What follows belongs to an exercise in optimizing a design on an open flow for small area and a short achievable clock period; a production flow would make more cautious choices.
At most, simulation tests tie the RTL to the original design; equivalence was not proved.
Not every run is shown, and edits may drop behaviour that the tests do not exercise.
For runs 1, 2, 4 to 7 and 10, only the layout was checked, not whether the RTL still works.

==> flow/design.v <==
module BigALU (
    output [24:0] out,
    input  [23:0] op1,
    input  [23:0] op2,
    input  cin
);
wire [23:0] p0 = op1 ^ op2;
wire [23:0] g0 = op1 & op2;
wire c0;
PfxG cg0 (.g(c0), .gh(g0[0]), .ph(p0[0]), .gl(cin));
wire G1;
PfxG c1 (.g(G1), .gh(g0[1]), .ph(p0[1]), .gl(c0));
wire G2, P2;
PfxGP c2 (.g(G2), .p(P2), .gh(g0[3]), .ph(p0[3]), .gl(g0[2]), .pl(p0[2]));
wire G3, P3;
PfxGP c3 (.g(G3), .p(P3), .gh(g0[5]), .ph(p0[5]), .gl(g0[4]), .pl(p0[4]));
wire G4, P4;
PfxGP c4 (.g(G4), .p(P4), .gh(g0[7]), .ph(p0[7]), .gl(g0[6]), .pl(p0[6]));
wire G5, P5;
PfxGP c5 (.g(G5), .p(P5), .gh(g0[9]), .ph(p0[9]), .gl(g0[8]), .pl(p0[8]));
wire G6, P6;
PfxGP c6 (.g(G6), .p(P6), .gh(g0[11]), .ph(p0[11]), .gl(g0[10]), .pl(p0[10]));
wire G7, P7;
PfxGP c7 (.g(G7), .p(P7), .gh(g0[13]), .ph(p0[13]), .gl(g0[12]), .pl(p0[12]));
wire G8, P8;
PfxGP c8 (.g(G8), .p(P8), .gh(g0[15]), .ph(p0[15]), .gl(g0[14]), .pl(p0[14]));
wire G9, P9;
PfxGP c9 (.g(G9), .p(P9), .gh(g0[17]), .ph(p0[17]), .gl(g0[16]), .pl(p0[16]));
wire G10, P10;
PfxGP c10 (.g(G10), .p(P10), .gh(g0[19]), .ph(p0[19]), .gl(g0[18]), .pl(p0[18]));
wire G11, P11;
PfxGP c11 (.g(G11), .p(P11), .gh(g0[21]), .ph(p0[21]), .gl(g0[20]), .pl(p0[20]));
wire G12, P12;
PfxGP c12 (.g(G12), .p(P12), .gh(g0[23]), .ph(p0[23]), .gl(g0[22]), .pl(p0[22]));
wire G13;
PfxG c13 (.g(G13), .gh(g0[2]), .ph(p0[2]), .gl(G1));
wire G14;
PfxG c14 (.g(G14), .gh(G2), .ph(P2), .gl(G1));
wire G15, P15;
PfxGP c15 (.g(G15), .p(P15), .gh(g0[6]), .ph(p0[6]), .gl(G3), .pl(P3));
wire G16, P16;
PfxGP c16 (.g(G16), .p(P16), .gh(G4), .ph(P4), .gl(G3), .pl(P3));
wire G17, P17;
PfxGP c17 (.g(G17), .p(P17), .gh(g0[10]), .ph(p0[10]), .gl(G5), .pl(P5));
wire G18, P18;
PfxGP c18 (.g(G18), .p(P18), .gh(G6), .ph(P6), .gl(G5), .pl(P5));
wire G19, P19;
PfxGP c19 (.g(G19), .p(P19), .gh(g0[14]), .ph(p0[14]), .gl(G7), .pl(P7));
wire G20, P20;
PfxGP c20 (.g(G20), .p(P20), .gh(G8), .ph(P8), .gl(G7), .pl(P7));
wire G21, P21;
PfxGP c21 (.g(G21), .p(P21), .gh(g0[18]), .ph(p0[18]), .gl(G9), .pl(P9));
wire G22, P22;
PfxGP c22 (.g(G22), .p(P22), .gh(G10), .ph(P10), .gl(G9), .pl(P9));
wire G23, P23;
PfxGP c23 (.g(G23), .p(P23), .gh(g0[22]), .ph(p0[22]), .gl(G11), .pl(P11));
wire G24, P24;
PfxGP c24 (.g(G24), .p(P24), .gh(G12), .ph(P12), .gl(G11), .pl(P11));
wire G25;
PfxG c25 (.g(G25), .gh(g0[4]), .ph(p0[4]), .gl(G14));
wire G26;
PfxG c26 (.g(G26), .gh(G3), .ph(P3), .gl(G14));
wire G27;
PfxG c27 (.g(G27), .gh(G15), .ph(P15), .gl(G14));
wire G28;
PfxG c28 (.g(G28), .gh(G16), .ph(P16), .gl(G14));
wire G29, P29;
PfxGP c29 (.g(G29), .p(P29), .gh(g0[12]), .ph(p0[12]), .gl(G18), .pl(P18));
wire G30, P30;
PfxGP c30 (.g(G30), .p(P30), .gh(G7), .ph(P7), .gl(G18), .pl(P18));
wire G31, P31;
PfxGP c31 (.g(G31), .p(P31), .gh(G19), .ph(P19), .gl(G18), .pl(P18));
wire G32, P32;
PfxGP c32 (.g(G32), .p(P32), .gh(G20), .ph(P20), .gl(G18), .pl(P18));
wire G33, P33;
PfxGP c33 (.g(G33), .p(P33), .gh(g0[20]), .ph(p0[20]), .gl(G22), .pl(P22));
wire G34, P34;
PfxGP c34 (.g(G34), .p(P34), .gh(G11), .ph(P11), .gl(G22), .pl(P22));
wire G35, P35;
PfxGP c35 (.g(G35), .p(P35), .gh(G23), .ph(P23), .gl(G22), .pl(P22));
wire G36, P36;
PfxGP c36 (.g(G36), .p(P36), .gh(G24), .ph(P24), .gl(G22), .pl(P22));
wire G37;
PfxG c37 (.g(G37), .gh(g0[8]), .ph(p0[8]), .gl(G28));
wire G38;
PfxG c38 (.g(G38), .gh(G5), .ph(P5), .gl(G28));
wire G39;
PfxG c39 (.g(G39), .gh(G17), .ph(P17), .gl(G28));
wire G40;
PfxG c40 (.g(G40), .gh(G18), .ph(P18), .gl(G28));
wire G41;
PfxG c41 (.g(G41), .gh(G29), .ph(P29), .gl(G28));
wire G42;
PfxG c42 (.g(G42), .gh(G30), .ph(P30), .gl(G28));
wire G43;
PfxG c43 (.g(G43), .gh(G31), .ph(P31), .gl(G28));
wire G44;
PfxG c44 (.g(G44), .gh(G32), .ph(P32), .gl(G28));
wire G45;
PfxG c45 (.g(G45), .gh(g0[16]), .ph(p0[16]), .gl(G44));
wire G46;
PfxG c46 (.g(G46), .gh(G9), .ph(P9), .gl(G44));
wire G47;
PfxG c47 (.g(G47), .gh(G21), .ph(P21), .gl(G44));
wire G48;
PfxG c48 (.g(G48), .gh(G22), .ph(P22), .gl(G44));
wire G49;
PfxG c49 (.g(G49), .gh(G33), .ph(P33), .gl(G44));
wire G50;
PfxG c50 (.g(G50), .gh(G34), .ph(P34), .gl(G44));
wire G51;
PfxG c51 (.g(G51), .gh(G35), .ph(P35), .gl(G44));
wire G52;
PfxG c52 (.g(G52), .gh(G36), .ph(P36), .gl(G44));
assign out = {G52, p0[23] ^ G51, p0[22] ^ G50, p0[21] ^ G49, p0[20] ^ G48, p0[19] ^ G47, p0[18] ^ G46, p0[17] ^ G45, p0[16] ^ G44, p0[15] ^ G43, p0[14] ^ G42, p0[13] ^ G41, p0[12] ^ G40, p0[11] ^ G39, p0[10] ^ G38, p0[9] ^ G37, p0[8] ^ G28, p0[7] ^ G27, p0[6] ^ G26, p0[5] ^ G25, p0[4] ^ G14, p0[3] ^ G13, p0[2] ^ G1, p0[1] ^ c0, p0[0] ^ cin};
endmodule
module PfxGP (output g, output p, input gh, input ph, input gl, input pl);
assign g = gh | (ph & gl);
assign p = ph & pl;
endmodule
module PfxG (output g, input gh, input ph, input gl);
assign g = gh | (ph & gl);
endmodule
module Inc23 (
    output [22:0] out,
    input  [22:0] in,
    input         cin
);
wire [22:0] a0 = in;
wire [22:0] a1 = {a0[22:1] & a0[21:0], a0[0]};
wire [22:0] a2 = {a1[22:2] & a1[20:0], a1[1:0]};
wire [22:0] a4 = {a2[22:4] & a2[18:0], a2[3:0]};
wire [22:0] a8 = {a4[22:8] & a4[14:0], a4[7:0]};
wire [22:0] a16 = {a8[22:16] & a8[6:0], a8[15:0]};
wire [22:0] c = {a16[21:0], 1'b1} & {23{cin}};
assign out = in ^ c;
endmodule
module NormalizedDecoder (
    output [22:0] result,
    output [4:0]  shift_times,
    input  [23:0] in
);
wire [31:0] x = {in, 8'hff};
wire [7:0]  v4;
wire [15:0] c4;
genvar k;
generate for (k = 0; k < 8; k = k + 1) begin : nib
    wire [3:0] n = x[4*k+3:4*k];
    assign v4[k] = |n;
    assign c4[2*k+1:2*k] = n[3] ? 2'd0 : n[2] ? 2'd1 : n[1] ? 2'd2 : 2'd3;
end endgenerate
wire [3:0]  v8;
wire [11:0] c8;
generate for (k = 0; k < 4; k = k + 1) begin : byt
    assign v8[k] = v4[2*k+1] | v4[2*k];
    assign c8[3*k+2:3*k] = v4[2*k+1] ? {1'b0, c4[4*k+3:4*k+2]} : {1'b1, c4[4*k+1:4*k]};
end endgenerate
wire [1:0] v16;
wire [7:0] c16;
generate for (k = 0; k < 2; k = k + 1) begin : hlf
    assign v16[k] = v8[2*k+1] | v8[2*k];
    assign c16[4*k+3:4*k] = v8[2*k+1] ? {1'b0, c8[6*k+5:6*k+3]} : {1'b1, c8[6*k+2:6*k]};
end endgenerate
wire [4:0] lz = v16[1] ? {1'b0, c16[7:4]} : {1'b1, c16[3:0]};
wire [23:0] s16 = lz[4] ? {in[7:0], 16'd0} : in;
wire [23:0] s8  = lz[3] ? {s16[15:0], 8'd0} : s16;
wire [23:0] s4  = lz[2] ? {s8[19:0], 4'd0} : s8;
wire [23:0] s2  = lz[1] ? {s4[21:0], 2'd0} : s4;
wire [23:0] s1  = lz[0] ? {s2[22:0], 1'b0} : s2;
wire defect = (in[23:11] == 13'b0000000000011) |
              (in[23:10] == 14'b00000000000011);
wire [12:0] neg = -in[12:0];
assign result      = defect ? {10'h3ff, neg} : s1[22:0];
assign shift_times = defect ? 5'd0 : lz;
endmodule
module AddOp (
    output reg [31:0] out,
    output reg under_overflow,
    input  [31:0] op1,
    input  [31:0] op2,
    input  [4:0]  d,
    input         big,
    input         dz,
    input         d1
);
wire        sub = op1[31] ^ op2[31];
wire [7:0]  E1  = op1[30:23];
wire [23:0] S1  = {1'b1, op1[22:0]};
wire [23:0] S2  = {1'b1, op2[22:0]};
wire is_result_zero = sub && (op1[30:0] == op2[30:0]);
wire add_with_zero  = ~|op2[30:0];
wire near = sub & (dz | d1 | big);
wire [24:0] aligned = {S2, 1'b0} >> d;
wire [23:0] U = big ? 24'd0 : aligned[24:1];
wire        r = ~big & aligned[0];
wire [24:0] R;
BigALU far_alu (.out(R), .op1(S1), .op2(U ^ {24{sub}}), .cin(r ^ sub));
wire [22:0] R_inc;
Inc23 rinc (.out(R_inc), .in(R[23:1]), .cin(R[0]));
wire        add_of = (E1 == 8'd254);
wire [7:0]  E1p1 = E1 + 8'd1;
wire [7:0]  E1m1 = E1 - 8'd1;
reg [31:0] far_out;
reg        far_uo;
always @(*) begin
    far_out = {op1[31], 31'd0};
    far_uo  = 1'b0;
    if (!sub) begin
        if (R[24]) begin
            far_uo = add_of;
            far_out[30:0] = {E1p1, add_of ? 23'd0 : R_inc};
        end
        else
            far_out[30:0] = {E1, R[22:0]};
    end
    else if (R[23]) begin
        far_uo = (E1 == 8'd0);
        far_out[30:0] = far_uo ? {8'hff, 23'd0} : {E1, R[22:0]};
    end
    else begin
        far_uo = (E1[7:1] == 7'd0);
        far_out[30:0] = far_uo ? {8'hff, 23'd0} : {E1m1, R[21:0], 1'b0};
    end
end
wire [23:0] nA  = big ? 24'd0 : S1;
wire [23:0] nB  = big ? S1 : (dz ? S2 : {1'b0, S2[23:1]});
wire        nci = big | dz | ~S2[0];
wire [24:0] Dsum;
BigALU near_alu (.out(Dsum), .op1(nA), .op2(~nB), .cin(nci));
wire [22:0] norm_frac;
wire [4:0]  shift;
NormalizedDecoder nd (.result(norm_frac), .shift_times(shift), .in(Dsum[23:0]));
wire [7:0] e_sub   = E1 - {3'd0, shift};
wire       near_uo = E1 <= {3'd0, shift};
wire [31:0] near_out = {op1[31], e_sub | {8{near_uo}}, norm_frac & {23{~near_uo}}};
wire sel_or   = ~is_result_zero & add_with_zero;
wire sel_near = ~is_result_zero & ~add_with_zero & near;
wire sel_far  = ~is_result_zero & ~add_with_zero & ~near;
always @(*) begin
    out = ({32{sel_or}}   & (op1 | op2))
        | ({32{sel_near}} & near_out)
        | ({32{sel_far}}  & far_out);
    under_overflow = (sel_near & near_uo) | (sel_far & far_uo);
end
endmodule
module MultiOp (
    output reg [31:0] out,
    output reg under_overflow,
    input  [31:0] para1,
    input  [31:0] para2,
    input  [11:0] one,      
    input  [11:0] two
);
wire [24:0] h;
MulCore core (.p(h), .fa(para1[22:0]), .fb(para2[22:0]), .one(one), .two(two));
wire        norm = h[24];     
wire [8:0] es = para1[30:23] + para2[30:23];
wire [8:0] e0 = es - 9'd127;
wire [8:0] e1 = es - 9'd126;
wire of0 = es >= 9'd382;
wire of1 = es >= 9'd381;
wire uf0 = es < 9'd127;
wire uf1 = es < 9'd126;
wire mzero = ~|para1 | ~|para2;
wire sgn   = para1[31] ^ para2[31];
wire [8:0] top0 = mzero ? 9'h000 : uf0 ? 9'h1ff : of0 ? 9'h0ff : {sgn, e0[7:0]};
wire [8:0] top1 = mzero ? 9'h000 : uf1 ? 9'h1ff : of1 ? 9'h0ff : {sgn, e1[7:0]};
wire keep0 = ~(mzero | uf0 | of0);
wire keep1 = ~(mzero | uf1 | of1);
wire uo0   = ~mzero & (uf0 | of0);
wire uo1   = ~mzero & (uf1 | of1);
always @(*) begin
    under_overflow = norm ? uo1 : uo0;
    out[31:23]     = norm ? top1 : top0;
    out[22:0]      = norm ? (h[23:1] & {23{keep1}}) : (h[22:0] & {23{keep0}});
end
endmodule
module MulCore (
    output [24:0] p,
    input  [22:0] fa,
    input  [22:0] fb,
    input  [11:0] one,    
    input  [11:0] two     
);
wire [23:0] a = {1'b1, fa};
wire [23:0] b = {1'b1, fb};
wire one0 = one[0];
wire two0 = two[0];
wire neg0 = b[1];
wire one1 = one[1];
wire two1 = two[1];
wire neg1 = b[3];
wire one2 = one[2];
wire two2 = two[2];
wire neg2 = b[5];
wire one3 = one[3];
wire two3 = two[3];
wire neg3 = b[7];
wire one4 = one[4];
wire two4 = two[4];
wire neg4 = b[9];
wire one5 = one[5];
wire two5 = two[5];
wire neg5 = b[11];
wire one6 = one[6];
wire two6 = two[6];
wire neg6 = b[13];
wire one7 = one[7];
wire two7 = two[7];
wire neg7 = b[15];
wire one8 = one[8];
wire two8 = two[8];
wire neg8 = b[17];
wire one9 = one[9];
wire two9 = two[9];
wire neg9 = b[19];
wire one10 = one[10];
wire two10 = two[10];
wire neg10 = b[21];
wire one11 = one[11];
wire two11 = two[11];
wire neg11 = b[23];
wire pp0_0 = ((a[0] & one0) | (1'b0 & two0)) ^ neg0;
wire pp0_1;
MulBoothPP q0_1 (.p(pp0_1), .a1(a[1]), .a0(a[0]), .one(one0), .two(two0), .neg(neg0));
wire pp0_2;
MulBoothPP q0_2 (.p(pp0_2), .a1(a[2]), .a0(a[1]), .one(one0), .two(two0), .neg(neg0));
wire pp0_3;
MulBoothPP q0_3 (.p(pp0_3), .a1(a[3]), .a0(a[2]), .one(one0), .two(two0), .neg(neg0));
wire pp0_4;
MulBoothPP q0_4 (.p(pp0_4), .a1(a[4]), .a0(a[3]), .one(one0), .two(two0), .neg(neg0));
wire pp0_5;
MulBoothPP q0_5 (.p(pp0_5), .a1(a[5]), .a0(a[4]), .one(one0), .two(two0), .neg(neg0));
wire pp0_6;
MulBoothPP q0_6 (.p(pp0_6), .a1(a[6]), .a0(a[5]), .one(one0), .two(two0), .neg(neg0));
wire pp0_7;
MulBoothPP q0_7 (.p(pp0_7), .a1(a[7]), .a0(a[6]), .one(one0), .two(two0), .neg(neg0));
wire pp0_8;
MulBoothPP q0_8 (.p(pp0_8), .a1(a[8]), .a0(a[7]), .one(one0), .two(two0), .neg(neg0));
wire pp0_9;
MulBoothPP q0_9 (.p(pp0_9), .a1(a[9]), .a0(a[8]), .one(one0), .two(two0), .neg(neg0));
wire pp0_10;
MulBoothPP q0_10 (.p(pp0_10), .a1(a[10]), .a0(a[9]), .one(one0), .two(two0), .neg(neg0));
wire pp0_11;
MulBoothPP q0_11 (.p(pp0_11), .a1(a[11]), .a0(a[10]), .one(one0), .two(two0), .neg(neg0));
wire pp0_12;
MulBoothPP q0_12 (.p(pp0_12), .a1(a[12]), .a0(a[11]), .one(one0), .two(two0), .neg(neg0));
wire pp0_13;
MulBoothPP q0_13 (.p(pp0_13), .a1(a[13]), .a0(a[12]), .one(one0), .two(two0), .neg(neg0));
wire pp0_14;
MulBoothPP q0_14 (.p(pp0_14), .a1(a[14]), .a0(a[13]), .one(one0), .two(two0), .neg(neg0));
wire pp0_15;
MulBoothPP q0_15 (.p(pp0_15), .a1(a[15]), .a0(a[14]), .one(one0), .two(two0), .neg(neg0));
wire pp0_16;
MulBoothPP q0_16 (.p(pp0_16), .a1(a[16]), .a0(a[15]), .one(one0), .two(two0), .neg(neg0));
wire pp0_17;
MulBoothPP q0_17 (.p(pp0_17), .a1(a[17]), .a0(a[16]), .one(one0), .two(two0), .neg(neg0));
wire pp0_18;
MulBoothPP q0_18 (.p(pp0_18), .a1(a[18]), .a0(a[17]), .one(one0), .two(two0), .neg(neg0));
wire pp0_19;
MulBoothPP q0_19 (.p(pp0_19), .a1(a[19]), .a0(a[18]), .one(one0), .two(two0), .neg(neg0));
wire pp0_20;
MulBoothPP q0_20 (.p(pp0_20), .a1(a[20]), .a0(a[19]), .one(one0), .two(two0), .neg(neg0));
wire pp0_21;
MulBoothPP q0_21 (.p(pp0_21), .a1(a[21]), .a0(a[20]), .one(one0), .two(two0), .neg(neg0));
wire pp0_22;
MulBoothPP q0_22 (.p(pp0_22), .a1(a[22]), .a0(a[21]), .one(one0), .two(two0), .neg(neg0));
wire pp0_23 = ((a[23] & one0) | (a[22] & two0)) ^ neg0;
wire pp0_24 = ((1'b0 & one0) | (a[23] & two0)) ^ neg0;
wire pp1_0 = ((a[0] & one1) | (1'b0 & two1)) ^ neg1;
wire pp1_1;
MulBoothPP q1_1 (.p(pp1_1), .a1(a[1]), .a0(a[0]), .one(one1), .two(two1), .neg(neg1));
wire pp1_2;
MulBoothPP q1_2 (.p(pp1_2), .a1(a[2]), .a0(a[1]), .one(one1), .two(two1), .neg(neg1));
wire pp1_3;
MulBoothPP q1_3 (.p(pp1_3), .a1(a[3]), .a0(a[2]), .one(one1), .two(two1), .neg(neg1));
wire pp1_4;
MulBoothPP q1_4 (.p(pp1_4), .a1(a[4]), .a0(a[3]), .one(one1), .two(two1), .neg(neg1));
wire pp1_5;
MulBoothPP q1_5 (.p(pp1_5), .a1(a[5]), .a0(a[4]), .one(one1), .two(two1), .neg(neg1));
wire pp1_6;
MulBoothPP q1_6 (.p(pp1_6), .a1(a[6]), .a0(a[5]), .one(one1), .two(two1), .neg(neg1));
wire pp1_7;
MulBoothPP q1_7 (.p(pp1_7), .a1(a[7]), .a0(a[6]), .one(one1), .two(two1), .neg(neg1));
wire pp1_8;
MulBoothPP q1_8 (.p(pp1_8), .a1(a[8]), .a0(a[7]), .one(one1), .two(two1), .neg(neg1));
wire pp1_9;
MulBoothPP q1_9 (.p(pp1_9), .a1(a[9]), .a0(a[8]), .one(one1), .two(two1), .neg(neg1));
wire pp1_10;
MulBoothPP q1_10 (.p(pp1_10), .a1(a[10]), .a0(a[9]), .one(one1), .two(two1), .neg(neg1));
wire pp1_11;
MulBoothPP q1_11 (.p(pp1_11), .a1(a[11]), .a0(a[10]), .one(one1), .two(two1), .neg(neg1));
wire pp1_12;
MulBoothPP q1_12 (.p(pp1_12), .a1(a[12]), .a0(a[11]), .one(one1), .two(two1), .neg(neg1));
wire pp1_13;
MulBoothPP q1_13 (.p(pp1_13), .a1(a[13]), .a0(a[12]), .one(one1), .two(two1), .neg(neg1));
wire pp1_14;
MulBoothPP q1_14 (.p(pp1_14), .a1(a[14]), .a0(a[13]), .one(one1), .two(two1), .neg(neg1));
wire pp1_15;
MulBoothPP q1_15 (.p(pp1_15), .a1(a[15]), .a0(a[14]), .one(one1), .two(two1), .neg(neg1));
wire pp1_16;
MulBoothPP q1_16 (.p(pp1_16), .a1(a[16]), .a0(a[15]), .one(one1), .two(two1), .neg(neg1));
wire pp1_17;
MulBoothPP q1_17 (.p(pp1_17), .a1(a[17]), .a0(a[16]), .one(one1), .two(two1), .neg(neg1));
wire pp1_18;
MulBoothPP q1_18 (.p(pp1_18), .a1(a[18]), .a0(a[17]), .one(one1), .two(two1), .neg(neg1));
wire pp1_19;
MulBoothPP q1_19 (.p(pp1_19), .a1(a[19]), .a0(a[18]), .one(one1), .two(two1), .neg(neg1));
wire pp1_20;
MulBoothPP q1_20 (.p(pp1_20), .a1(a[20]), .a0(a[19]), .one(one1), .two(two1), .neg(neg1));
wire pp1_21;
MulBoothPP q1_21 (.p(pp1_21), .a1(a[21]), .a0(a[20]), .one(one1), .two(two1), .neg(neg1));
wire pp1_22;
MulBoothPP q1_22 (.p(pp1_22), .a1(a[22]), .a0(a[21]), .one(one1), .two(two1), .neg(neg1));
wire pp1_23 = ((a[23] & one1) | (a[22] & two1)) ^ neg1;
wire pp1_24 = ((1'b0 & one1) | (a[23] & two1)) ^ neg1;
wire pp2_0 = ((a[0] & one2) | (1'b0 & two2)) ^ neg2;
wire pp2_1;
MulBoothPP q2_1 (.p(pp2_1), .a1(a[1]), .a0(a[0]), .one(one2), .two(two2), .neg(neg2));
wire pp2_2;
MulBoothPP q2_2 (.p(pp2_2), .a1(a[2]), .a0(a[1]), .one(one2), .two(two2), .neg(neg2));
wire pp2_3;
MulBoothPP q2_3 (.p(pp2_3), .a1(a[3]), .a0(a[2]), .one(one2), .two(two2), .neg(neg2));
wire pp2_4;
MulBoothPP q2_4 (.p(pp2_4), .a1(a[4]), .a0(a[3]), .one(one2), .two(two2), .neg(neg2));
wire pp2_5;
MulBoothPP q2_5 (.p(pp2_5), .a1(a[5]), .a0(a[4]), .one(one2), .two(two2), .neg(neg2));
wire pp2_6;
MulBoothPP q2_6 (.p(pp2_6), .a1(a[6]), .a0(a[5]), .one(one2), .two(two2), .neg(neg2));
wire pp2_7;
MulBoothPP q2_7 (.p(pp2_7), .a1(a[7]), .a0(a[6]), .one(one2), .two(two2), .neg(neg2));
wire pp2_8;
MulBoothPP q2_8 (.p(pp2_8), .a1(a[8]), .a0(a[7]), .one(one2), .two(two2), .neg(neg2));
wire pp2_9;
MulBoothPP q2_9 (.p(pp2_9), .a1(a[9]), .a0(a[8]), .one(one2), .two(two2), .neg(neg2));
wire pp2_10;
MulBoothPP q2_10 (.p(pp2_10), .a1(a[10]), .a0(a[9]), .one(one2), .two(two2), .neg(neg2));
wire pp2_11;
MulBoothPP q2_11 (.p(pp2_11), .a1(a[11]), .a0(a[10]), .one(one2), .two(two2), .neg(neg2));
wire pp2_12;
MulBoothPP q2_12 (.p(pp2_12), .a1(a[12]), .a0(a[11]), .one(one2), .two(two2), .neg(neg2));
wire pp2_13;
MulBoothPP q2_13 (.p(pp2_13), .a1(a[13]), .a0(a[12]), .one(one2), .two(two2), .neg(neg2));
wire pp2_14;
MulBoothPP q2_14 (.p(pp2_14), .a1(a[14]), .a0(a[13]), .one(one2), .two(two2), .neg(neg2));
wire pp2_15;
MulBoothPP q2_15 (.p(pp2_15), .a1(a[15]), .a0(a[14]), .one(one2), .two(two2), .neg(neg2));
wire pp2_16;
MulBoothPP q2_16 (.p(pp2_16), .a1(a[16]), .a0(a[15]), .one(one2), .two(two2), .neg(neg2));
wire pp2_17;
MulBoothPP q2_17 (.p(pp2_17), .a1(a[17]), .a0(a[16]), .one(one2), .two(two2), .neg(neg2));
wire pp2_18;
MulBoothPP q2_18 (.p(pp2_18), .a1(a[18]), .a0(a[17]), .one(one2), .two(two2), .neg(neg2));
wire pp2_19;
MulBoothPP q2_19 (.p(pp2_19), .a1(a[19]), .a0(a[18]), .one(one2), .two(two2), .neg(neg2));
wire pp2_20;
MulBoothPP q2_20 (.p(pp2_20), .a1(a[20]), .a0(a[19]), .one(one2), .two(two2), .neg(neg2));
wire pp2_21;
MulBoothPP q2_21 (.p(pp2_21), .a1(a[21]), .a0(a[20]), .one(one2), .two(two2), .neg(neg2));
wire pp2_22;
MulBoothPP q2_22 (.p(pp2_22), .a1(a[22]), .a0(a[21]), .one(one2), .two(two2), .neg(neg2));
wire pp2_23 = ((a[23] & one2) | (a[22] & two2)) ^ neg2;
wire pp2_24 = ((1'b0 & one2) | (a[23] & two2)) ^ neg2;
wire pp3_0 = ((a[0] & one3) | (1'b0 & two3)) ^ neg3;
wire pp3_1;
MulBoothPP q3_1 (.p(pp3_1), .a1(a[1]), .a0(a[0]), .one(one3), .two(two3), .neg(neg3));
wire pp3_2;
MulBoothPP q3_2 (.p(pp3_2), .a1(a[2]), .a0(a[1]), .one(one3), .two(two3), .neg(neg3));
wire pp3_3;
MulBoothPP q3_3 (.p(pp3_3), .a1(a[3]), .a0(a[2]), .one(one3), .two(two3), .neg(neg3));
wire pp3_4;
MulBoothPP q3_4 (.p(pp3_4), .a1(a[4]), .a0(a[3]), .one(one3), .two(two3), .neg(neg3));
wire pp3_5;
MulBoothPP q3_5 (.p(pp3_5), .a1(a[5]), .a0(a[4]), .one(one3), .two(two3), .neg(neg3));
wire pp3_6;
MulBoothPP q3_6 (.p(pp3_6), .a1(a[6]), .a0(a[5]), .one(one3), .two(two3), .neg(neg3));
wire pp3_7;
MulBoothPP q3_7 (.p(pp3_7), .a1(a[7]), .a0(a[6]), .one(one3), .two(two3), .neg(neg3));
wire pp3_8;
MulBoothPP q3_8 (.p(pp3_8), .a1(a[8]), .a0(a[7]), .one(one3), .two(two3), .neg(neg3));
wire pp3_9;
MulBoothPP q3_9 (.p(pp3_9), .a1(a[9]), .a0(a[8]), .one(one3), .two(two3), .neg(neg3));
wire pp3_10;
MulBoothPP q3_10 (.p(pp3_10), .a1(a[10]), .a0(a[9]), .one(one3), .two(two3), .neg(neg3));
wire pp3_11;
MulBoothPP q3_11 (.p(pp3_11), .a1(a[11]), .a0(a[10]), .one(one3), .two(two3), .neg(neg3));
wire pp3_12;
MulBoothPP q3_12 (.p(pp3_12), .a1(a[12]), .a0(a[11]), .one(one3), .two(two3), .neg(neg3));
wire pp3_13;
MulBoothPP q3_13 (.p(pp3_13), .a1(a[13]), .a0(a[12]), .one(one3), .two(two3), .neg(neg3));
wire pp3_14;
MulBoothPP q3_14 (.p(pp3_14), .a1(a[14]), .a0(a[13]), .one(one3), .two(two3), .neg(neg3));
wire pp3_15;
MulBoothPP q3_15 (.p(pp3_15), .a1(a[15]), .a0(a[14]), .one(one3), .two(two3), .neg(neg3));
wire pp3_16;
MulBoothPP q3_16 (.p(pp3_16), .a1(a[16]), .a0(a[15]), .one(one3), .two(two3), .neg(neg3));
wire pp3_17;
MulBoothPP q3_17 (.p(pp3_17), .a1(a[17]), .a0(a[16]), .one(one3), .two(two3), .neg(neg3));
wire pp3_18;
MulBoothPP q3_18 (.p(pp3_18), .a1(a[18]), .a0(a[17]), .one(one3), .two(two3), .neg(neg3));
wire pp3_19;
MulBoothPP q3_19 (.p(pp3_19), .a1(a[19]), .a0(a[18]), .one(one3), .two(two3), .neg(neg3));
wire pp3_20;
MulBoothPP q3_20 (.p(pp3_20), .a1(a[20]), .a0(a[19]), .one(one3), .two(two3), .neg(neg3));
wire pp3_21;
MulBoothPP q3_21 (.p(pp3_21), .a1(a[21]), .a0(a[20]), .one(one3), .two(two3), .neg(neg3));
wire pp3_22;
MulBoothPP q3_22 (.p(pp3_22), .a1(a[22]), .a0(a[21]), .one(one3), .two(two3), .neg(neg3));
wire pp3_23 = ((a[23] & one3) | (a[22] & two3)) ^ neg3;
wire pp3_24 = ((1'b0 & one3) | (a[23] & two3)) ^ neg3;
wire pp4_0 = ((a[0] & one4) | (1'b0 & two4)) ^ neg4;
wire pp4_1;
MulBoothPP q4_1 (.p(pp4_1), .a1(a[1]), .a0(a[0]), .one(one4), .two(two4), .neg(neg4));
wire pp4_2;
MulBoothPP q4_2 (.p(pp4_2), .a1(a[2]), .a0(a[1]), .one(one4), .two(two4), .neg(neg4));
wire pp4_3;
MulBoothPP q4_3 (.p(pp4_3), .a1(a[3]), .a0(a[2]), .one(one4), .two(two4), .neg(neg4));
wire pp4_4;
MulBoothPP q4_4 (.p(pp4_4), .a1(a[4]), .a0(a[3]), .one(one4), .two(two4), .neg(neg4));
wire pp4_5;
MulBoothPP q4_5 (.p(pp4_5), .a1(a[5]), .a0(a[4]), .one(one4), .two(two4), .neg(neg4));
wire pp4_6;
MulBoothPP q4_6 (.p(pp4_6), .a1(a[6]), .a0(a[5]), .one(one4), .two(two4), .neg(neg4));
wire pp4_7;
MulBoothPP q4_7 (.p(pp4_7), .a1(a[7]), .a0(a[6]), .one(one4), .two(two4), .neg(neg4));
wire pp4_8;
MulBoothPP q4_8 (.p(pp4_8), .a1(a[8]), .a0(a[7]), .one(one4), .two(two4), .neg(neg4));
wire pp4_9;
MulBoothPP q4_9 (.p(pp4_9), .a1(a[9]), .a0(a[8]), .one(one4), .two(two4), .neg(neg4));
wire pp4_10;
MulBoothPP q4_10 (.p(pp4_10), .a1(a[10]), .a0(a[9]), .one(one4), .two(two4), .neg(neg4));
wire pp4_11;
MulBoothPP q4_11 (.p(pp4_11), .a1(a[11]), .a0(a[10]), .one(one4), .two(two4), .neg(neg4));
wire pp4_12;
MulBoothPP q4_12 (.p(pp4_12), .a1(a[12]), .a0(a[11]), .one(one4), .two(two4), .neg(neg4));
wire pp4_13;
MulBoothPP q4_13 (.p(pp4_13), .a1(a[13]), .a0(a[12]), .one(one4), .two(two4), .neg(neg4));
wire pp4_14;
MulBoothPP q4_14 (.p(pp4_14), .a1(a[14]), .a0(a[13]), .one(one4), .two(two4), .neg(neg4));
wire pp4_15;
MulBoothPP q4_15 (.p(pp4_15), .a1(a[15]), .a0(a[14]), .one(one4), .two(two4), .neg(neg4));
wire pp4_16;
MulBoothPP q4_16 (.p(pp4_16), .a1(a[16]), .a0(a[15]), .one(one4), .two(two4), .neg(neg4));
wire pp4_17;
MulBoothPP q4_17 (.p(pp4_17), .a1(a[17]), .a0(a[16]), .one(one4), .two(two4), .neg(neg4));
wire pp4_18;
MulBoothPP q4_18 (.p(pp4_18), .a1(a[18]), .a0(a[17]), .one(one4), .two(two4), .neg(neg4));
wire pp4_19;
MulBoothPP q4_19 (.p(pp4_19), .a1(a[19]), .a0(a[18]), .one(one4), .two(two4), .neg(neg4));
wire pp4_20;
MulBoothPP q4_20 (.p(pp4_20), .a1(a[20]), .a0(a[19]), .one(one4), .two(two4), .neg(neg4));
wire pp4_21;
MulBoothPP q4_21 (.p(pp4_21), .a1(a[21]), .a0(a[20]), .one(one4), .two(two4), .neg(neg4));
wire pp4_22;
MulBoothPP q4_22 (.p(pp4_22), .a1(a[22]), .a0(a[21]), .one(one4), .two(two4), .neg(neg4));
wire pp4_23 = ((a[23] & one4) | (a[22] & two4)) ^ neg4;
wire pp4_24 = ((1'b0 & one4) | (a[23] & two4)) ^ neg4;
wire pp5_0 = ((a[0] & one5) | (1'b0 & two5)) ^ neg5;
wire pp5_1;
MulBoothPP q5_1 (.p(pp5_1), .a1(a[1]), .a0(a[0]), .one(one5), .two(two5), .neg(neg5));
wire pp5_2;
MulBoothPP q5_2 (.p(pp5_2), .a1(a[2]), .a0(a[1]), .one(one5), .two(two5), .neg(neg5));
wire pp5_3;
MulBoothPP q5_3 (.p(pp5_3), .a1(a[3]), .a0(a[2]), .one(one5), .two(two5), .neg(neg5));
wire pp5_4;
MulBoothPP q5_4 (.p(pp5_4), .a1(a[4]), .a0(a[3]), .one(one5), .two(two5), .neg(neg5));
wire pp5_5;
MulBoothPP q5_5 (.p(pp5_5), .a1(a[5]), .a0(a[4]), .one(one5), .two(two5), .neg(neg5));
wire pp5_6;
MulBoothPP q5_6 (.p(pp5_6), .a1(a[6]), .a0(a[5]), .one(one5), .two(two5), .neg(neg5));
wire pp5_7;
MulBoothPP q5_7 (.p(pp5_7), .a1(a[7]), .a0(a[6]), .one(one5), .two(two5), .neg(neg5));
wire pp5_8;
MulBoothPP q5_8 (.p(pp5_8), .a1(a[8]), .a0(a[7]), .one(one5), .two(two5), .neg(neg5));
wire pp5_9;
MulBoothPP q5_9 (.p(pp5_9), .a1(a[9]), .a0(a[8]), .one(one5), .two(two5), .neg(neg5));
wire pp5_10;
MulBoothPP q5_10 (.p(pp5_10), .a1(a[10]), .a0(a[9]), .one(one5), .two(two5), .neg(neg5));
wire pp5_11;
MulBoothPP q5_11 (.p(pp5_11), .a1(a[11]), .a0(a[10]), .one(one5), .two(two5), .neg(neg5));
wire pp5_12;
MulBoothPP q5_12 (.p(pp5_12), .a1(a[12]), .a0(a[11]), .one(one5), .two(two5), .neg(neg5));
wire pp5_13;
MulBoothPP q5_13 (.p(pp5_13), .a1(a[13]), .a0(a[12]), .one(one5), .two(two5), .neg(neg5));
wire pp5_14;
MulBoothPP q5_14 (.p(pp5_14), .a1(a[14]), .a0(a[13]), .one(one5), .two(two5), .neg(neg5));
wire pp5_15;
MulBoothPP q5_15 (.p(pp5_15), .a1(a[15]), .a0(a[14]), .one(one5), .two(two5), .neg(neg5));
wire pp5_16;
MulBoothPP q5_16 (.p(pp5_16), .a1(a[16]), .a0(a[15]), .one(one5), .two(two5), .neg(neg5));
wire pp5_17;
MulBoothPP q5_17 (.p(pp5_17), .a1(a[17]), .a0(a[16]), .one(one5), .two(two5), .neg(neg5));
wire pp5_18;
MulBoothPP q5_18 (.p(pp5_18), .a1(a[18]), .a0(a[17]), .one(one5), .two(two5), .neg(neg5));
wire pp5_19;
MulBoothPP q5_19 (.p(pp5_19), .a1(a[19]), .a0(a[18]), .one(one5), .two(two5), .neg(neg5));
wire pp5_20;
MulBoothPP q5_20 (.p(pp5_20), .a1(a[20]), .a0(a[19]), .one(one5), .two(two5), .neg(neg5));
wire pp5_21;
MulBoothPP q5_21 (.p(pp5_21), .a1(a[21]), .a0(a[20]), .one(one5), .two(two5), .neg(neg5));
wire pp5_22;
MulBoothPP q5_22 (.p(pp5_22), .a1(a[22]), .a0(a[21]), .one(one5), .two(two5), .neg(neg5));
wire pp5_23 = ((a[23] & one5) | (a[22] & two5)) ^ neg5;
wire pp5_24 = ((1'b0 & one5) | (a[23] & two5)) ^ neg5;
wire pp6_0 = ((a[0] & one6) | (1'b0 & two6)) ^ neg6;
wire pp6_1;
MulBoothPP q6_1 (.p(pp6_1), .a1(a[1]), .a0(a[0]), .one(one6), .two(two6), .neg(neg6));
wire pp6_2;
MulBoothPP q6_2 (.p(pp6_2), .a1(a[2]), .a0(a[1]), .one(one6), .two(two6), .neg(neg6));
wire pp6_3;
MulBoothPP q6_3 (.p(pp6_3), .a1(a[3]), .a0(a[2]), .one(one6), .two(two6), .neg(neg6));
wire pp6_4;
MulBoothPP q6_4 (.p(pp6_4), .a1(a[4]), .a0(a[3]), .one(one6), .two(two6), .neg(neg6));
wire pp6_5;
MulBoothPP q6_5 (.p(pp6_5), .a1(a[5]), .a0(a[4]), .one(one6), .two(two6), .neg(neg6));
wire pp6_6;
MulBoothPP q6_6 (.p(pp6_6), .a1(a[6]), .a0(a[5]), .one(one6), .two(two6), .neg(neg6));
wire pp6_7;
MulBoothPP q6_7 (.p(pp6_7), .a1(a[7]), .a0(a[6]), .one(one6), .two(two6), .neg(neg6));
wire pp6_8;
MulBoothPP q6_8 (.p(pp6_8), .a1(a[8]), .a0(a[7]), .one(one6), .two(two6), .neg(neg6));
wire pp6_9;
MulBoothPP q6_9 (.p(pp6_9), .a1(a[9]), .a0(a[8]), .one(one6), .two(two6), .neg(neg6));
wire pp6_10;
MulBoothPP q6_10 (.p(pp6_10), .a1(a[10]), .a0(a[9]), .one(one6), .two(two6), .neg(neg6));
wire pp6_11;
MulBoothPP q6_11 (.p(pp6_11), .a1(a[11]), .a0(a[10]), .one(one6), .two(two6), .neg(neg6));
wire pp6_12;
MulBoothPP q6_12 (.p(pp6_12), .a1(a[12]), .a0(a[11]), .one(one6), .two(two6), .neg(neg6));
wire pp6_13;
MulBoothPP q6_13 (.p(pp6_13), .a1(a[13]), .a0(a[12]), .one(one6), .two(two6), .neg(neg6));
wire pp6_14;
MulBoothPP q6_14 (.p(pp6_14), .a1(a[14]), .a0(a[13]), .one(one6), .two(two6), .neg(neg6));
wire pp6_15;
MulBoothPP q6_15 (.p(pp6_15), .a1(a[15]), .a0(a[14]), .one(one6), .two(two6), .neg(neg6));
wire pp6_16;
MulBoothPP q6_16 (.p(pp6_16), .a1(a[16]), .a0(a[15]), .one(one6), .two(two6), .neg(neg6));
wire pp6_17;
MulBoothPP q6_17 (.p(pp6_17), .a1(a[17]), .a0(a[16]), .one(one6), .two(two6), .neg(neg6));
wire pp6_18;
MulBoothPP q6_18 (.p(pp6_18), .a1(a[18]), .a0(a[17]), .one(one6), .two(two6), .neg(neg6));
wire pp6_19;
MulBoothPP q6_19 (.p(pp6_19), .a1(a[19]), .a0(a[18]), .one(one6), .two(two6), .neg(neg6));
wire pp6_20;
MulBoothPP q6_20 (.p(pp6_20), .a1(a[20]), .a0(a[19]), .one(one6), .two(two6), .neg(neg6));
wire pp6_21;
MulBoothPP q6_21 (.p(pp6_21), .a1(a[21]), .a0(a[20]), .one(one6), .two(two6), .neg(neg6));
wire pp6_22;
MulBoothPP q6_22 (.p(pp6_22), .a1(a[22]), .a0(a[21]), .one(one6), .two(two6), .neg(neg6));
wire pp6_23 = ((a[23] & one6) | (a[22] & two6)) ^ neg6;
wire pp6_24 = ((1'b0 & one6) | (a[23] & two6)) ^ neg6;
wire pp7_0 = ((a[0] & one7) | (1'b0 & two7)) ^ neg7;
wire pp7_1;
MulBoothPP q7_1 (.p(pp7_1), .a1(a[1]), .a0(a[0]), .one(one7), .two(two7), .neg(neg7));
wire pp7_2;
MulBoothPP q7_2 (.p(pp7_2), .a1(a[2]), .a0(a[1]), .one(one7), .two(two7), .neg(neg7));
wire pp7_3;
MulBoothPP q7_3 (.p(pp7_3), .a1(a[3]), .a0(a[2]), .one(one7), .two(two7), .neg(neg7));
wire pp7_4;
MulBoothPP q7_4 (.p(pp7_4), .a1(a[4]), .a0(a[3]), .one(one7), .two(two7), .neg(neg7));
wire pp7_5;
MulBoothPP q7_5 (.p(pp7_5), .a1(a[5]), .a0(a[4]), .one(one7), .two(two7), .neg(neg7));
wire pp7_6;
MulBoothPP q7_6 (.p(pp7_6), .a1(a[6]), .a0(a[5]), .one(one7), .two(two7), .neg(neg7));
wire pp7_7;
MulBoothPP q7_7 (.p(pp7_7), .a1(a[7]), .a0(a[6]), .one(one7), .two(two7), .neg(neg7));
wire pp7_8;
MulBoothPP q7_8 (.p(pp7_8), .a1(a[8]), .a0(a[7]), .one(one7), .two(two7), .neg(neg7));
wire pp7_9;
MulBoothPP q7_9 (.p(pp7_9), .a1(a[9]), .a0(a[8]), .one(one7), .two(two7), .neg(neg7));
wire pp7_10;
MulBoothPP q7_10 (.p(pp7_10), .a1(a[10]), .a0(a[9]), .one(one7), .two(two7), .neg(neg7));
wire pp7_11;
MulBoothPP q7_11 (.p(pp7_11), .a1(a[11]), .a0(a[10]), .one(one7), .two(two7), .neg(neg7));
wire pp7_12;
MulBoothPP q7_12 (.p(pp7_12), .a1(a[12]), .a0(a[11]), .one(one7), .two(two7), .neg(neg7));
wire pp7_13;
MulBoothPP q7_13 (.p(pp7_13), .a1(a[13]), .a0(a[12]), .one(one7), .two(two7), .neg(neg7));
wire pp7_14;
MulBoothPP q7_14 (.p(pp7_14), .a1(a[14]), .a0(a[13]), .one(one7), .two(two7), .neg(neg7));
wire pp7_15;
MulBoothPP q7_15 (.p(pp7_15), .a1(a[15]), .a0(a[14]), .one(one7), .two(two7), .neg(neg7));
wire pp7_16;
MulBoothPP q7_16 (.p(pp7_16), .a1(a[16]), .a0(a[15]), .one(one7), .two(two7), .neg(neg7));
wire pp7_17;
MulBoothPP q7_17 (.p(pp7_17), .a1(a[17]), .a0(a[16]), .one(one7), .two(two7), .neg(neg7));
wire pp7_18;
MulBoothPP q7_18 (.p(pp7_18), .a1(a[18]), .a0(a[17]), .one(one7), .two(two7), .neg(neg7));
wire pp7_19;
MulBoothPP q7_19 (.p(pp7_19), .a1(a[19]), .a0(a[18]), .one(one7), .two(two7), .neg(neg7));
wire pp7_20;
MulBoothPP q7_20 (.p(pp7_20), .a1(a[20]), .a0(a[19]), .one(one7), .two(two7), .neg(neg7));
wire pp7_21;
MulBoothPP q7_21 (.p(pp7_21), .a1(a[21]), .a0(a[20]), .one(one7), .two(two7), .neg(neg7));
wire pp7_22;
MulBoothPP q7_22 (.p(pp7_22), .a1(a[22]), .a0(a[21]), .one(one7), .two(two7), .neg(neg7));
wire pp7_23 = ((a[23] & one7) | (a[22] & two7)) ^ neg7;
wire pp7_24 = ((1'b0 & one7) | (a[23] & two7)) ^ neg7;
wire pp8_0 = ((a[0] & one8) | (1'b0 & two8)) ^ neg8;
wire pp8_1;
MulBoothPP q8_1 (.p(pp8_1), .a1(a[1]), .a0(a[0]), .one(one8), .two(two8), .neg(neg8));
wire pp8_2;
MulBoothPP q8_2 (.p(pp8_2), .a1(a[2]), .a0(a[1]), .one(one8), .two(two8), .neg(neg8));
wire pp8_3;
MulBoothPP q8_3 (.p(pp8_3), .a1(a[3]), .a0(a[2]), .one(one8), .two(two8), .neg(neg8));
wire pp8_4;
MulBoothPP q8_4 (.p(pp8_4), .a1(a[4]), .a0(a[3]), .one(one8), .two(two8), .neg(neg8));
wire pp8_5;
MulBoothPP q8_5 (.p(pp8_5), .a1(a[5]), .a0(a[4]), .one(one8), .two(two8), .neg(neg8));
wire pp8_6;
MulBoothPP q8_6 (.p(pp8_6), .a1(a[6]), .a0(a[5]), .one(one8), .two(two8), .neg(neg8));
wire pp8_7;
MulBoothPP q8_7 (.p(pp8_7), .a1(a[7]), .a0(a[6]), .one(one8), .two(two8), .neg(neg8));
wire pp8_8;
MulBoothPP q8_8 (.p(pp8_8), .a1(a[8]), .a0(a[7]), .one(one8), .two(two8), .neg(neg8));
wire pp8_9;
MulBoothPP q8_9 (.p(pp8_9), .a1(a[9]), .a0(a[8]), .one(one8), .two(two8), .neg(neg8));
wire pp8_10;
MulBoothPP q8_10 (.p(pp8_10), .a1(a[10]), .a0(a[9]), .one(one8), .two(two8), .neg(neg8));
wire pp8_11;
MulBoothPP q8_11 (.p(pp8_11), .a1(a[11]), .a0(a[10]), .one(one8), .two(two8), .neg(neg8));
wire pp8_12;
MulBoothPP q8_12 (.p(pp8_12), .a1(a[12]), .a0(a[11]), .one(one8), .two(two8), .neg(neg8));
wire pp8_13;
MulBoothPP q8_13 (.p(pp8_13), .a1(a[13]), .a0(a[12]), .one(one8), .two(two8), .neg(neg8));
wire pp8_14;
MulBoothPP q8_14 (.p(pp8_14), .a1(a[14]), .a0(a[13]), .one(one8), .two(two8), .neg(neg8));
wire pp8_15;
MulBoothPP q8_15 (.p(pp8_15), .a1(a[15]), .a0(a[14]), .one(one8), .two(two8), .neg(neg8));
wire pp8_16;
MulBoothPP q8_16 (.p(pp8_16), .a1(a[16]), .a0(a[15]), .one(one8), .two(two8), .neg(neg8));
wire pp8_17;
MulBoothPP q8_17 (.p(pp8_17), .a1(a[17]), .a0(a[16]), .one(one8), .two(two8), .neg(neg8));
wire pp8_18;
MulBoothPP q8_18 (.p(pp8_18), .a1(a[18]), .a0(a[17]), .one(one8), .two(two8), .neg(neg8));
wire pp8_19;
MulBoothPP q8_19 (.p(pp8_19), .a1(a[19]), .a0(a[18]), .one(one8), .two(two8), .neg(neg8));
wire pp8_20;
MulBoothPP q8_20 (.p(pp8_20), .a1(a[20]), .a0(a[19]), .one(one8), .two(two8), .neg(neg8));
wire pp8_21;
MulBoothPP q8_21 (.p(pp8_21), .a1(a[21]), .a0(a[20]), .one(one8), .two(two8), .neg(neg8));
wire pp8_22;
MulBoothPP q8_22 (.p(pp8_22), .a1(a[22]), .a0(a[21]), .one(one8), .two(two8), .neg(neg8));
wire pp8_23 = ((a[23] & one8) | (a[22] & two8)) ^ neg8;
wire pp8_24 = ((1'b0 & one8) | (a[23] & two8)) ^ neg8;
wire pp9_0 = ((a[0] & one9) | (1'b0 & two9)) ^ neg9;
wire pp9_1;
MulBoothPP q9_1 (.p(pp9_1), .a1(a[1]), .a0(a[0]), .one(one9), .two(two9), .neg(neg9));
wire pp9_2;
MulBoothPP q9_2 (.p(pp9_2), .a1(a[2]), .a0(a[1]), .one(one9), .two(two9), .neg(neg9));
wire pp9_3;
MulBoothPP q9_3 (.p(pp9_3), .a1(a[3]), .a0(a[2]), .one(one9), .two(two9), .neg(neg9));
wire pp9_4;
MulBoothPP q9_4 (.p(pp9_4), .a1(a[4]), .a0(a[3]), .one(one9), .two(two9), .neg(neg9));
wire pp9_5;
MulBoothPP q9_5 (.p(pp9_5), .a1(a[5]), .a0(a[4]), .one(one9), .two(two9), .neg(neg9));
wire pp9_6;
MulBoothPP q9_6 (.p(pp9_6), .a1(a[6]), .a0(a[5]), .one(one9), .two(two9), .neg(neg9));
wire pp9_7;
MulBoothPP q9_7 (.p(pp9_7), .a1(a[7]), .a0(a[6]), .one(one9), .two(two9), .neg(neg9));
wire pp9_8;
MulBoothPP q9_8 (.p(pp9_8), .a1(a[8]), .a0(a[7]), .one(one9), .two(two9), .neg(neg9));
wire pp9_9;
MulBoothPP q9_9 (.p(pp9_9), .a1(a[9]), .a0(a[8]), .one(one9), .two(two9), .neg(neg9));
wire pp9_10;
MulBoothPP q9_10 (.p(pp9_10), .a1(a[10]), .a0(a[9]), .one(one9), .two(two9), .neg(neg9));
wire pp9_11;
MulBoothPP q9_11 (.p(pp9_11), .a1(a[11]), .a0(a[10]), .one(one9), .two(two9), .neg(neg9));
wire pp9_12;
MulBoothPP q9_12 (.p(pp9_12), .a1(a[12]), .a0(a[11]), .one(one9), .two(two9), .neg(neg9));
wire pp9_13;
MulBoothPP q9_13 (.p(pp9_13), .a1(a[13]), .a0(a[12]), .one(one9), .two(two9), .neg(neg9));
wire pp9_14;
MulBoothPP q9_14 (.p(pp9_14), .a1(a[14]), .a0(a[13]), .one(one9), .two(two9), .neg(neg9));
wire pp9_15;
MulBoothPP q9_15 (.p(pp9_15), .a1(a[15]), .a0(a[14]), .one(one9), .two(two9), .neg(neg9));
wire pp9_16;
MulBoothPP q9_16 (.p(pp9_16), .a1(a[16]), .a0(a[15]), .one(one9), .two(two9), .neg(neg9));
wire pp9_17;
MulBoothPP q9_17 (.p(pp9_17), .a1(a[17]), .a0(a[16]), .one(one9), .two(two9), .neg(neg9));
wire pp9_18;
MulBoothPP q9_18 (.p(pp9_18), .a1(a[18]), .a0(a[17]), .one(one9), .two(two9), .neg(neg9));
wire pp9_19;
MulBoothPP q9_19 (.p(pp9_19), .a1(a[19]), .a0(a[18]), .one(one9), .two(two9), .neg(neg9));
wire pp9_20;
MulBoothPP q9_20 (.p(pp9_20), .a1(a[20]), .a0(a[19]), .one(one9), .two(two9), .neg(neg9));
wire pp9_21;
MulBoothPP q9_21 (.p(pp9_21), .a1(a[21]), .a0(a[20]), .one(one9), .two(two9), .neg(neg9));
wire pp9_22;
MulBoothPP q9_22 (.p(pp9_22), .a1(a[22]), .a0(a[21]), .one(one9), .two(two9), .neg(neg9));
wire pp9_23 = ((a[23] & one9) | (a[22] & two9)) ^ neg9;
wire pp9_24 = ((1'b0 & one9) | (a[23] & two9)) ^ neg9;
wire pp10_0 = ((a[0] & one10) | (1'b0 & two10)) ^ neg10;
wire pp10_1;
MulBoothPP q10_1 (.p(pp10_1), .a1(a[1]), .a0(a[0]), .one(one10), .two(two10), .neg(neg10));
wire pp10_2;
MulBoothPP q10_2 (.p(pp10_2), .a1(a[2]), .a0(a[1]), .one(one10), .two(two10), .neg(neg10));
wire pp10_3;
MulBoothPP q10_3 (.p(pp10_3), .a1(a[3]), .a0(a[2]), .one(one10), .two(two10), .neg(neg10));
wire pp10_4;
MulBoothPP q10_4 (.p(pp10_4), .a1(a[4]), .a0(a[3]), .one(one10), .two(two10), .neg(neg10));
wire pp10_5;
MulBoothPP q10_5 (.p(pp10_5), .a1(a[5]), .a0(a[4]), .one(one10), .two(two10), .neg(neg10));
wire pp10_6;
MulBoothPP q10_6 (.p(pp10_6), .a1(a[6]), .a0(a[5]), .one(one10), .two(two10), .neg(neg10));
wire pp10_7;
MulBoothPP q10_7 (.p(pp10_7), .a1(a[7]), .a0(a[6]), .one(one10), .two(two10), .neg(neg10));
wire pp10_8;
MulBoothPP q10_8 (.p(pp10_8), .a1(a[8]), .a0(a[7]), .one(one10), .two(two10), .neg(neg10));
wire pp10_9;
MulBoothPP q10_9 (.p(pp10_9), .a1(a[9]), .a0(a[8]), .one(one10), .two(two10), .neg(neg10));
wire pp10_10;
MulBoothPP q10_10 (.p(pp10_10), .a1(a[10]), .a0(a[9]), .one(one10), .two(two10), .neg(neg10));
wire pp10_11;
MulBoothPP q10_11 (.p(pp10_11), .a1(a[11]), .a0(a[10]), .one(one10), .two(two10), .neg(neg10));
wire pp10_12;
MulBoothPP q10_12 (.p(pp10_12), .a1(a[12]), .a0(a[11]), .one(one10), .two(two10), .neg(neg10));
wire pp10_13;
MulBoothPP q10_13 (.p(pp10_13), .a1(a[13]), .a0(a[12]), .one(one10), .two(two10), .neg(neg10));
wire pp10_14;
MulBoothPP q10_14 (.p(pp10_14), .a1(a[14]), .a0(a[13]), .one(one10), .two(two10), .neg(neg10));
wire pp10_15;
MulBoothPP q10_15 (.p(pp10_15), .a1(a[15]), .a0(a[14]), .one(one10), .two(two10), .neg(neg10));
wire pp10_16;
MulBoothPP q10_16 (.p(pp10_16), .a1(a[16]), .a0(a[15]), .one(one10), .two(two10), .neg(neg10));
wire pp10_17;
MulBoothPP q10_17 (.p(pp10_17), .a1(a[17]), .a0(a[16]), .one(one10), .two(two10), .neg(neg10));
wire pp10_18;
MulBoothPP q10_18 (.p(pp10_18), .a1(a[18]), .a0(a[17]), .one(one10), .two(two10), .neg(neg10));
wire pp10_19;
MulBoothPP q10_19 (.p(pp10_19), .a1(a[19]), .a0(a[18]), .one(one10), .two(two10), .neg(neg10));
wire pp10_20;
MulBoothPP q10_20 (.p(pp10_20), .a1(a[20]), .a0(a[19]), .one(one10), .two(two10), .neg(neg10));
wire pp10_21;
MulBoothPP q10_21 (.p(pp10_21), .a1(a[21]), .a0(a[20]), .one(one10), .two(two10), .neg(neg10));
wire pp10_22;
MulBoothPP q10_22 (.p(pp10_22), .a1(a[22]), .a0(a[21]), .one(one10), .two(two10), .neg(neg10));
wire pp10_23 = ((a[23] & one10) | (a[22] & two10)) ^ neg10;
wire pp10_24 = ((1'b0 & one10) | (a[23] & two10)) ^ neg10;
wire pp11_0 = ((a[0] & one11) | (1'b0 & two11)) ^ neg11;
wire pp11_1;
MulBoothPP q11_1 (.p(pp11_1), .a1(a[1]), .a0(a[0]), .one(one11), .two(two11), .neg(neg11));
wire pp11_2;
MulBoothPP q11_2 (.p(pp11_2), .a1(a[2]), .a0(a[1]), .one(one11), .two(two11), .neg(neg11));
wire pp11_3;
MulBoothPP q11_3 (.p(pp11_3), .a1(a[3]), .a0(a[2]), .one(one11), .two(two11), .neg(neg11));
wire pp11_4;
MulBoothPP q11_4 (.p(pp11_4), .a1(a[4]), .a0(a[3]), .one(one11), .two(two11), .neg(neg11));
wire pp11_5;
MulBoothPP q11_5 (.p(pp11_5), .a1(a[5]), .a0(a[4]), .one(one11), .two(two11), .neg(neg11));
wire pp11_6;
MulBoothPP q11_6 (.p(pp11_6), .a1(a[6]), .a0(a[5]), .one(one11), .two(two11), .neg(neg11));
wire pp11_7;
MulBoothPP q11_7 (.p(pp11_7), .a1(a[7]), .a0(a[6]), .one(one11), .two(two11), .neg(neg11));
wire pp11_8;
MulBoothPP q11_8 (.p(pp11_8), .a1(a[8]), .a0(a[7]), .one(one11), .two(two11), .neg(neg11));
wire pp11_9;
MulBoothPP q11_9 (.p(pp11_9), .a1(a[9]), .a0(a[8]), .one(one11), .two(two11), .neg(neg11));
wire pp11_10;
MulBoothPP q11_10 (.p(pp11_10), .a1(a[10]), .a0(a[9]), .one(one11), .two(two11), .neg(neg11));
wire pp11_11;
MulBoothPP q11_11 (.p(pp11_11), .a1(a[11]), .a0(a[10]), .one(one11), .two(two11), .neg(neg11));
wire pp11_12;
MulBoothPP q11_12 (.p(pp11_12), .a1(a[12]), .a0(a[11]), .one(one11), .two(two11), .neg(neg11));
wire pp11_13;
MulBoothPP q11_13 (.p(pp11_13), .a1(a[13]), .a0(a[12]), .one(one11), .two(two11), .neg(neg11));
wire pp11_14;
MulBoothPP q11_14 (.p(pp11_14), .a1(a[14]), .a0(a[13]), .one(one11), .two(two11), .neg(neg11));
wire pp11_15;
MulBoothPP q11_15 (.p(pp11_15), .a1(a[15]), .a0(a[14]), .one(one11), .two(two11), .neg(neg11));
wire pp11_16;
MulBoothPP q11_16 (.p(pp11_16), .a1(a[16]), .a0(a[15]), .one(one11), .two(two11), .neg(neg11));
wire pp11_17;
MulBoothPP q11_17 (.p(pp11_17), .a1(a[17]), .a0(a[16]), .one(one11), .two(two11), .neg(neg11));
wire pp11_18;
MulBoothPP q11_18 (.p(pp11_18), .a1(a[18]), .a0(a[17]), .one(one11), .two(two11), .neg(neg11));
wire pp11_19;
MulBoothPP q11_19 (.p(pp11_19), .a1(a[19]), .a0(a[18]), .one(one11), .two(two11), .neg(neg11));
wire pp11_20;
MulBoothPP q11_20 (.p(pp11_20), .a1(a[20]), .a0(a[19]), .one(one11), .two(two11), .neg(neg11));
wire pp11_21;
MulBoothPP q11_21 (.p(pp11_21), .a1(a[21]), .a0(a[20]), .one(one11), .two(two11), .neg(neg11));
wire pp11_22;
MulBoothPP q11_22 (.p(pp11_22), .a1(a[22]), .a0(a[21]), .one(one11), .two(two11), .neg(neg11));
wire pp11_23 = ((a[23] & one11) | (a[22] & two11)) ^ neg11;
wire pp11_24 = ((1'b0 & one11) | (a[23] & two11)) ^ neg11;
wire s1, c2;
MulHA hs1 (.s(s1), .co(c2), .a(neg8), .b(pp0_16));
wire s3, c4;
MulHA hs3 (.s(s3), .co(c4), .a(pp0_17), .b(pp1_15));
wire s5, c6;
MulFA fs5 (.s(s5), .co(c6), .a(neg9), .b(pp0_18), .c(pp1_16));
wire s7, c8;
MulHA hs7 (.s(s7), .co(c8), .a(pp2_14), .b(pp3_12));
wire s9, c10;
MulFA fs9 (.s(s9), .co(c10), .a(pp0_19), .b(pp1_17), .c(pp2_15));
wire s11, c12;
MulHA hs11 (.s(s11), .co(c12), .a(pp3_13), .b(pp4_11));
wire s13, c14;
MulFA fs13 (.s(s13), .co(c14), .a(neg10), .b(pp0_20), .c(pp1_18));
wire s15, c16;
MulFA fs15 (.s(s15), .co(c16), .a(pp2_16), .b(pp3_14), .c(pp4_12));
wire s17, c18;
MulHA hs17 (.s(s17), .co(c18), .a(pp5_10), .b(pp6_8));
wire s19, c20;
MulFA fs19 (.s(s19), .co(c20), .a(pp0_21), .b(pp1_19), .c(pp2_17));
wire s21, c22;
MulFA fs21 (.s(s21), .co(c22), .a(pp3_15), .b(pp4_13), .c(pp5_11));
wire s23, c24;
MulHA hs23 (.s(s23), .co(c24), .a(pp6_9), .b(pp7_7));
wire s25, c26;
MulFA fs25 (.s(s25), .co(c26), .a(pp0_22), .b(pp1_20), .c(pp2_18));
wire s27, c28;
MulFA fs27 (.s(s27), .co(c28), .a(pp3_16), .b(pp4_14), .c(pp5_12));
wire s29, c30;
MulFA fs29 (.s(s29), .co(c30), .a(pp6_10), .b(pp7_8), .c(pp8_6));
wire s31 = ~(pp0_23 ^ pp1_21);
wire c32 = pp0_23 | pp1_21;
wire s33, c34;
MulFA fs33 (.s(s33), .co(c34), .a(pp2_19), .b(pp3_17), .c(pp4_15));
wire s35, c36;
MulFA fs35 (.s(s35), .co(c36), .a(pp5_13), .b(pp6_11), .c(pp7_9));
wire s37, c38;
MulHA hs37 (.s(s37), .co(c38), .a(pp8_7), .b(pp9_5));
wire s39, c40;
MulFA fs39 (.s(s39), .co(c40), .a(a[0]), .b(pp0_24), .c(pp1_22));
wire s41, c42;
MulFA fs41 (.s(s41), .co(c42), .a(pp2_20), .b(pp3_18), .c(pp4_16));
wire s43, c44;
MulFA fs43 (.s(s43), .co(c44), .a(pp5_14), .b(pp6_12), .c(pp7_10));
wire s45, c46;
MulFA fs45 (.s(s45), .co(c46), .a(pp8_8), .b(pp9_6), .c(pp10_4));
wire s47, c48;
MulFA fs47 (.s(s47), .co(c48), .a(a[1]), .b(neg0), .c(pp1_23));
wire s49, c50;
MulFA fs49 (.s(s49), .co(c50), .a(pp2_21), .b(pp3_19), .c(pp4_17));
wire s51, c52;
MulFA fs51 (.s(s51), .co(c52), .a(pp5_15), .b(pp6_13), .c(pp7_11));
wire s53, c54;
MulFA fs53 (.s(s53), .co(c54), .a(pp8_9), .b(pp9_7), .c(pp10_5));
wire s55, c56;
MulFA fs55 (.s(s55), .co(c56), .a(a[2]), .b(neg0), .c(pp1_24));
wire s57, c58;
MulFA fs57 (.s(s57), .co(c58), .a(pp2_22), .b(pp3_20), .c(pp4_18));
wire s59, c60;
MulFA fs59 (.s(s59), .co(c60), .a(pp5_16), .b(pp6_14), .c(pp7_12));
wire s61, c62;
MulFA fs61 (.s(s61), .co(c62), .a(pp8_10), .b(pp9_8), .c(pp10_6));
wire s63, c64;
MulFA fs63 (.s(s63), .co(c64), .a(a[3]), .b(~neg0), .c(~neg1));
wire s65, c66;
MulFA fs65 (.s(s65), .co(c66), .a(pp2_23), .b(pp3_21), .c(pp4_19));
wire s67, c68;
MulFA fs67 (.s(s67), .co(c68), .a(pp5_17), .b(pp6_15), .c(pp7_13));
wire s69, c70;
MulFA fs69 (.s(s69), .co(c70), .a(pp8_11), .b(pp9_9), .c(pp10_7));
wire s71 = ~(a[4] ^ pp2_24);
wire c72 = a[4] | pp2_24;
wire s73, c74;
MulFA fs73 (.s(s73), .co(c74), .a(pp3_22), .b(pp4_20), .c(pp5_18));
wire s75, c76;
MulFA fs75 (.s(s75), .co(c76), .a(pp6_16), .b(pp7_14), .c(pp8_12));
wire s77, c78;
MulHA hs77 (.s(s77), .co(c78), .a(pp9_10), .b(pp10_8));
wire s79, c80;
MulFA fs79 (.s(s79), .co(c80), .a(a[5]), .b(~neg2), .c(pp3_23));
wire s81, c82;
MulFA fs81 (.s(s81), .co(c82), .a(pp4_21), .b(pp5_19), .c(pp6_17));
wire s83, c84;
MulFA fs83 (.s(s83), .co(c84), .a(pp7_15), .b(pp8_13), .c(pp9_11));
wire s85 = ~(a[6] ^ pp3_24);
wire c86 = a[6] | pp3_24;
wire s87, c88;
MulFA fs87 (.s(s87), .co(c88), .a(pp4_22), .b(pp5_20), .c(pp6_18));
wire s89, c90;
MulHA hs89 (.s(s89), .co(c90), .a(pp7_16), .b(pp8_14));
wire s91, c92;
MulFA fs91 (.s(s91), .co(c92), .a(a[7]), .b(~neg3), .c(pp4_23));
wire s93, c94;
MulFA fs93 (.s(s93), .co(c94), .a(pp5_21), .b(pp6_19), .c(pp7_17));
wire s95 = ~(a[8] ^ pp4_24);
wire c96 = a[8] | pp4_24;
wire s97, c98;
MulHA hs97 (.s(s97), .co(c98), .a(pp5_22), .b(pp6_20));
wire s99, c100;
MulFA fs99 (.s(s99), .co(c100), .a(a[9]), .b(~neg4), .c(pp5_23));
wire s101 = ~a[10];
wire c102 = a[10];
wire s103, c104;
MulHA hs103 (.s(s103), .co(c104), .a(neg5), .b(pp0_10));
wire s105, c106;
MulHA hs105 (.s(s105), .co(c106), .a(pp0_11), .b(pp1_9));
wire s107, c108;
MulFA fs107 (.s(s107), .co(c108), .a(neg6), .b(pp0_12), .c(pp1_10));
wire s109, c110;
MulHA hs109 (.s(s109), .co(c110), .a(pp2_8), .b(pp3_6));
wire s111, c112;
MulFA fs111 (.s(s111), .co(c112), .a(pp0_13), .b(pp1_11), .c(pp2_9));
wire s113, c114;
MulHA hs113 (.s(s113), .co(c114), .a(pp3_7), .b(pp4_5));
wire s115, c116;
MulFA fs115 (.s(s115), .co(c116), .a(neg7), .b(pp0_14), .c(pp1_12));
wire s117, c118;
MulFA fs117 (.s(s117), .co(c118), .a(pp2_10), .b(pp3_8), .c(pp4_6));
wire s119, c120;
MulHA hs119 (.s(s119), .co(c120), .a(pp5_4), .b(pp6_2));
wire s121, c122;
MulFA fs121 (.s(s121), .co(c122), .a(pp0_15), .b(pp1_13), .c(pp2_11));
wire s123, c124;
MulFA fs123 (.s(s123), .co(c124), .a(pp3_9), .b(pp4_7), .c(pp5_5));
wire s125, c126;
MulHA hs125 (.s(s125), .co(c126), .a(pp6_3), .b(pp7_1));
wire s127, c128;
MulFA fs127 (.s(s127), .co(c128), .a(pp1_14), .b(pp2_12), .c(pp3_10));
wire s129, c130;
MulFA fs129 (.s(s129), .co(c130), .a(pp4_8), .b(pp5_6), .c(pp6_4));
wire s131, c132;
MulFA fs131 (.s(s131), .co(c132), .a(pp7_2), .b(pp8_0), .c(s1));
wire s133, c134;
MulFA fs133 (.s(s133), .co(c134), .a(pp2_13), .b(pp3_11), .c(pp4_9));
wire s135, c136;
MulFA fs135 (.s(s135), .co(c136), .a(pp5_7), .b(pp6_5), .c(pp7_3));
wire s137, c138;
MulFA fs137 (.s(s137), .co(c138), .a(pp8_1), .b(c2), .c(s3));
wire s139, c140;
MulFA fs139 (.s(s139), .co(c140), .a(pp4_10), .b(pp5_8), .c(pp6_6));
wire s141, c142;
MulFA fs141 (.s(s141), .co(c142), .a(pp7_4), .b(pp8_2), .c(pp9_0));
wire s143, c144;
MulFA fs143 (.s(s143), .co(c144), .a(c4), .b(s7), .c(s5));
wire s145, c146;
MulFA fs145 (.s(s145), .co(c146), .a(pp5_9), .b(pp6_7), .c(pp7_5));
wire s147, c148;
MulFA fs147 (.s(s147), .co(c148), .a(pp8_3), .b(pp9_1), .c(c8));
wire s149, c150;
MulFA fs149 (.s(s149), .co(c150), .a(s11), .b(c6), .c(s9));
wire s151, c152;
MulFA fs151 (.s(s151), .co(c152), .a(pp7_6), .b(pp8_4), .c(pp9_2));
wire s153, c154;
MulFA fs153 (.s(s153), .co(c154), .a(pp10_0), .b(c12), .c(s17));
wire s155, c156;
MulFA fs155 (.s(s155), .co(c156), .a(c10), .b(s13), .c(s15));
wire s157, c158;
MulFA fs157 (.s(s157), .co(c158), .a(pp8_5), .b(pp9_3), .c(pp10_1));
wire s159, c160;
MulFA fs159 (.s(s159), .co(c160), .a(c18), .b(s23), .c(c14));
wire s161, c162;
MulFA fs161 (.s(s161), .co(c162), .a(c16), .b(s19), .c(s21));
wire s163, c164;
MulFA fs163 (.s(s163), .co(c164), .a(pp9_4), .b(pp10_2), .c(pp11_0));
wire s165, c166;
MulFA fs165 (.s(s165), .co(c166), .a(c24), .b(c20), .c(c22));
wire s167, c168;
MulFA fs167 (.s(s167), .co(c168), .a(s25), .b(s27), .c(s29));
wire s169, c170;
MulFA fs169 (.s(s169), .co(c170), .a(pp10_3), .b(pp11_1), .c(s37));
wire s171, c172;
MulFA fs171 (.s(s171), .co(c172), .a(c26), .b(c28), .c(c30));
wire s173, c174;
MulFA fs173 (.s(s173), .co(c174), .a(s31), .b(s33), .c(s35));
wire s175, c176;
MulFA fs175 (.s(s175), .co(c176), .a(pp11_2), .b(c38), .c(c32));
wire s177, c178;
MulFA fs177 (.s(s177), .co(c178), .a(c34), .b(c36), .c(s39));
wire s179, c180;
MulFA fs179 (.s(s179), .co(c180), .a(s41), .b(s43), .c(s45));
wire s181, c182;
MulFA fs181 (.s(s181), .co(c182), .a(pp11_3), .b(c40), .c(c42));
wire s183, c184;
MulFA fs183 (.s(s183), .co(c184), .a(c44), .b(c46), .c(s47));
wire s185, c186;
MulFA fs185 (.s(s185), .co(c186), .a(s49), .b(s51), .c(s53));
wire s187, c188;
MulFA fs187 (.s(s187), .co(c188), .a(pp11_4), .b(c48), .c(c50));
wire s189, c190;
MulFA fs189 (.s(s189), .co(c190), .a(c52), .b(c54), .c(s55));
wire s191, c192;
MulFA fs191 (.s(s191), .co(c192), .a(s57), .b(s59), .c(s61));
wire s193, c194;
MulFA fs193 (.s(s193), .co(c194), .a(pp11_5), .b(s63), .c(c56));
wire s195, c196;
MulFA fs195 (.s(s195), .co(c196), .a(c58), .b(c60), .c(c62));
wire s197, c198;
MulFA fs197 (.s(s197), .co(c198), .a(s65), .b(s67), .c(s69));
wire s199, c200;
MulFA fs199 (.s(s199), .co(c200), .a(pp11_6), .b(c64), .c(s77));
wire s201, c202;
MulFA fs201 (.s(s201), .co(c202), .a(c66), .b(c68), .c(c70));
wire s203, c204;
MulFA fs203 (.s(s203), .co(c204), .a(s71), .b(s73), .c(s75));
wire s205, c206;
MulFA fs205 (.s(s205), .co(c206), .a(pp10_9), .b(pp11_7), .c(c78));
wire s207, c208;
MulFA fs207 (.s(s207), .co(c208), .a(c72), .b(c74), .c(c76));
wire s209, c210;
MulFA fs209 (.s(s209), .co(c210), .a(s79), .b(s81), .c(s83));
wire s211, c212;
MulFA fs211 (.s(s211), .co(c212), .a(pp9_12), .b(pp10_10), .c(pp11_8));
wire s213, c214;
MulFA fs213 (.s(s213), .co(c214), .a(s89), .b(c80), .c(c82));
wire s215, c216;
MulFA fs215 (.s(s215), .co(c216), .a(c84), .b(s85), .c(s87));
wire s217, c218;
MulFA fs217 (.s(s217), .co(c218), .a(pp8_15), .b(pp9_13), .c(pp10_11));
wire s219, c220;
MulFA fs219 (.s(s219), .co(c220), .a(pp11_9), .b(c90), .c(c86));
wire s221, c222;
MulFA fs221 (.s(s221), .co(c222), .a(c88), .b(s91), .c(s93));
wire s223, c224;
MulFA fs223 (.s(s223), .co(c224), .a(pp7_18), .b(pp8_16), .c(pp9_14));
wire s225, c226;
MulFA fs225 (.s(s225), .co(c226), .a(pp10_12), .b(pp11_10), .c(s97));
wire s227, c228;
MulFA fs227 (.s(s227), .co(c228), .a(c92), .b(c94), .c(s95));
wire s229, c230;
MulFA fs229 (.s(s229), .co(c230), .a(pp6_21), .b(pp7_19), .c(pp8_17));
wire s231, c232;
MulFA fs231 (.s(s231), .co(c232), .a(pp9_15), .b(pp10_13), .c(pp11_11));
wire s233, c234;
MulFA fs233 (.s(s233), .co(c234), .a(c98), .b(c96), .c(s99));
wire s235, c236;
MulFA fs235 (.s(s235), .co(c236), .a(s101), .b(pp5_24), .c(pp6_22));
wire s237, c238;
MulFA fs237 (.s(s237), .co(c238), .a(pp7_20), .b(pp8_18), .c(pp9_16));
wire s239, c240;
MulFA fs239 (.s(s239), .co(c240), .a(pp10_14), .b(pp11_12), .c(c100));
wire s241, c242;
MulFA fs241 (.s(s241), .co(c242), .a(a[11]), .b(~neg5), .c(c102));
wire s243, c244;
MulFA fs243 (.s(s243), .co(c244), .a(pp6_23), .b(pp7_21), .c(pp8_19));
wire s245, c246;
MulFA fs245 (.s(s245), .co(c246), .a(pp9_17), .b(pp10_15), .c(pp11_13));
wire s247 = ~(a[12] ^ pp6_24);
wire c248 = a[12] | pp6_24;
wire s249, c250;
MulFA fs249 (.s(s249), .co(c250), .a(pp7_22), .b(pp8_20), .c(pp9_18));
wire s251, c252;
MulHA hs251 (.s(s251), .co(c252), .a(pp10_16), .b(pp11_14));
wire s253, c254;
MulFA fs253 (.s(s253), .co(c254), .a(a[13]), .b(~neg6), .c(pp7_23));
wire s255, c256;
MulFA fs255 (.s(s255), .co(c256), .a(pp8_21), .b(pp9_19), .c(pp10_17));
wire s257 = ~(a[14] ^ pp7_24);
wire c258 = a[14] | pp7_24;
wire s259, c260;
MulHA hs259 (.s(s259), .co(c260), .a(pp8_22), .b(pp9_20));
wire s261, c262;
MulFA fs261 (.s(s261), .co(c262), .a(a[15]), .b(~neg7), .c(pp8_23));
wire s263 = ~a[16];
wire c264 = a[16];
wire s265, c266;
MulHA hs265 (.s(s265), .co(c266), .a(neg3), .b(pp0_6));
wire s267, c268;
MulHA hs267 (.s(s267), .co(c268), .a(pp0_7), .b(pp1_5));
wire s269, c270;
MulFA fs269 (.s(s269), .co(c270), .a(neg4), .b(pp0_8), .c(pp1_6));
wire s271, c272;
MulHA hs271 (.s(s271), .co(c272), .a(pp2_4), .b(pp3_2));
wire s273, c274;
MulFA fs273 (.s(s273), .co(c274), .a(pp0_9), .b(pp1_7), .c(pp2_5));
wire s275, c276;
MulHA hs275 (.s(s275), .co(c276), .a(pp3_3), .b(pp4_1));
wire s277, c278;
MulFA fs277 (.s(s277), .co(c278), .a(pp1_8), .b(pp2_6), .c(pp3_4));
wire s279, c280;
MulFA fs279 (.s(s279), .co(c280), .a(pp4_2), .b(pp5_0), .c(s103));
wire s281, c282;
MulFA fs281 (.s(s281), .co(c282), .a(pp2_7), .b(pp3_5), .c(pp4_3));
wire s283, c284;
MulFA fs283 (.s(s283), .co(c284), .a(pp5_1), .b(c104), .c(s105));
wire s285, c286;
MulFA fs285 (.s(s285), .co(c286), .a(pp4_4), .b(pp5_2), .c(pp6_0));
wire s287, c288;
MulFA fs287 (.s(s287), .co(c288), .a(c106), .b(s109), .c(s107));
wire s289, c290;
MulFA fs289 (.s(s289), .co(c290), .a(pp5_3), .b(pp6_1), .c(c110));
wire s291, c292;
MulFA fs291 (.s(s291), .co(c292), .a(s113), .b(c108), .c(s111));
wire s293, c294;
MulFA fs293 (.s(s293), .co(c294), .a(pp7_0), .b(c114), .c(s119));
wire s295, c296;
MulFA fs295 (.s(s295), .co(c296), .a(c112), .b(s115), .c(s117));
wire s297, c298;
MulFA fs297 (.s(s297), .co(c298), .a(c120), .b(s125), .c(c116));
wire s299, c300;
MulFA fs299 (.s(s299), .co(c300), .a(c118), .b(s121), .c(s123));
wire s301, c302;
MulFA fs301 (.s(s301), .co(c302), .a(c126), .b(c122), .c(c124));
wire s303, c304;
MulFA fs303 (.s(s303), .co(c304), .a(s127), .b(s129), .c(s131));
wire s305, c306;
MulFA fs305 (.s(s305), .co(c306), .a(c128), .b(c130), .c(s133));
wire s307, c308;
MulFA fs307 (.s(s307), .co(c308), .a(s135), .b(c132), .c(s137));
wire s309, c310;
MulFA fs309 (.s(s309), .co(c310), .a(c134), .b(c136), .c(s139));
wire s311, c312;
MulFA fs311 (.s(s311), .co(c312), .a(s141), .b(c138), .c(s143));
wire s313, c314;
MulFA fs313 (.s(s313), .co(c314), .a(c140), .b(c142), .c(s145));
wire s315, c316;
MulFA fs315 (.s(s315), .co(c316), .a(s147), .b(c144), .c(s149));
wire s317, c318;
MulFA fs317 (.s(s317), .co(c318), .a(c146), .b(s151), .c(c148));
wire s319, c320;
MulFA fs319 (.s(s319), .co(c320), .a(s153), .b(c150), .c(s155));
wire s321, c322;
MulFA fs321 (.s(s321), .co(c322), .a(c152), .b(s157), .c(c154));
wire s323, c324;
MulFA fs323 (.s(s323), .co(c324), .a(c156), .b(s159), .c(s161));
wire s325, c326;
MulFA fs325 (.s(s325), .co(c326), .a(c158), .b(s163), .c(c160));
wire s327, c328;
MulFA fs327 (.s(s327), .co(c328), .a(c162), .b(s165), .c(s167));
wire s329, c330;
MulFA fs329 (.s(s329), .co(c330), .a(c164), .b(s169), .c(c166));
wire s331, c332;
MulFA fs331 (.s(s331), .co(c332), .a(c168), .b(s171), .c(s173));
wire s333, c334;
MulFA fs333 (.s(s333), .co(c334), .a(c170), .b(c172), .c(c174));
wire s335, c336;
MulFA fs335 (.s(s335), .co(c336), .a(s175), .b(s177), .c(s179));
wire s337, c338;
MulFA fs337 (.s(s337), .co(c338), .a(c176), .b(c178), .c(c180));
wire s339, c340;
MulFA fs339 (.s(s339), .co(c340), .a(s181), .b(s183), .c(s185));
wire s341, c342;
MulFA fs341 (.s(s341), .co(c342), .a(c182), .b(c184), .c(c186));
wire s343, c344;
MulFA fs343 (.s(s343), .co(c344), .a(s187), .b(s189), .c(s191));
wire s345, c346;
MulFA fs345 (.s(s345), .co(c346), .a(c188), .b(c190), .c(c192));
wire s347, c348;
MulFA fs347 (.s(s347), .co(c348), .a(s193), .b(s195), .c(s197));
wire s349, c350;
MulFA fs349 (.s(s349), .co(c350), .a(s199), .b(c194), .c(c196));
wire s351, c352;
MulFA fs351 (.s(s351), .co(c352), .a(c198), .b(s201), .c(s203));
wire s353, c354;
MulFA fs353 (.s(s353), .co(c354), .a(s205), .b(c200), .c(c202));
wire s355, c356;
MulFA fs355 (.s(s355), .co(c356), .a(c204), .b(s207), .c(s209));
wire s357, c358;
MulFA fs357 (.s(s357), .co(c358), .a(s211), .b(c206), .c(c208));
wire s359, c360;
MulFA fs359 (.s(s359), .co(c360), .a(c210), .b(s213), .c(s215));
wire s361, c362;
MulFA fs361 (.s(s361), .co(c362), .a(c212), .b(s217), .c(c214));
wire s363, c364;
MulFA fs363 (.s(s363), .co(c364), .a(c216), .b(s219), .c(s221));
wire s365, c366;
MulFA fs365 (.s(s365), .co(c366), .a(c218), .b(s223), .c(s225));
wire s367, c368;
MulFA fs367 (.s(s367), .co(c368), .a(c220), .b(c222), .c(s227));
wire s369, c370;
MulFA fs369 (.s(s369), .co(c370), .a(c224), .b(s229), .c(s231));
wire s371, c372;
MulFA fs371 (.s(s371), .co(c372), .a(c226), .b(c228), .c(s233));
wire s373, c374;
MulFA fs373 (.s(s373), .co(c374), .a(c230), .b(c232), .c(s235));
wire s375, c376;
MulFA fs375 (.s(s375), .co(c376), .a(s237), .b(c234), .c(s239));
wire s377, c378;
MulFA fs377 (.s(s377), .co(c378), .a(s241), .b(c236), .c(c238));
wire s379, c380;
MulFA fs379 (.s(s379), .co(c380), .a(s243), .b(s245), .c(c240));
wire s381, c382;
MulFA fs381 (.s(s381), .co(c382), .a(c242), .b(s251), .c(c244));
wire s383, c384;
MulFA fs383 (.s(s383), .co(c384), .a(c246), .b(s247), .c(s249));
wire s385, c386;
MulFA fs385 (.s(s385), .co(c386), .a(pp11_15), .b(c252), .c(c248));
wire s387, c388;
MulFA fs387 (.s(s387), .co(c388), .a(c250), .b(s253), .c(s255));
wire s389, c390;
MulFA fs389 (.s(s389), .co(c390), .a(pp10_18), .b(pp11_16), .c(s259));
wire s391, c392;
MulFA fs391 (.s(s391), .co(c392), .a(c254), .b(c256), .c(s257));
wire s393, c394;
MulFA fs393 (.s(s393), .co(c394), .a(pp9_21), .b(pp10_19), .c(pp11_17));
wire s395, c396;
MulFA fs395 (.s(s395), .co(c396), .a(c260), .b(c258), .c(s261));
wire s397, c398;
MulFA fs397 (.s(s397), .co(c398), .a(s263), .b(pp8_24), .c(pp9_22));
wire s399, c400;
MulFA fs399 (.s(s399), .co(c400), .a(pp10_20), .b(pp11_18), .c(c262));
wire s401, c402;
MulFA fs401 (.s(s401), .co(c402), .a(a[17]), .b(~neg8), .c(c264));
wire s403, c404;
MulFA fs403 (.s(s403), .co(c404), .a(pp9_23), .b(pp10_21), .c(pp11_19));
wire s405 = ~(a[18] ^ pp9_24);
wire c406 = a[18] | pp9_24;
wire s407, c408;
MulHA hs407 (.s(s407), .co(c408), .a(pp10_22), .b(pp11_20));
wire s409, c410;
MulFA fs409 (.s(s409), .co(c410), .a(a[19]), .b(~neg9), .c(pp10_23));
wire s411 = ~a[20];
wire c412 = a[20];
wire s413, c414;
MulHA hs413 (.s(s413), .co(c414), .a(neg2), .b(pp0_4));
wire s415, c416;
MulHA hs415 (.s(s415), .co(c416), .a(pp0_5), .b(pp1_3));
wire s417, c418;
MulFA fs417 (.s(s417), .co(c418), .a(pp1_4), .b(pp2_2), .c(pp3_0));
wire s419, c420;
MulFA fs419 (.s(s419), .co(c420), .a(pp2_3), .b(pp3_1), .c(c266));
wire s421, c422;
MulFA fs421 (.s(s421), .co(c422), .a(pp4_0), .b(c268), .c(s271));
wire s423, c424;
MulFA fs423 (.s(s423), .co(c424), .a(c272), .b(s275), .c(c270));
wire s425, c426;
MulFA fs425 (.s(s425), .co(c426), .a(c276), .b(c274), .c(s277));
wire s427, c428;
MulFA fs427 (.s(s427), .co(c428), .a(c278), .b(s281), .c(c280));
wire s429, c430;
MulFA fs429 (.s(s429), .co(c430), .a(c282), .b(s285), .c(c284));
wire s431, c432;
MulFA fs431 (.s(s431), .co(c432), .a(c286), .b(s289), .c(c288));
wire s433, c434;
MulFA fs433 (.s(s433), .co(c434), .a(c290), .b(s293), .c(c292));
wire s435, c436;
MulFA fs435 (.s(s435), .co(c436), .a(c294), .b(c296), .c(s297));
wire s437, c438;
MulFA fs437 (.s(s437), .co(c438), .a(c298), .b(c300), .c(s301));
wire s439, c440;
MulFA fs439 (.s(s439), .co(c440), .a(c302), .b(s305), .c(c304));
wire s441, c442;
MulFA fs441 (.s(s441), .co(c442), .a(c306), .b(s309), .c(c308));
wire s443, c444;
MulFA fs443 (.s(s443), .co(c444), .a(c310), .b(s313), .c(c312));
wire s445, c446;
MulFA fs445 (.s(s445), .co(c446), .a(c314), .b(s317), .c(c316));
wire s447, c448;
MulFA fs447 (.s(s447), .co(c448), .a(c318), .b(s321), .c(c320));
wire s449, c450;
MulFA fs449 (.s(s449), .co(c450), .a(c322), .b(s325), .c(c324));
wire s451, c452;
MulFA fs451 (.s(s451), .co(c452), .a(c326), .b(s329), .c(c328));
wire s453, c454;
MulFA fs453 (.s(s453), .co(c454), .a(c330), .b(c332), .c(s333));
wire s455, c456;
MulFA fs455 (.s(s455), .co(c456), .a(c334), .b(c336), .c(s337));
wire s457, c458;
MulFA fs457 (.s(s457), .co(c458), .a(c338), .b(c340), .c(s341));
wire s459, c460;
MulFA fs459 (.s(s459), .co(c460), .a(c342), .b(c344), .c(s345));
wire s461, c462;
MulFA fs461 (.s(s461), .co(c462), .a(c346), .b(s349), .c(c348));
wire s463, c464;
MulFA fs463 (.s(s463), .co(c464), .a(c350), .b(s353), .c(c352));
wire s465, c466;
MulFA fs465 (.s(s465), .co(c466), .a(c354), .b(s357), .c(c356));
wire s467, c468;
MulFA fs467 (.s(s467), .co(c468), .a(c358), .b(s361), .c(c360));
wire s469, c470;
MulFA fs469 (.s(s469), .co(c470), .a(s365), .b(c362), .c(c364));
wire s471, c472;
MulFA fs471 (.s(s471), .co(c472), .a(s369), .b(c366), .c(c368));
wire s473, c474;
MulFA fs473 (.s(s473), .co(c474), .a(c370), .b(s373), .c(c372));
wire s475, c476;
MulFA fs475 (.s(s475), .co(c476), .a(c374), .b(s377), .c(c376));
wire s477, c478;
MulFA fs477 (.s(s477), .co(c478), .a(c378), .b(s381), .c(s383));
wire s479, c480;
MulFA fs479 (.s(s479), .co(c480), .a(c382), .b(c384), .c(s385));
wire s481, c482;
MulFA fs481 (.s(s481), .co(c482), .a(s389), .b(c386), .c(c388));
wire s483, c484;
MulFA fs483 (.s(s483), .co(c484), .a(s393), .b(c390), .c(c392));
wire s485, c486;
MulFA fs485 (.s(s485), .co(c486), .a(c394), .b(s397), .c(c396));
wire s487, c488;
MulFA fs487 (.s(s487), .co(c488), .a(s401), .b(c398), .c(s403));
wire s489, c490;
MulFA fs489 (.s(s489), .co(c490), .a(c402), .b(s407), .c(c404));
wire s491, c492;
MulFA fs491 (.s(s491), .co(c492), .a(pp11_21), .b(c408), .c(c406));
wire s493, c494;
MulFA fs493 (.s(s493), .co(c494), .a(s411), .b(pp10_24), .c(pp11_22));
wire s495, c496;
MulFA fs495 (.s(s495), .co(c496), .a(a[21]), .b(~neg10), .c(c412));
wire s497 = ~a[22];
wire c498 = a[22];
wire s499, c500;
MulHA hs499 (.s(s499), .co(c500), .a(neg1), .b(pp0_2));
wire s501, c502;
MulHA hs501 (.s(s501), .co(c502), .a(pp0_3), .b(pp1_1));
wire s503, c504;
MulFA fs503 (.s(s503), .co(c504), .a(pp1_2), .b(pp2_0), .c(s413));
wire s505, c506;
MulFA fs505 (.s(s505), .co(c506), .a(pp2_1), .b(c414), .c(s415));
wire s507, c508;
MulFA fs507 (.s(s507), .co(c508), .a(c416), .b(s265), .c(s417));
wire s509, c510;
MulFA fs509 (.s(s509), .co(c510), .a(s267), .b(c418), .c(s419));
wire s511, c512;
MulFA fs511 (.s(s511), .co(c512), .a(s269), .b(c420), .c(s421));
wire s513, c514;
MulFA fs513 (.s(s513), .co(c514), .a(s273), .b(c422), .c(s423));
wire s515, c516;
MulFA fs515 (.s(s515), .co(c516), .a(s279), .b(c424), .c(s425));
wire s517, c518;
MulFA fs517 (.s(s517), .co(c518), .a(s283), .b(c426), .c(s427));
wire s519, c520;
MulFA fs519 (.s(s519), .co(c520), .a(s287), .b(c428), .c(s429));
wire s521, c522;
MulFA fs521 (.s(s521), .co(c522), .a(s291), .b(c430), .c(s431));
wire s523, c524;
MulFA fs523 (.s(s523), .co(c524), .a(s295), .b(c432), .c(s433));
wire s525, c526;
MulFA fs525 (.s(s525), .co(c526), .a(s299), .b(c434), .c(s435));
wire s527, c528;
MulFA fs527 (.s(s527), .co(c528), .a(s303), .b(c436), .c(s437));
wire s529, c530;
MulFA fs529 (.s(s529), .co(c530), .a(s307), .b(c438), .c(s439));
wire s531, c532;
MulFA fs531 (.s(s531), .co(c532), .a(s311), .b(c440), .c(s441));
wire s533, c534;
MulFA fs533 (.s(s533), .co(c534), .a(s315), .b(c442), .c(s443));
wire s535, c536;
MulFA fs535 (.s(s535), .co(c536), .a(s319), .b(c444), .c(s445));
wire s537, c538;
MulFA fs537 (.s(s537), .co(c538), .a(s323), .b(c446), .c(s447));
wire s539, c540;
MulFA fs539 (.s(s539), .co(c540), .a(s327), .b(c448), .c(s449));
wire s541, c542;
MulFA fs541 (.s(s541), .co(c542), .a(s331), .b(c450), .c(s451));
wire s543, c544;
MulFA fs543 (.s(s543), .co(c544), .a(s335), .b(c452), .c(s453));
wire s545, c546;
MulFA fs545 (.s(s545), .co(c546), .a(s339), .b(c454), .c(s455));
wire s547, c548;
MulFA fs547 (.s(s547), .co(c548), .a(s343), .b(c456), .c(s457));
wire s549, c550;
MulFA fs549 (.s(s549), .co(c550), .a(s347), .b(c458), .c(s459));
wire s551, c552;
MulFA fs551 (.s(s551), .co(c552), .a(s351), .b(c460), .c(s461));
wire s553, c554;
MulFA fs553 (.s(s553), .co(c554), .a(s355), .b(c462), .c(s463));
wire s555, c556;
MulFA fs555 (.s(s555), .co(c556), .a(s359), .b(c464), .c(s465));
wire s557, c558;
MulFA fs557 (.s(s557), .co(c558), .a(s363), .b(c466), .c(s467));
wire s559, c560;
MulFA fs559 (.s(s559), .co(c560), .a(s367), .b(c468), .c(s469));
wire s561, c562;
MulFA fs561 (.s(s561), .co(c562), .a(s371), .b(c470), .c(s471));
wire s563, c564;
MulFA fs563 (.s(s563), .co(c564), .a(s375), .b(c472), .c(s473));
wire s565, c566;
MulFA fs565 (.s(s565), .co(c566), .a(s379), .b(c474), .c(s475));
wire s567, c568;
MulFA fs567 (.s(s567), .co(c568), .a(c380), .b(s477), .c(c476));
wire s569, c570;
MulFA fs569 (.s(s569), .co(c570), .a(s387), .b(c478), .c(s479));
wire s571, c572;
MulFA fs571 (.s(s571), .co(c572), .a(s391), .b(c480), .c(s481));
wire s573, c574;
MulFA fs573 (.s(s573), .co(c574), .a(s395), .b(c482), .c(s483));
wire s575, c576;
MulFA fs575 (.s(s575), .co(c576), .a(s399), .b(c484), .c(s485));
wire s577, c578;
MulFA fs577 (.s(s577), .co(c578), .a(c400), .b(s487), .c(c486));
wire s579, c580;
MulFA fs579 (.s(s579), .co(c580), .a(s405), .b(c488), .c(s489));
wire s581, c582;
MulFA fs581 (.s(s581), .co(c582), .a(s409), .b(c490), .c(s491));
wire s583, c584;
MulFA fs583 (.s(s583), .co(c584), .a(c410), .b(s493), .c(c492));
wire s585, c586;
MulFA fs585 (.s(s585), .co(c586), .a(pp11_23), .b(s495), .c(c494));
wire s587, c588;
MulFA fs587 (.s(s587), .co(c588), .a(s497), .b(pp11_24), .c(c496));
wire s589 = ~c498;
wire c590 = c498;
wire [47:0] ra = {c588, c586, c584, c582, c580, c578, c576, c574, c572, c570, c568, c566, c564, c562, c560, c558, c556, c554, c552, c550, c548, c546, c544, c542, c540, c538, c536, c534, c532, c530, c528, c526, c524, c522, c520, c518, c516, c514, c512, c510, c508, c506, c504, c502, c500, s499, pp0_1, neg0};
wire [47:0] rb = {s589, s587, s585, s583, s581, s579, s577, s575, s573, s571, s569, s567, s565, s563, s561, s559, s557, s555, s553, s551, s549, s547, s545, s543, s541, s539, s537, s535, s533, s531, s529, s527, s525, s523, s521, s519, s517, s515, s513, s511, s509, s507, s505, s503, s501, pp1_0, 1'b0, pp0_0};
wire [25:0] hi;
MulCPA cpa (.out(hi), .op1(ra), .op2(rb), .cin(1'b0));
assign p = hi[24:0];
endmodule
module MulFA (output s, output co, input a, input b, input c);
assign s  = a ^ b ^ c;
assign co = (a & b) | (c & (a ^ b));
endmodule
module MulBoothEnc (output one, output two, input b2, input b1, input b0);
assign one = b1 ^ b0;
assign two = (b2 & ~b1 & ~b0) | (~b2 & b1 & b0);
endmodule
module MulBoothPP (output p, input a1, input a0, input one, input two, input neg);
assign p = ((a1 & one) | (a0 & two)) ^ neg;
endmodule
module MulHA (output s, output co, input a, input b);
assign s  = a ^ b;
assign co = a & b;
endmodule
module MulCPA (
    output [25:0] out,
    input  [47:0] op1,
    input  [47:0] op2,
    input  cin
);
wire [47:0] p0 = op1 ^ op2;
wire [47:0] g0 = op1 & op2;
wire c0;
PfxG cg0 (.g(c0), .gh(g0[0]), .ph(p0[0]), .gl(cin));
wire G1;
PfxG c1 (.g(G1), .gh(g0[1]), .ph(p0[1]), .gl(c0));
wire G2, P2;
PfxGP c2 (.g(G2), .p(P2), .gh(g0[3]), .ph(p0[3]), .gl(g0[2]), .pl(p0[2]));
wire G3, P3;
PfxGP c3 (.g(G3), .p(P3), .gh(g0[5]), .ph(p0[5]), .gl(g0[4]), .pl(p0[4]));
wire G4, P4;
PfxGP c4 (.g(G4), .p(P4), .gh(g0[7]), .ph(p0[7]), .gl(g0[6]), .pl(p0[6]));
wire G5, P5;
PfxGP c5 (.g(G5), .p(P5), .gh(g0[9]), .ph(p0[9]), .gl(g0[8]), .pl(p0[8]));
wire G6, P6;
PfxGP c6 (.g(G6), .p(P6), .gh(g0[11]), .ph(p0[11]), .gl(g0[10]), .pl(p0[10]));
wire G7, P7;
PfxGP c7 (.g(G7), .p(P7), .gh(g0[13]), .ph(p0[13]), .gl(g0[12]), .pl(p0[12]));
wire G8, P8;
PfxGP c8 (.g(G8), .p(P8), .gh(g0[15]), .ph(p0[15]), .gl(g0[14]), .pl(p0[14]));
wire G9, P9;
PfxGP c9 (.g(G9), .p(P9), .gh(g0[17]), .ph(p0[17]), .gl(g0[16]), .pl(p0[16]));
wire G10, P10;
PfxGP c10 (.g(G10), .p(P10), .gh(g0[19]), .ph(p0[19]), .gl(g0[18]), .pl(p0[18]));
wire G11, P11;
PfxGP c11 (.g(G11), .p(P11), .gh(g0[21]), .ph(p0[21]), .gl(g0[20]), .pl(p0[20]));
wire G12, P12;
PfxGP c12 (.g(G12), .p(P12), .gh(g0[23]), .ph(p0[23]), .gl(g0[22]), .pl(p0[22]));
wire G13, P13;
PfxGP c13 (.g(G13), .p(P13), .gh(g0[25]), .ph(p0[25]), .gl(g0[24]), .pl(p0[24]));
wire G14, P14;
PfxGP c14 (.g(G14), .p(P14), .gh(g0[27]), .ph(p0[27]), .gl(g0[26]), .pl(p0[26]));
wire G15, P15;
PfxGP c15 (.g(G15), .p(P15), .gh(g0[29]), .ph(p0[29]), .gl(g0[28]), .pl(p0[28]));
wire G16, P16;
PfxGP c16 (.g(G16), .p(P16), .gh(g0[31]), .ph(p0[31]), .gl(g0[30]), .pl(p0[30]));
wire G17, P17;
PfxGP c17 (.g(G17), .p(P17), .gh(g0[33]), .ph(p0[33]), .gl(g0[32]), .pl(p0[32]));
wire G18, P18;
PfxGP c18 (.g(G18), .p(P18), .gh(g0[35]), .ph(p0[35]), .gl(g0[34]), .pl(p0[34]));
wire G19, P19;
PfxGP c19 (.g(G19), .p(P19), .gh(g0[37]), .ph(p0[37]), .gl(g0[36]), .pl(p0[36]));
wire G20, P20;
PfxGP c20 (.g(G20), .p(P20), .gh(g0[39]), .ph(p0[39]), .gl(g0[38]), .pl(p0[38]));
wire G21, P21;
PfxGP c21 (.g(G21), .p(P21), .gh(g0[41]), .ph(p0[41]), .gl(g0[40]), .pl(p0[40]));
wire G22, P22;
PfxGP c22 (.g(G22), .p(P22), .gh(g0[43]), .ph(p0[43]), .gl(g0[42]), .pl(p0[42]));
wire G23, P23;
PfxGP c23 (.g(G23), .p(P23), .gh(g0[45]), .ph(p0[45]), .gl(g0[44]), .pl(p0[44]));
wire G24, P24;
PfxGP c24 (.g(G24), .p(P24), .gh(g0[47]), .ph(p0[47]), .gl(g0[46]), .pl(p0[46]));
wire G25;
PfxG c25 (.g(G25), .gh(G2), .ph(P2), .gl(G1));
wire G26, P26;
PfxGP c26 (.g(G26), .p(P26), .gh(G4), .ph(P4), .gl(G3), .pl(P3));
wire G27, P27;
PfxGP c27 (.g(G27), .p(P27), .gh(G6), .ph(P6), .gl(G5), .pl(P5));
wire G28, P28;
PfxGP c28 (.g(G28), .p(P28), .gh(G8), .ph(P8), .gl(G7), .pl(P7));
wire G29, P29;
PfxGP c29 (.g(G29), .p(P29), .gh(G10), .ph(P10), .gl(G9), .pl(P9));
wire G30, P30;
PfxGP c30 (.g(G30), .p(P30), .gh(g0[22]), .ph(p0[22]), .gl(G11), .pl(P11));
wire G31, P31;
PfxGP c31 (.g(G31), .p(P31), .gh(G12), .ph(P12), .gl(G11), .pl(P11));
wire G32, P32;
PfxGP c32 (.g(G32), .p(P32), .gh(g0[26]), .ph(p0[26]), .gl(G13), .pl(P13));
wire G33, P33;
PfxGP c33 (.g(G33), .p(P33), .gh(G14), .ph(P14), .gl(G13), .pl(P13));
wire G34, P34;
PfxGP c34 (.g(G34), .p(P34), .gh(g0[30]), .ph(p0[30]), .gl(G15), .pl(P15));
wire G35, P35;
PfxGP c35 (.g(G35), .p(P35), .gh(G16), .ph(P16), .gl(G15), .pl(P15));
wire G36, P36;
PfxGP c36 (.g(G36), .p(P36), .gh(g0[34]), .ph(p0[34]), .gl(G17), .pl(P17));
wire G37, P37;
PfxGP c37 (.g(G37), .p(P37), .gh(G18), .ph(P18), .gl(G17), .pl(P17));
wire G38, P38;
PfxGP c38 (.g(G38), .p(P38), .gh(g0[38]), .ph(p0[38]), .gl(G19), .pl(P19));
wire G39, P39;
PfxGP c39 (.g(G39), .p(P39), .gh(G20), .ph(P20), .gl(G19), .pl(P19));
wire G40, P40;
PfxGP c40 (.g(G40), .p(P40), .gh(g0[42]), .ph(p0[42]), .gl(G21), .pl(P21));
wire G41, P41;
PfxGP c41 (.g(G41), .p(P41), .gh(G22), .ph(P22), .gl(G21), .pl(P21));
wire G42, P42;
PfxGP c42 (.g(G42), .p(P42), .gh(g0[46]), .ph(p0[46]), .gl(G23), .pl(P23));
wire G43, P43;
PfxGP c43 (.g(G43), .p(P43), .gh(G24), .ph(P24), .gl(G23), .pl(P23));
wire G44;
PfxG c44 (.g(G44), .gh(G26), .ph(P26), .gl(G25));
wire G45, P45;
PfxGP c45 (.g(G45), .p(P45), .gh(G28), .ph(P28), .gl(G27), .pl(P27));
wire G46, P46;
PfxGP c46 (.g(G46), .p(P46), .gh(G30), .ph(P30), .gl(G29), .pl(P29));
wire G47, P47;
PfxGP c47 (.g(G47), .p(P47), .gh(G31), .ph(P31), .gl(G29), .pl(P29));
wire G48, P48;
PfxGP c48 (.g(G48), .p(P48), .gh(g0[28]), .ph(p0[28]), .gl(G33), .pl(P33));
wire G49, P49;
PfxGP c49 (.g(G49), .p(P49), .gh(G15), .ph(P15), .gl(G33), .pl(P33));
wire G50, P50;
PfxGP c50 (.g(G50), .p(P50), .gh(G34), .ph(P34), .gl(G33), .pl(P33));
wire G51, P51;
PfxGP c51 (.g(G51), .p(P51), .gh(G35), .ph(P35), .gl(G33), .pl(P33));
wire G52, P52;
PfxGP c52 (.g(G52), .p(P52), .gh(g0[36]), .ph(p0[36]), .gl(G37), .pl(P37));
wire G53, P53;
PfxGP c53 (.g(G53), .p(P53), .gh(G19), .ph(P19), .gl(G37), .pl(P37));
wire G54, P54;
PfxGP c54 (.g(G54), .p(P54), .gh(G38), .ph(P38), .gl(G37), .pl(P37));
wire G55, P55;
PfxGP c55 (.g(G55), .p(P55), .gh(G39), .ph(P39), .gl(G37), .pl(P37));
wire G56, P56;
PfxGP c56 (.g(G56), .p(P56), .gh(g0[44]), .ph(p0[44]), .gl(G41), .pl(P41));
wire G57, P57;
PfxGP c57 (.g(G57), .p(P57), .gh(G23), .ph(P23), .gl(G41), .pl(P41));
wire G58, P58;
PfxGP c58 (.g(G58), .p(P58), .gh(G42), .ph(P42), .gl(G41), .pl(P41));
wire G59, P59;
PfxGP c59 (.g(G59), .p(P59), .gh(G43), .ph(P43), .gl(G41), .pl(P41));
wire G60;
PfxG c60 (.g(G60), .gh(G45), .ph(P45), .gl(G44));
wire G61, P61;
PfxGP c61 (.g(G61), .p(P61), .gh(g0[24]), .ph(p0[24]), .gl(G47), .pl(P47));
wire G62, P62;
PfxGP c62 (.g(G62), .p(P62), .gh(G13), .ph(P13), .gl(G47), .pl(P47));
wire G63, P63;
PfxGP c63 (.g(G63), .p(P63), .gh(G32), .ph(P32), .gl(G47), .pl(P47));
wire G64, P64;
PfxGP c64 (.g(G64), .p(P64), .gh(G33), .ph(P33), .gl(G47), .pl(P47));
wire G65, P65;
PfxGP c65 (.g(G65), .p(P65), .gh(G48), .ph(P48), .gl(G47), .pl(P47));
wire G66, P66;
PfxGP c66 (.g(G66), .p(P66), .gh(G49), .ph(P49), .gl(G47), .pl(P47));
wire G67, P67;
PfxGP c67 (.g(G67), .p(P67), .gh(G50), .ph(P50), .gl(G47), .pl(P47));
wire G68, P68;
PfxGP c68 (.g(G68), .p(P68), .gh(G51), .ph(P51), .gl(G47), .pl(P47));
wire G69, P69;
PfxGP c69 (.g(G69), .p(P69), .gh(g0[40]), .ph(p0[40]), .gl(G55), .pl(P55));
wire G70, P70;
PfxGP c70 (.g(G70), .p(P70), .gh(G21), .ph(P21), .gl(G55), .pl(P55));
wire G71, P71;
PfxGP c71 (.g(G71), .p(P71), .gh(G40), .ph(P40), .gl(G55), .pl(P55));
wire G72, P72;
PfxGP c72 (.g(G72), .p(P72), .gh(G41), .ph(P41), .gl(G55), .pl(P55));
wire G73, P73;
PfxGP c73 (.g(G73), .p(P73), .gh(G56), .ph(P56), .gl(G55), .pl(P55));
wire G74, P74;
PfxGP c74 (.g(G74), .p(P74), .gh(G57), .ph(P57), .gl(G55), .pl(P55));
wire G75, P75;
PfxGP c75 (.g(G75), .p(P75), .gh(G58), .ph(P58), .gl(G55), .pl(P55));
wire G76, P76;
PfxGP c76 (.g(G76), .p(P76), .gh(G59), .ph(P59), .gl(G55), .pl(P55));
wire G77;
PfxG c77 (.g(G77), .gh(G46), .ph(P46), .gl(G60));
wire G78;
PfxG c78 (.g(G78), .gh(G47), .ph(P47), .gl(G60));
wire G79;
PfxG c79 (.g(G79), .gh(G61), .ph(P61), .gl(G60));
wire G80;
PfxG c80 (.g(G80), .gh(G62), .ph(P62), .gl(G60));
wire G81;
PfxG c81 (.g(G81), .gh(G63), .ph(P63), .gl(G60));
wire G82;
PfxG c82 (.g(G82), .gh(G64), .ph(P64), .gl(G60));
wire G83;
PfxG c83 (.g(G83), .gh(G65), .ph(P65), .gl(G60));
wire G84;
PfxG c84 (.g(G84), .gh(G66), .ph(P66), .gl(G60));
wire G85;
PfxG c85 (.g(G85), .gh(G67), .ph(P67), .gl(G60));
wire G86;
PfxG c86 (.g(G86), .gh(G68), .ph(P68), .gl(G60));
wire G87;
PfxG c87 (.g(G87), .gh(g0[32]), .ph(p0[32]), .gl(G86));
wire G88;
PfxG c88 (.g(G88), .gh(G17), .ph(P17), .gl(G86));
wire G89;
PfxG c89 (.g(G89), .gh(G36), .ph(P36), .gl(G86));
wire G90;
PfxG c90 (.g(G90), .gh(G37), .ph(P37), .gl(G86));
wire G91;
PfxG c91 (.g(G91), .gh(G52), .ph(P52), .gl(G86));
wire G92;
PfxG c92 (.g(G92), .gh(G53), .ph(P53), .gl(G86));
wire G93;
PfxG c93 (.g(G93), .gh(G54), .ph(P54), .gl(G86));
wire G94;
PfxG c94 (.g(G94), .gh(G55), .ph(P55), .gl(G86));
wire G95;
PfxG c95 (.g(G95), .gh(G69), .ph(P69), .gl(G86));
wire G96;
PfxG c96 (.g(G96), .gh(G70), .ph(P70), .gl(G86));
wire G97;
PfxG c97 (.g(G97), .gh(G71), .ph(P71), .gl(G86));
wire G98;
PfxG c98 (.g(G98), .gh(G72), .ph(P72), .gl(G86));
wire G99;
PfxG c99 (.g(G99), .gh(G73), .ph(P73), .gl(G86));
wire G100;
PfxG c100 (.g(G100), .gh(G74), .ph(P74), .gl(G86));
wire G101;
PfxG c101 (.g(G101), .gh(G75), .ph(P75), .gl(G86));
wire G102;
PfxG c102 (.g(G102), .gh(G76), .ph(P76), .gl(G86));
assign out = {G102, p0[47] ^ G101, p0[46] ^ G100, p0[45] ^ G99, p0[44] ^ G98, p0[43] ^ G97, p0[42] ^ G96, p0[41] ^ G95, p0[40] ^ G94, p0[39] ^ G93, p0[38] ^ G92, p0[37] ^ G91, p0[36] ^ G90, p0[35] ^ G89, p0[34] ^ G88, p0[33] ^ G87, p0[32] ^ G86, p0[31] ^ G85, p0[30] ^ G84, p0[29] ^ G83, p0[28] ^ G82, p0[27] ^ G81, p0[26] ^ G80, p0[25] ^ G79, p0[24] ^ G78, p0[23] ^ G77};
endmodule
module FP_ALU_SYN (
    output [31:0] out,
    output under_overflow,
    output zero,
    input  [31:0] para1,
    input  [31:0] para2,
    input  [1:0]  ALU_op,
    input  clk
);
wire [31:0] p2_eff = {para2[31] ^ (ALU_op == 2'b01), para2[30:0]};
wire        keep   = para1[30:0] >= para2[30:0];
wire [7:0]  d12    = para1[30:23] - para2[30:23];
wire [7:0]  d21    = para2[30:23] - para1[30:23];
wire [7:0]  d      = keep ? d12 : d21;
wire [31:0] n1 = keep ? para1  : p2_eff;
wire [31:0] n2 = keep ? p2_eff : para1;
wire [24:0] bx = {1'b1, n2[22:0], 1'b0};
wire [11:0] one_n, two_n;
genvar j;
generate for (j = 0; j < 12; j = j + 1) begin : booth
    assign one_n[j] = bx[2*j+1] ^ bx[2*j];
    assign two_n[j] = (bx[2*j+2] & ~bx[2*j+1] & ~bx[2*j]) | (~bx[2*j+2] & bx[2*j+1] & bx[2*j]);
end endgenerate
reg [31:0] op1_ff, op2_ff;
reg [11:0] one_ff, two_ff;
reg [1:0]  ALU_op_ff;
reg [4:0]  d_ff;
reg        big_ff, dz_ff, d1_ff;
always @(posedge clk) begin
    op1_ff    <= n1;
    op2_ff    <= n2;
    one_ff    <= one_n;
    two_ff    <= two_n;
    ALU_op_ff <= ALU_op;
    d_ff      <= d[4:0];
    big_ff    <= d > 8'd24;
    dz_ff     <= d == 8'd0;
    d1_ff     <= d == 8'd1;
end
wire [31:0] add_result, multi_result;
wire        add_under_overflow, multi_under_overflow;
AddOp   add   (.out(add_result),   .under_overflow(add_under_overflow),
               .op1(op1_ff), .op2(op2_ff), .d(d_ff), .big(big_ff),
               .dz(dz_ff), .d1(d1_ff));
MultiOp multi (.out(multi_result), .under_overflow(multi_under_overflow),
               .para1(op1_ff), .para2(op2_ff), .one(one_ff), .two(two_ff));
reg [31:0] add_r, mul_r;
reg        add_uo_r, mul_uo_r;
reg        sel_add, sel_mul;
always @(posedge clk) begin
    add_r    <= add_result;
    add_uo_r <= add_under_overflow;
    mul_r    <= multi_result;
    mul_uo_r <= multi_under_overflow;
    sel_add  <= ~ALU_op_ff[1];
    sel_mul  <= ALU_op_ff == 2'b10;
end
assign out = ({32{sel_add}} & add_r) | ({32{sel_mul}} & mul_r);
assign under_overflow = (sel_add & add_uo_r) | (sel_mul & mul_uo_r);
assign zero = ~((sel_add & |add_r) | (sel_mul & |mul_r));
endmodule
==> flow/flow/run.sh <==
#!/bin/bash
set -euo pipefail
bash standard.sh synth > synth.log 2>&1
bash standard.sh finish SETUP_SLACK_MARGIN=9.5 TNS_END_PERCENT=100 > layout.log 2>&1
==> flow/standard.sh <==
#!/bin/bash
# synth_recipe.tcl (not shown) runs the flow's synth.tcl, then flattens the netlist and writes it again
# the make line also repeats each setting of config.mk as NAME=value (left out here)
make -C /OpenROAD-flow-scripts/flow DESIGN_CONFIG=/design/flow/config.mk WORK_HOME=/design/flow/orfs CLKGATE_MAP_FILE= SYNTH_SCRIPT=/design/flow/synth_recipe.tcl "${@:-finish}"
==> flow/config.mk <==
export PLATFORM = sky130hd
export DESIGN_NAME = FP_ALU_SYN
export DESIGN_NICKNAME = FP_ALU_SYN
export VERILOG_FILES = /design/flow/design.v
export SDC_FILE = /design/flow/constraint.sdc
export NUM_CORES = 4
export LEC_CHECK = 0
export CAP_MARGIN = 20
export CORE_MARGIN = 2
export CORE_UTILIZATION = 40
export SLEW_MARGIN = 20
export SYNTH_HIERARCHICAL = 1
==> flow/constraint.sdc <==
create_clock -name core_clock -period 16.0 [get_ports {clk}]
set_input_delay 3.2000 -clock core_clock [delete_from_list [all_inputs] [get_ports {clk}]]
set_output_delay 3.2000 -clock core_clock [all_outputs]
set_load 0.01 [all_outputs]
Fig. 1: run 1, met2 routing
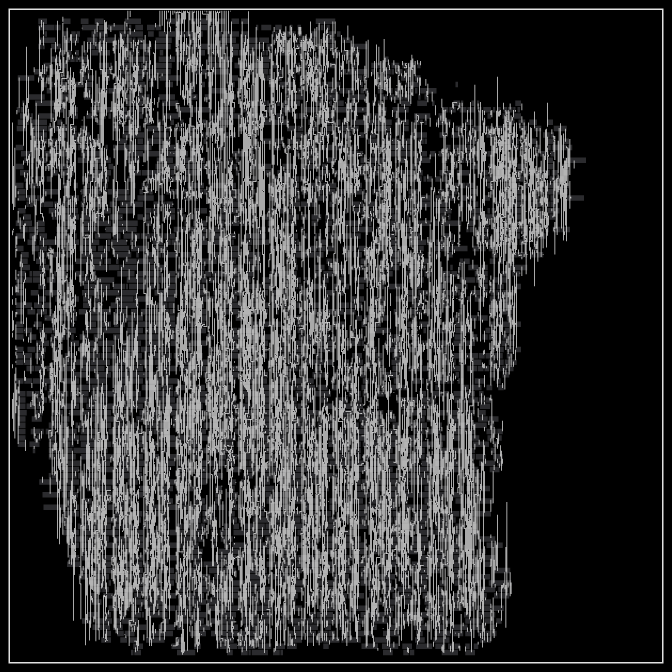
- nets with wire on the layer: 3,429
- wire length on this layer: 51.2 mm
- main direction: vertical
via count: 28,000
final wirelength: 119 mm

Fig. 2: run 1, cell classes on the final placement
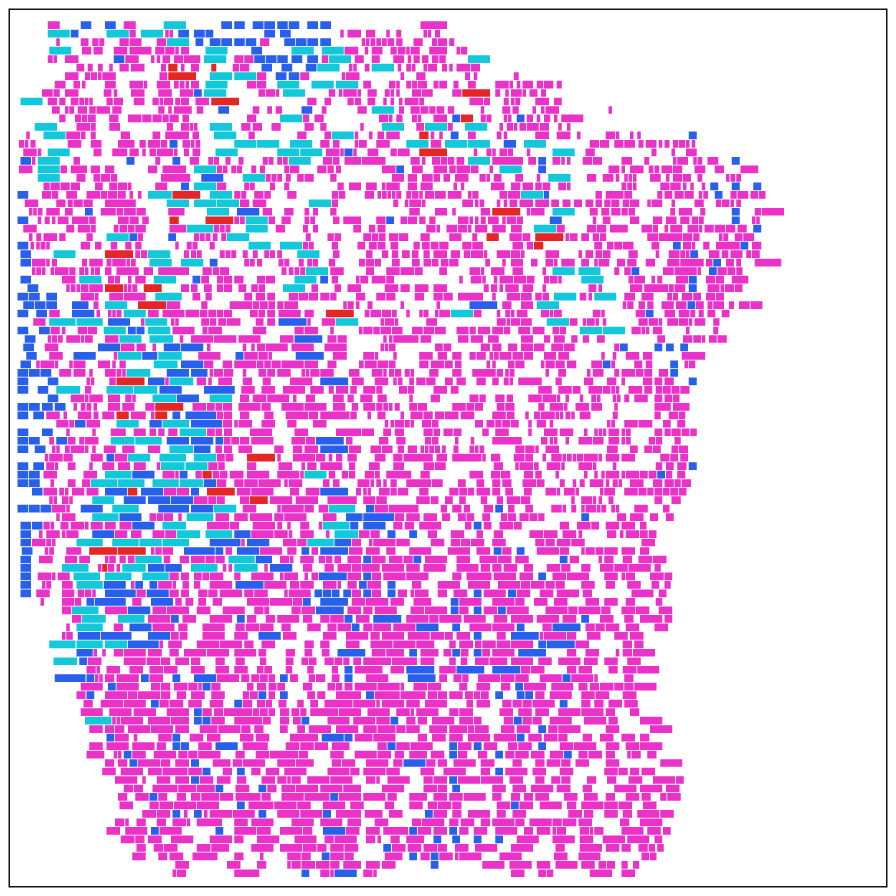
- cyan: flip-flops (cells 165)
- blue: other buffers and delay cells (cells 376)
- red: clock drivers and dummy loads (cells 32)
- magenta: all other logic (cells 2,930)

Fig. 3: run 1, zoomed window
Window x 55 to 85, y 55 to 85 µm. Cells in grey, sequential cells in the stronger grey; small squares are vias.
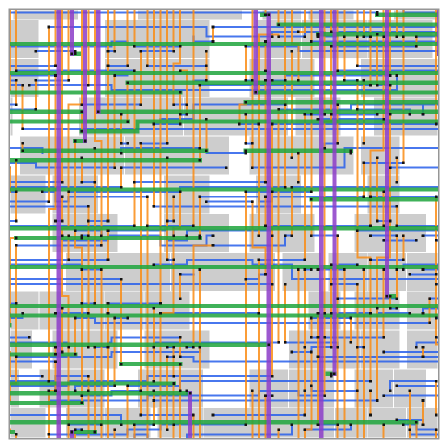
- orange: met2
- purple: met4
- green: met3
- blue: met1
- most frequent: a22oi_2 (12), a21o_1 (10)
- sequential cells in the window: 0
- cells with their middle in the window: 59

Fig. 4: run 1, top view of the die
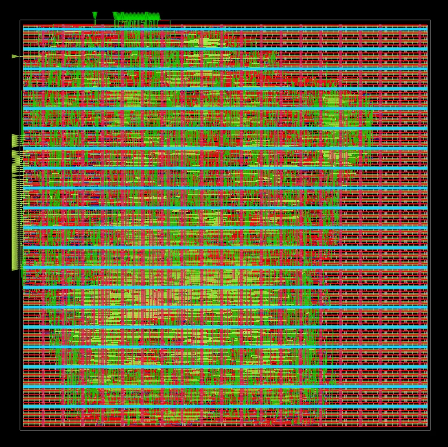
Final Util: 48.8%
total die area: 78,900 µm²
final instance area: 37,100 µm²
chip height: 281 µm

==> run notes, run 1 <==
Ys Warns 9; worst r2r path cells 23; DR iter-0 viols 2,912; comb_multi_in 2,753; Hold Worst Slack 0.383 ns; largest net degree at the start of global routing 77; Crit-path slowest cell mux2i_1; gr ovfl total 0; clk slew on worst S/H paths 0.07 ns; clock buffer depth 2; latest clock arrival within the worst-skew pair 0.47 ns; GRT Max-Usage Layer met2; multi-input combinational area share 72.0%; share of cells above drive strength 1 24.7%; reg2reg start op1_ff[15]; final std cells w/o fill 4,533; Worst Max-Slew Pin Slew 1.03 ns; Syn Std Cell Area 30,700 µm²; drc violations 0; Logic inverters 177; Post-CTS Hold Fix Bufs 0; Num Clock Sinks 165; Mean Syn Cell Area 9.61 µm²; TritonCTS clock tree done; most common cell after layout, fill and taps aside xnor2_1; Area Growth Syn to Fin 20.9%; M2 GR Usage 43.1%; Worst Setup EP two_ff[1]; Max H-tree Level 4; most frequent cells in the layout xnor2_1 (312), a22oi_2 (266), fa_1 (244); Hold WC Path Type register to register; Worst Setup SP para2[13]; wire length per cell 26.2 µm; WS Path Type input pin to register; Reg area 3470 µm²; CP Cell Sequence clkdlybuf4s50_1 -> inv_1 -> ha_1 -> a21oi_1 -> nand2_1 -> a211oi_1 -> a31oi_1 -> nor2_4 -> buf_8 -> mux2i_1 -> nand2b_1 -> o22ai_1; Final Skew 0.0229 ns; Pre-antenna DRT Iters 8; WP data required 16.38 ns; initial antenna violation count 0; Worst path max stage delay 0.63 ns; Rows 101; Met3 Routed Length 13.1 mm; Placed Instance Area 33,000 µm²; max-cap violations 0; core area 75,900 µm²; worst setup margin 9.65 ns; Worst Hold Depth 1; routed length on met1 48.0 mm; Worst Setup End Kind register; Hold Violations, Final 0; CP max FO 58; outcome finished clean; Detailed Place HPWL 73.9 mm; Multi-input gate area 26,700 µm²; FF-to-FF setup slack 9.66 ns; Seq/total area 9.35%; Regs by FF count add_r x32, mul_r x32, op1_ff x32; Initial Utilization 40.4%; Buf+Inv Stages, Crit Path 3; top routing layer in use met4; Die X 281 µm; clock buffers 17; clock network area share 1.57%; Root Driver clkbuf_16; CTS Buf Count 17
==> inputs of run 2 (changes only) <==
==> flow/flow/run.sh (replaced) <==
#!/bin/bash
set -euo pipefail
bash standard.sh synth > synth.log 2>&1
bash standard.sh finish SETUP_SLACK_MARGIN=9.0 TNS_END_PERCENT=100 > layout.log 2>&1
Fig. 5: run 2, top view of the die
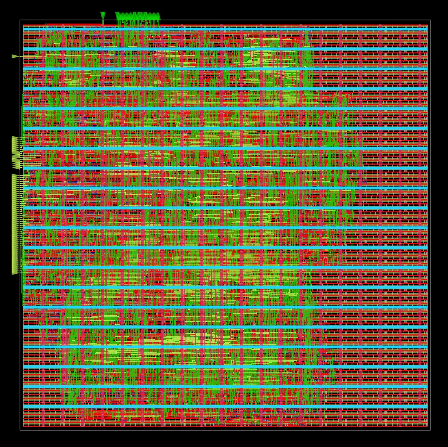
Die X: 281 µm
I/O pin cnt: 101

Fig. 6: run 2, cell classes on the final placement
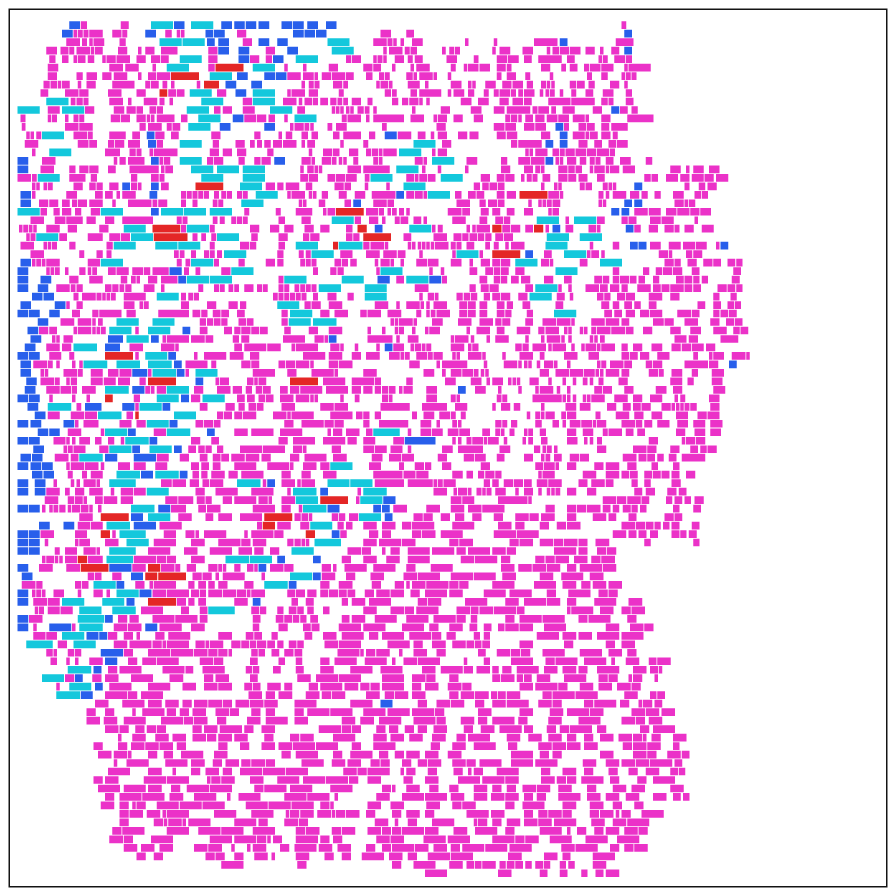
- magenta: all other logic (cells 2,928)
- red: clock drivers and dummy loads (cells 32)
- blue: other buffers and delay cells (cells 200)
- cyan: flip-flops (cells 165)
final instance area: 34,100 µm²
Seq/total area: 9.88%

==> run 2 against run 1 <==
  * Die area stayed put
  * Design area down 8.1%
  * Core utilization shrank 3.9 points
  * Global-route usage shrank 0.33 points
  * Critical path depth decreased by 1
  * Critical path type unchanged
==> run notes, run 2 <==
Mean Syn Cell Area 9.61 µm²; M2 GR Usage 43.5%; Regs by FF count add_r x32, mul_r x32, op1_ff x32; routed length on met1 46.5 mm; drc violations 0; reg2reg start op2_ff[7]; worst setup margin 9.17 ns; WS Path Type input pin to register; CP max FO 61; nets 3,864; latest clock arrival within the worst-skew pair 0.47 ns; largest net degree at the start of global routing 77; fmax 0.146 GHz; Initial Utilization 40.4%; Multi-input gate area 26,300 µm²; share of cells above drive strength 1 17.8%; Reg area 3370 µm²; Final Skew 0.0135 ns; Worst Setup End Kind register; Max H-tree Level 4; Total Neg Setup Slack 0 ns; r2r endpoint mul_r[15]; multi-input combinational area share 77.0%; worst r2r path cells 21; clock buffer depth 2; Hold Violations, Final 0; outcome finished clean; Worst Setup EP two_ff[1]; CP Cell Sequence clkdlybuf4s50_1 -> inv_1 -> ha_1 -> a21o_1 -> a221o_1 -> a311oi_2 -> o21ai_2 -> nor2_4 -> buf_6 -> mux2i_1 -> o22ai_1; vias per inst 6.13; core area 75,900 µm²; GRT Max-Usage Layer met2; Hold WC Path Type register to register; Post-CTS Hold Fix Bufs 0; Worst Setup SP para1[26]; most frequent cells in the layout xnor2_1 (342), a22oi_2 (266), fa_1 (260); Met3 Routed Length 9.92 mm; max-cap violations 0; comb_multi_in 2,751; Num Clock Sinks 165; vias in the first global route 26,700; Area Growth Syn to Fin 11.2%; Ys Warns 9; Syn Std Cell Area 30,700 µm²; initial antenna violation count 0; Buf+Inv Stages, Crit Path 3; Hold Worst Slack 0.384 ns; Detailed Place HPWL 75.4 mm; clk slew on worst S/H paths 0.07 ns; Rows 101; Post-DRT Antenna Nets 0; total die area 78,900 µm²; Crit-path slowest cell mux2i_1; CTS Buf Count 17; clock network area share 1.70%; Final Util 44.9%; clock buffers 19; gr ovfl total 0; WP data required 16.32 ns; final std cells w/o fill 4,355; Placed Instance Area 33,100 µm²; via count 26,700; final wirelength 110 mm; Root Driver clkbuf_16; most common cell after layout, fill and taps aside xnor2_1; FF-to-FF setup slack 9.23 ns; Worst Hold Depth 1; Worst Max-Slew Pin Slew 1.00 ns; TritonCTS clock tree done; Pre-antenna DRT Iters 5; Worst path max stage delay 0.66 ns; wire length per cell 25.2 µm
Fig. 7: run 2, zoomed window
Window x 55 to 85, y 55 to 85 µm. Cells in grey, sequential cells in the stronger grey; small squares are vias.
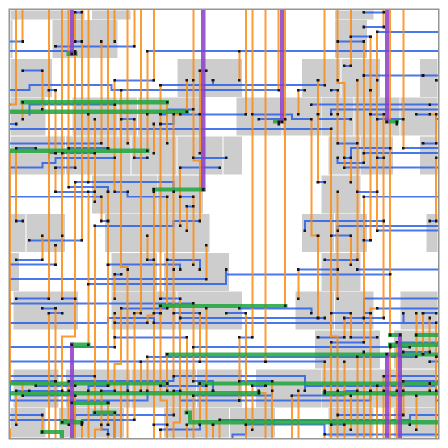
- purple: met4
- blue: met1
- orange: met2
- green: met3
- cells with their middle in the window: 52
- sequential cells in the window: 0
- most frequent: a22oi_2 (13), xnor2_1 (12), a21o_1 (9)

==> inputs of run 3 (changes only) <==
--- a/flow/design.v
+++ b/flow/design.v
@@ -116,2 +116,38 @@
 endmodule
+module ExpSub (
+    output [8:0] out,
+    input  [7:0] op1,
+    input  [7:0] op2,
+    input  cin
+);
+wire [7:0] p0 = op1 ^ op2;
+wire [7:0] g0 = op1 & op2;
+wire c0;
+PfxG cg0 (.g(c0), .gh(g0[0]), .ph(p0[0]), .gl(cin));
+wire G1;
+PfxG c1 (.g(G1), .gh(g0[1]), .ph(p0[1]), .gl(c0));
+wire G2, P2;
+PfxGP c2 (.g(G2), .p(P2), .gh(g0[3]), .ph(p0[3]), .gl(g0[2]), .pl(p0[2]));
+wire G3, P3;
+PfxGP c3 (.g(G3), .p(P3), .gh(g0[5]), .ph(p0[5]), .gl(g0[4]), .pl(p0[4]));
+wire G4, P4;
+PfxGP c4 (.g(G4), .p(P4), .gh(g0[7]), .ph(p0[7]), .gl(g0[6]), .pl(p0[6]));
+wire G5;
+PfxG c5 (.g(G5), .gh(g0[2]), .ph(p0[2]), .gl(G1));
+wire G6;
+PfxG c6 (.g(G6), .gh(G2), .ph(P2), .gl(G1));
+wire G7, P7;
+PfxGP c7 (.g(G7), .p(P7), .gh(g0[6]), .ph(p0[6]), .gl(G3), .pl(P3));
+wire G8, P8;
+PfxGP c8 (.g(G8), .p(P8), .gh(G4), .ph(P4), .gl(G3), .pl(P3));
+wire G9;
+PfxG c9 (.g(G9), .gh(g0[4]), .ph(p0[4]), .gl(G6));
+wire G10;
+PfxG c10 (.g(G10), .gh(G3), .ph(P3), .gl(G6));
+wire G11;
+PfxG c11 (.g(G11), .gh(G7), .ph(P7), .gl(G6));
+wire G12;
+PfxG c12 (.g(G12), .gh(G8), .ph(P8), .gl(G6));
+assign out = {G12, p0[7] ^ G11, p0[6] ^ G10, p0[5] ^ G9, p0[4] ^ G6, p0[3] ^ G5, p0[2] ^ G1, p0[1] ^ c0, p0[0] ^ cin};
+endmodule
 module PfxGP (output g, output p, input gh, input ph, input gl, input pl);
@@ -232,4 +268,11 @@
 NormalizedDecoder nd (.result(norm_frac), .shift_times(shift), .in(Dsum[23:0]));
-wire [7:0] e_sub   = E1 - {3'd0, shift};
-wire       near_uo = E1 <= {3'd0, shift};
+wire [8:0] e_sum;
+ExpSub esub (.out(e_sum), .op1(E1), .op2({3'b111, ~shift}), .cin(1'b1));
+wire [7:0] e_sub = e_sum[7:0];
+wire [24:0] e_le;
+genvar k;
+generate for (k = 0; k < 25; k = k + 1) begin : le
+    assign e_le[k] = E1 <= k;
+end endgenerate
+wire       near_uo = e_le[shift];
 wire [31:0] near_out = {op1[31], e_sub | {8{near_uo}}, norm_frac & {23{~near_uo}}};
@@ -246,12 +289,13 @@
 module MultiOp (
-    output reg [31:0] out,
-    output reg under_overflow,
+    output [24:0] h,
+    output [8:0]  top0,       
+    output [8:0]  top1,       
+    output        keep0,      
+    output        keep1,
+    output        uo0,        
+    output        uo1,
     input  [31:0] para1,
-    input  [31:0] para2,
-    input  [11:0] one,      
-    input  [11:0] two
+    input  [31:0] para2
 );
-wire [24:0] h;
-MulCore core (.p(h), .fa(para1[22:0]), .fb(para2[22:0]), .one(one), .two(two));
-wire        norm = h[24];     
+MulCore core (.p(h), .fa(para1[22:0]), .fb(para2[22:0]));
 wire [8:0] es = para1[30:23] + para2[30:23];
@@ -265,13 +309,24 @@
 wire sgn   = para1[31] ^ para2[31];
-wire [8:0] top0 = mzero ? 9'h000 : uf0 ? 9'h1ff : of0 ? 9'h0ff : {sgn, e0[7:0]};
-wire [8:0] top1 = mzero ? 9'h000 : uf1 ? 9'h1ff : of1 ? 9'h0ff : {sgn, e1[7:0]};
-wire keep0 = ~(mzero | uf0 | of0);
-wire keep1 = ~(mzero | uf1 | of1);
-wire uo0   = ~mzero & (uf0 | of0);
-wire uo1   = ~mzero & (uf1 | of1);
-always @(*) begin
-    under_overflow = norm ? uo1 : uo0;
-    out[31:23]     = norm ? top1 : top0;
-    out[22:0]      = norm ? (h[23:1] & {23{keep1}}) : (h[22:0] & {23{keep0}});
-end
+assign top0  = mzero ? 9'h000 : uf0 ? 9'h1ff : of0 ? 9'h0ff : {sgn, e0[7:0]};
+assign top1  = mzero ? 9'h000 : uf1 ? 9'h1ff : of1 ? 9'h0ff : {sgn, e1[7:0]};
+assign keep0 = ~(mzero | uf0 | of0);
+assign keep1 = ~(mzero | uf1 | of1);
+assign uo0   = ~mzero & (uf0 | of0);
+assign uo1   = ~mzero & (uf1 | of1);
+endmodule
+module MulOut (
+    output [31:0] out,
+    output        under_overflow,
+    input  [24:0] h,
+    input  [8:0]  top0,
+    input  [8:0]  top1,
+    input         keep0,
+    input         keep1,
+    input         uo0,
+    input         uo1
+);
+wire norm = h[24];
+assign under_overflow = norm ? uo1 : uo0;
+assign out[31:23]     = norm ? top1 : top0;
+assign out[22:0]      = norm ? (h[23:1] & {23{keep1}}) : (h[22:0] & {23{keep0}});
 endmodule
@@ -280,5 +335,3 @@
     input  [22:0] fa,
-    input  [22:0] fb,
-    input  [11:0] one,    
-    input  [11:0] two     
+    input  [22:0] fb
 );
@@ -286,37 +339,37 @@
 wire [23:0] b = {1'b1, fb};
-wire one0 = one[0];
-wire two0 = two[0];
+wire one0, two0;
+MulBoothEnc e0 (.one(one0), .two(two0), .b2(b[1]), .b1(b[0]), .b0(1'b0));
 wire neg0 = b[1];
-wire one1 = one[1];
-wire two1 = two[1];
+wire one1, two1;
+MulBoothEnc e1 (.one(one1), .two(two1), .b2(b[3]), .b1(b[2]), .b0(b[1]));
 wire neg1 = b[3];
-wire one2 = one[2];
-wire two2 = two[2];
+wire one2, two2;
+MulBoothEnc e2 (.one(one2), .two(two2), .b2(b[5]), .b1(b[4]), .b0(b[3]));
 wire neg2 = b[5];
-wire one3 = one[3];
-wire two3 = two[3];
+wire one3, two3;
+MulBoothEnc e3 (.one(one3), .two(two3), .b2(b[7]), .b1(b[6]), .b0(b[5]));
 wire neg3 = b[7];
-wire one4 = one[4];
-wire two4 = two[4];
+wire one4, two4;
+MulBoothEnc e4 (.one(one4), .two(two4), .b2(b[9]), .b1(b[8]), .b0(b[7]));
 wire neg4 = b[9];
-wire one5 = one[5];
-wire two5 = two[5];
+wire one5, two5;
+MulBoothEnc e5 (.one(one5), .two(two5), .b2(b[11]), .b1(b[10]), .b0(b[9]));
 wire neg5 = b[11];
-wire one6 = one[6];
-wire two6 = two[6];
+wire one6, two6;
+MulBoothEnc e6 (.one(one6), .two(two6), .b2(b[13]), .b1(b[12]), .b0(b[11]));
 wire neg6 = b[13];
-wire one7 = one[7];
-wire two7 = two[7];
+wire one7, two7;
+MulBoothEnc e7 (.one(one7), .two(two7), .b2(b[15]), .b1(b[14]), .b0(b[13]));
 wire neg7 = b[15];
-wire one8 = one[8];
-wire two8 = two[8];
+wire one8, two8;
+MulBoothEnc e8 (.one(one8), .two(two8), .b2(b[17]), .b1(b[16]), .b0(b[15]));
 wire neg8 = b[17];
-wire one9 = one[9];
-wire two9 = two[9];
+wire one9, two9;
+MulBoothEnc e9 (.one(one9), .two(two9), .b2(b[19]), .b1(b[18]), .b0(b[17]));
 wire neg9 = b[19];
-wire one10 = one[10];
-wire two10 = two[10];
+wire one10, two10;
+MulBoothEnc e10 (.one(one10), .two(two10), .b2(b[21]), .b1(b[20]), .b0(b[19]));
 wire neg10 = b[21];
-wire one11 = one[11];
-wire two11 = two[11];
+wire one11 = b[22] ^ b[21];
+wire two11 = (b[23] & ~b[22] & ~b[21]) | (~b[23] & b[22] & b[21]);
 wire neg11 = b[23];
@@ -1727,13 +1780,3 @@
 wire [7:0]  d      = keep ? d12 : d21;
-wire [31:0] n1 = keep ? para1  : p2_eff;
-wire [31:0] n2 = keep ? p2_eff : para1;
-wire [24:0] bx = {1'b1, n2[22:0], 1'b0};
-wire [11:0] one_n, two_n;
-genvar j;
-generate for (j = 0; j < 12; j = j + 1) begin : booth
-    assign one_n[j] = bx[2*j+1] ^ bx[2*j];
-    assign two_n[j] = (bx[2*j+2] & ~bx[2*j+1] & ~bx[2*j]) | (~bx[2*j+2] & bx[2*j+1] & bx[2*j]);
-end endgenerate
 reg [31:0] op1_ff, op2_ff;
-reg [11:0] one_ff, two_ff;
 reg [1:0]  ALU_op_ff;
@@ -1742,6 +1785,4 @@
 always @(posedge clk) begin
-    op1_ff    <= n1;
-    op2_ff    <= n2;
-    one_ff    <= one_n;
-    two_ff    <= two_n;
+    op1_ff    <= keep ? para1  : p2_eff;
+    op2_ff    <= keep ? p2_eff : para1;
     ALU_op_ff <= ALU_op;
@@ -1752,11 +1793,17 @@
 end
-wire [31:0] add_result, multi_result;
-wire        add_under_overflow, multi_under_overflow;
-AddOp   add   (.out(add_result),   .under_overflow(add_under_overflow),
+wire [31:0] add_result;
+wire        add_under_overflow;
+wire [24:0] mh;
+wire [8:0]  mtop0, mtop1;
+wire        mkeep0, mkeep1, muo0, muo1;
+AddOp   add   (.out(add_result), .under_overflow(add_under_overflow),
                .op1(op1_ff), .op2(op2_ff), .d(d_ff), .big(big_ff),
                .dz(dz_ff), .d1(d1_ff));
-MultiOp multi (.out(multi_result), .under_overflow(multi_under_overflow),
-               .para1(op1_ff), .para2(op2_ff), .one(one_ff), .two(two_ff));
-reg [31:0] add_r, mul_r;
-reg        add_uo_r, mul_uo_r;
+MultiOp multi (.h(mh), .top0(mtop0), .top1(mtop1), .keep0(mkeep0), .keep1(mkeep1),
+               .uo0(muo0), .uo1(muo1), .para1(op1_ff), .para2(op2_ff));
+reg [31:0] add_r;
+reg        add_uo_r;
+reg [24:0] mh_r;
+reg [8:0]  mtop0_r, mtop1_r;
+reg        mkeep0_r, mkeep1_r, muo0_r, muo1_r;
 reg        sel_add, sel_mul;
@@ -1765,4 +1812,9 @@
     add_uo_r <= add_under_overflow;
-    mul_r    <= multi_result;
-    mul_uo_r <= multi_under_overflow;
+    mh_r     <= mh;
+    mtop0_r  <= mtop0;
+    mtop1_r  <= mtop1;
+    mkeep0_r <= mkeep0;
+    mkeep1_r <= mkeep1;
+    muo0_r   <= muo0;
+    muo1_r   <= muo1;
     sel_add  <= ~ALU_op_ff[1];
@@ -1770,5 +1822,9 @@
 end
-assign out = ({32{sel_add}} & add_r) | ({32{sel_mul}} & mul_r);
-assign under_overflow = (sel_add & add_uo_r) | (sel_mul & mul_uo_r);
-assign zero = ~((sel_add & |add_r) | (sel_mul & |mul_r));
+wire [31:0] mul_out;
+wire        mul_uo;
+MulOut mout (.out(mul_out), .under_overflow(mul_uo), .h(mh_r), .top0(mtop0_r), .top1(mtop1_r),
+             .keep0(mkeep0_r), .keep1(mkeep1_r), .uo0(muo0_r), .uo1(muo1_r));
+assign out = ({32{sel_add}} & add_r) | ({32{sel_mul}} & mul_out);
+assign under_overflow = (sel_add & add_uo_r) | (sel_mul & mul_uo);
+assign zero = ~|out;
 endmodule
==> flow/flow/run.sh (replaced) <==
#!/bin/bash
set -euo pipefail
bash standard.sh synth > synth.log 2>&1
bash standard.sh finish SETUP_SLACK_MARGIN=9.5 TNS_END_PERCENT=100 \
    "BUFFER_PORTS_ARGS=-buffer_cell sky130_fd_sc_hd__buf_4" > layout.log 2>&1
Fig. 8: run 3, cell classes on the final placement
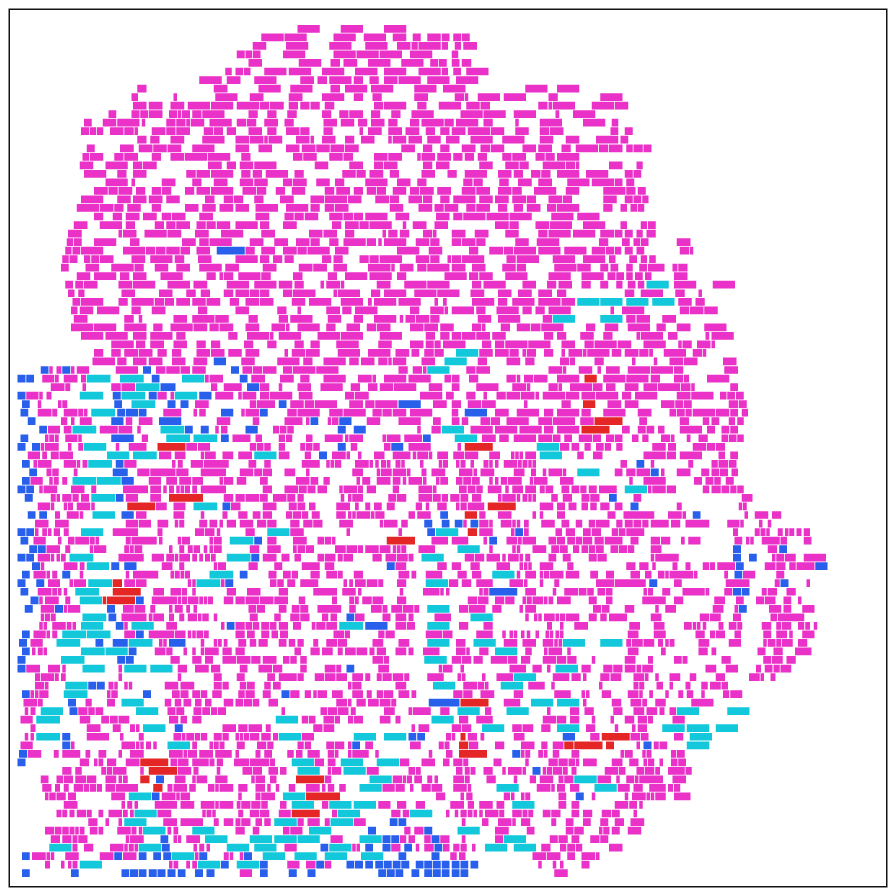
- cyan: flip-flops (cells 156)
- magenta: all other logic (cells 2,899)
- red: clock drivers and dummy loads (cells 31)
- blue: other buffers and delay cells (cells 218)

Fig. 9: run 3, top view of the die
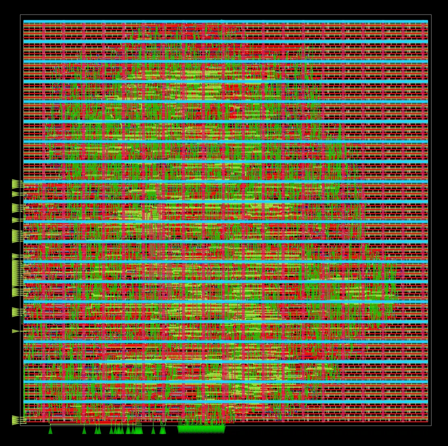
chip height: 279 µm
final wirelength: 104 mm
total die area: 78,100 µm²
final std cells w/o fill: 4,273
Final Util: 45.3%

==> run 3 against run 2 <==
  * Routed wire length fell by 5.5%
  * Largest cell class unchanged
  * Area after synthesis fell by 1.1%
  * Design area down 0.80%
  * First-iteration DRC count is 14% lower
  * Synthesized cell count is 1.4% lower
  * Non-clock buffer count up 18
==> run notes, run 3 <==
clk slew on worst S/H paths 0.07 ns; Max-area cell class multi-input combinational cells; wire length per cell 24.2 µm; worst setup margin 9.65 ns; Post-DRT Antenna Nets 0; Hold Violations, Final 0; comb_multi_in 2,704; latest clock arrival within the worst-skew pair 0.47 ns; Multi-input gate area 26,300 µm²; max-cap violations 0; Logic inverters 195; initial antenna violation count 0; largest net degree at the start of global routing 78; Seq/total area 9.36%; Worst Setup SP op2_ff[13]; routed length on met1 46.7 mm; Num Clock Sinks 156; Regs by FF count add_r x32, op1_ff x32, op2_ff x32; gr ovfl total 0; met1 Resource Use GR 37.9%; minimum clock period 6.35 ns; fraction of area in non-clock buffers 5.43%; PostCTS Resize Cnt 49; DR iter-0 viols 2,356; Pre-antenna DRT Iters 6; clock network area share 1.74%; most common cell after layout, fill and taps aside xnor2_1; fmax 0.157 GHz; Rows 100; most frequent cells in the layout xnor2_1 (355), a22oi_2 (264), fa_1 (259); Ys Warns 8; Worst Hold End sel_mul; gr usage total 26.2%; Max-slew headroom 38.2%; Max H-tree Level 4; Worst Setup End Kind register; Mean Syn Cell Area 9.64 µm²; vias per inst 6.04; Worst Max-Slew Pin Slew 0.923 ns; vias in the first global route 25,400; FF-to-FF setup slack 9.65 ns; Crit-path slowest cell dfxtp_2; Root Driver clkbuf_16; TritonCTS clock tree done; Hold Worst Slack 0.378 ns; clock buffer depth 2; core area 74,700 µm²; Final Skew 0.0139 ns; final instance area 33,800 µm²; first-pass GRT wire length 158 mm; I/O pin cnt 101; Met3 Routed Length 8.83 mm; worst r2r path cells 19; Slew Limit Fails 0; share of cells above drive strength 1 22.4%; Worst Hold Depth 1; nets 3,848; drc violations 0; Initial Utilization 40.6%; CTS Buf Count 17; WS Path Type register to register; Worst Setup EP mh_r[19]; outcome finished clean; r2r endpoint mh_r[19]; cells after synthesis 3,146; multi-input combinational area share 77.7%; post-CTS setup repair buffer count 7; Final setup violation count 0; top routing layer in use met4; GRT Max-Usage Layer met2; Detailed Place HPWL 73.5 mm; Die X 279 µm; final worst-path cycle share 39.7%; clock buffers 18; reg2reg start op2_ff[13]; WP data required 16.32 ns; Total Neg Setup Slack 0 ns; Syn Std Cell Area 30,300 µm²; Hold WC Path Type register to register; Filler cells 7,131; CP Cell Sequence buf_12 -> nand2b_1 -> o22ai_2 -> buf_6 -> a22oi_2 -> xnor2_1 -> fa_1 -> fa_1 -> fa_1 -> fa_1 -> fa_1 -> ha_1 -> and2_1 -> and2_1 -> a21o_1 -> a21o_1 -> a21o_4 -> a21o_1 -> xor2_1; Reg area 3170 µm²; Placed Instance Area 32,700 µm²; Area Growth Syn to Fin 11.5%; Worst path max stage delay 0.58 ns; Post-CTS Hold Fix Bufs 0; Buf+Inv Stages, Crit Path 2; CP max FO 33; post-placement setup slack 8.15 ns
Fig. 10: run 3, met2 routing
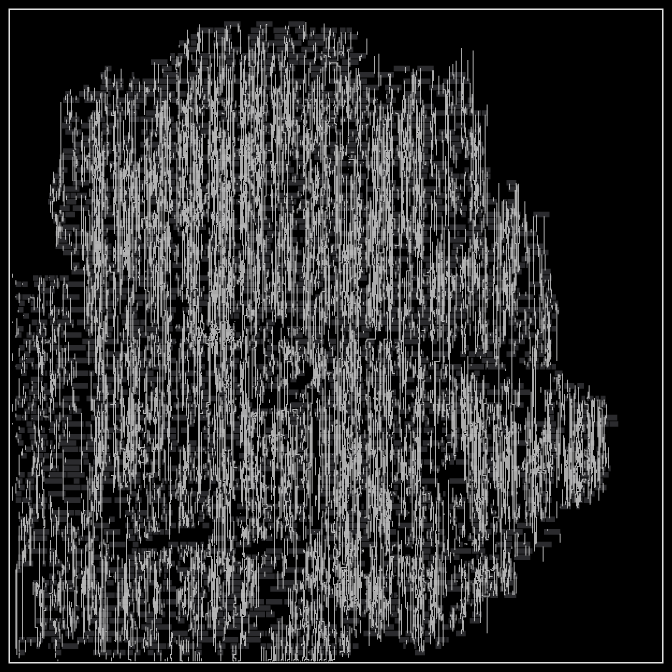
- main direction: vertical
- share of all routed wire: 43%
M2 GR Usage: 39.7%
via count: 25,800

## Run 4: large edit since run 3, in outline
flow/design.v: 1830 -> 1591 lines; modules unchanged: 13
  MultiOp: edited, 28 -> 31 lines
  MulCore: edited, 1203 -> 942 lines
  MulBoothPP2: new, 4 lines
  FP_ALU_SYN: edited, 64 -> 79 lines
==> module FP_ALU_SYN as of run 4 <==
module FP_ALU_SYN (
    output [31:0] out,
    output under_overflow,
    output zero,
    input  [31:0] para1,
    input  [31:0] para2,
    input  [1:0]  ALU_op,
    input  clk
);
wire [31:0] p2_eff = {para2[31] ^ (ALU_op == 2'b01), para2[30:0]};
wire        keep   = para1[30:0] >= para2[30:0];
wire [7:0]  d12    = para1[30:23] - para2[30:23];
wire [7:0]  d21    = para2[30:23] - para1[30:23];
wire [7:0]  d      = keep ? d12 : d21;
wire [31:0] n2 = keep ? p2_eff : para1;
wire [24:0] bx = {1'b1, n2[22:0], 1'b0};
wire [11:0] one_n, two_n, neg_n;
genvar j;
generate for (j = 0; j < 12; j = j + 1) begin : booth
    assign one_n[j] = bx[2*j+1] ^ bx[2*j];
    assign two_n[j] = (bx[2*j+2] & ~bx[2*j+1] & ~bx[2*j]) | (~bx[2*j+2] & bx[2*j+1] & bx[2*j]);
    assign neg_n[j] = bx[2*j+2];
end endgenerate
reg [31:0] op1_ff, op2_ff;
reg [11:0] one_ff, two_ff;
reg [10:0] neg_ff;
reg [1:0]  ALU_op_ff;
reg [4:0]  d_ff;
reg        big_ff, dz_ff, d1_ff;
always @(posedge clk) begin
    op1_ff    <= keep ? para1  : p2_eff;
    op2_ff    <= n2;
    one_ff    <= one_n;
    two_ff    <= two_n;
    neg_ff    <= neg_n[10:0];
    ALU_op_ff <= ALU_op;
    d_ff      <= d[4:0];
    big_ff    <= d > 8'd24;
    dz_ff     <= d == 8'd0;
    d1_ff     <= d == 8'd1;
end
wire [31:0] add_result;
wire        add_under_overflow;
wire [24:0] mh;
wire [8:0]  mtop0, mtop1;
wire        mkeep0, mkeep1, muo0, muo1;
AddOp   add   (.out(add_result), .under_overflow(add_under_overflow),
               .op1(op1_ff), .op2(op2_ff), .d(d_ff), .big(big_ff),
               .dz(dz_ff), .d1(d1_ff));
MultiOp multi (.h(mh), .top0(mtop0), .top1(mtop1), .keep0(mkeep0), .keep1(mkeep1),
               .uo0(muo0), .uo1(muo1), .para1(op1_ff), .para2(op2_ff),
               .one(one_ff), .two(two_ff), .neg({1'b1, neg_ff}));
reg [31:0] add_r;
reg        add_uo_r;
reg [24:0] mh_r;
reg [8:0]  mtop0_r, mtop1_r;
reg        mkeep0_r, mkeep1_r, muo0_r, muo1_r;
reg        sel_add, sel_mul;
always @(posedge clk) begin
    add_r    <= add_result;
    add_uo_r <= add_under_overflow;
    mh_r     <= mh;
    mtop0_r  <= mtop0;
    mtop1_r  <= mtop1;
    mkeep0_r <= mkeep0;
    mkeep1_r <= mkeep1;
    muo0_r   <= muo0;
    muo1_r   <= muo1;
    sel_add  <= ~ALU_op_ff[1];
    sel_mul  <= ALU_op_ff == 2'b10;
end
wire [31:0] mul_out;
wire        mul_uo;
MulOut mout (.out(mul_out), .under_overflow(mul_uo), .h(mh_r), .top0(mtop0_r), .top1(mtop1_r),
             .keep0(mkeep0_r), .keep1(mkeep1_r), .uo0(muo0_r), .uo1(muo1_r));
assign out = ({32{sel_add}} & add_r) | ({32{sel_mul}} & mul_out);
assign under_overflow = (sel_add & add_uo_r) | (sel_mul & mul_uo);
assign zero = ~|out;
endmodule
==> module MultiOp as of run 4 <==
module MultiOp (
    output [24:0] h,
    output [8:0]  top0,       
    output [8:0]  top1,       
    output        keep0,      
    output        keep1,
    output        uo0,        
    output        uo1,
    input  [31:0] para1,
    input  [31:0] para2,
    input  [11:0] one,        
    input  [11:0] two,        
    input  [11:0] neg
);
MulCore core (.p(h), .fa(para1[22:0]), .fb(para2[22:0]), .one(one), .two(two), .neg(neg));
wire [8:0] es = para1[30:23] + para2[30:23];
wire [8:0] e0 = es - 9'd127;
wire [8:0] e1 = es - 9'd126;
wire of0 = es >= 9'd382;
wire of1 = es >= 9'd381;
wire uf0 = es < 9'd127;
wire uf1 = es < 9'd126;
wire mzero = ~|para1 | ~|para2;
wire sgn   = para1[31] ^ para2[31];
assign top0  = mzero ? 9'h000 : uf0 ? 9'h1ff : of0 ? 9'h0ff : {sgn, e0[7:0]};
assign top1  = mzero ? 9'h000 : uf1 ? 9'h1ff : of1 ? 9'h0ff : {sgn, e1[7:0]};
assign keep0 = ~(mzero | uf0 | of0);
assign keep1 = ~(mzero | uf1 | of1);
assign uo0   = ~mzero & (uf0 | of0);
assign uo1   = ~mzero & (uf1 | of1);
endmodule
==> module MulBoothPP2 as of run 4 <==
module MulBoothPP2 (output [1:0] p, input a2, input a1, input a0, input one, input two, input neg);
assign p[1] = ((a2 & one) | (a1 & two)) ^ neg;
assign p[0] = ((a1 & one) | (a0 & two)) ^ neg;
endmodule
==> flow/flow/run.sh (replaced) <==
#!/bin/bash
set -euo pipefail
bash standard.sh synth > synth.log 2>&1
bash standard.sh finish SETUP_SLACK_MARGIN=10.0 TNS_END_PERCENT=100 \
    "BUFFER_PORTS_ARGS=-buffer_cell sky130_fd_sc_hd__buf_4" > layout.log 2>&1
Fig. 11: run 4, met2 routing
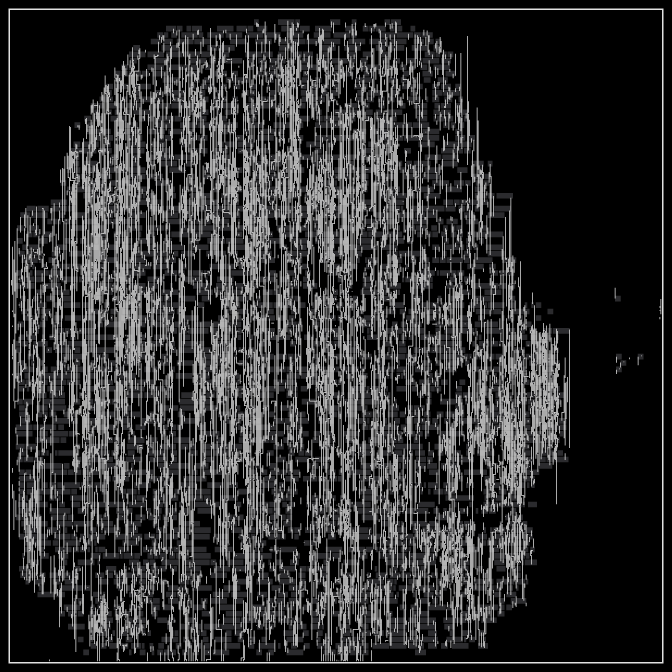
- longest straight run: 83.1 µm
- main direction: vertical
- nets with wire on the layer: 3,087
- share of all routed wire: 42%
- wire length on this layer: 43.5 mm

Fig. 12: run 4, cell classes on the final placement
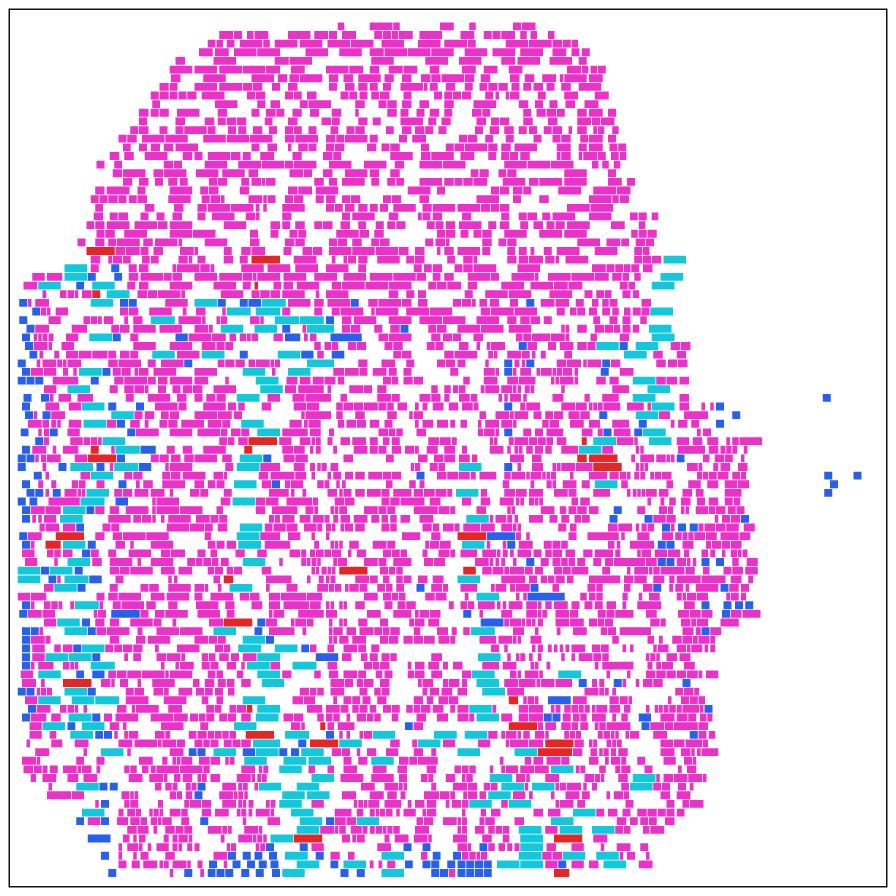
- red: clock drivers and dummy loads (cells 31)
- magenta: all other logic (cells 2,905)
- cyan: flip-flops (cells 179)
- blue: other buffers and delay cells (cells 235)
final instance area: 33,300 µm²
core area: 73,100 µm²
Seq/total area: 10.9%
Final Util: 45.6%
Rows: 99

==> run 4 against run 3 <==
  * Global-route usage rose by 0.69 points
  * Still clean on timing, DRC and antenna
  * Setup slack better by 0.37 ns
  * Count of clock-buffer cells in the layout rose by 2
  * Highest routed layer unchanged
==> run notes, run 4 <==
FF-to-FF setup slack 10.22 ns; routed length on met1 45.3 mm; Multi-input gate area 25,200 µm²; fraction of area in non-clock buffers 5.84%; gr usage total 26.9%; worst setup margin 10.01 ns; gr ovfl total 0; outcome finished clean; most frequent cells in the layout xnor2_1 (366), a22oi_1 (269), fa_1 (259); Die X 276 µm; Post-DRT Antenna Nets 0; post-placement setup slack 8.11 ns; Logic inverters 207; clk slew on worst S/H paths 0.07 ns; minimum clock period 5.99 ns; Final setup violation count 0; Slew Limit Fails 0; max-cap violations 0; Regs by FF count add_r x32, op1_ff x32, mh_r x25; drc violations 0; DR iter-0 viols 2,794; Met3 Routed Length 11.0 mm; Hold WC Path Type register to register; first-pass GRT wire length 156 mm; cells after synthesis 3,169; share of cells above drive strength 1 14.8%; Initial Utilization 40.4%; GRT Max-Usage Layer met2; Max-slew headroom 26.1%; final std cells w/o fill 4,309; Worst Setup SP mh_r[24]; Max-area cell class multi-input combinational cells; final worst-path cycle share 37.4%; clock network area share 1.69%; latest clock arrival within the worst-skew pair 0.49 ns; most common cell after layout, fill and taps aside xnor2_1; vias in the first global route 25,800; fmax 0.167 GHz; Mean Syn Cell Area 9.32 µm²; Worst Hold Depth 1; worst r2r path cells 28; Root Driver clkbuf_16; Hold Worst Slack 0.381 ns; met1 Resource Use GR 38.6%; Pre-antenna DRT Iters 18
Fig. 13: run 4, routed metal per tile
The die is cut into 28 by 28 equal tiles; dark purple is low, yellow is high, scaled to the fullest tile. Values are wire area over tile area, all layers added.
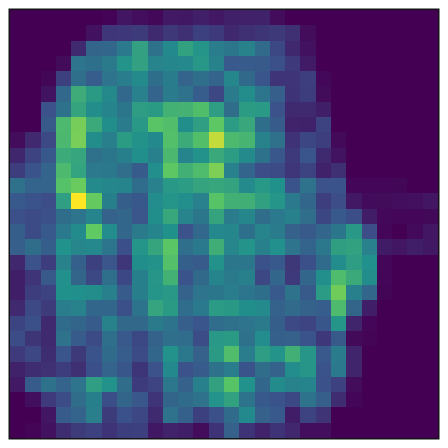
- tiles over half the peak: 14%
- mean over tiles: 0.23
- emptiest ninth of the die: top right

==> inputs of run 5 (changes only) <==
==> flow/flow/run.sh (replaced) <==
#!/bin/bash
set -euo pipefail
bash standard.sh synth > synth.log 2>&1
bash standard.sh finish SETUP_SLACK_MARGIN=10.5 TNS_END_PERCENT=100 \
    "BUFFER_PORTS_ARGS=-buffer_cell sky130_fd_sc_hd__buf_4" > layout.log 2>&1
Fig. 14: run 5, zoomed window
Window x 54 to 84, y 54 to 84 µm. Cells in grey, sequential cells in the stronger grey; small squares are vias.
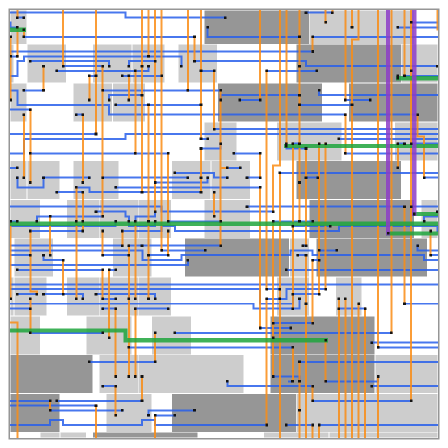
- orange: met2
- purple: met4
- green: met3
- blue: met1
- netlist names of flops here include: `mh_r` (6), `d_ff` (4)
- sequential cells in the window: 12
- most frequent: a21o_1 (11), dfxtp_1 (10), and2_1 (9)
- cells with their middle in the window: 48

Fig. 15: run 5, top view of the die
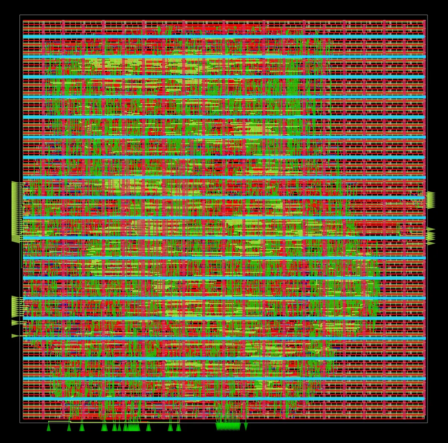
final std cells w/o fill: 4,362
final wirelength: 107 mm
final instance area: 35,000 µm²
Die X: 276 µm

==> run 5 against run 4 <==
  * Still clean
  * Area after synthesis stayed put
  * Flip-flop and latch count stayed put
  * Sequential share of layout area is 0.43 points lower
  * Via count is 1.1% higher
  * Count of clock-buffer cells in the layout is 1 lower
  * Die area stayed put
==> run notes, run 5 <==
Placed Instance Area 31,900 µm²; Final setup violation count 0; Hold Worst Slack 0.377 ns; met1 Resource Use GR 39.2%; post-CTS setup repair buffer count 50; CTS Buf Count 17; Reg area 3650 µm²; minimum clock period 5.83 ns; Post-CTS Hold Fix Bufs 0; DR iter-0 viols 3,017; Num Clock Sinks 179; Hold WC Path Type register to register; Rows 99; multi-input combinational area share 73.3%; PostCTS Resize Cnt 118; Initial Utilization 40.4%; vias per inst 6.10; Worst path max stage delay 0.41 ns; CP Cell Sequence and2_4 -> a22o_1 -> a22o_4 -> nor4_4 -> nand4_1 -> nor2_1 -> buf_4; max-cap violations 0; Worst Setup EP zero; clock network area share 1.75%; routed length on met1 47.2 mm; initial antenna violation count 3; worst setup margin 10.17 ns; most frequent cells in the layout xnor2_1 (363), a22oi_1 (264), fa_1 (259); vias in the first global route 25,400; GRT Max-Usage Layer met2; first-pass GRT wire length 156 mm; Pre-antenna DRT Iters 19; Worst Max-Slew Pin Slew 0.898 ns; worst r2r path cells 26; Crit-path slowest cell dfxtp_4; most common cell after layout, fill and taps aside xnor2_1; Total Neg Setup Slack 0 ns; fraction of area in non-clock buffers 8.82%; CP max FO 7; post-placement setup slack 8.90 ns; comb_multi_in 2,698; Max-area cell class multi-input combinational cells; Multi-input gate area 25,700 µm²; Max H-tree Level 4; final worst-path cycle share 36.5%; Root Driver clkbuf_16; reg2reg start dz_ff; Filler cells 6,979; largest net degree at the start of global routing 55; outcome finished clean; drc violations 0; Worst Setup End Kind primary output
Fig. 16: run 5, routed metal per tile
The die is cut into 28 by 28 equal tiles; dark purple is low, yellow is high, scaled to the fullest tile. Values are wire area over tile area, all layers added.
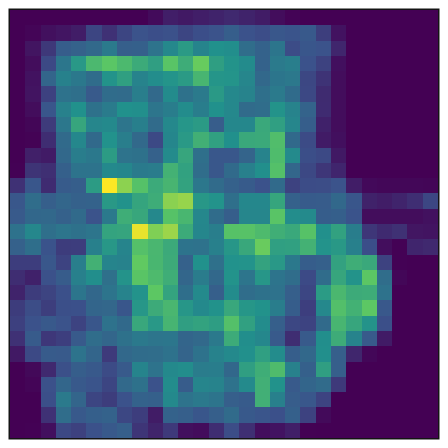
- tiles over half the peak: 19%
- fullest tile: 0.80
- nearly empty tiles: 21%
- mean over tiles: 0.23
- densest ninth of the die: middle
wire length per cell: 24.5 µm
gr usage total: 26.8%
via count: 26,600

==> inputs of run 6 (changes only) <==
--- a/flow/design.v
+++ b/flow/design.v
@@ -117,9 +117,9 @@
 module ExpSub (
-    output [8:0] out,
-    input  [7:0] op1,
-    input  [7:0] op2,
+    output [5:0] out,
+    input  [4:0] op1,
+    input  [4:0] op2,
     input  cin
 );
-wire [7:0] p0 = op1 ^ op2;
-wire [7:0] g0 = op1 & op2;
+wire [4:0] p0 = op1 ^ op2;
+wire [4:0] g0 = op1 & op2;
 wire c0;
@@ -130,23 +130,9 @@
 PfxGP c2 (.g(G2), .p(P2), .gh(g0[3]), .ph(p0[3]), .gl(g0[2]), .pl(p0[2]));
-wire G3, P3;
-PfxGP c3 (.g(G3), .p(P3), .gh(g0[5]), .ph(p0[5]), .gl(g0[4]), .pl(p0[4]));
-wire G4, P4;
-PfxGP c4 (.g(G4), .p(P4), .gh(g0[7]), .ph(p0[7]), .gl(g0[6]), .pl(p0[6]));
+wire G3;
+PfxG c3 (.g(G3), .gh(g0[2]), .ph(p0[2]), .gl(G1));
+wire G4;
+PfxG c4 (.g(G4), .gh(G2), .ph(P2), .gl(G1));
 wire G5;
-PfxG c5 (.g(G5), .gh(g0[2]), .ph(p0[2]), .gl(G1));
-wire G6;
-PfxG c6 (.g(G6), .gh(G2), .ph(P2), .gl(G1));
-wire G7, P7;
-PfxGP c7 (.g(G7), .p(P7), .gh(g0[6]), .ph(p0[6]), .gl(G3), .pl(P3));
-wire G8, P8;
-PfxGP c8 (.g(G8), .p(P8), .gh(G4), .ph(P4), .gl(G3), .pl(P3));
-wire G9;
-PfxG c9 (.g(G9), .gh(g0[4]), .ph(p0[4]), .gl(G6));
-wire G10;
-PfxG c10 (.g(G10), .gh(G3), .ph(P3), .gl(G6));
-wire G11;
-PfxG c11 (.g(G11), .gh(G7), .ph(P7), .gl(G6));
-wire G12;
-PfxG c12 (.g(G12), .gh(G8), .ph(P8), .gl(G6));
-assign out = {G12, p0[7] ^ G11, p0[6] ^ G10, p0[5] ^ G9, p0[4] ^ G6, p0[3] ^ G5, p0[2] ^ G1, p0[1] ^ c0, p0[0] ^ cin};
+PfxG c5 (.g(G5), .gh(g0[4]), .ph(p0[4]), .gl(G4));
+assign out = {G5, p0[4] ^ G4, p0[3] ^ G3, p0[2] ^ G1, p0[1] ^ c0, p0[0] ^ cin};
 endmodule
@@ -268,5 +254,6 @@
 NormalizedDecoder nd (.result(norm_frac), .shift_times(shift), .in(Dsum[23:0]));
-wire [8:0] e_sum;
-ExpSub esub (.out(e_sum), .op1(E1), .op2({3'b111, ~shift}), .cin(1'b1));
-wire [7:0] e_sub = e_sum[7:0];
+wire [5:0] e_lo;
+ExpSub esub (.out(e_lo), .op1(E1[4:0]), .op2(~shift), .cin(1'b1));
+wire [2:0] E1_hi_m1 = E1[7:5] - 3'd1;
+wire [7:0] e_sub = {e_lo[5] ? E1[7:5] : E1_hi_m1, e_lo[4:0]};
 wire [24:0] e_le;
@@ -1523,14 +1510,20 @@
 wire        keep   = para1[30:0] >= para2[30:0];
-wire [7:0]  d12    = para1[30:23] - para2[30:23];
+wire [8:0]  d12    = {1'b0, para1[30:23]} - {1'b0, para2[30:23]};
 wire [7:0]  d21    = para2[30:23] - para1[30:23];
-wire [7:0]  d      = keep ? d12 : d21;
+wire [7:0]  d      = d12[8] ? d21 : d12[7:0];
 wire [31:0] n2 = keep ? p2_eff : para1;
-wire [24:0] bx = {1'b1, n2[22:0], 1'b0};
-wire [11:0] one_n, two_n, neg_n;
+wire [24:0] bx1 = {1'b1, para1[22:0], 1'b0};
+wire [24:0] bx2 = {1'b1, para2[22:0], 1'b0};
+wire [11:0] one1, two1, one2, two2;
 genvar j;
 generate for (j = 0; j < 12; j = j + 1) begin : booth
-    assign one_n[j] = bx[2*j+1] ^ bx[2*j];
-    assign two_n[j] = (bx[2*j+2] & ~bx[2*j+1] & ~bx[2*j]) | (~bx[2*j+2] & bx[2*j+1] & bx[2*j]);
-    assign neg_n[j] = bx[2*j+2];
+    assign one1[j] = bx1[2*j+1] ^ bx1[2*j];
+    assign two1[j] = (bx1[2*j+2] & ~bx1[2*j+1] & ~bx1[2*j]) | (~bx1[2*j+2] & bx1[2*j+1] & bx1[2*j]);
+    assign one2[j] = bx2[2*j+1] ^ bx2[2*j];
+    assign two2[j] = (bx2[2*j+2] & ~bx2[2*j+1] & ~bx2[2*j]) | (~bx2[2*j+2] & bx2[2*j+1] & bx2[2*j]);
 end endgenerate
+wire [11:0] one_n = keep ? one2 : one1;
+wire [11:0] two_n = keep ? two2 : two1;
+wire [11:0] neg_n = {1'b1, n2[21], n2[19], n2[17], n2[15], n2[13], n2[11],
+                     n2[9], n2[7], n2[5], n2[3], n2[1]};
 reg [31:0] op1_ff, op2_ff;
==> flow/flow/run.sh (replaced) <==
#!/bin/bash
set -euo pipefail
bash standard.sh synth > synth.log 2>&1
bash standard.sh finish SETUP_SLACK_MARGIN=10.0 TNS_END_PERCENT=100 \
    "BUFFER_PORTS_ARGS=-buffer_cell sky130_fd_sc_hd__buf_4" > layout.log 2>&1
Fig. 17: run 6, top view of the die
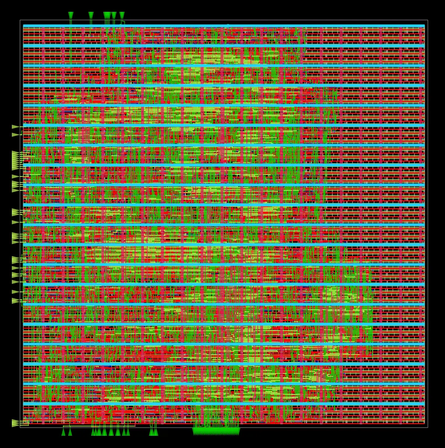
Die X: 279 µm
Rows: 100
total die area: 77,700 µm²

Fig. 18: run 6, routed metal per tile
The die is cut into 28 by 28 equal tiles; dark purple is low, yellow is high, scaled to the fullest tile. Values are wire area over tile area, all layers added.
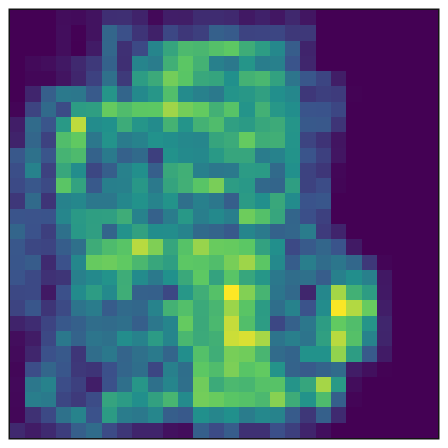
- fullest tile: 0.72
- nearly empty tiles: 22%
- tiles over half the peak: 27%
- mean over tiles: 0.23
- emptiest ninth of the die: top right
final wirelength: 108 mm
wire length per cell: 24.3 µm
gr usage total: 27.0%
via count: 27,500

==> run 6 against run 5 <==
  * Global-route usage grew 0.20 points
  * Core utilization fell by 2.0 points
  * Still clean
  * Critical path depth stayed put
  * Flip-flop and latch count unchanged
  * Sequential share of layout area up 0.15 points
  * Hold slack worse by 0.0070 ns
  * Highest routed layer unchanged
  * Via count increased by 3.3%
  * Synthesized cell count rose by 3.7%
  * Design area down 2.3%
==> run notes, run 6 <==
CP Cell Sequence and2_4 -> a22o_1 -> or4_1 -> a211oi_1 -> and4_1 -> and4_1 -> buf_4; latest clock arrival within the worst-skew pair 0.52 ns; vias in the first global route 26,300; Max-slew headroom 28.5%; M2 GR Usage 40.9%; Pre-antenna DRT Iters 8; Ys Warns 8; Hold WC Path Type register to register; post-placement setup slack 8.57 ns; fraction of area in non-clock buffers 6.39%; top routing layer in use met4; drc violations 0; initial antenna violation count 0; routed length on met1 46.3 mm; Detailed Place HPWL 74.5 mm; Initial Utilization 40.5%; clock network area share 1.78%; Total Neg Setup Slack 0 ns; Post-CTS Hold Fix Bufs 0; Regs by FF count add_r x32, op1_ff x32, mh_r x25; Worst Hold End sel_mul; Hold Worst Slack 0.370 ns; FF-to-FF setup slack 10.09 ns; largest net degree at the start of global routing 80; outcome finished clean; Final setup violation count 0; final instance area 34,200 µm²; gr ovfl total 0; most common cell after layout, fill and taps aside xnor2_1; Post-DRT Antenna Nets 0; most frequent cells in the layout xnor2_1 (379), a22oi_1 (273), fa_1 (259); Worst Setup EP zero; reg2reg start dz_ff; Met3 Routed Length 10.8 mm; Logic inverters 188; Worst Setup End Kind primary output; first-pass GRT wire length 162 mm; Seq/total area 10.6%; CP max FO 11; comb_multi_in 2,827; vias per inst 6.17; clock buffer depth 2; Syn Std Cell Area 30,200 µm²; met1 Resource Use GR 37.6%; Root Driver clkbuf_16; Crit-path slowest cell or4_1; worst setup margin 10.08 ns; Max-area cell class multi-input combinational cells; fmax 0.169 GHz; nets 4,029; Buf+Inv Stages, Crit Path 1; multi-input combinational area share 75.6%; WP data required 12.80 ns; Hold Violations, Final 0; Filler cells 7,255; Final Util 45.9%; I/O pin cnt 101; clock buffers 20; PostCTS Resize Cnt 55; Area Growth Syn to Fin 13.3%; GRT Max-Usage Layer met2; hold path startpoint ALU_op_ff[0]; Mean Syn Cell Area 9.19 µm²; Worst Max-Slew Pin Slew 1.07 ns; core area 74,600 µm²; max-cap violations 0; Worst path max stage delay 0.53 ns; TritonCTS clock tree done; DR iter-0 viols 2,961; final std cells w/o fill 4,453; r2r endpoint add_r[29]; final worst-path cycle share 37.0%; Num Clock Sinks 179; Reg area 3620 µm²; Worst Hold Depth 1; Multi-input gate area 25,900 µm²; Final Skew 0.0274 ns; minimum clock period 5.92 ns; post-CTS setup repair buffer count 18
Fig. 19: run 6, zoomed window
Window x 55 to 85, y 55 to 85 µm. Cells in grey, sequential cells in the stronger grey; small squares are vias.
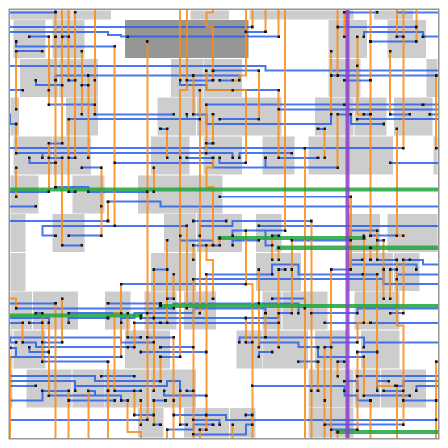
- blue: met1
- green: met3
- orange: met2
- purple: met4
- most frequent: a21o_1 (12), and2_1 (10)
- sequential cells in the window: 1
- cells with their middle in the window: 59
- netlist names of flops here include: `big_ff` (1)

==> inputs of run 7 (changes only) <==
==> flow/flow/run.sh (replaced) <==
#!/bin/bash
set -euo pipefail
bash standard.sh synth > synth.log 2>&1
bash standard.sh finish SETUP_SLACK_MARGIN=10.5 TNS_END_PERCENT=100 \
    "BUFFER_PORTS_ARGS=-buffer_cell sky130_fd_sc_hd__buf_4" > layout.log 2>&1
Fig. 20: run 7, cell classes on the final placement
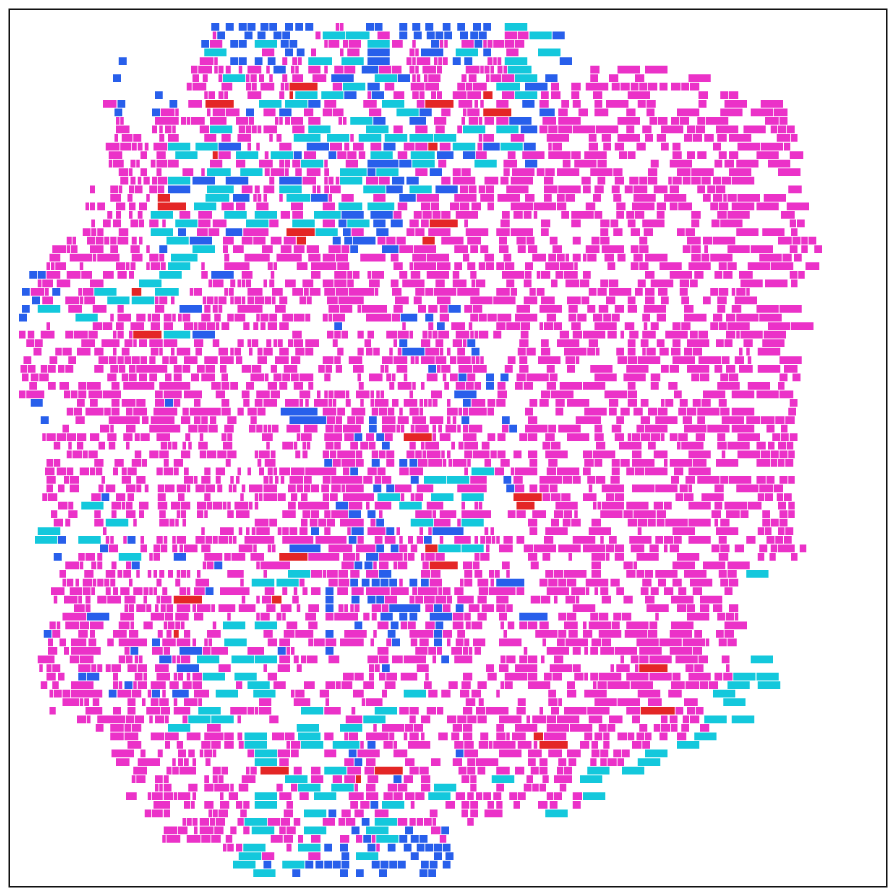
- cyan: flip-flops (cells 179)
- magenta: all other logic (cells 3,011)
- blue: other buffers and delay cells (cells 288)
- red: clock drivers and dummy loads (cells 32)
Seq/total area: 10.3%
core area: 74,600 µm²
final instance area: 35,400 µm²

Fig. 21: run 7, met2 routing
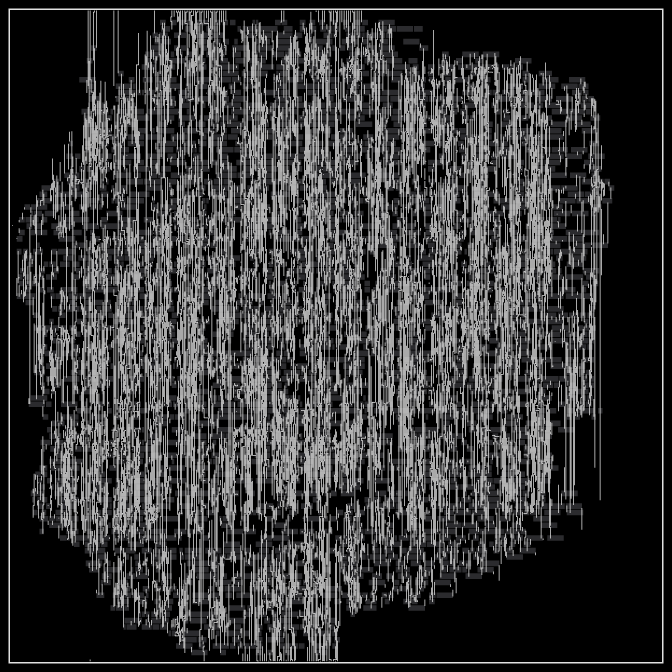
- main direction: vertical
- share of all routed wire: 47%
- nets with wire on the layer: 3,341
- longest straight run: 131 µm
final wirelength: 111 mm
via count: 27,600
M2 GR Usage: 45.8%

==> run 7 against run 6 <==
  * Register-to-register slack improved by 0.29 ns
  * Critical path type unchanged
  * Routed wire length grew 2.6%
  * Global-route usage is 0.86 points higher
  * Fmax rose by 3.2%
  * Largest cell class unchanged
  * Highest routed layer unchanged
==> run notes, run 7 <==
clk slew on worst S/H paths 0.07 ns; TritonCTS clock tree done; largest net degree at the start of global routing 76; minimum clock period 5.73 ns; I/O pin cnt 101; Hold Worst Slack 0.386 ns; GRT Max-Usage Layer met2; Num Clock Sinks 179; nets 4,055; Pre-antenna DRT Iters 6; Worst Hold Depth 1; CTS Buf Count 17; Post-DRT Antenna Nets 0; routed length on met1 45.6 mm; Total Neg Setup Slack 0 ns; Worst Setup End Kind primary output; outcome finished clean; Regs by FF count add_r x32, op1_ff x32, mh_r x25; worst r2r path cells 29; Initial Utilization 40.5%; Placed Instance Area 32,500 µm²; Worst Max-Slew Pin Slew 1.04 ns; Syn Std Cell Area 30,200 µm²; Slew Limit Fails 0; Final Skew 0.0174 ns; gr usage total 27.9%; max-cap violations 0; Ys Warns 8; Multi-input gate area 26,300 µm²; Max H-tree Level 4; Crit-path slowest cell or4_4; clock buffers 18; cells after synthesis 3,286; Worst Hold End sel_add; comb_multi_in 2,823; fraction of area in non-clock buffers 8.17%; Final Util 47.4%; multi-input combinational area share 74.4%; CP Cell Sequence and2_4 -> a22o_1 -> or4_4 -> a211oi_2 -> and4_1 -> and4_1 -> buf_4; PostCTS Resize Cnt 129; vias per inst 6.16; fmax 0.174 GHz; clock buffer depth 2; final std cells w/o fill 4,479; Hold Violations, Final 0; Worst Setup SP mh_r[24]; reg2reg start dz_ff; Reg area 3630 µm²; Detailed Place HPWL 75.8 mm; Logic inverters 188; Area Growth Syn to Fin 17.1%; Rows 100; hold path startpoint ALU_op_ff[1]; post-placement setup slack 8.68 ns; most common cell after layout, fill and taps aside xnor2_1; latest clock arrival within the worst-skew pair 0.50 ns; initial antenna violation count 0; most frequent cells in the layout xnor2_1 (379), a22oi_1 (273), fa_1 (258); Root Driver clkbuf_16; Met3 Routed Length 8.68 mm; Max-slew headroom 30.9%; total die area 77,700 µm²; top routing layer in use met4; post-CTS setup repair buffer count 69; gr ovfl total 0; drc violations 0; Worst path max stage delay 0.53 ns; CP max FO 7; WS Path Type register to primary output; DR iter-0 viols 3,021; worst setup margin 10.27 ns; Hold WC Path Type register to register; final worst-path cycle share 35.8%; wire length per cell 24.8 µm; Die X 279 µm; Worst Setup EP zero; Filler cells 7,151; FF-to-FF setup slack 10.38 ns; met1 Resource Use GR 36.5%; WP data required 12.80 ns; first-pass GRT wire length 168 mm; r2r endpoint add_r[20]; Mean Syn Cell Area 9.19 µm²
Fig. 22: run 7, zoomed window
Window x 55 to 85, y 55 to 85 µm. Cells in grey, sequential cells in the stronger grey; small squares are vias.
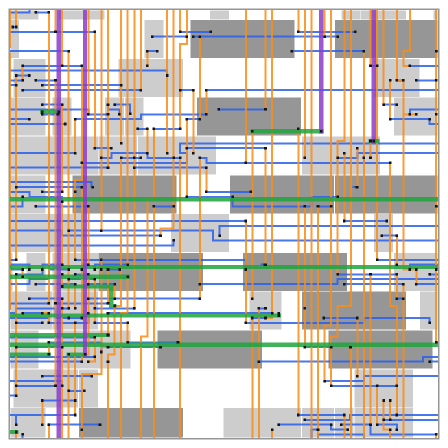
- purple: met4
- blue: met1
- green: met3
- orange: met2
- cells with their middle in the window: 43
- most frequent: dfxtp_1 (12), inv_1 (6)
- sequential cells in the window: 12
- netlist names of flops here include: `add_r` (9)

==> inputs of run 8 (changes only) <==
--- a/flow/design.v
+++ b/flow/design.v
@@ -117,9 +117,9 @@
 module ExpSub (
-    output [5:0] out,
-    input  [4:0] op1,
-    input  [4:0] op2,
+    output [8:0] out,
+    input  [7:0] op1,
+    input  [7:0] op2,
     input  cin
 );
-wire [4:0] p0 = op1 ^ op2;
-wire [4:0] g0 = op1 & op2;
+wire [7:0] p0 = op1 ^ op2;
+wire [7:0] g0 = op1 & op2;
 wire c0;
@@ -130,9 +130,23 @@
 PfxGP c2 (.g(G2), .p(P2), .gh(g0[3]), .ph(p0[3]), .gl(g0[2]), .pl(p0[2]));
-wire G3;
-PfxG c3 (.g(G3), .gh(g0[2]), .ph(p0[2]), .gl(G1));
-wire G4;
-PfxG c4 (.g(G4), .gh(G2), .ph(P2), .gl(G1));
+wire G3, P3;
+PfxGP c3 (.g(G3), .p(P3), .gh(g0[5]), .ph(p0[5]), .gl(g0[4]), .pl(p0[4]));
+wire G4, P4;
+PfxGP c4 (.g(G4), .p(P4), .gh(g0[7]), .ph(p0[7]), .gl(g0[6]), .pl(p0[6]));
 wire G5;
-PfxG c5 (.g(G5), .gh(g0[4]), .ph(p0[4]), .gl(G4));
-assign out = {G5, p0[4] ^ G4, p0[3] ^ G3, p0[2] ^ G1, p0[1] ^ c0, p0[0] ^ cin};
+PfxG c5 (.g(G5), .gh(g0[2]), .ph(p0[2]), .gl(G1));
+wire G6;
+PfxG c6 (.g(G6), .gh(G2), .ph(P2), .gl(G1));
+wire G7, P7;
+PfxGP c7 (.g(G7), .p(P7), .gh(g0[6]), .ph(p0[6]), .gl(G3), .pl(P3));
+wire G8, P8;
+PfxGP c8 (.g(G8), .p(P8), .gh(G4), .ph(P4), .gl(G3), .pl(P3));
+wire G9;
+PfxG c9 (.g(G9), .gh(g0[4]), .ph(p0[4]), .gl(G6));
+wire G10;
+PfxG c10 (.g(G10), .gh(G3), .ph(P3), .gl(G6));
+wire G11;
+PfxG c11 (.g(G11), .gh(G7), .ph(P7), .gl(G6));
+wire G12;
+PfxG c12 (.g(G12), .gh(G8), .ph(P8), .gl(G6));
+assign out = {G12, p0[7] ^ G11, p0[6] ^ G10, p0[5] ^ G9, p0[4] ^ G6, p0[3] ^ G5, p0[2] ^ G1, p0[1] ^ c0, p0[0] ^ cin};
 endmodule
@@ -254,6 +268,5 @@
 NormalizedDecoder nd (.result(norm_frac), .shift_times(shift), .in(Dsum[23:0]));
-wire [5:0] e_lo;
-ExpSub esub (.out(e_lo), .op1(E1[4:0]), .op2(~shift), .cin(1'b1));
-wire [2:0] E1_hi_m1 = E1[7:5] - 3'd1;
-wire [7:0] e_sub = {e_lo[5] ? E1[7:5] : E1_hi_m1, e_lo[4:0]};
+wire [8:0] e_sum;
+ExpSub esub (.out(e_sum), .op1(E1), .op2({3'b111, ~shift}), .cin(1'b1));
+wire [7:0] e_sub = e_sum[7:0];
 wire [24:0] e_le;
@@ -284,8 +297,5 @@
     input  [31:0] para1,
-    input  [31:0] para2,
-    input  [11:0] one,        
-    input  [11:0] two,        
-    input  [11:0] neg
+    input  [31:0] para2
 );
-MulCore core (.p(h), .fa(para1[22:0]), .fb(para2[22:0]), .one(one), .two(two), .neg(neg));
+MulCore core (.p(h), .fa(para1[22:0]), .fb(para2[22:0]));
 wire [8:0] es = para1[30:23] + para2[30:23];
@@ -325,6 +335,3 @@
     input  [22:0] fa,
-    input  [22:0] fb,
-    input  [11:0] one,    
-    input  [11:0] two,    
-    input  [11:0] neg     
+    input  [22:0] fb
 );
@@ -332,38 +339,38 @@
 wire [23:0] b = {1'b1, fb};
-wire one0 = one[0];
-wire two0 = two[0];
-wire neg0 = neg[0];
-wire one1 = one[1];
-wire two1 = two[1];
-wire neg1 = neg[1];
-wire one2 = one[2];
-wire two2 = two[2];
-wire neg2 = neg[2];
-wire one3 = one[3];
-wire two3 = two[3];
-wire neg3 = neg[3];
-wire one4 = one[4];
-wire two4 = two[4];
-wire neg4 = neg[4];
-wire one5 = one[5];
-wire two5 = two[5];
-wire neg5 = neg[5];
-wire one6 = one[6];
-wire two6 = two[6];
-wire neg6 = neg[6];
-wire one7 = one[7];
-wire two7 = two[7];
-wire neg7 = neg[7];
-wire one8 = one[8];
-wire two8 = two[8];
-wire neg8 = neg[8];
-wire one9 = one[9];
-wire two9 = two[9];
-wire neg9 = neg[9];
-wire one10 = one[10];
-wire two10 = two[10];
-wire neg10 = neg[10];
-wire one11 = one[11];
-wire two11 = two[11];
-wire neg11 = neg[11];
+wire one0, two0;
+MulBoothEnc e0 (.one(one0), .two(two0), .b2(b[1]), .b1(b[0]), .b0(1'b0));
+wire neg0 = b[1];
+wire one1, two1;
+MulBoothEnc e1 (.one(one1), .two(two1), .b2(b[3]), .b1(b[2]), .b0(b[1]));
+wire neg1 = b[3];
+wire one2, two2;
+MulBoothEnc e2 (.one(one2), .two(two2), .b2(b[5]), .b1(b[4]), .b0(b[3]));
+wire neg2 = b[5];
+wire one3, two3;
+MulBoothEnc e3 (.one(one3), .two(two3), .b2(b[7]), .b1(b[6]), .b0(b[5]));
+wire neg3 = b[7];
+wire one4, two4;
+MulBoothEnc e4 (.one(one4), .two(two4), .b2(b[9]), .b1(b[8]), .b0(b[7]));
+wire neg4 = b[9];
+wire one5, two5;
+MulBoothEnc e5 (.one(one5), .two(two5), .b2(b[11]), .b1(b[10]), .b0(b[9]));
+wire neg5 = b[11];
+wire one6, two6;
+MulBoothEnc e6 (.one(one6), .two(two6), .b2(b[13]), .b1(b[12]), .b0(b[11]));
+wire neg6 = b[13];
+wire one7, two7;
+MulBoothEnc e7 (.one(one7), .two(two7), .b2(b[15]), .b1(b[14]), .b0(b[13]));
+wire neg7 = b[15];
+wire one8, two8;
+MulBoothEnc e8 (.one(one8), .two(two8), .b2(b[17]), .b1(b[16]), .b0(b[15]));
+wire neg8 = b[17];
+wire one9, two9;
+MulBoothEnc e9 (.one(one9), .two(two9), .b2(b[19]), .b1(b[18]), .b0(b[17]));
+wire neg9 = b[19];
+wire one10, two10;
+MulBoothEnc e10 (.one(one10), .two(two10), .b2(b[21]), .b1(b[20]), .b0(b[19]));
+wire neg10 = b[21];
+wire one11 = b[22] ^ b[21];
+wire two11 = (b[23] & ~b[22] & ~b[21]) | (~b[23] & b[22] & b[21]);
+wire neg11 = b[23];
 wire pp0_0 = ((a[0] & one0) | (1'b0 & two0)) ^ neg0;
@@ -1510,23 +1517,6 @@
 wire        keep   = para1[30:0] >= para2[30:0];
-wire [8:0]  d12    = {1'b0, para1[30:23]} - {1'b0, para2[30:23]};
+wire [7:0]  d12    = para1[30:23] - para2[30:23];
 wire [7:0]  d21    = para2[30:23] - para1[30:23];
-wire [7:0]  d      = d12[8] ? d21 : d12[7:0];
-wire [31:0] n2 = keep ? p2_eff : para1;
-wire [24:0] bx1 = {1'b1, para1[22:0], 1'b0};
-wire [24:0] bx2 = {1'b1, para2[22:0], 1'b0};
-wire [11:0] one1, two1, one2, two2;
-genvar j;
-generate for (j = 0; j < 12; j = j + 1) begin : booth
-    assign one1[j] = bx1[2*j+1] ^ bx1[2*j];
-    assign two1[j] = (bx1[2*j+2] & ~bx1[2*j+1] & ~bx1[2*j]) | (~bx1[2*j+2] & bx1[2*j+1] & bx1[2*j]);
-    assign one2[j] = bx2[2*j+1] ^ bx2[2*j];
-    assign two2[j] = (bx2[2*j+2] & ~bx2[2*j+1] & ~bx2[2*j]) | (~bx2[2*j+2] & bx2[2*j+1] & bx2[2*j]);
-end endgenerate
-wire [11:0] one_n = keep ? one2 : one1;
-wire [11:0] two_n = keep ? two2 : two1;
-wire [11:0] neg_n = {1'b1, n2[21], n2[19], n2[17], n2[15], n2[13], n2[11],
-                     n2[9], n2[7], n2[5], n2[3], n2[1]};
+wire [7:0]  d      = keep ? d12 : d21;
 reg [31:0] op1_ff, op2_ff;
-reg [11:0] one_ff, two_ff;
-reg [10:0] neg_ff;
 reg [1:0]  ALU_op_ff;
@@ -1536,6 +1526,3 @@
     op1_ff    <= keep ? para1  : p2_eff;
-    op2_ff    <= n2;
-    one_ff    <= one_n;
-    two_ff    <= two_n;
-    neg_ff    <= neg_n[10:0];
+    op2_ff    <= keep ? p2_eff : para1;
     ALU_op_ff <= ALU_op;
@@ -1555,4 +1542,3 @@
 MultiOp multi (.h(mh), .top0(mtop0), .top1(mtop1), .keep0(mkeep0), .keep1(mkeep1),
-               .uo0(muo0), .uo1(muo1), .para1(op1_ff), .para2(op2_ff),
-               .one(one_ff), .two(two_ff), .neg({1'b1, neg_ff}));
+               .uo0(muo0), .uo1(muo1), .para1(op1_ff), .para2(op2_ff));
 reg [31:0] add_r;
==> flow/flow/run.sh (replaced) <==
#!/bin/bash
set -euo pipefail
bash standard.sh synth > synth.log 2>&1
bash standard.sh finish SETUP_SLACK_MARGIN=10.0 TNS_END_PERCENT=100 \
    "BUFFER_PORTS_ARGS=-buffer_cell sky130_fd_sc_hd__buf_4" > layout.log 2>&1
--- a/flow/config.mk
+++ b/flow/config.mk
@@ -10,2 +10,3 @@
 export CORE_UTILIZATION = 40
+export CTS_BUF_LIST = sky130_fd_sc_hd__clkbuf_4 sky130_fd_sc_hd__clkbuf_8
 export SLEW_MARGIN = 20
Fig. 23: run 8, top view of the die
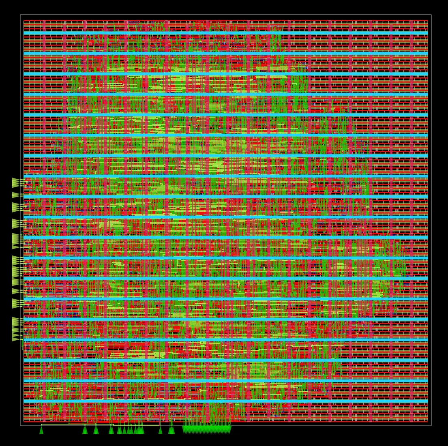
chip height: 273 µm
Final Util: 47.1%
final instance area: 33,700 µm²
Die X: 273 µm
final wirelength: 108 mm

Fig. 24: run 8, zoomed window
Window x 53 to 83, y 53 to 83 µm. Cells in grey, sequential cells in the stronger grey; small squares are vias.
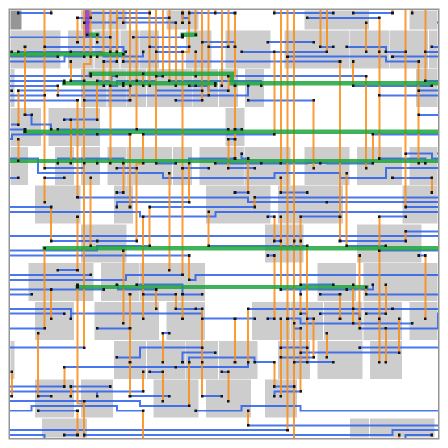
- blue: met1
- purple: met4
- orange: met2
- green: met3
- cells with their middle in the window: 71
- most frequent: a21o_1 (15), ha_1 (10)
- sequential cells in the window: 0

==> run 8 against run 7 <==
  * Area after synthesis is 3.9% lower
  * Non-clock buffer count is 16 higher
  * Die area is 3.8% lower
  * Clock skew is 0.0098 ns higher
  * Core utilization is 0.34 points lower
  * Fmax is 2.3% lower
==> run notes, run 8 <==
Buf+Inv Stages, Crit Path 2; Filler cells 6,977; Max H-tree Level 4; Max-slew headroom 26.6%; hold path startpoint ALU_op_ff[0]; Hold Violations, Final 0; routed length on met1 47.4 mm; r2r endpoint add_r[24]; outcome finished clean; PostCTS Resize Cnt 81; vias per inst 6.12; post-placement setup slack 8.58 ns; WP data required 16.41 ns; most common cell after layout, fill and taps aside xnor2_1; clk slew on worst S/H paths 0.10 ns; worst setup margin 10.13 ns; Worst Setup EP add_r[24]; Worst path max stage delay 0.61 ns; Crit-path slowest cell or4_4; Regs by FF count add_r x32, op1_ff x32, op2_ff x32; Pre-antenna DRT Iters 6; minimum clock period 5.87 ns; Slew Limit Fails 0; max-cap violations 0; Seq/total area 9.45%; largest net degree at the start of global routing 78; Worst Setup End Kind register; WS Path Type register to register; Post-DRT Antenna Nets 0; first-pass GRT wire length 161 mm; Mean Syn Cell Area 9.22 µm²; I/O pin cnt 101; vias in the first global route 25,300; Root Driver clkbuf_8; reg2reg start dz_ff; final std cells w/o fill 4,344; initial antenna violation count 1; worst r2r path cells 23; cells after synthesis 3,146; fmax 0.170 GHz; top routing layer in use met4; met1 Resource Use GR 40.9%; Area Growth Syn to Fin 16.2%; clock network area share 1.14%; DR iter-0 viols 2,942; Final Skew 0.0272 ns; latest clock arrival within the worst-skew pair 0.55 ns; Logic inverters 195; Worst Hold End sel_mul; comb_multi_in 2,706; Initial Utilization 40.5%; Reg area 3180 µm²; CTS Buf Count 17; Placed Instance Area 31,300 µm²; most frequent cells in the layout xnor2_1 (355), a22oi_1 (268), fa_1 (259); gr usage total 28.4%; core area 71,600 µm²; M2 GR Usage 41.2%; post-CTS setup repair buffer count 35; multi-input combinational area share 74.9%; drc violations 0; Hold Worst Slack 0.379 ns; CP Cell Sequence buf_12 -> mux2i_1 -> nor2_1 -> a21oi_1 -> ha_1 -> a21o_1 -> a21o_1 -> a21o_4 -> a21o_4 -> a21o_4 -> a21o_1 -> xor2_4 -> or4_4 -> nor2_4 -> and3_2 -> nor2_2 -> nor2b_1 -> a211oi_1 -> a211oi_1 -> o211ai_4 -> buf_4 -> o31ai_1 -> o211ai_1; share of cells above drive strength 1 16.9%; Met3 Routed Length 10.6 mm
Fig. 25: run 8, cell classes on the final placement
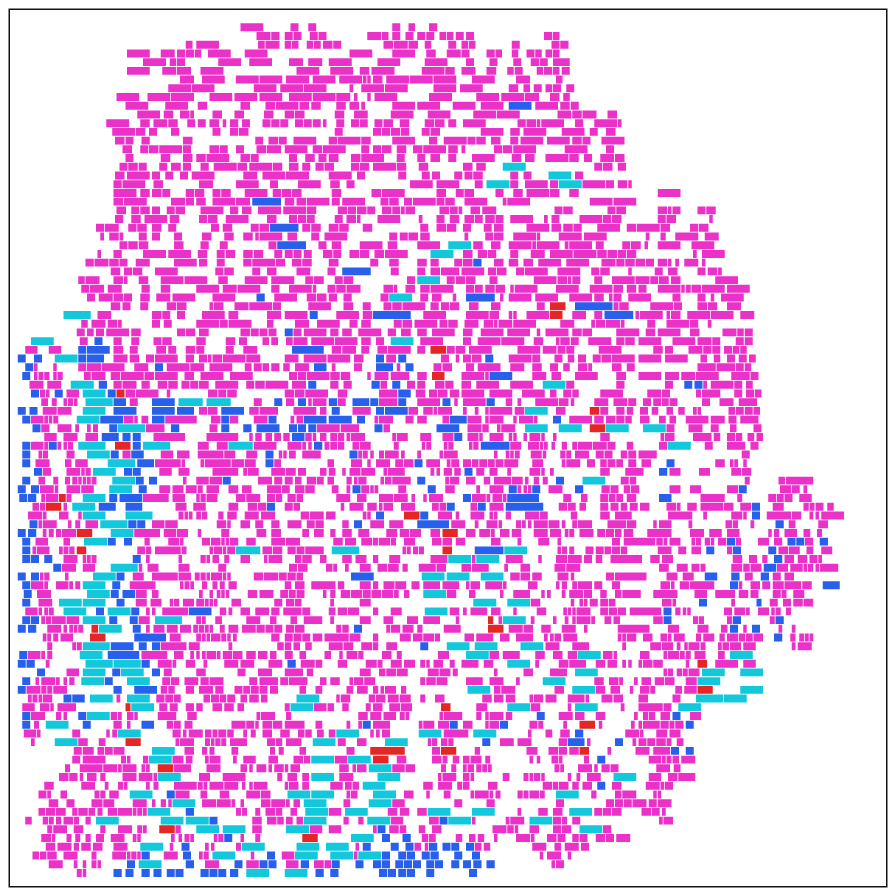
- magenta: all other logic (cells 2,901)
- red: clock drivers and dummy loads (cells 32)
- blue: other buffers and delay cells (cells 304)
- cyan: flip-flops (cells 156)

==> inputs of run 9 (changes only) <==
--- a/flow/config.mk
+++ b/flow/config.mk
@@ -10,3 +10,2 @@
 export CORE_UTILIZATION = 40
-export CTS_BUF_LIST = sky130_fd_sc_hd__clkbuf_4 sky130_fd_sc_hd__clkbuf_8
 export SLEW_MARGIN = 20
Fig. 26: run 9, routed metal per tile
The die is cut into 27 by 27 equal tiles; dark purple is low, yellow is high, scaled to the fullest tile. Values are wire area over tile area, all layers added.
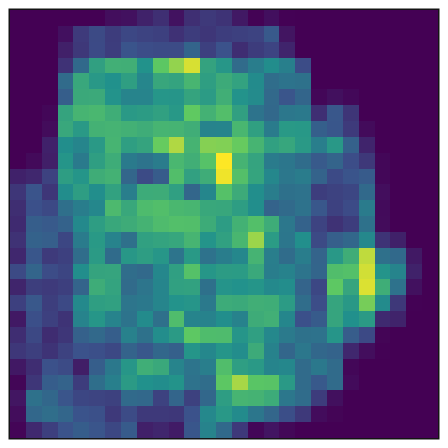
- fullest tile: 0.78
- tiles over half the peak: 28%
- emptiest ninth of the die: top right
- mean over tiles: 0.24

Fig. 27: run 9, top view of the die
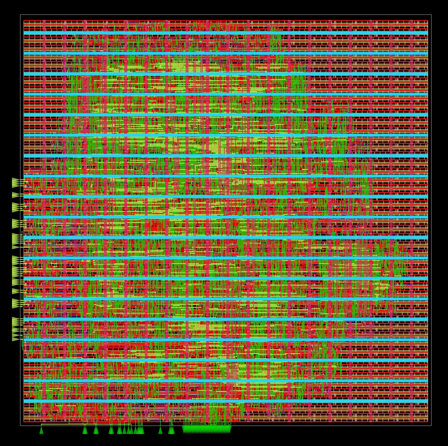
Rows: 98
final instance area: 33,800 µm²

==> run 9 against run 8 <==
  * Sequential share of layout area about the same
  * Routed wire length down 0.43%
  * Area after synthesis is the same
  * Still clean
  * Clock skew decreased by 0.0056 ns
  * Via count fell by 0.20%
==> run notes, run 9 <==
outcome finished clean; Final Util 47.2%; Worst Setup SP big_ff; Worst Max-Slew Pin Slew 1.04 ns; comb_multi_in 2,706; gr ovfl total 0; nets 3,921; fraction of area in non-clock buffers 8.39%; Max-area cell class multi-input combinational cells; largest net degree at the start of global routing 78; vias in the first global route 25,300; final worst-path cycle share 36.5%; Worst path max stage delay 0.44 ns; clk slew on worst S/H paths 0.07 ns; Post-DRT Antenna Nets 0; Seq/total area 9.41%; Buf+Inv Stages, Crit Path 6; minimum clock period 5.84 ns; met1 Resource Use GR 40.9%; Ys Warns 8; Crit-path slowest cell dfxtp_4; Slew Limit Fails 0; WS Path Type register to register; CTS Buf Count 17; share of cells above drive strength 1 16.5%; total die area 74,700 µm²; Max-slew headroom 30.3%; Regs by FF count add_r x32, op1_ff x32, op2_ff x32; Syn Std Cell Area 29,000 µm²; Reg area 3180 µm²; Detailed Place HPWL 71.6 mm; multi-input combinational area share 74.8%; clock buffers 19; wire length per cell 24.9 µm; Mean Syn Cell Area 9.22 µm²; most frequent cells in the layout xnor2_1 (355), a22oi_1 (268), fa_1 (259); TritonCTS clock tree done; Root Driver clkbuf_16; hold path startpoint ALU_op_ff[0]
Fig. 28: run 9, zoomed window
Window x 53 to 83, y 53 to 83 µm. Cells in grey, sequential cells in the stronger grey; small squares are vias.
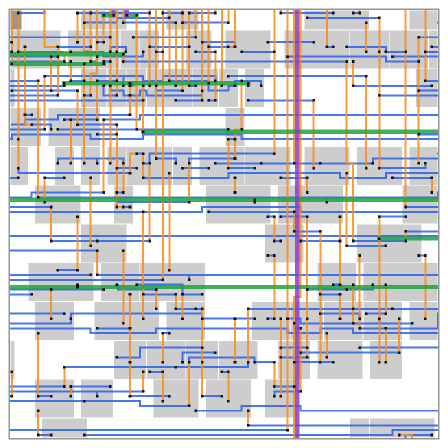
- orange: met2
- blue: met1
- purple: met4
- green: met3
- most frequent: a21o_1 (15), ha_1 (10)
- cells with their middle in the window: 71
- sequential cells in the window: 0

==> inputs of run 10 (changes only) <==
--- a/flow/design.v
+++ b/flow/design.v
@@ -1517,5 +1517,5 @@
 wire        keep   = para1[30:0] >= para2[30:0];
-wire [7:0]  d12    = para1[30:23] - para2[30:23];
+wire [8:0]  d12    = {1'b0, para1[30:23]} - {1'b0, para2[30:23]};
 wire [7:0]  d21    = para2[30:23] - para1[30:23];
-wire [7:0]  d      = keep ? d12 : d21;
+wire [7:0]  d      = d12[8] ? d21 : d12[7:0];
 reg [31:0] op1_ff, op2_ff;
Fig. 29: run 10, zoomed window
Window x 54 to 84, y 54 to 84 µm. Cells in grey, sequential cells in the stronger grey; small squares are vias.
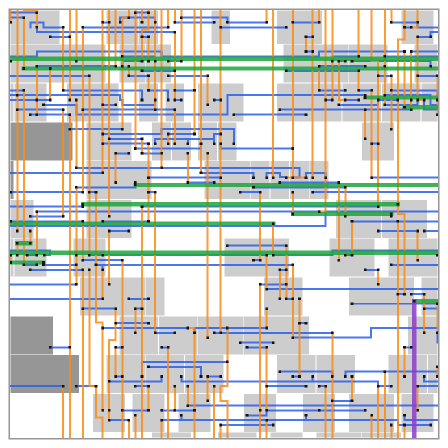
- blue: met1
- green: met3
- orange: met2
- purple: met4
- sequential cells in the window: 2
- cells with their middle in the window: 65
- netlist names of flops here include: `d_ff` (1), `op1_ff` (1)
- most frequent: a21o_1 (14), xnor2_1 (9), and2_1 (9)

Fig. 30: run 10, top view of the die
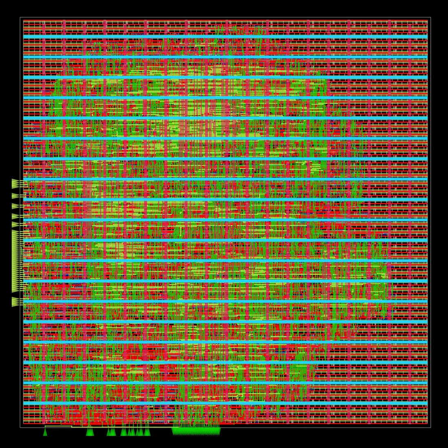
Die X: 274 µm
final wirelength: 110 mm
final instance area: 33,900 µm²
final std cells w/o fill: 4,311
Final Util: 46.7%

==> run 10 against run 9 <==
  * Flip-flop and latch count did not move
  * Critical path type is now register to primary output
  * Highest routed layer unchanged
==> run notes, run 10 <==
outcome finished clean; fmax 0.169 GHz; Mean Syn Cell Area 9.36 µm²; most common cell after layout, fill and taps aside xnor2_1; clock network area share 1.81%; Total Neg Setup Slack 0 ns; Root Driver clkbuf_16; Crit-path slowest cell or4_1; Worst Setup EP zero; vias in the first global route 25,700; I/O pin cnt 101; CP Cell Sequence and2_4 -> a22o_1 -> or4_1 -> a211oi_2 -> and4_1 -> and4_1 -> buf_4; Pre-antenna DRT Iters 7; Worst Max-Slew Pin Slew 0.845 ns; core area 72,600 µm²; gr usage total 28.4%; Hold WC Path Type register to register; WS Path Type register to primary output; via count 26,500; worst setup margin 10.08 ns; Placed Instance Area 31,500 µm²; Worst Setup SP mh_r[24]; Worst Hold Depth 1; Slew Limit Fails 0; clock buffer depth 2; post-placement setup slack 8.03 ns; Worst Setup End Kind primary output; most frequent cells in the layout xnor2_1 (355), a22oi_1 (269), fa_1 (255); Max-slew headroom 43.5%; Final Skew 0.0176 ns; Ys Warns 8; Area Growth Syn to Fin 16.3%; total die area 75,100 µm²; PostCTS Resize Cnt 78; Worst path max stage delay 0.57 ns; multi-input combinational area share 75.0%; FF-to-FF setup slack 10.12 ns; met1 Resource Use GR 39.6%; DR iter-0 viols 2,840; GRT Max-Usage Layer met2; Buf+Inv Stages, Crit Path 1; gr ovfl total 0; Post-DRT Antenna Nets 0; Post-CTS Hold Fix Bufs 0; Multi-input gate area 25,500 µm²; Max-area cell class multi-input combinational cells; final worst-path cycle share 37.0%; Num Clock Sinks 156; Max H-tree Level 4; clock buffers 18; Filler cells 7,103; routed length on met1 47.4 mm; minimum clock period 5.92 ns; CTS Buf Count 17
Fig. 31: run 10, cell classes on the final placement
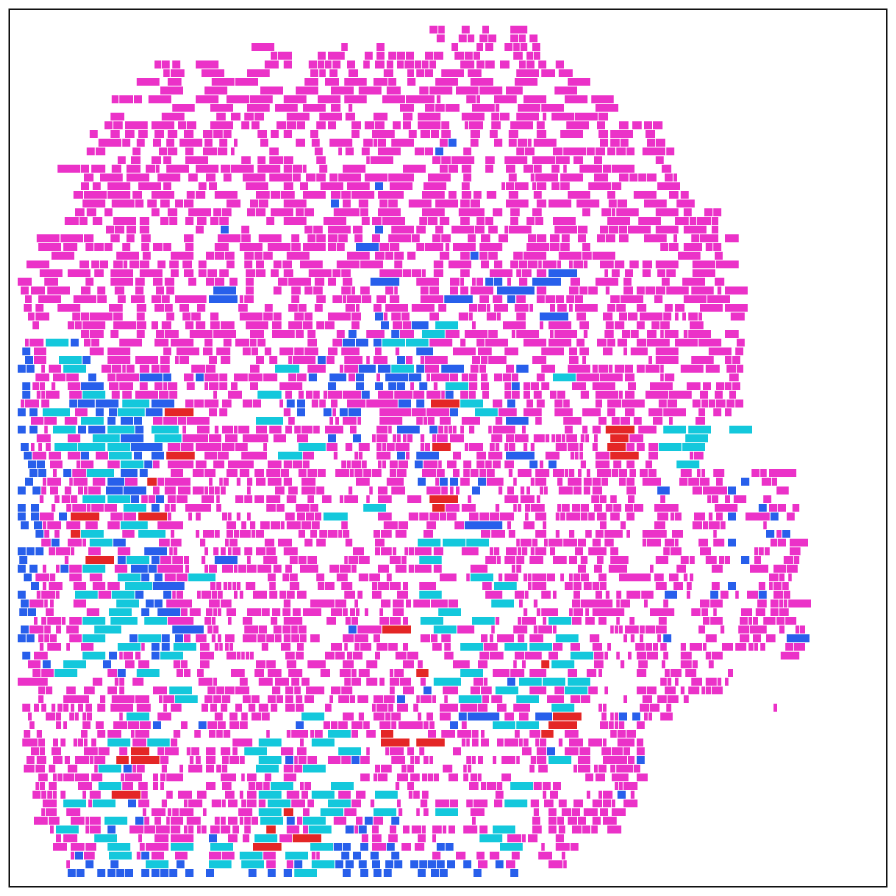
- magenta: all other logic (cells 2,880)
- cyan: flip-flops (cells 156)
- blue: other buffers and delay cells (cells 280)
- red: clock drivers and dummy loads (cells 32)

-- afterwards: timing with drivers on the ports --
No port has a modelled driver above. Below, the same layouts with a new extraction and two added sets of constraints.
Step 1 (the two cells are an assumption about what drives the block):
set clk [get_ports {clk}]
set_driving_cell -lib_cell sky130_fd_sc_hd__clkbuf_16 $clk
set_driving_cell -lib_cell sky130_fd_sc_hd__buf_2 [delete_from_list [all_inputs] $clk]
Step 2, shift: input delay + t, output delay - t, t = (earliest + latest rising clock arrival at the registers) / 2. This alone moves slack from input paths to output paths.
a / b / c = no drivers / after step 1 / after step 2; a / b = the first two.
| run | t (ns) | slack for setup (ns) | latest minus earliest clock arrival (ns) | worst data-port slew with drivers (ns) | pins driven straight from the clock port |
|---|---|---|---|---|---|
| run 1 | 0.514 | 9.646 / 9.657 / 9.161 | 0.023 / 0.023 | 0.07 | 1 |
| run 2 | 0.516 | 9.169 / 9.201 / 8.686 | 0.014 / 0.013 | 0.07 | 1 |
| run 3 | 0.520 | 9.646 / 9.646 / 9.570 | 0.016 / 0.016 | 0.07 | 1 |
| run 4 | 0.538 | 10.013 / 9.957 / 9.681 | 0.016 / 0.016 | 0.05 | 1 |
| run 5 | 0.521 | 10.167 / 10.114 / 10.072 | 0.024 / 0.024 | 0.15 | 1 |
| run 6 | 0.564 | 10.082 / 10.023 / 9.624 | 0.028 / 0.028 | 0.06 | 1 |
| run 7 | 0.557 | 10.268 / 10.206 / 10.139 | 0.018 / 0.017 | 0.08 | 1 |
| run 8 | 0.600 | 10.130 / 10.082 / 9.677 | 0.027 / 0.028 | 0.06 | 1 |
| run 9 | 0.542 | 10.161 / 10.153 / 9.716 | 0.022 / 0.021 | 0.06 | 1 |
| run 10 | 0.520 | 10.081 / 10.028 / 9.830 | 0.018 / 0.018 | 0.07 | 1 |
After both steps setup and hold are still met in every run listed. The setup slack of run 1, which loses most, moves by +0.011 ns with the drivers and by -0.485 ns with both steps.
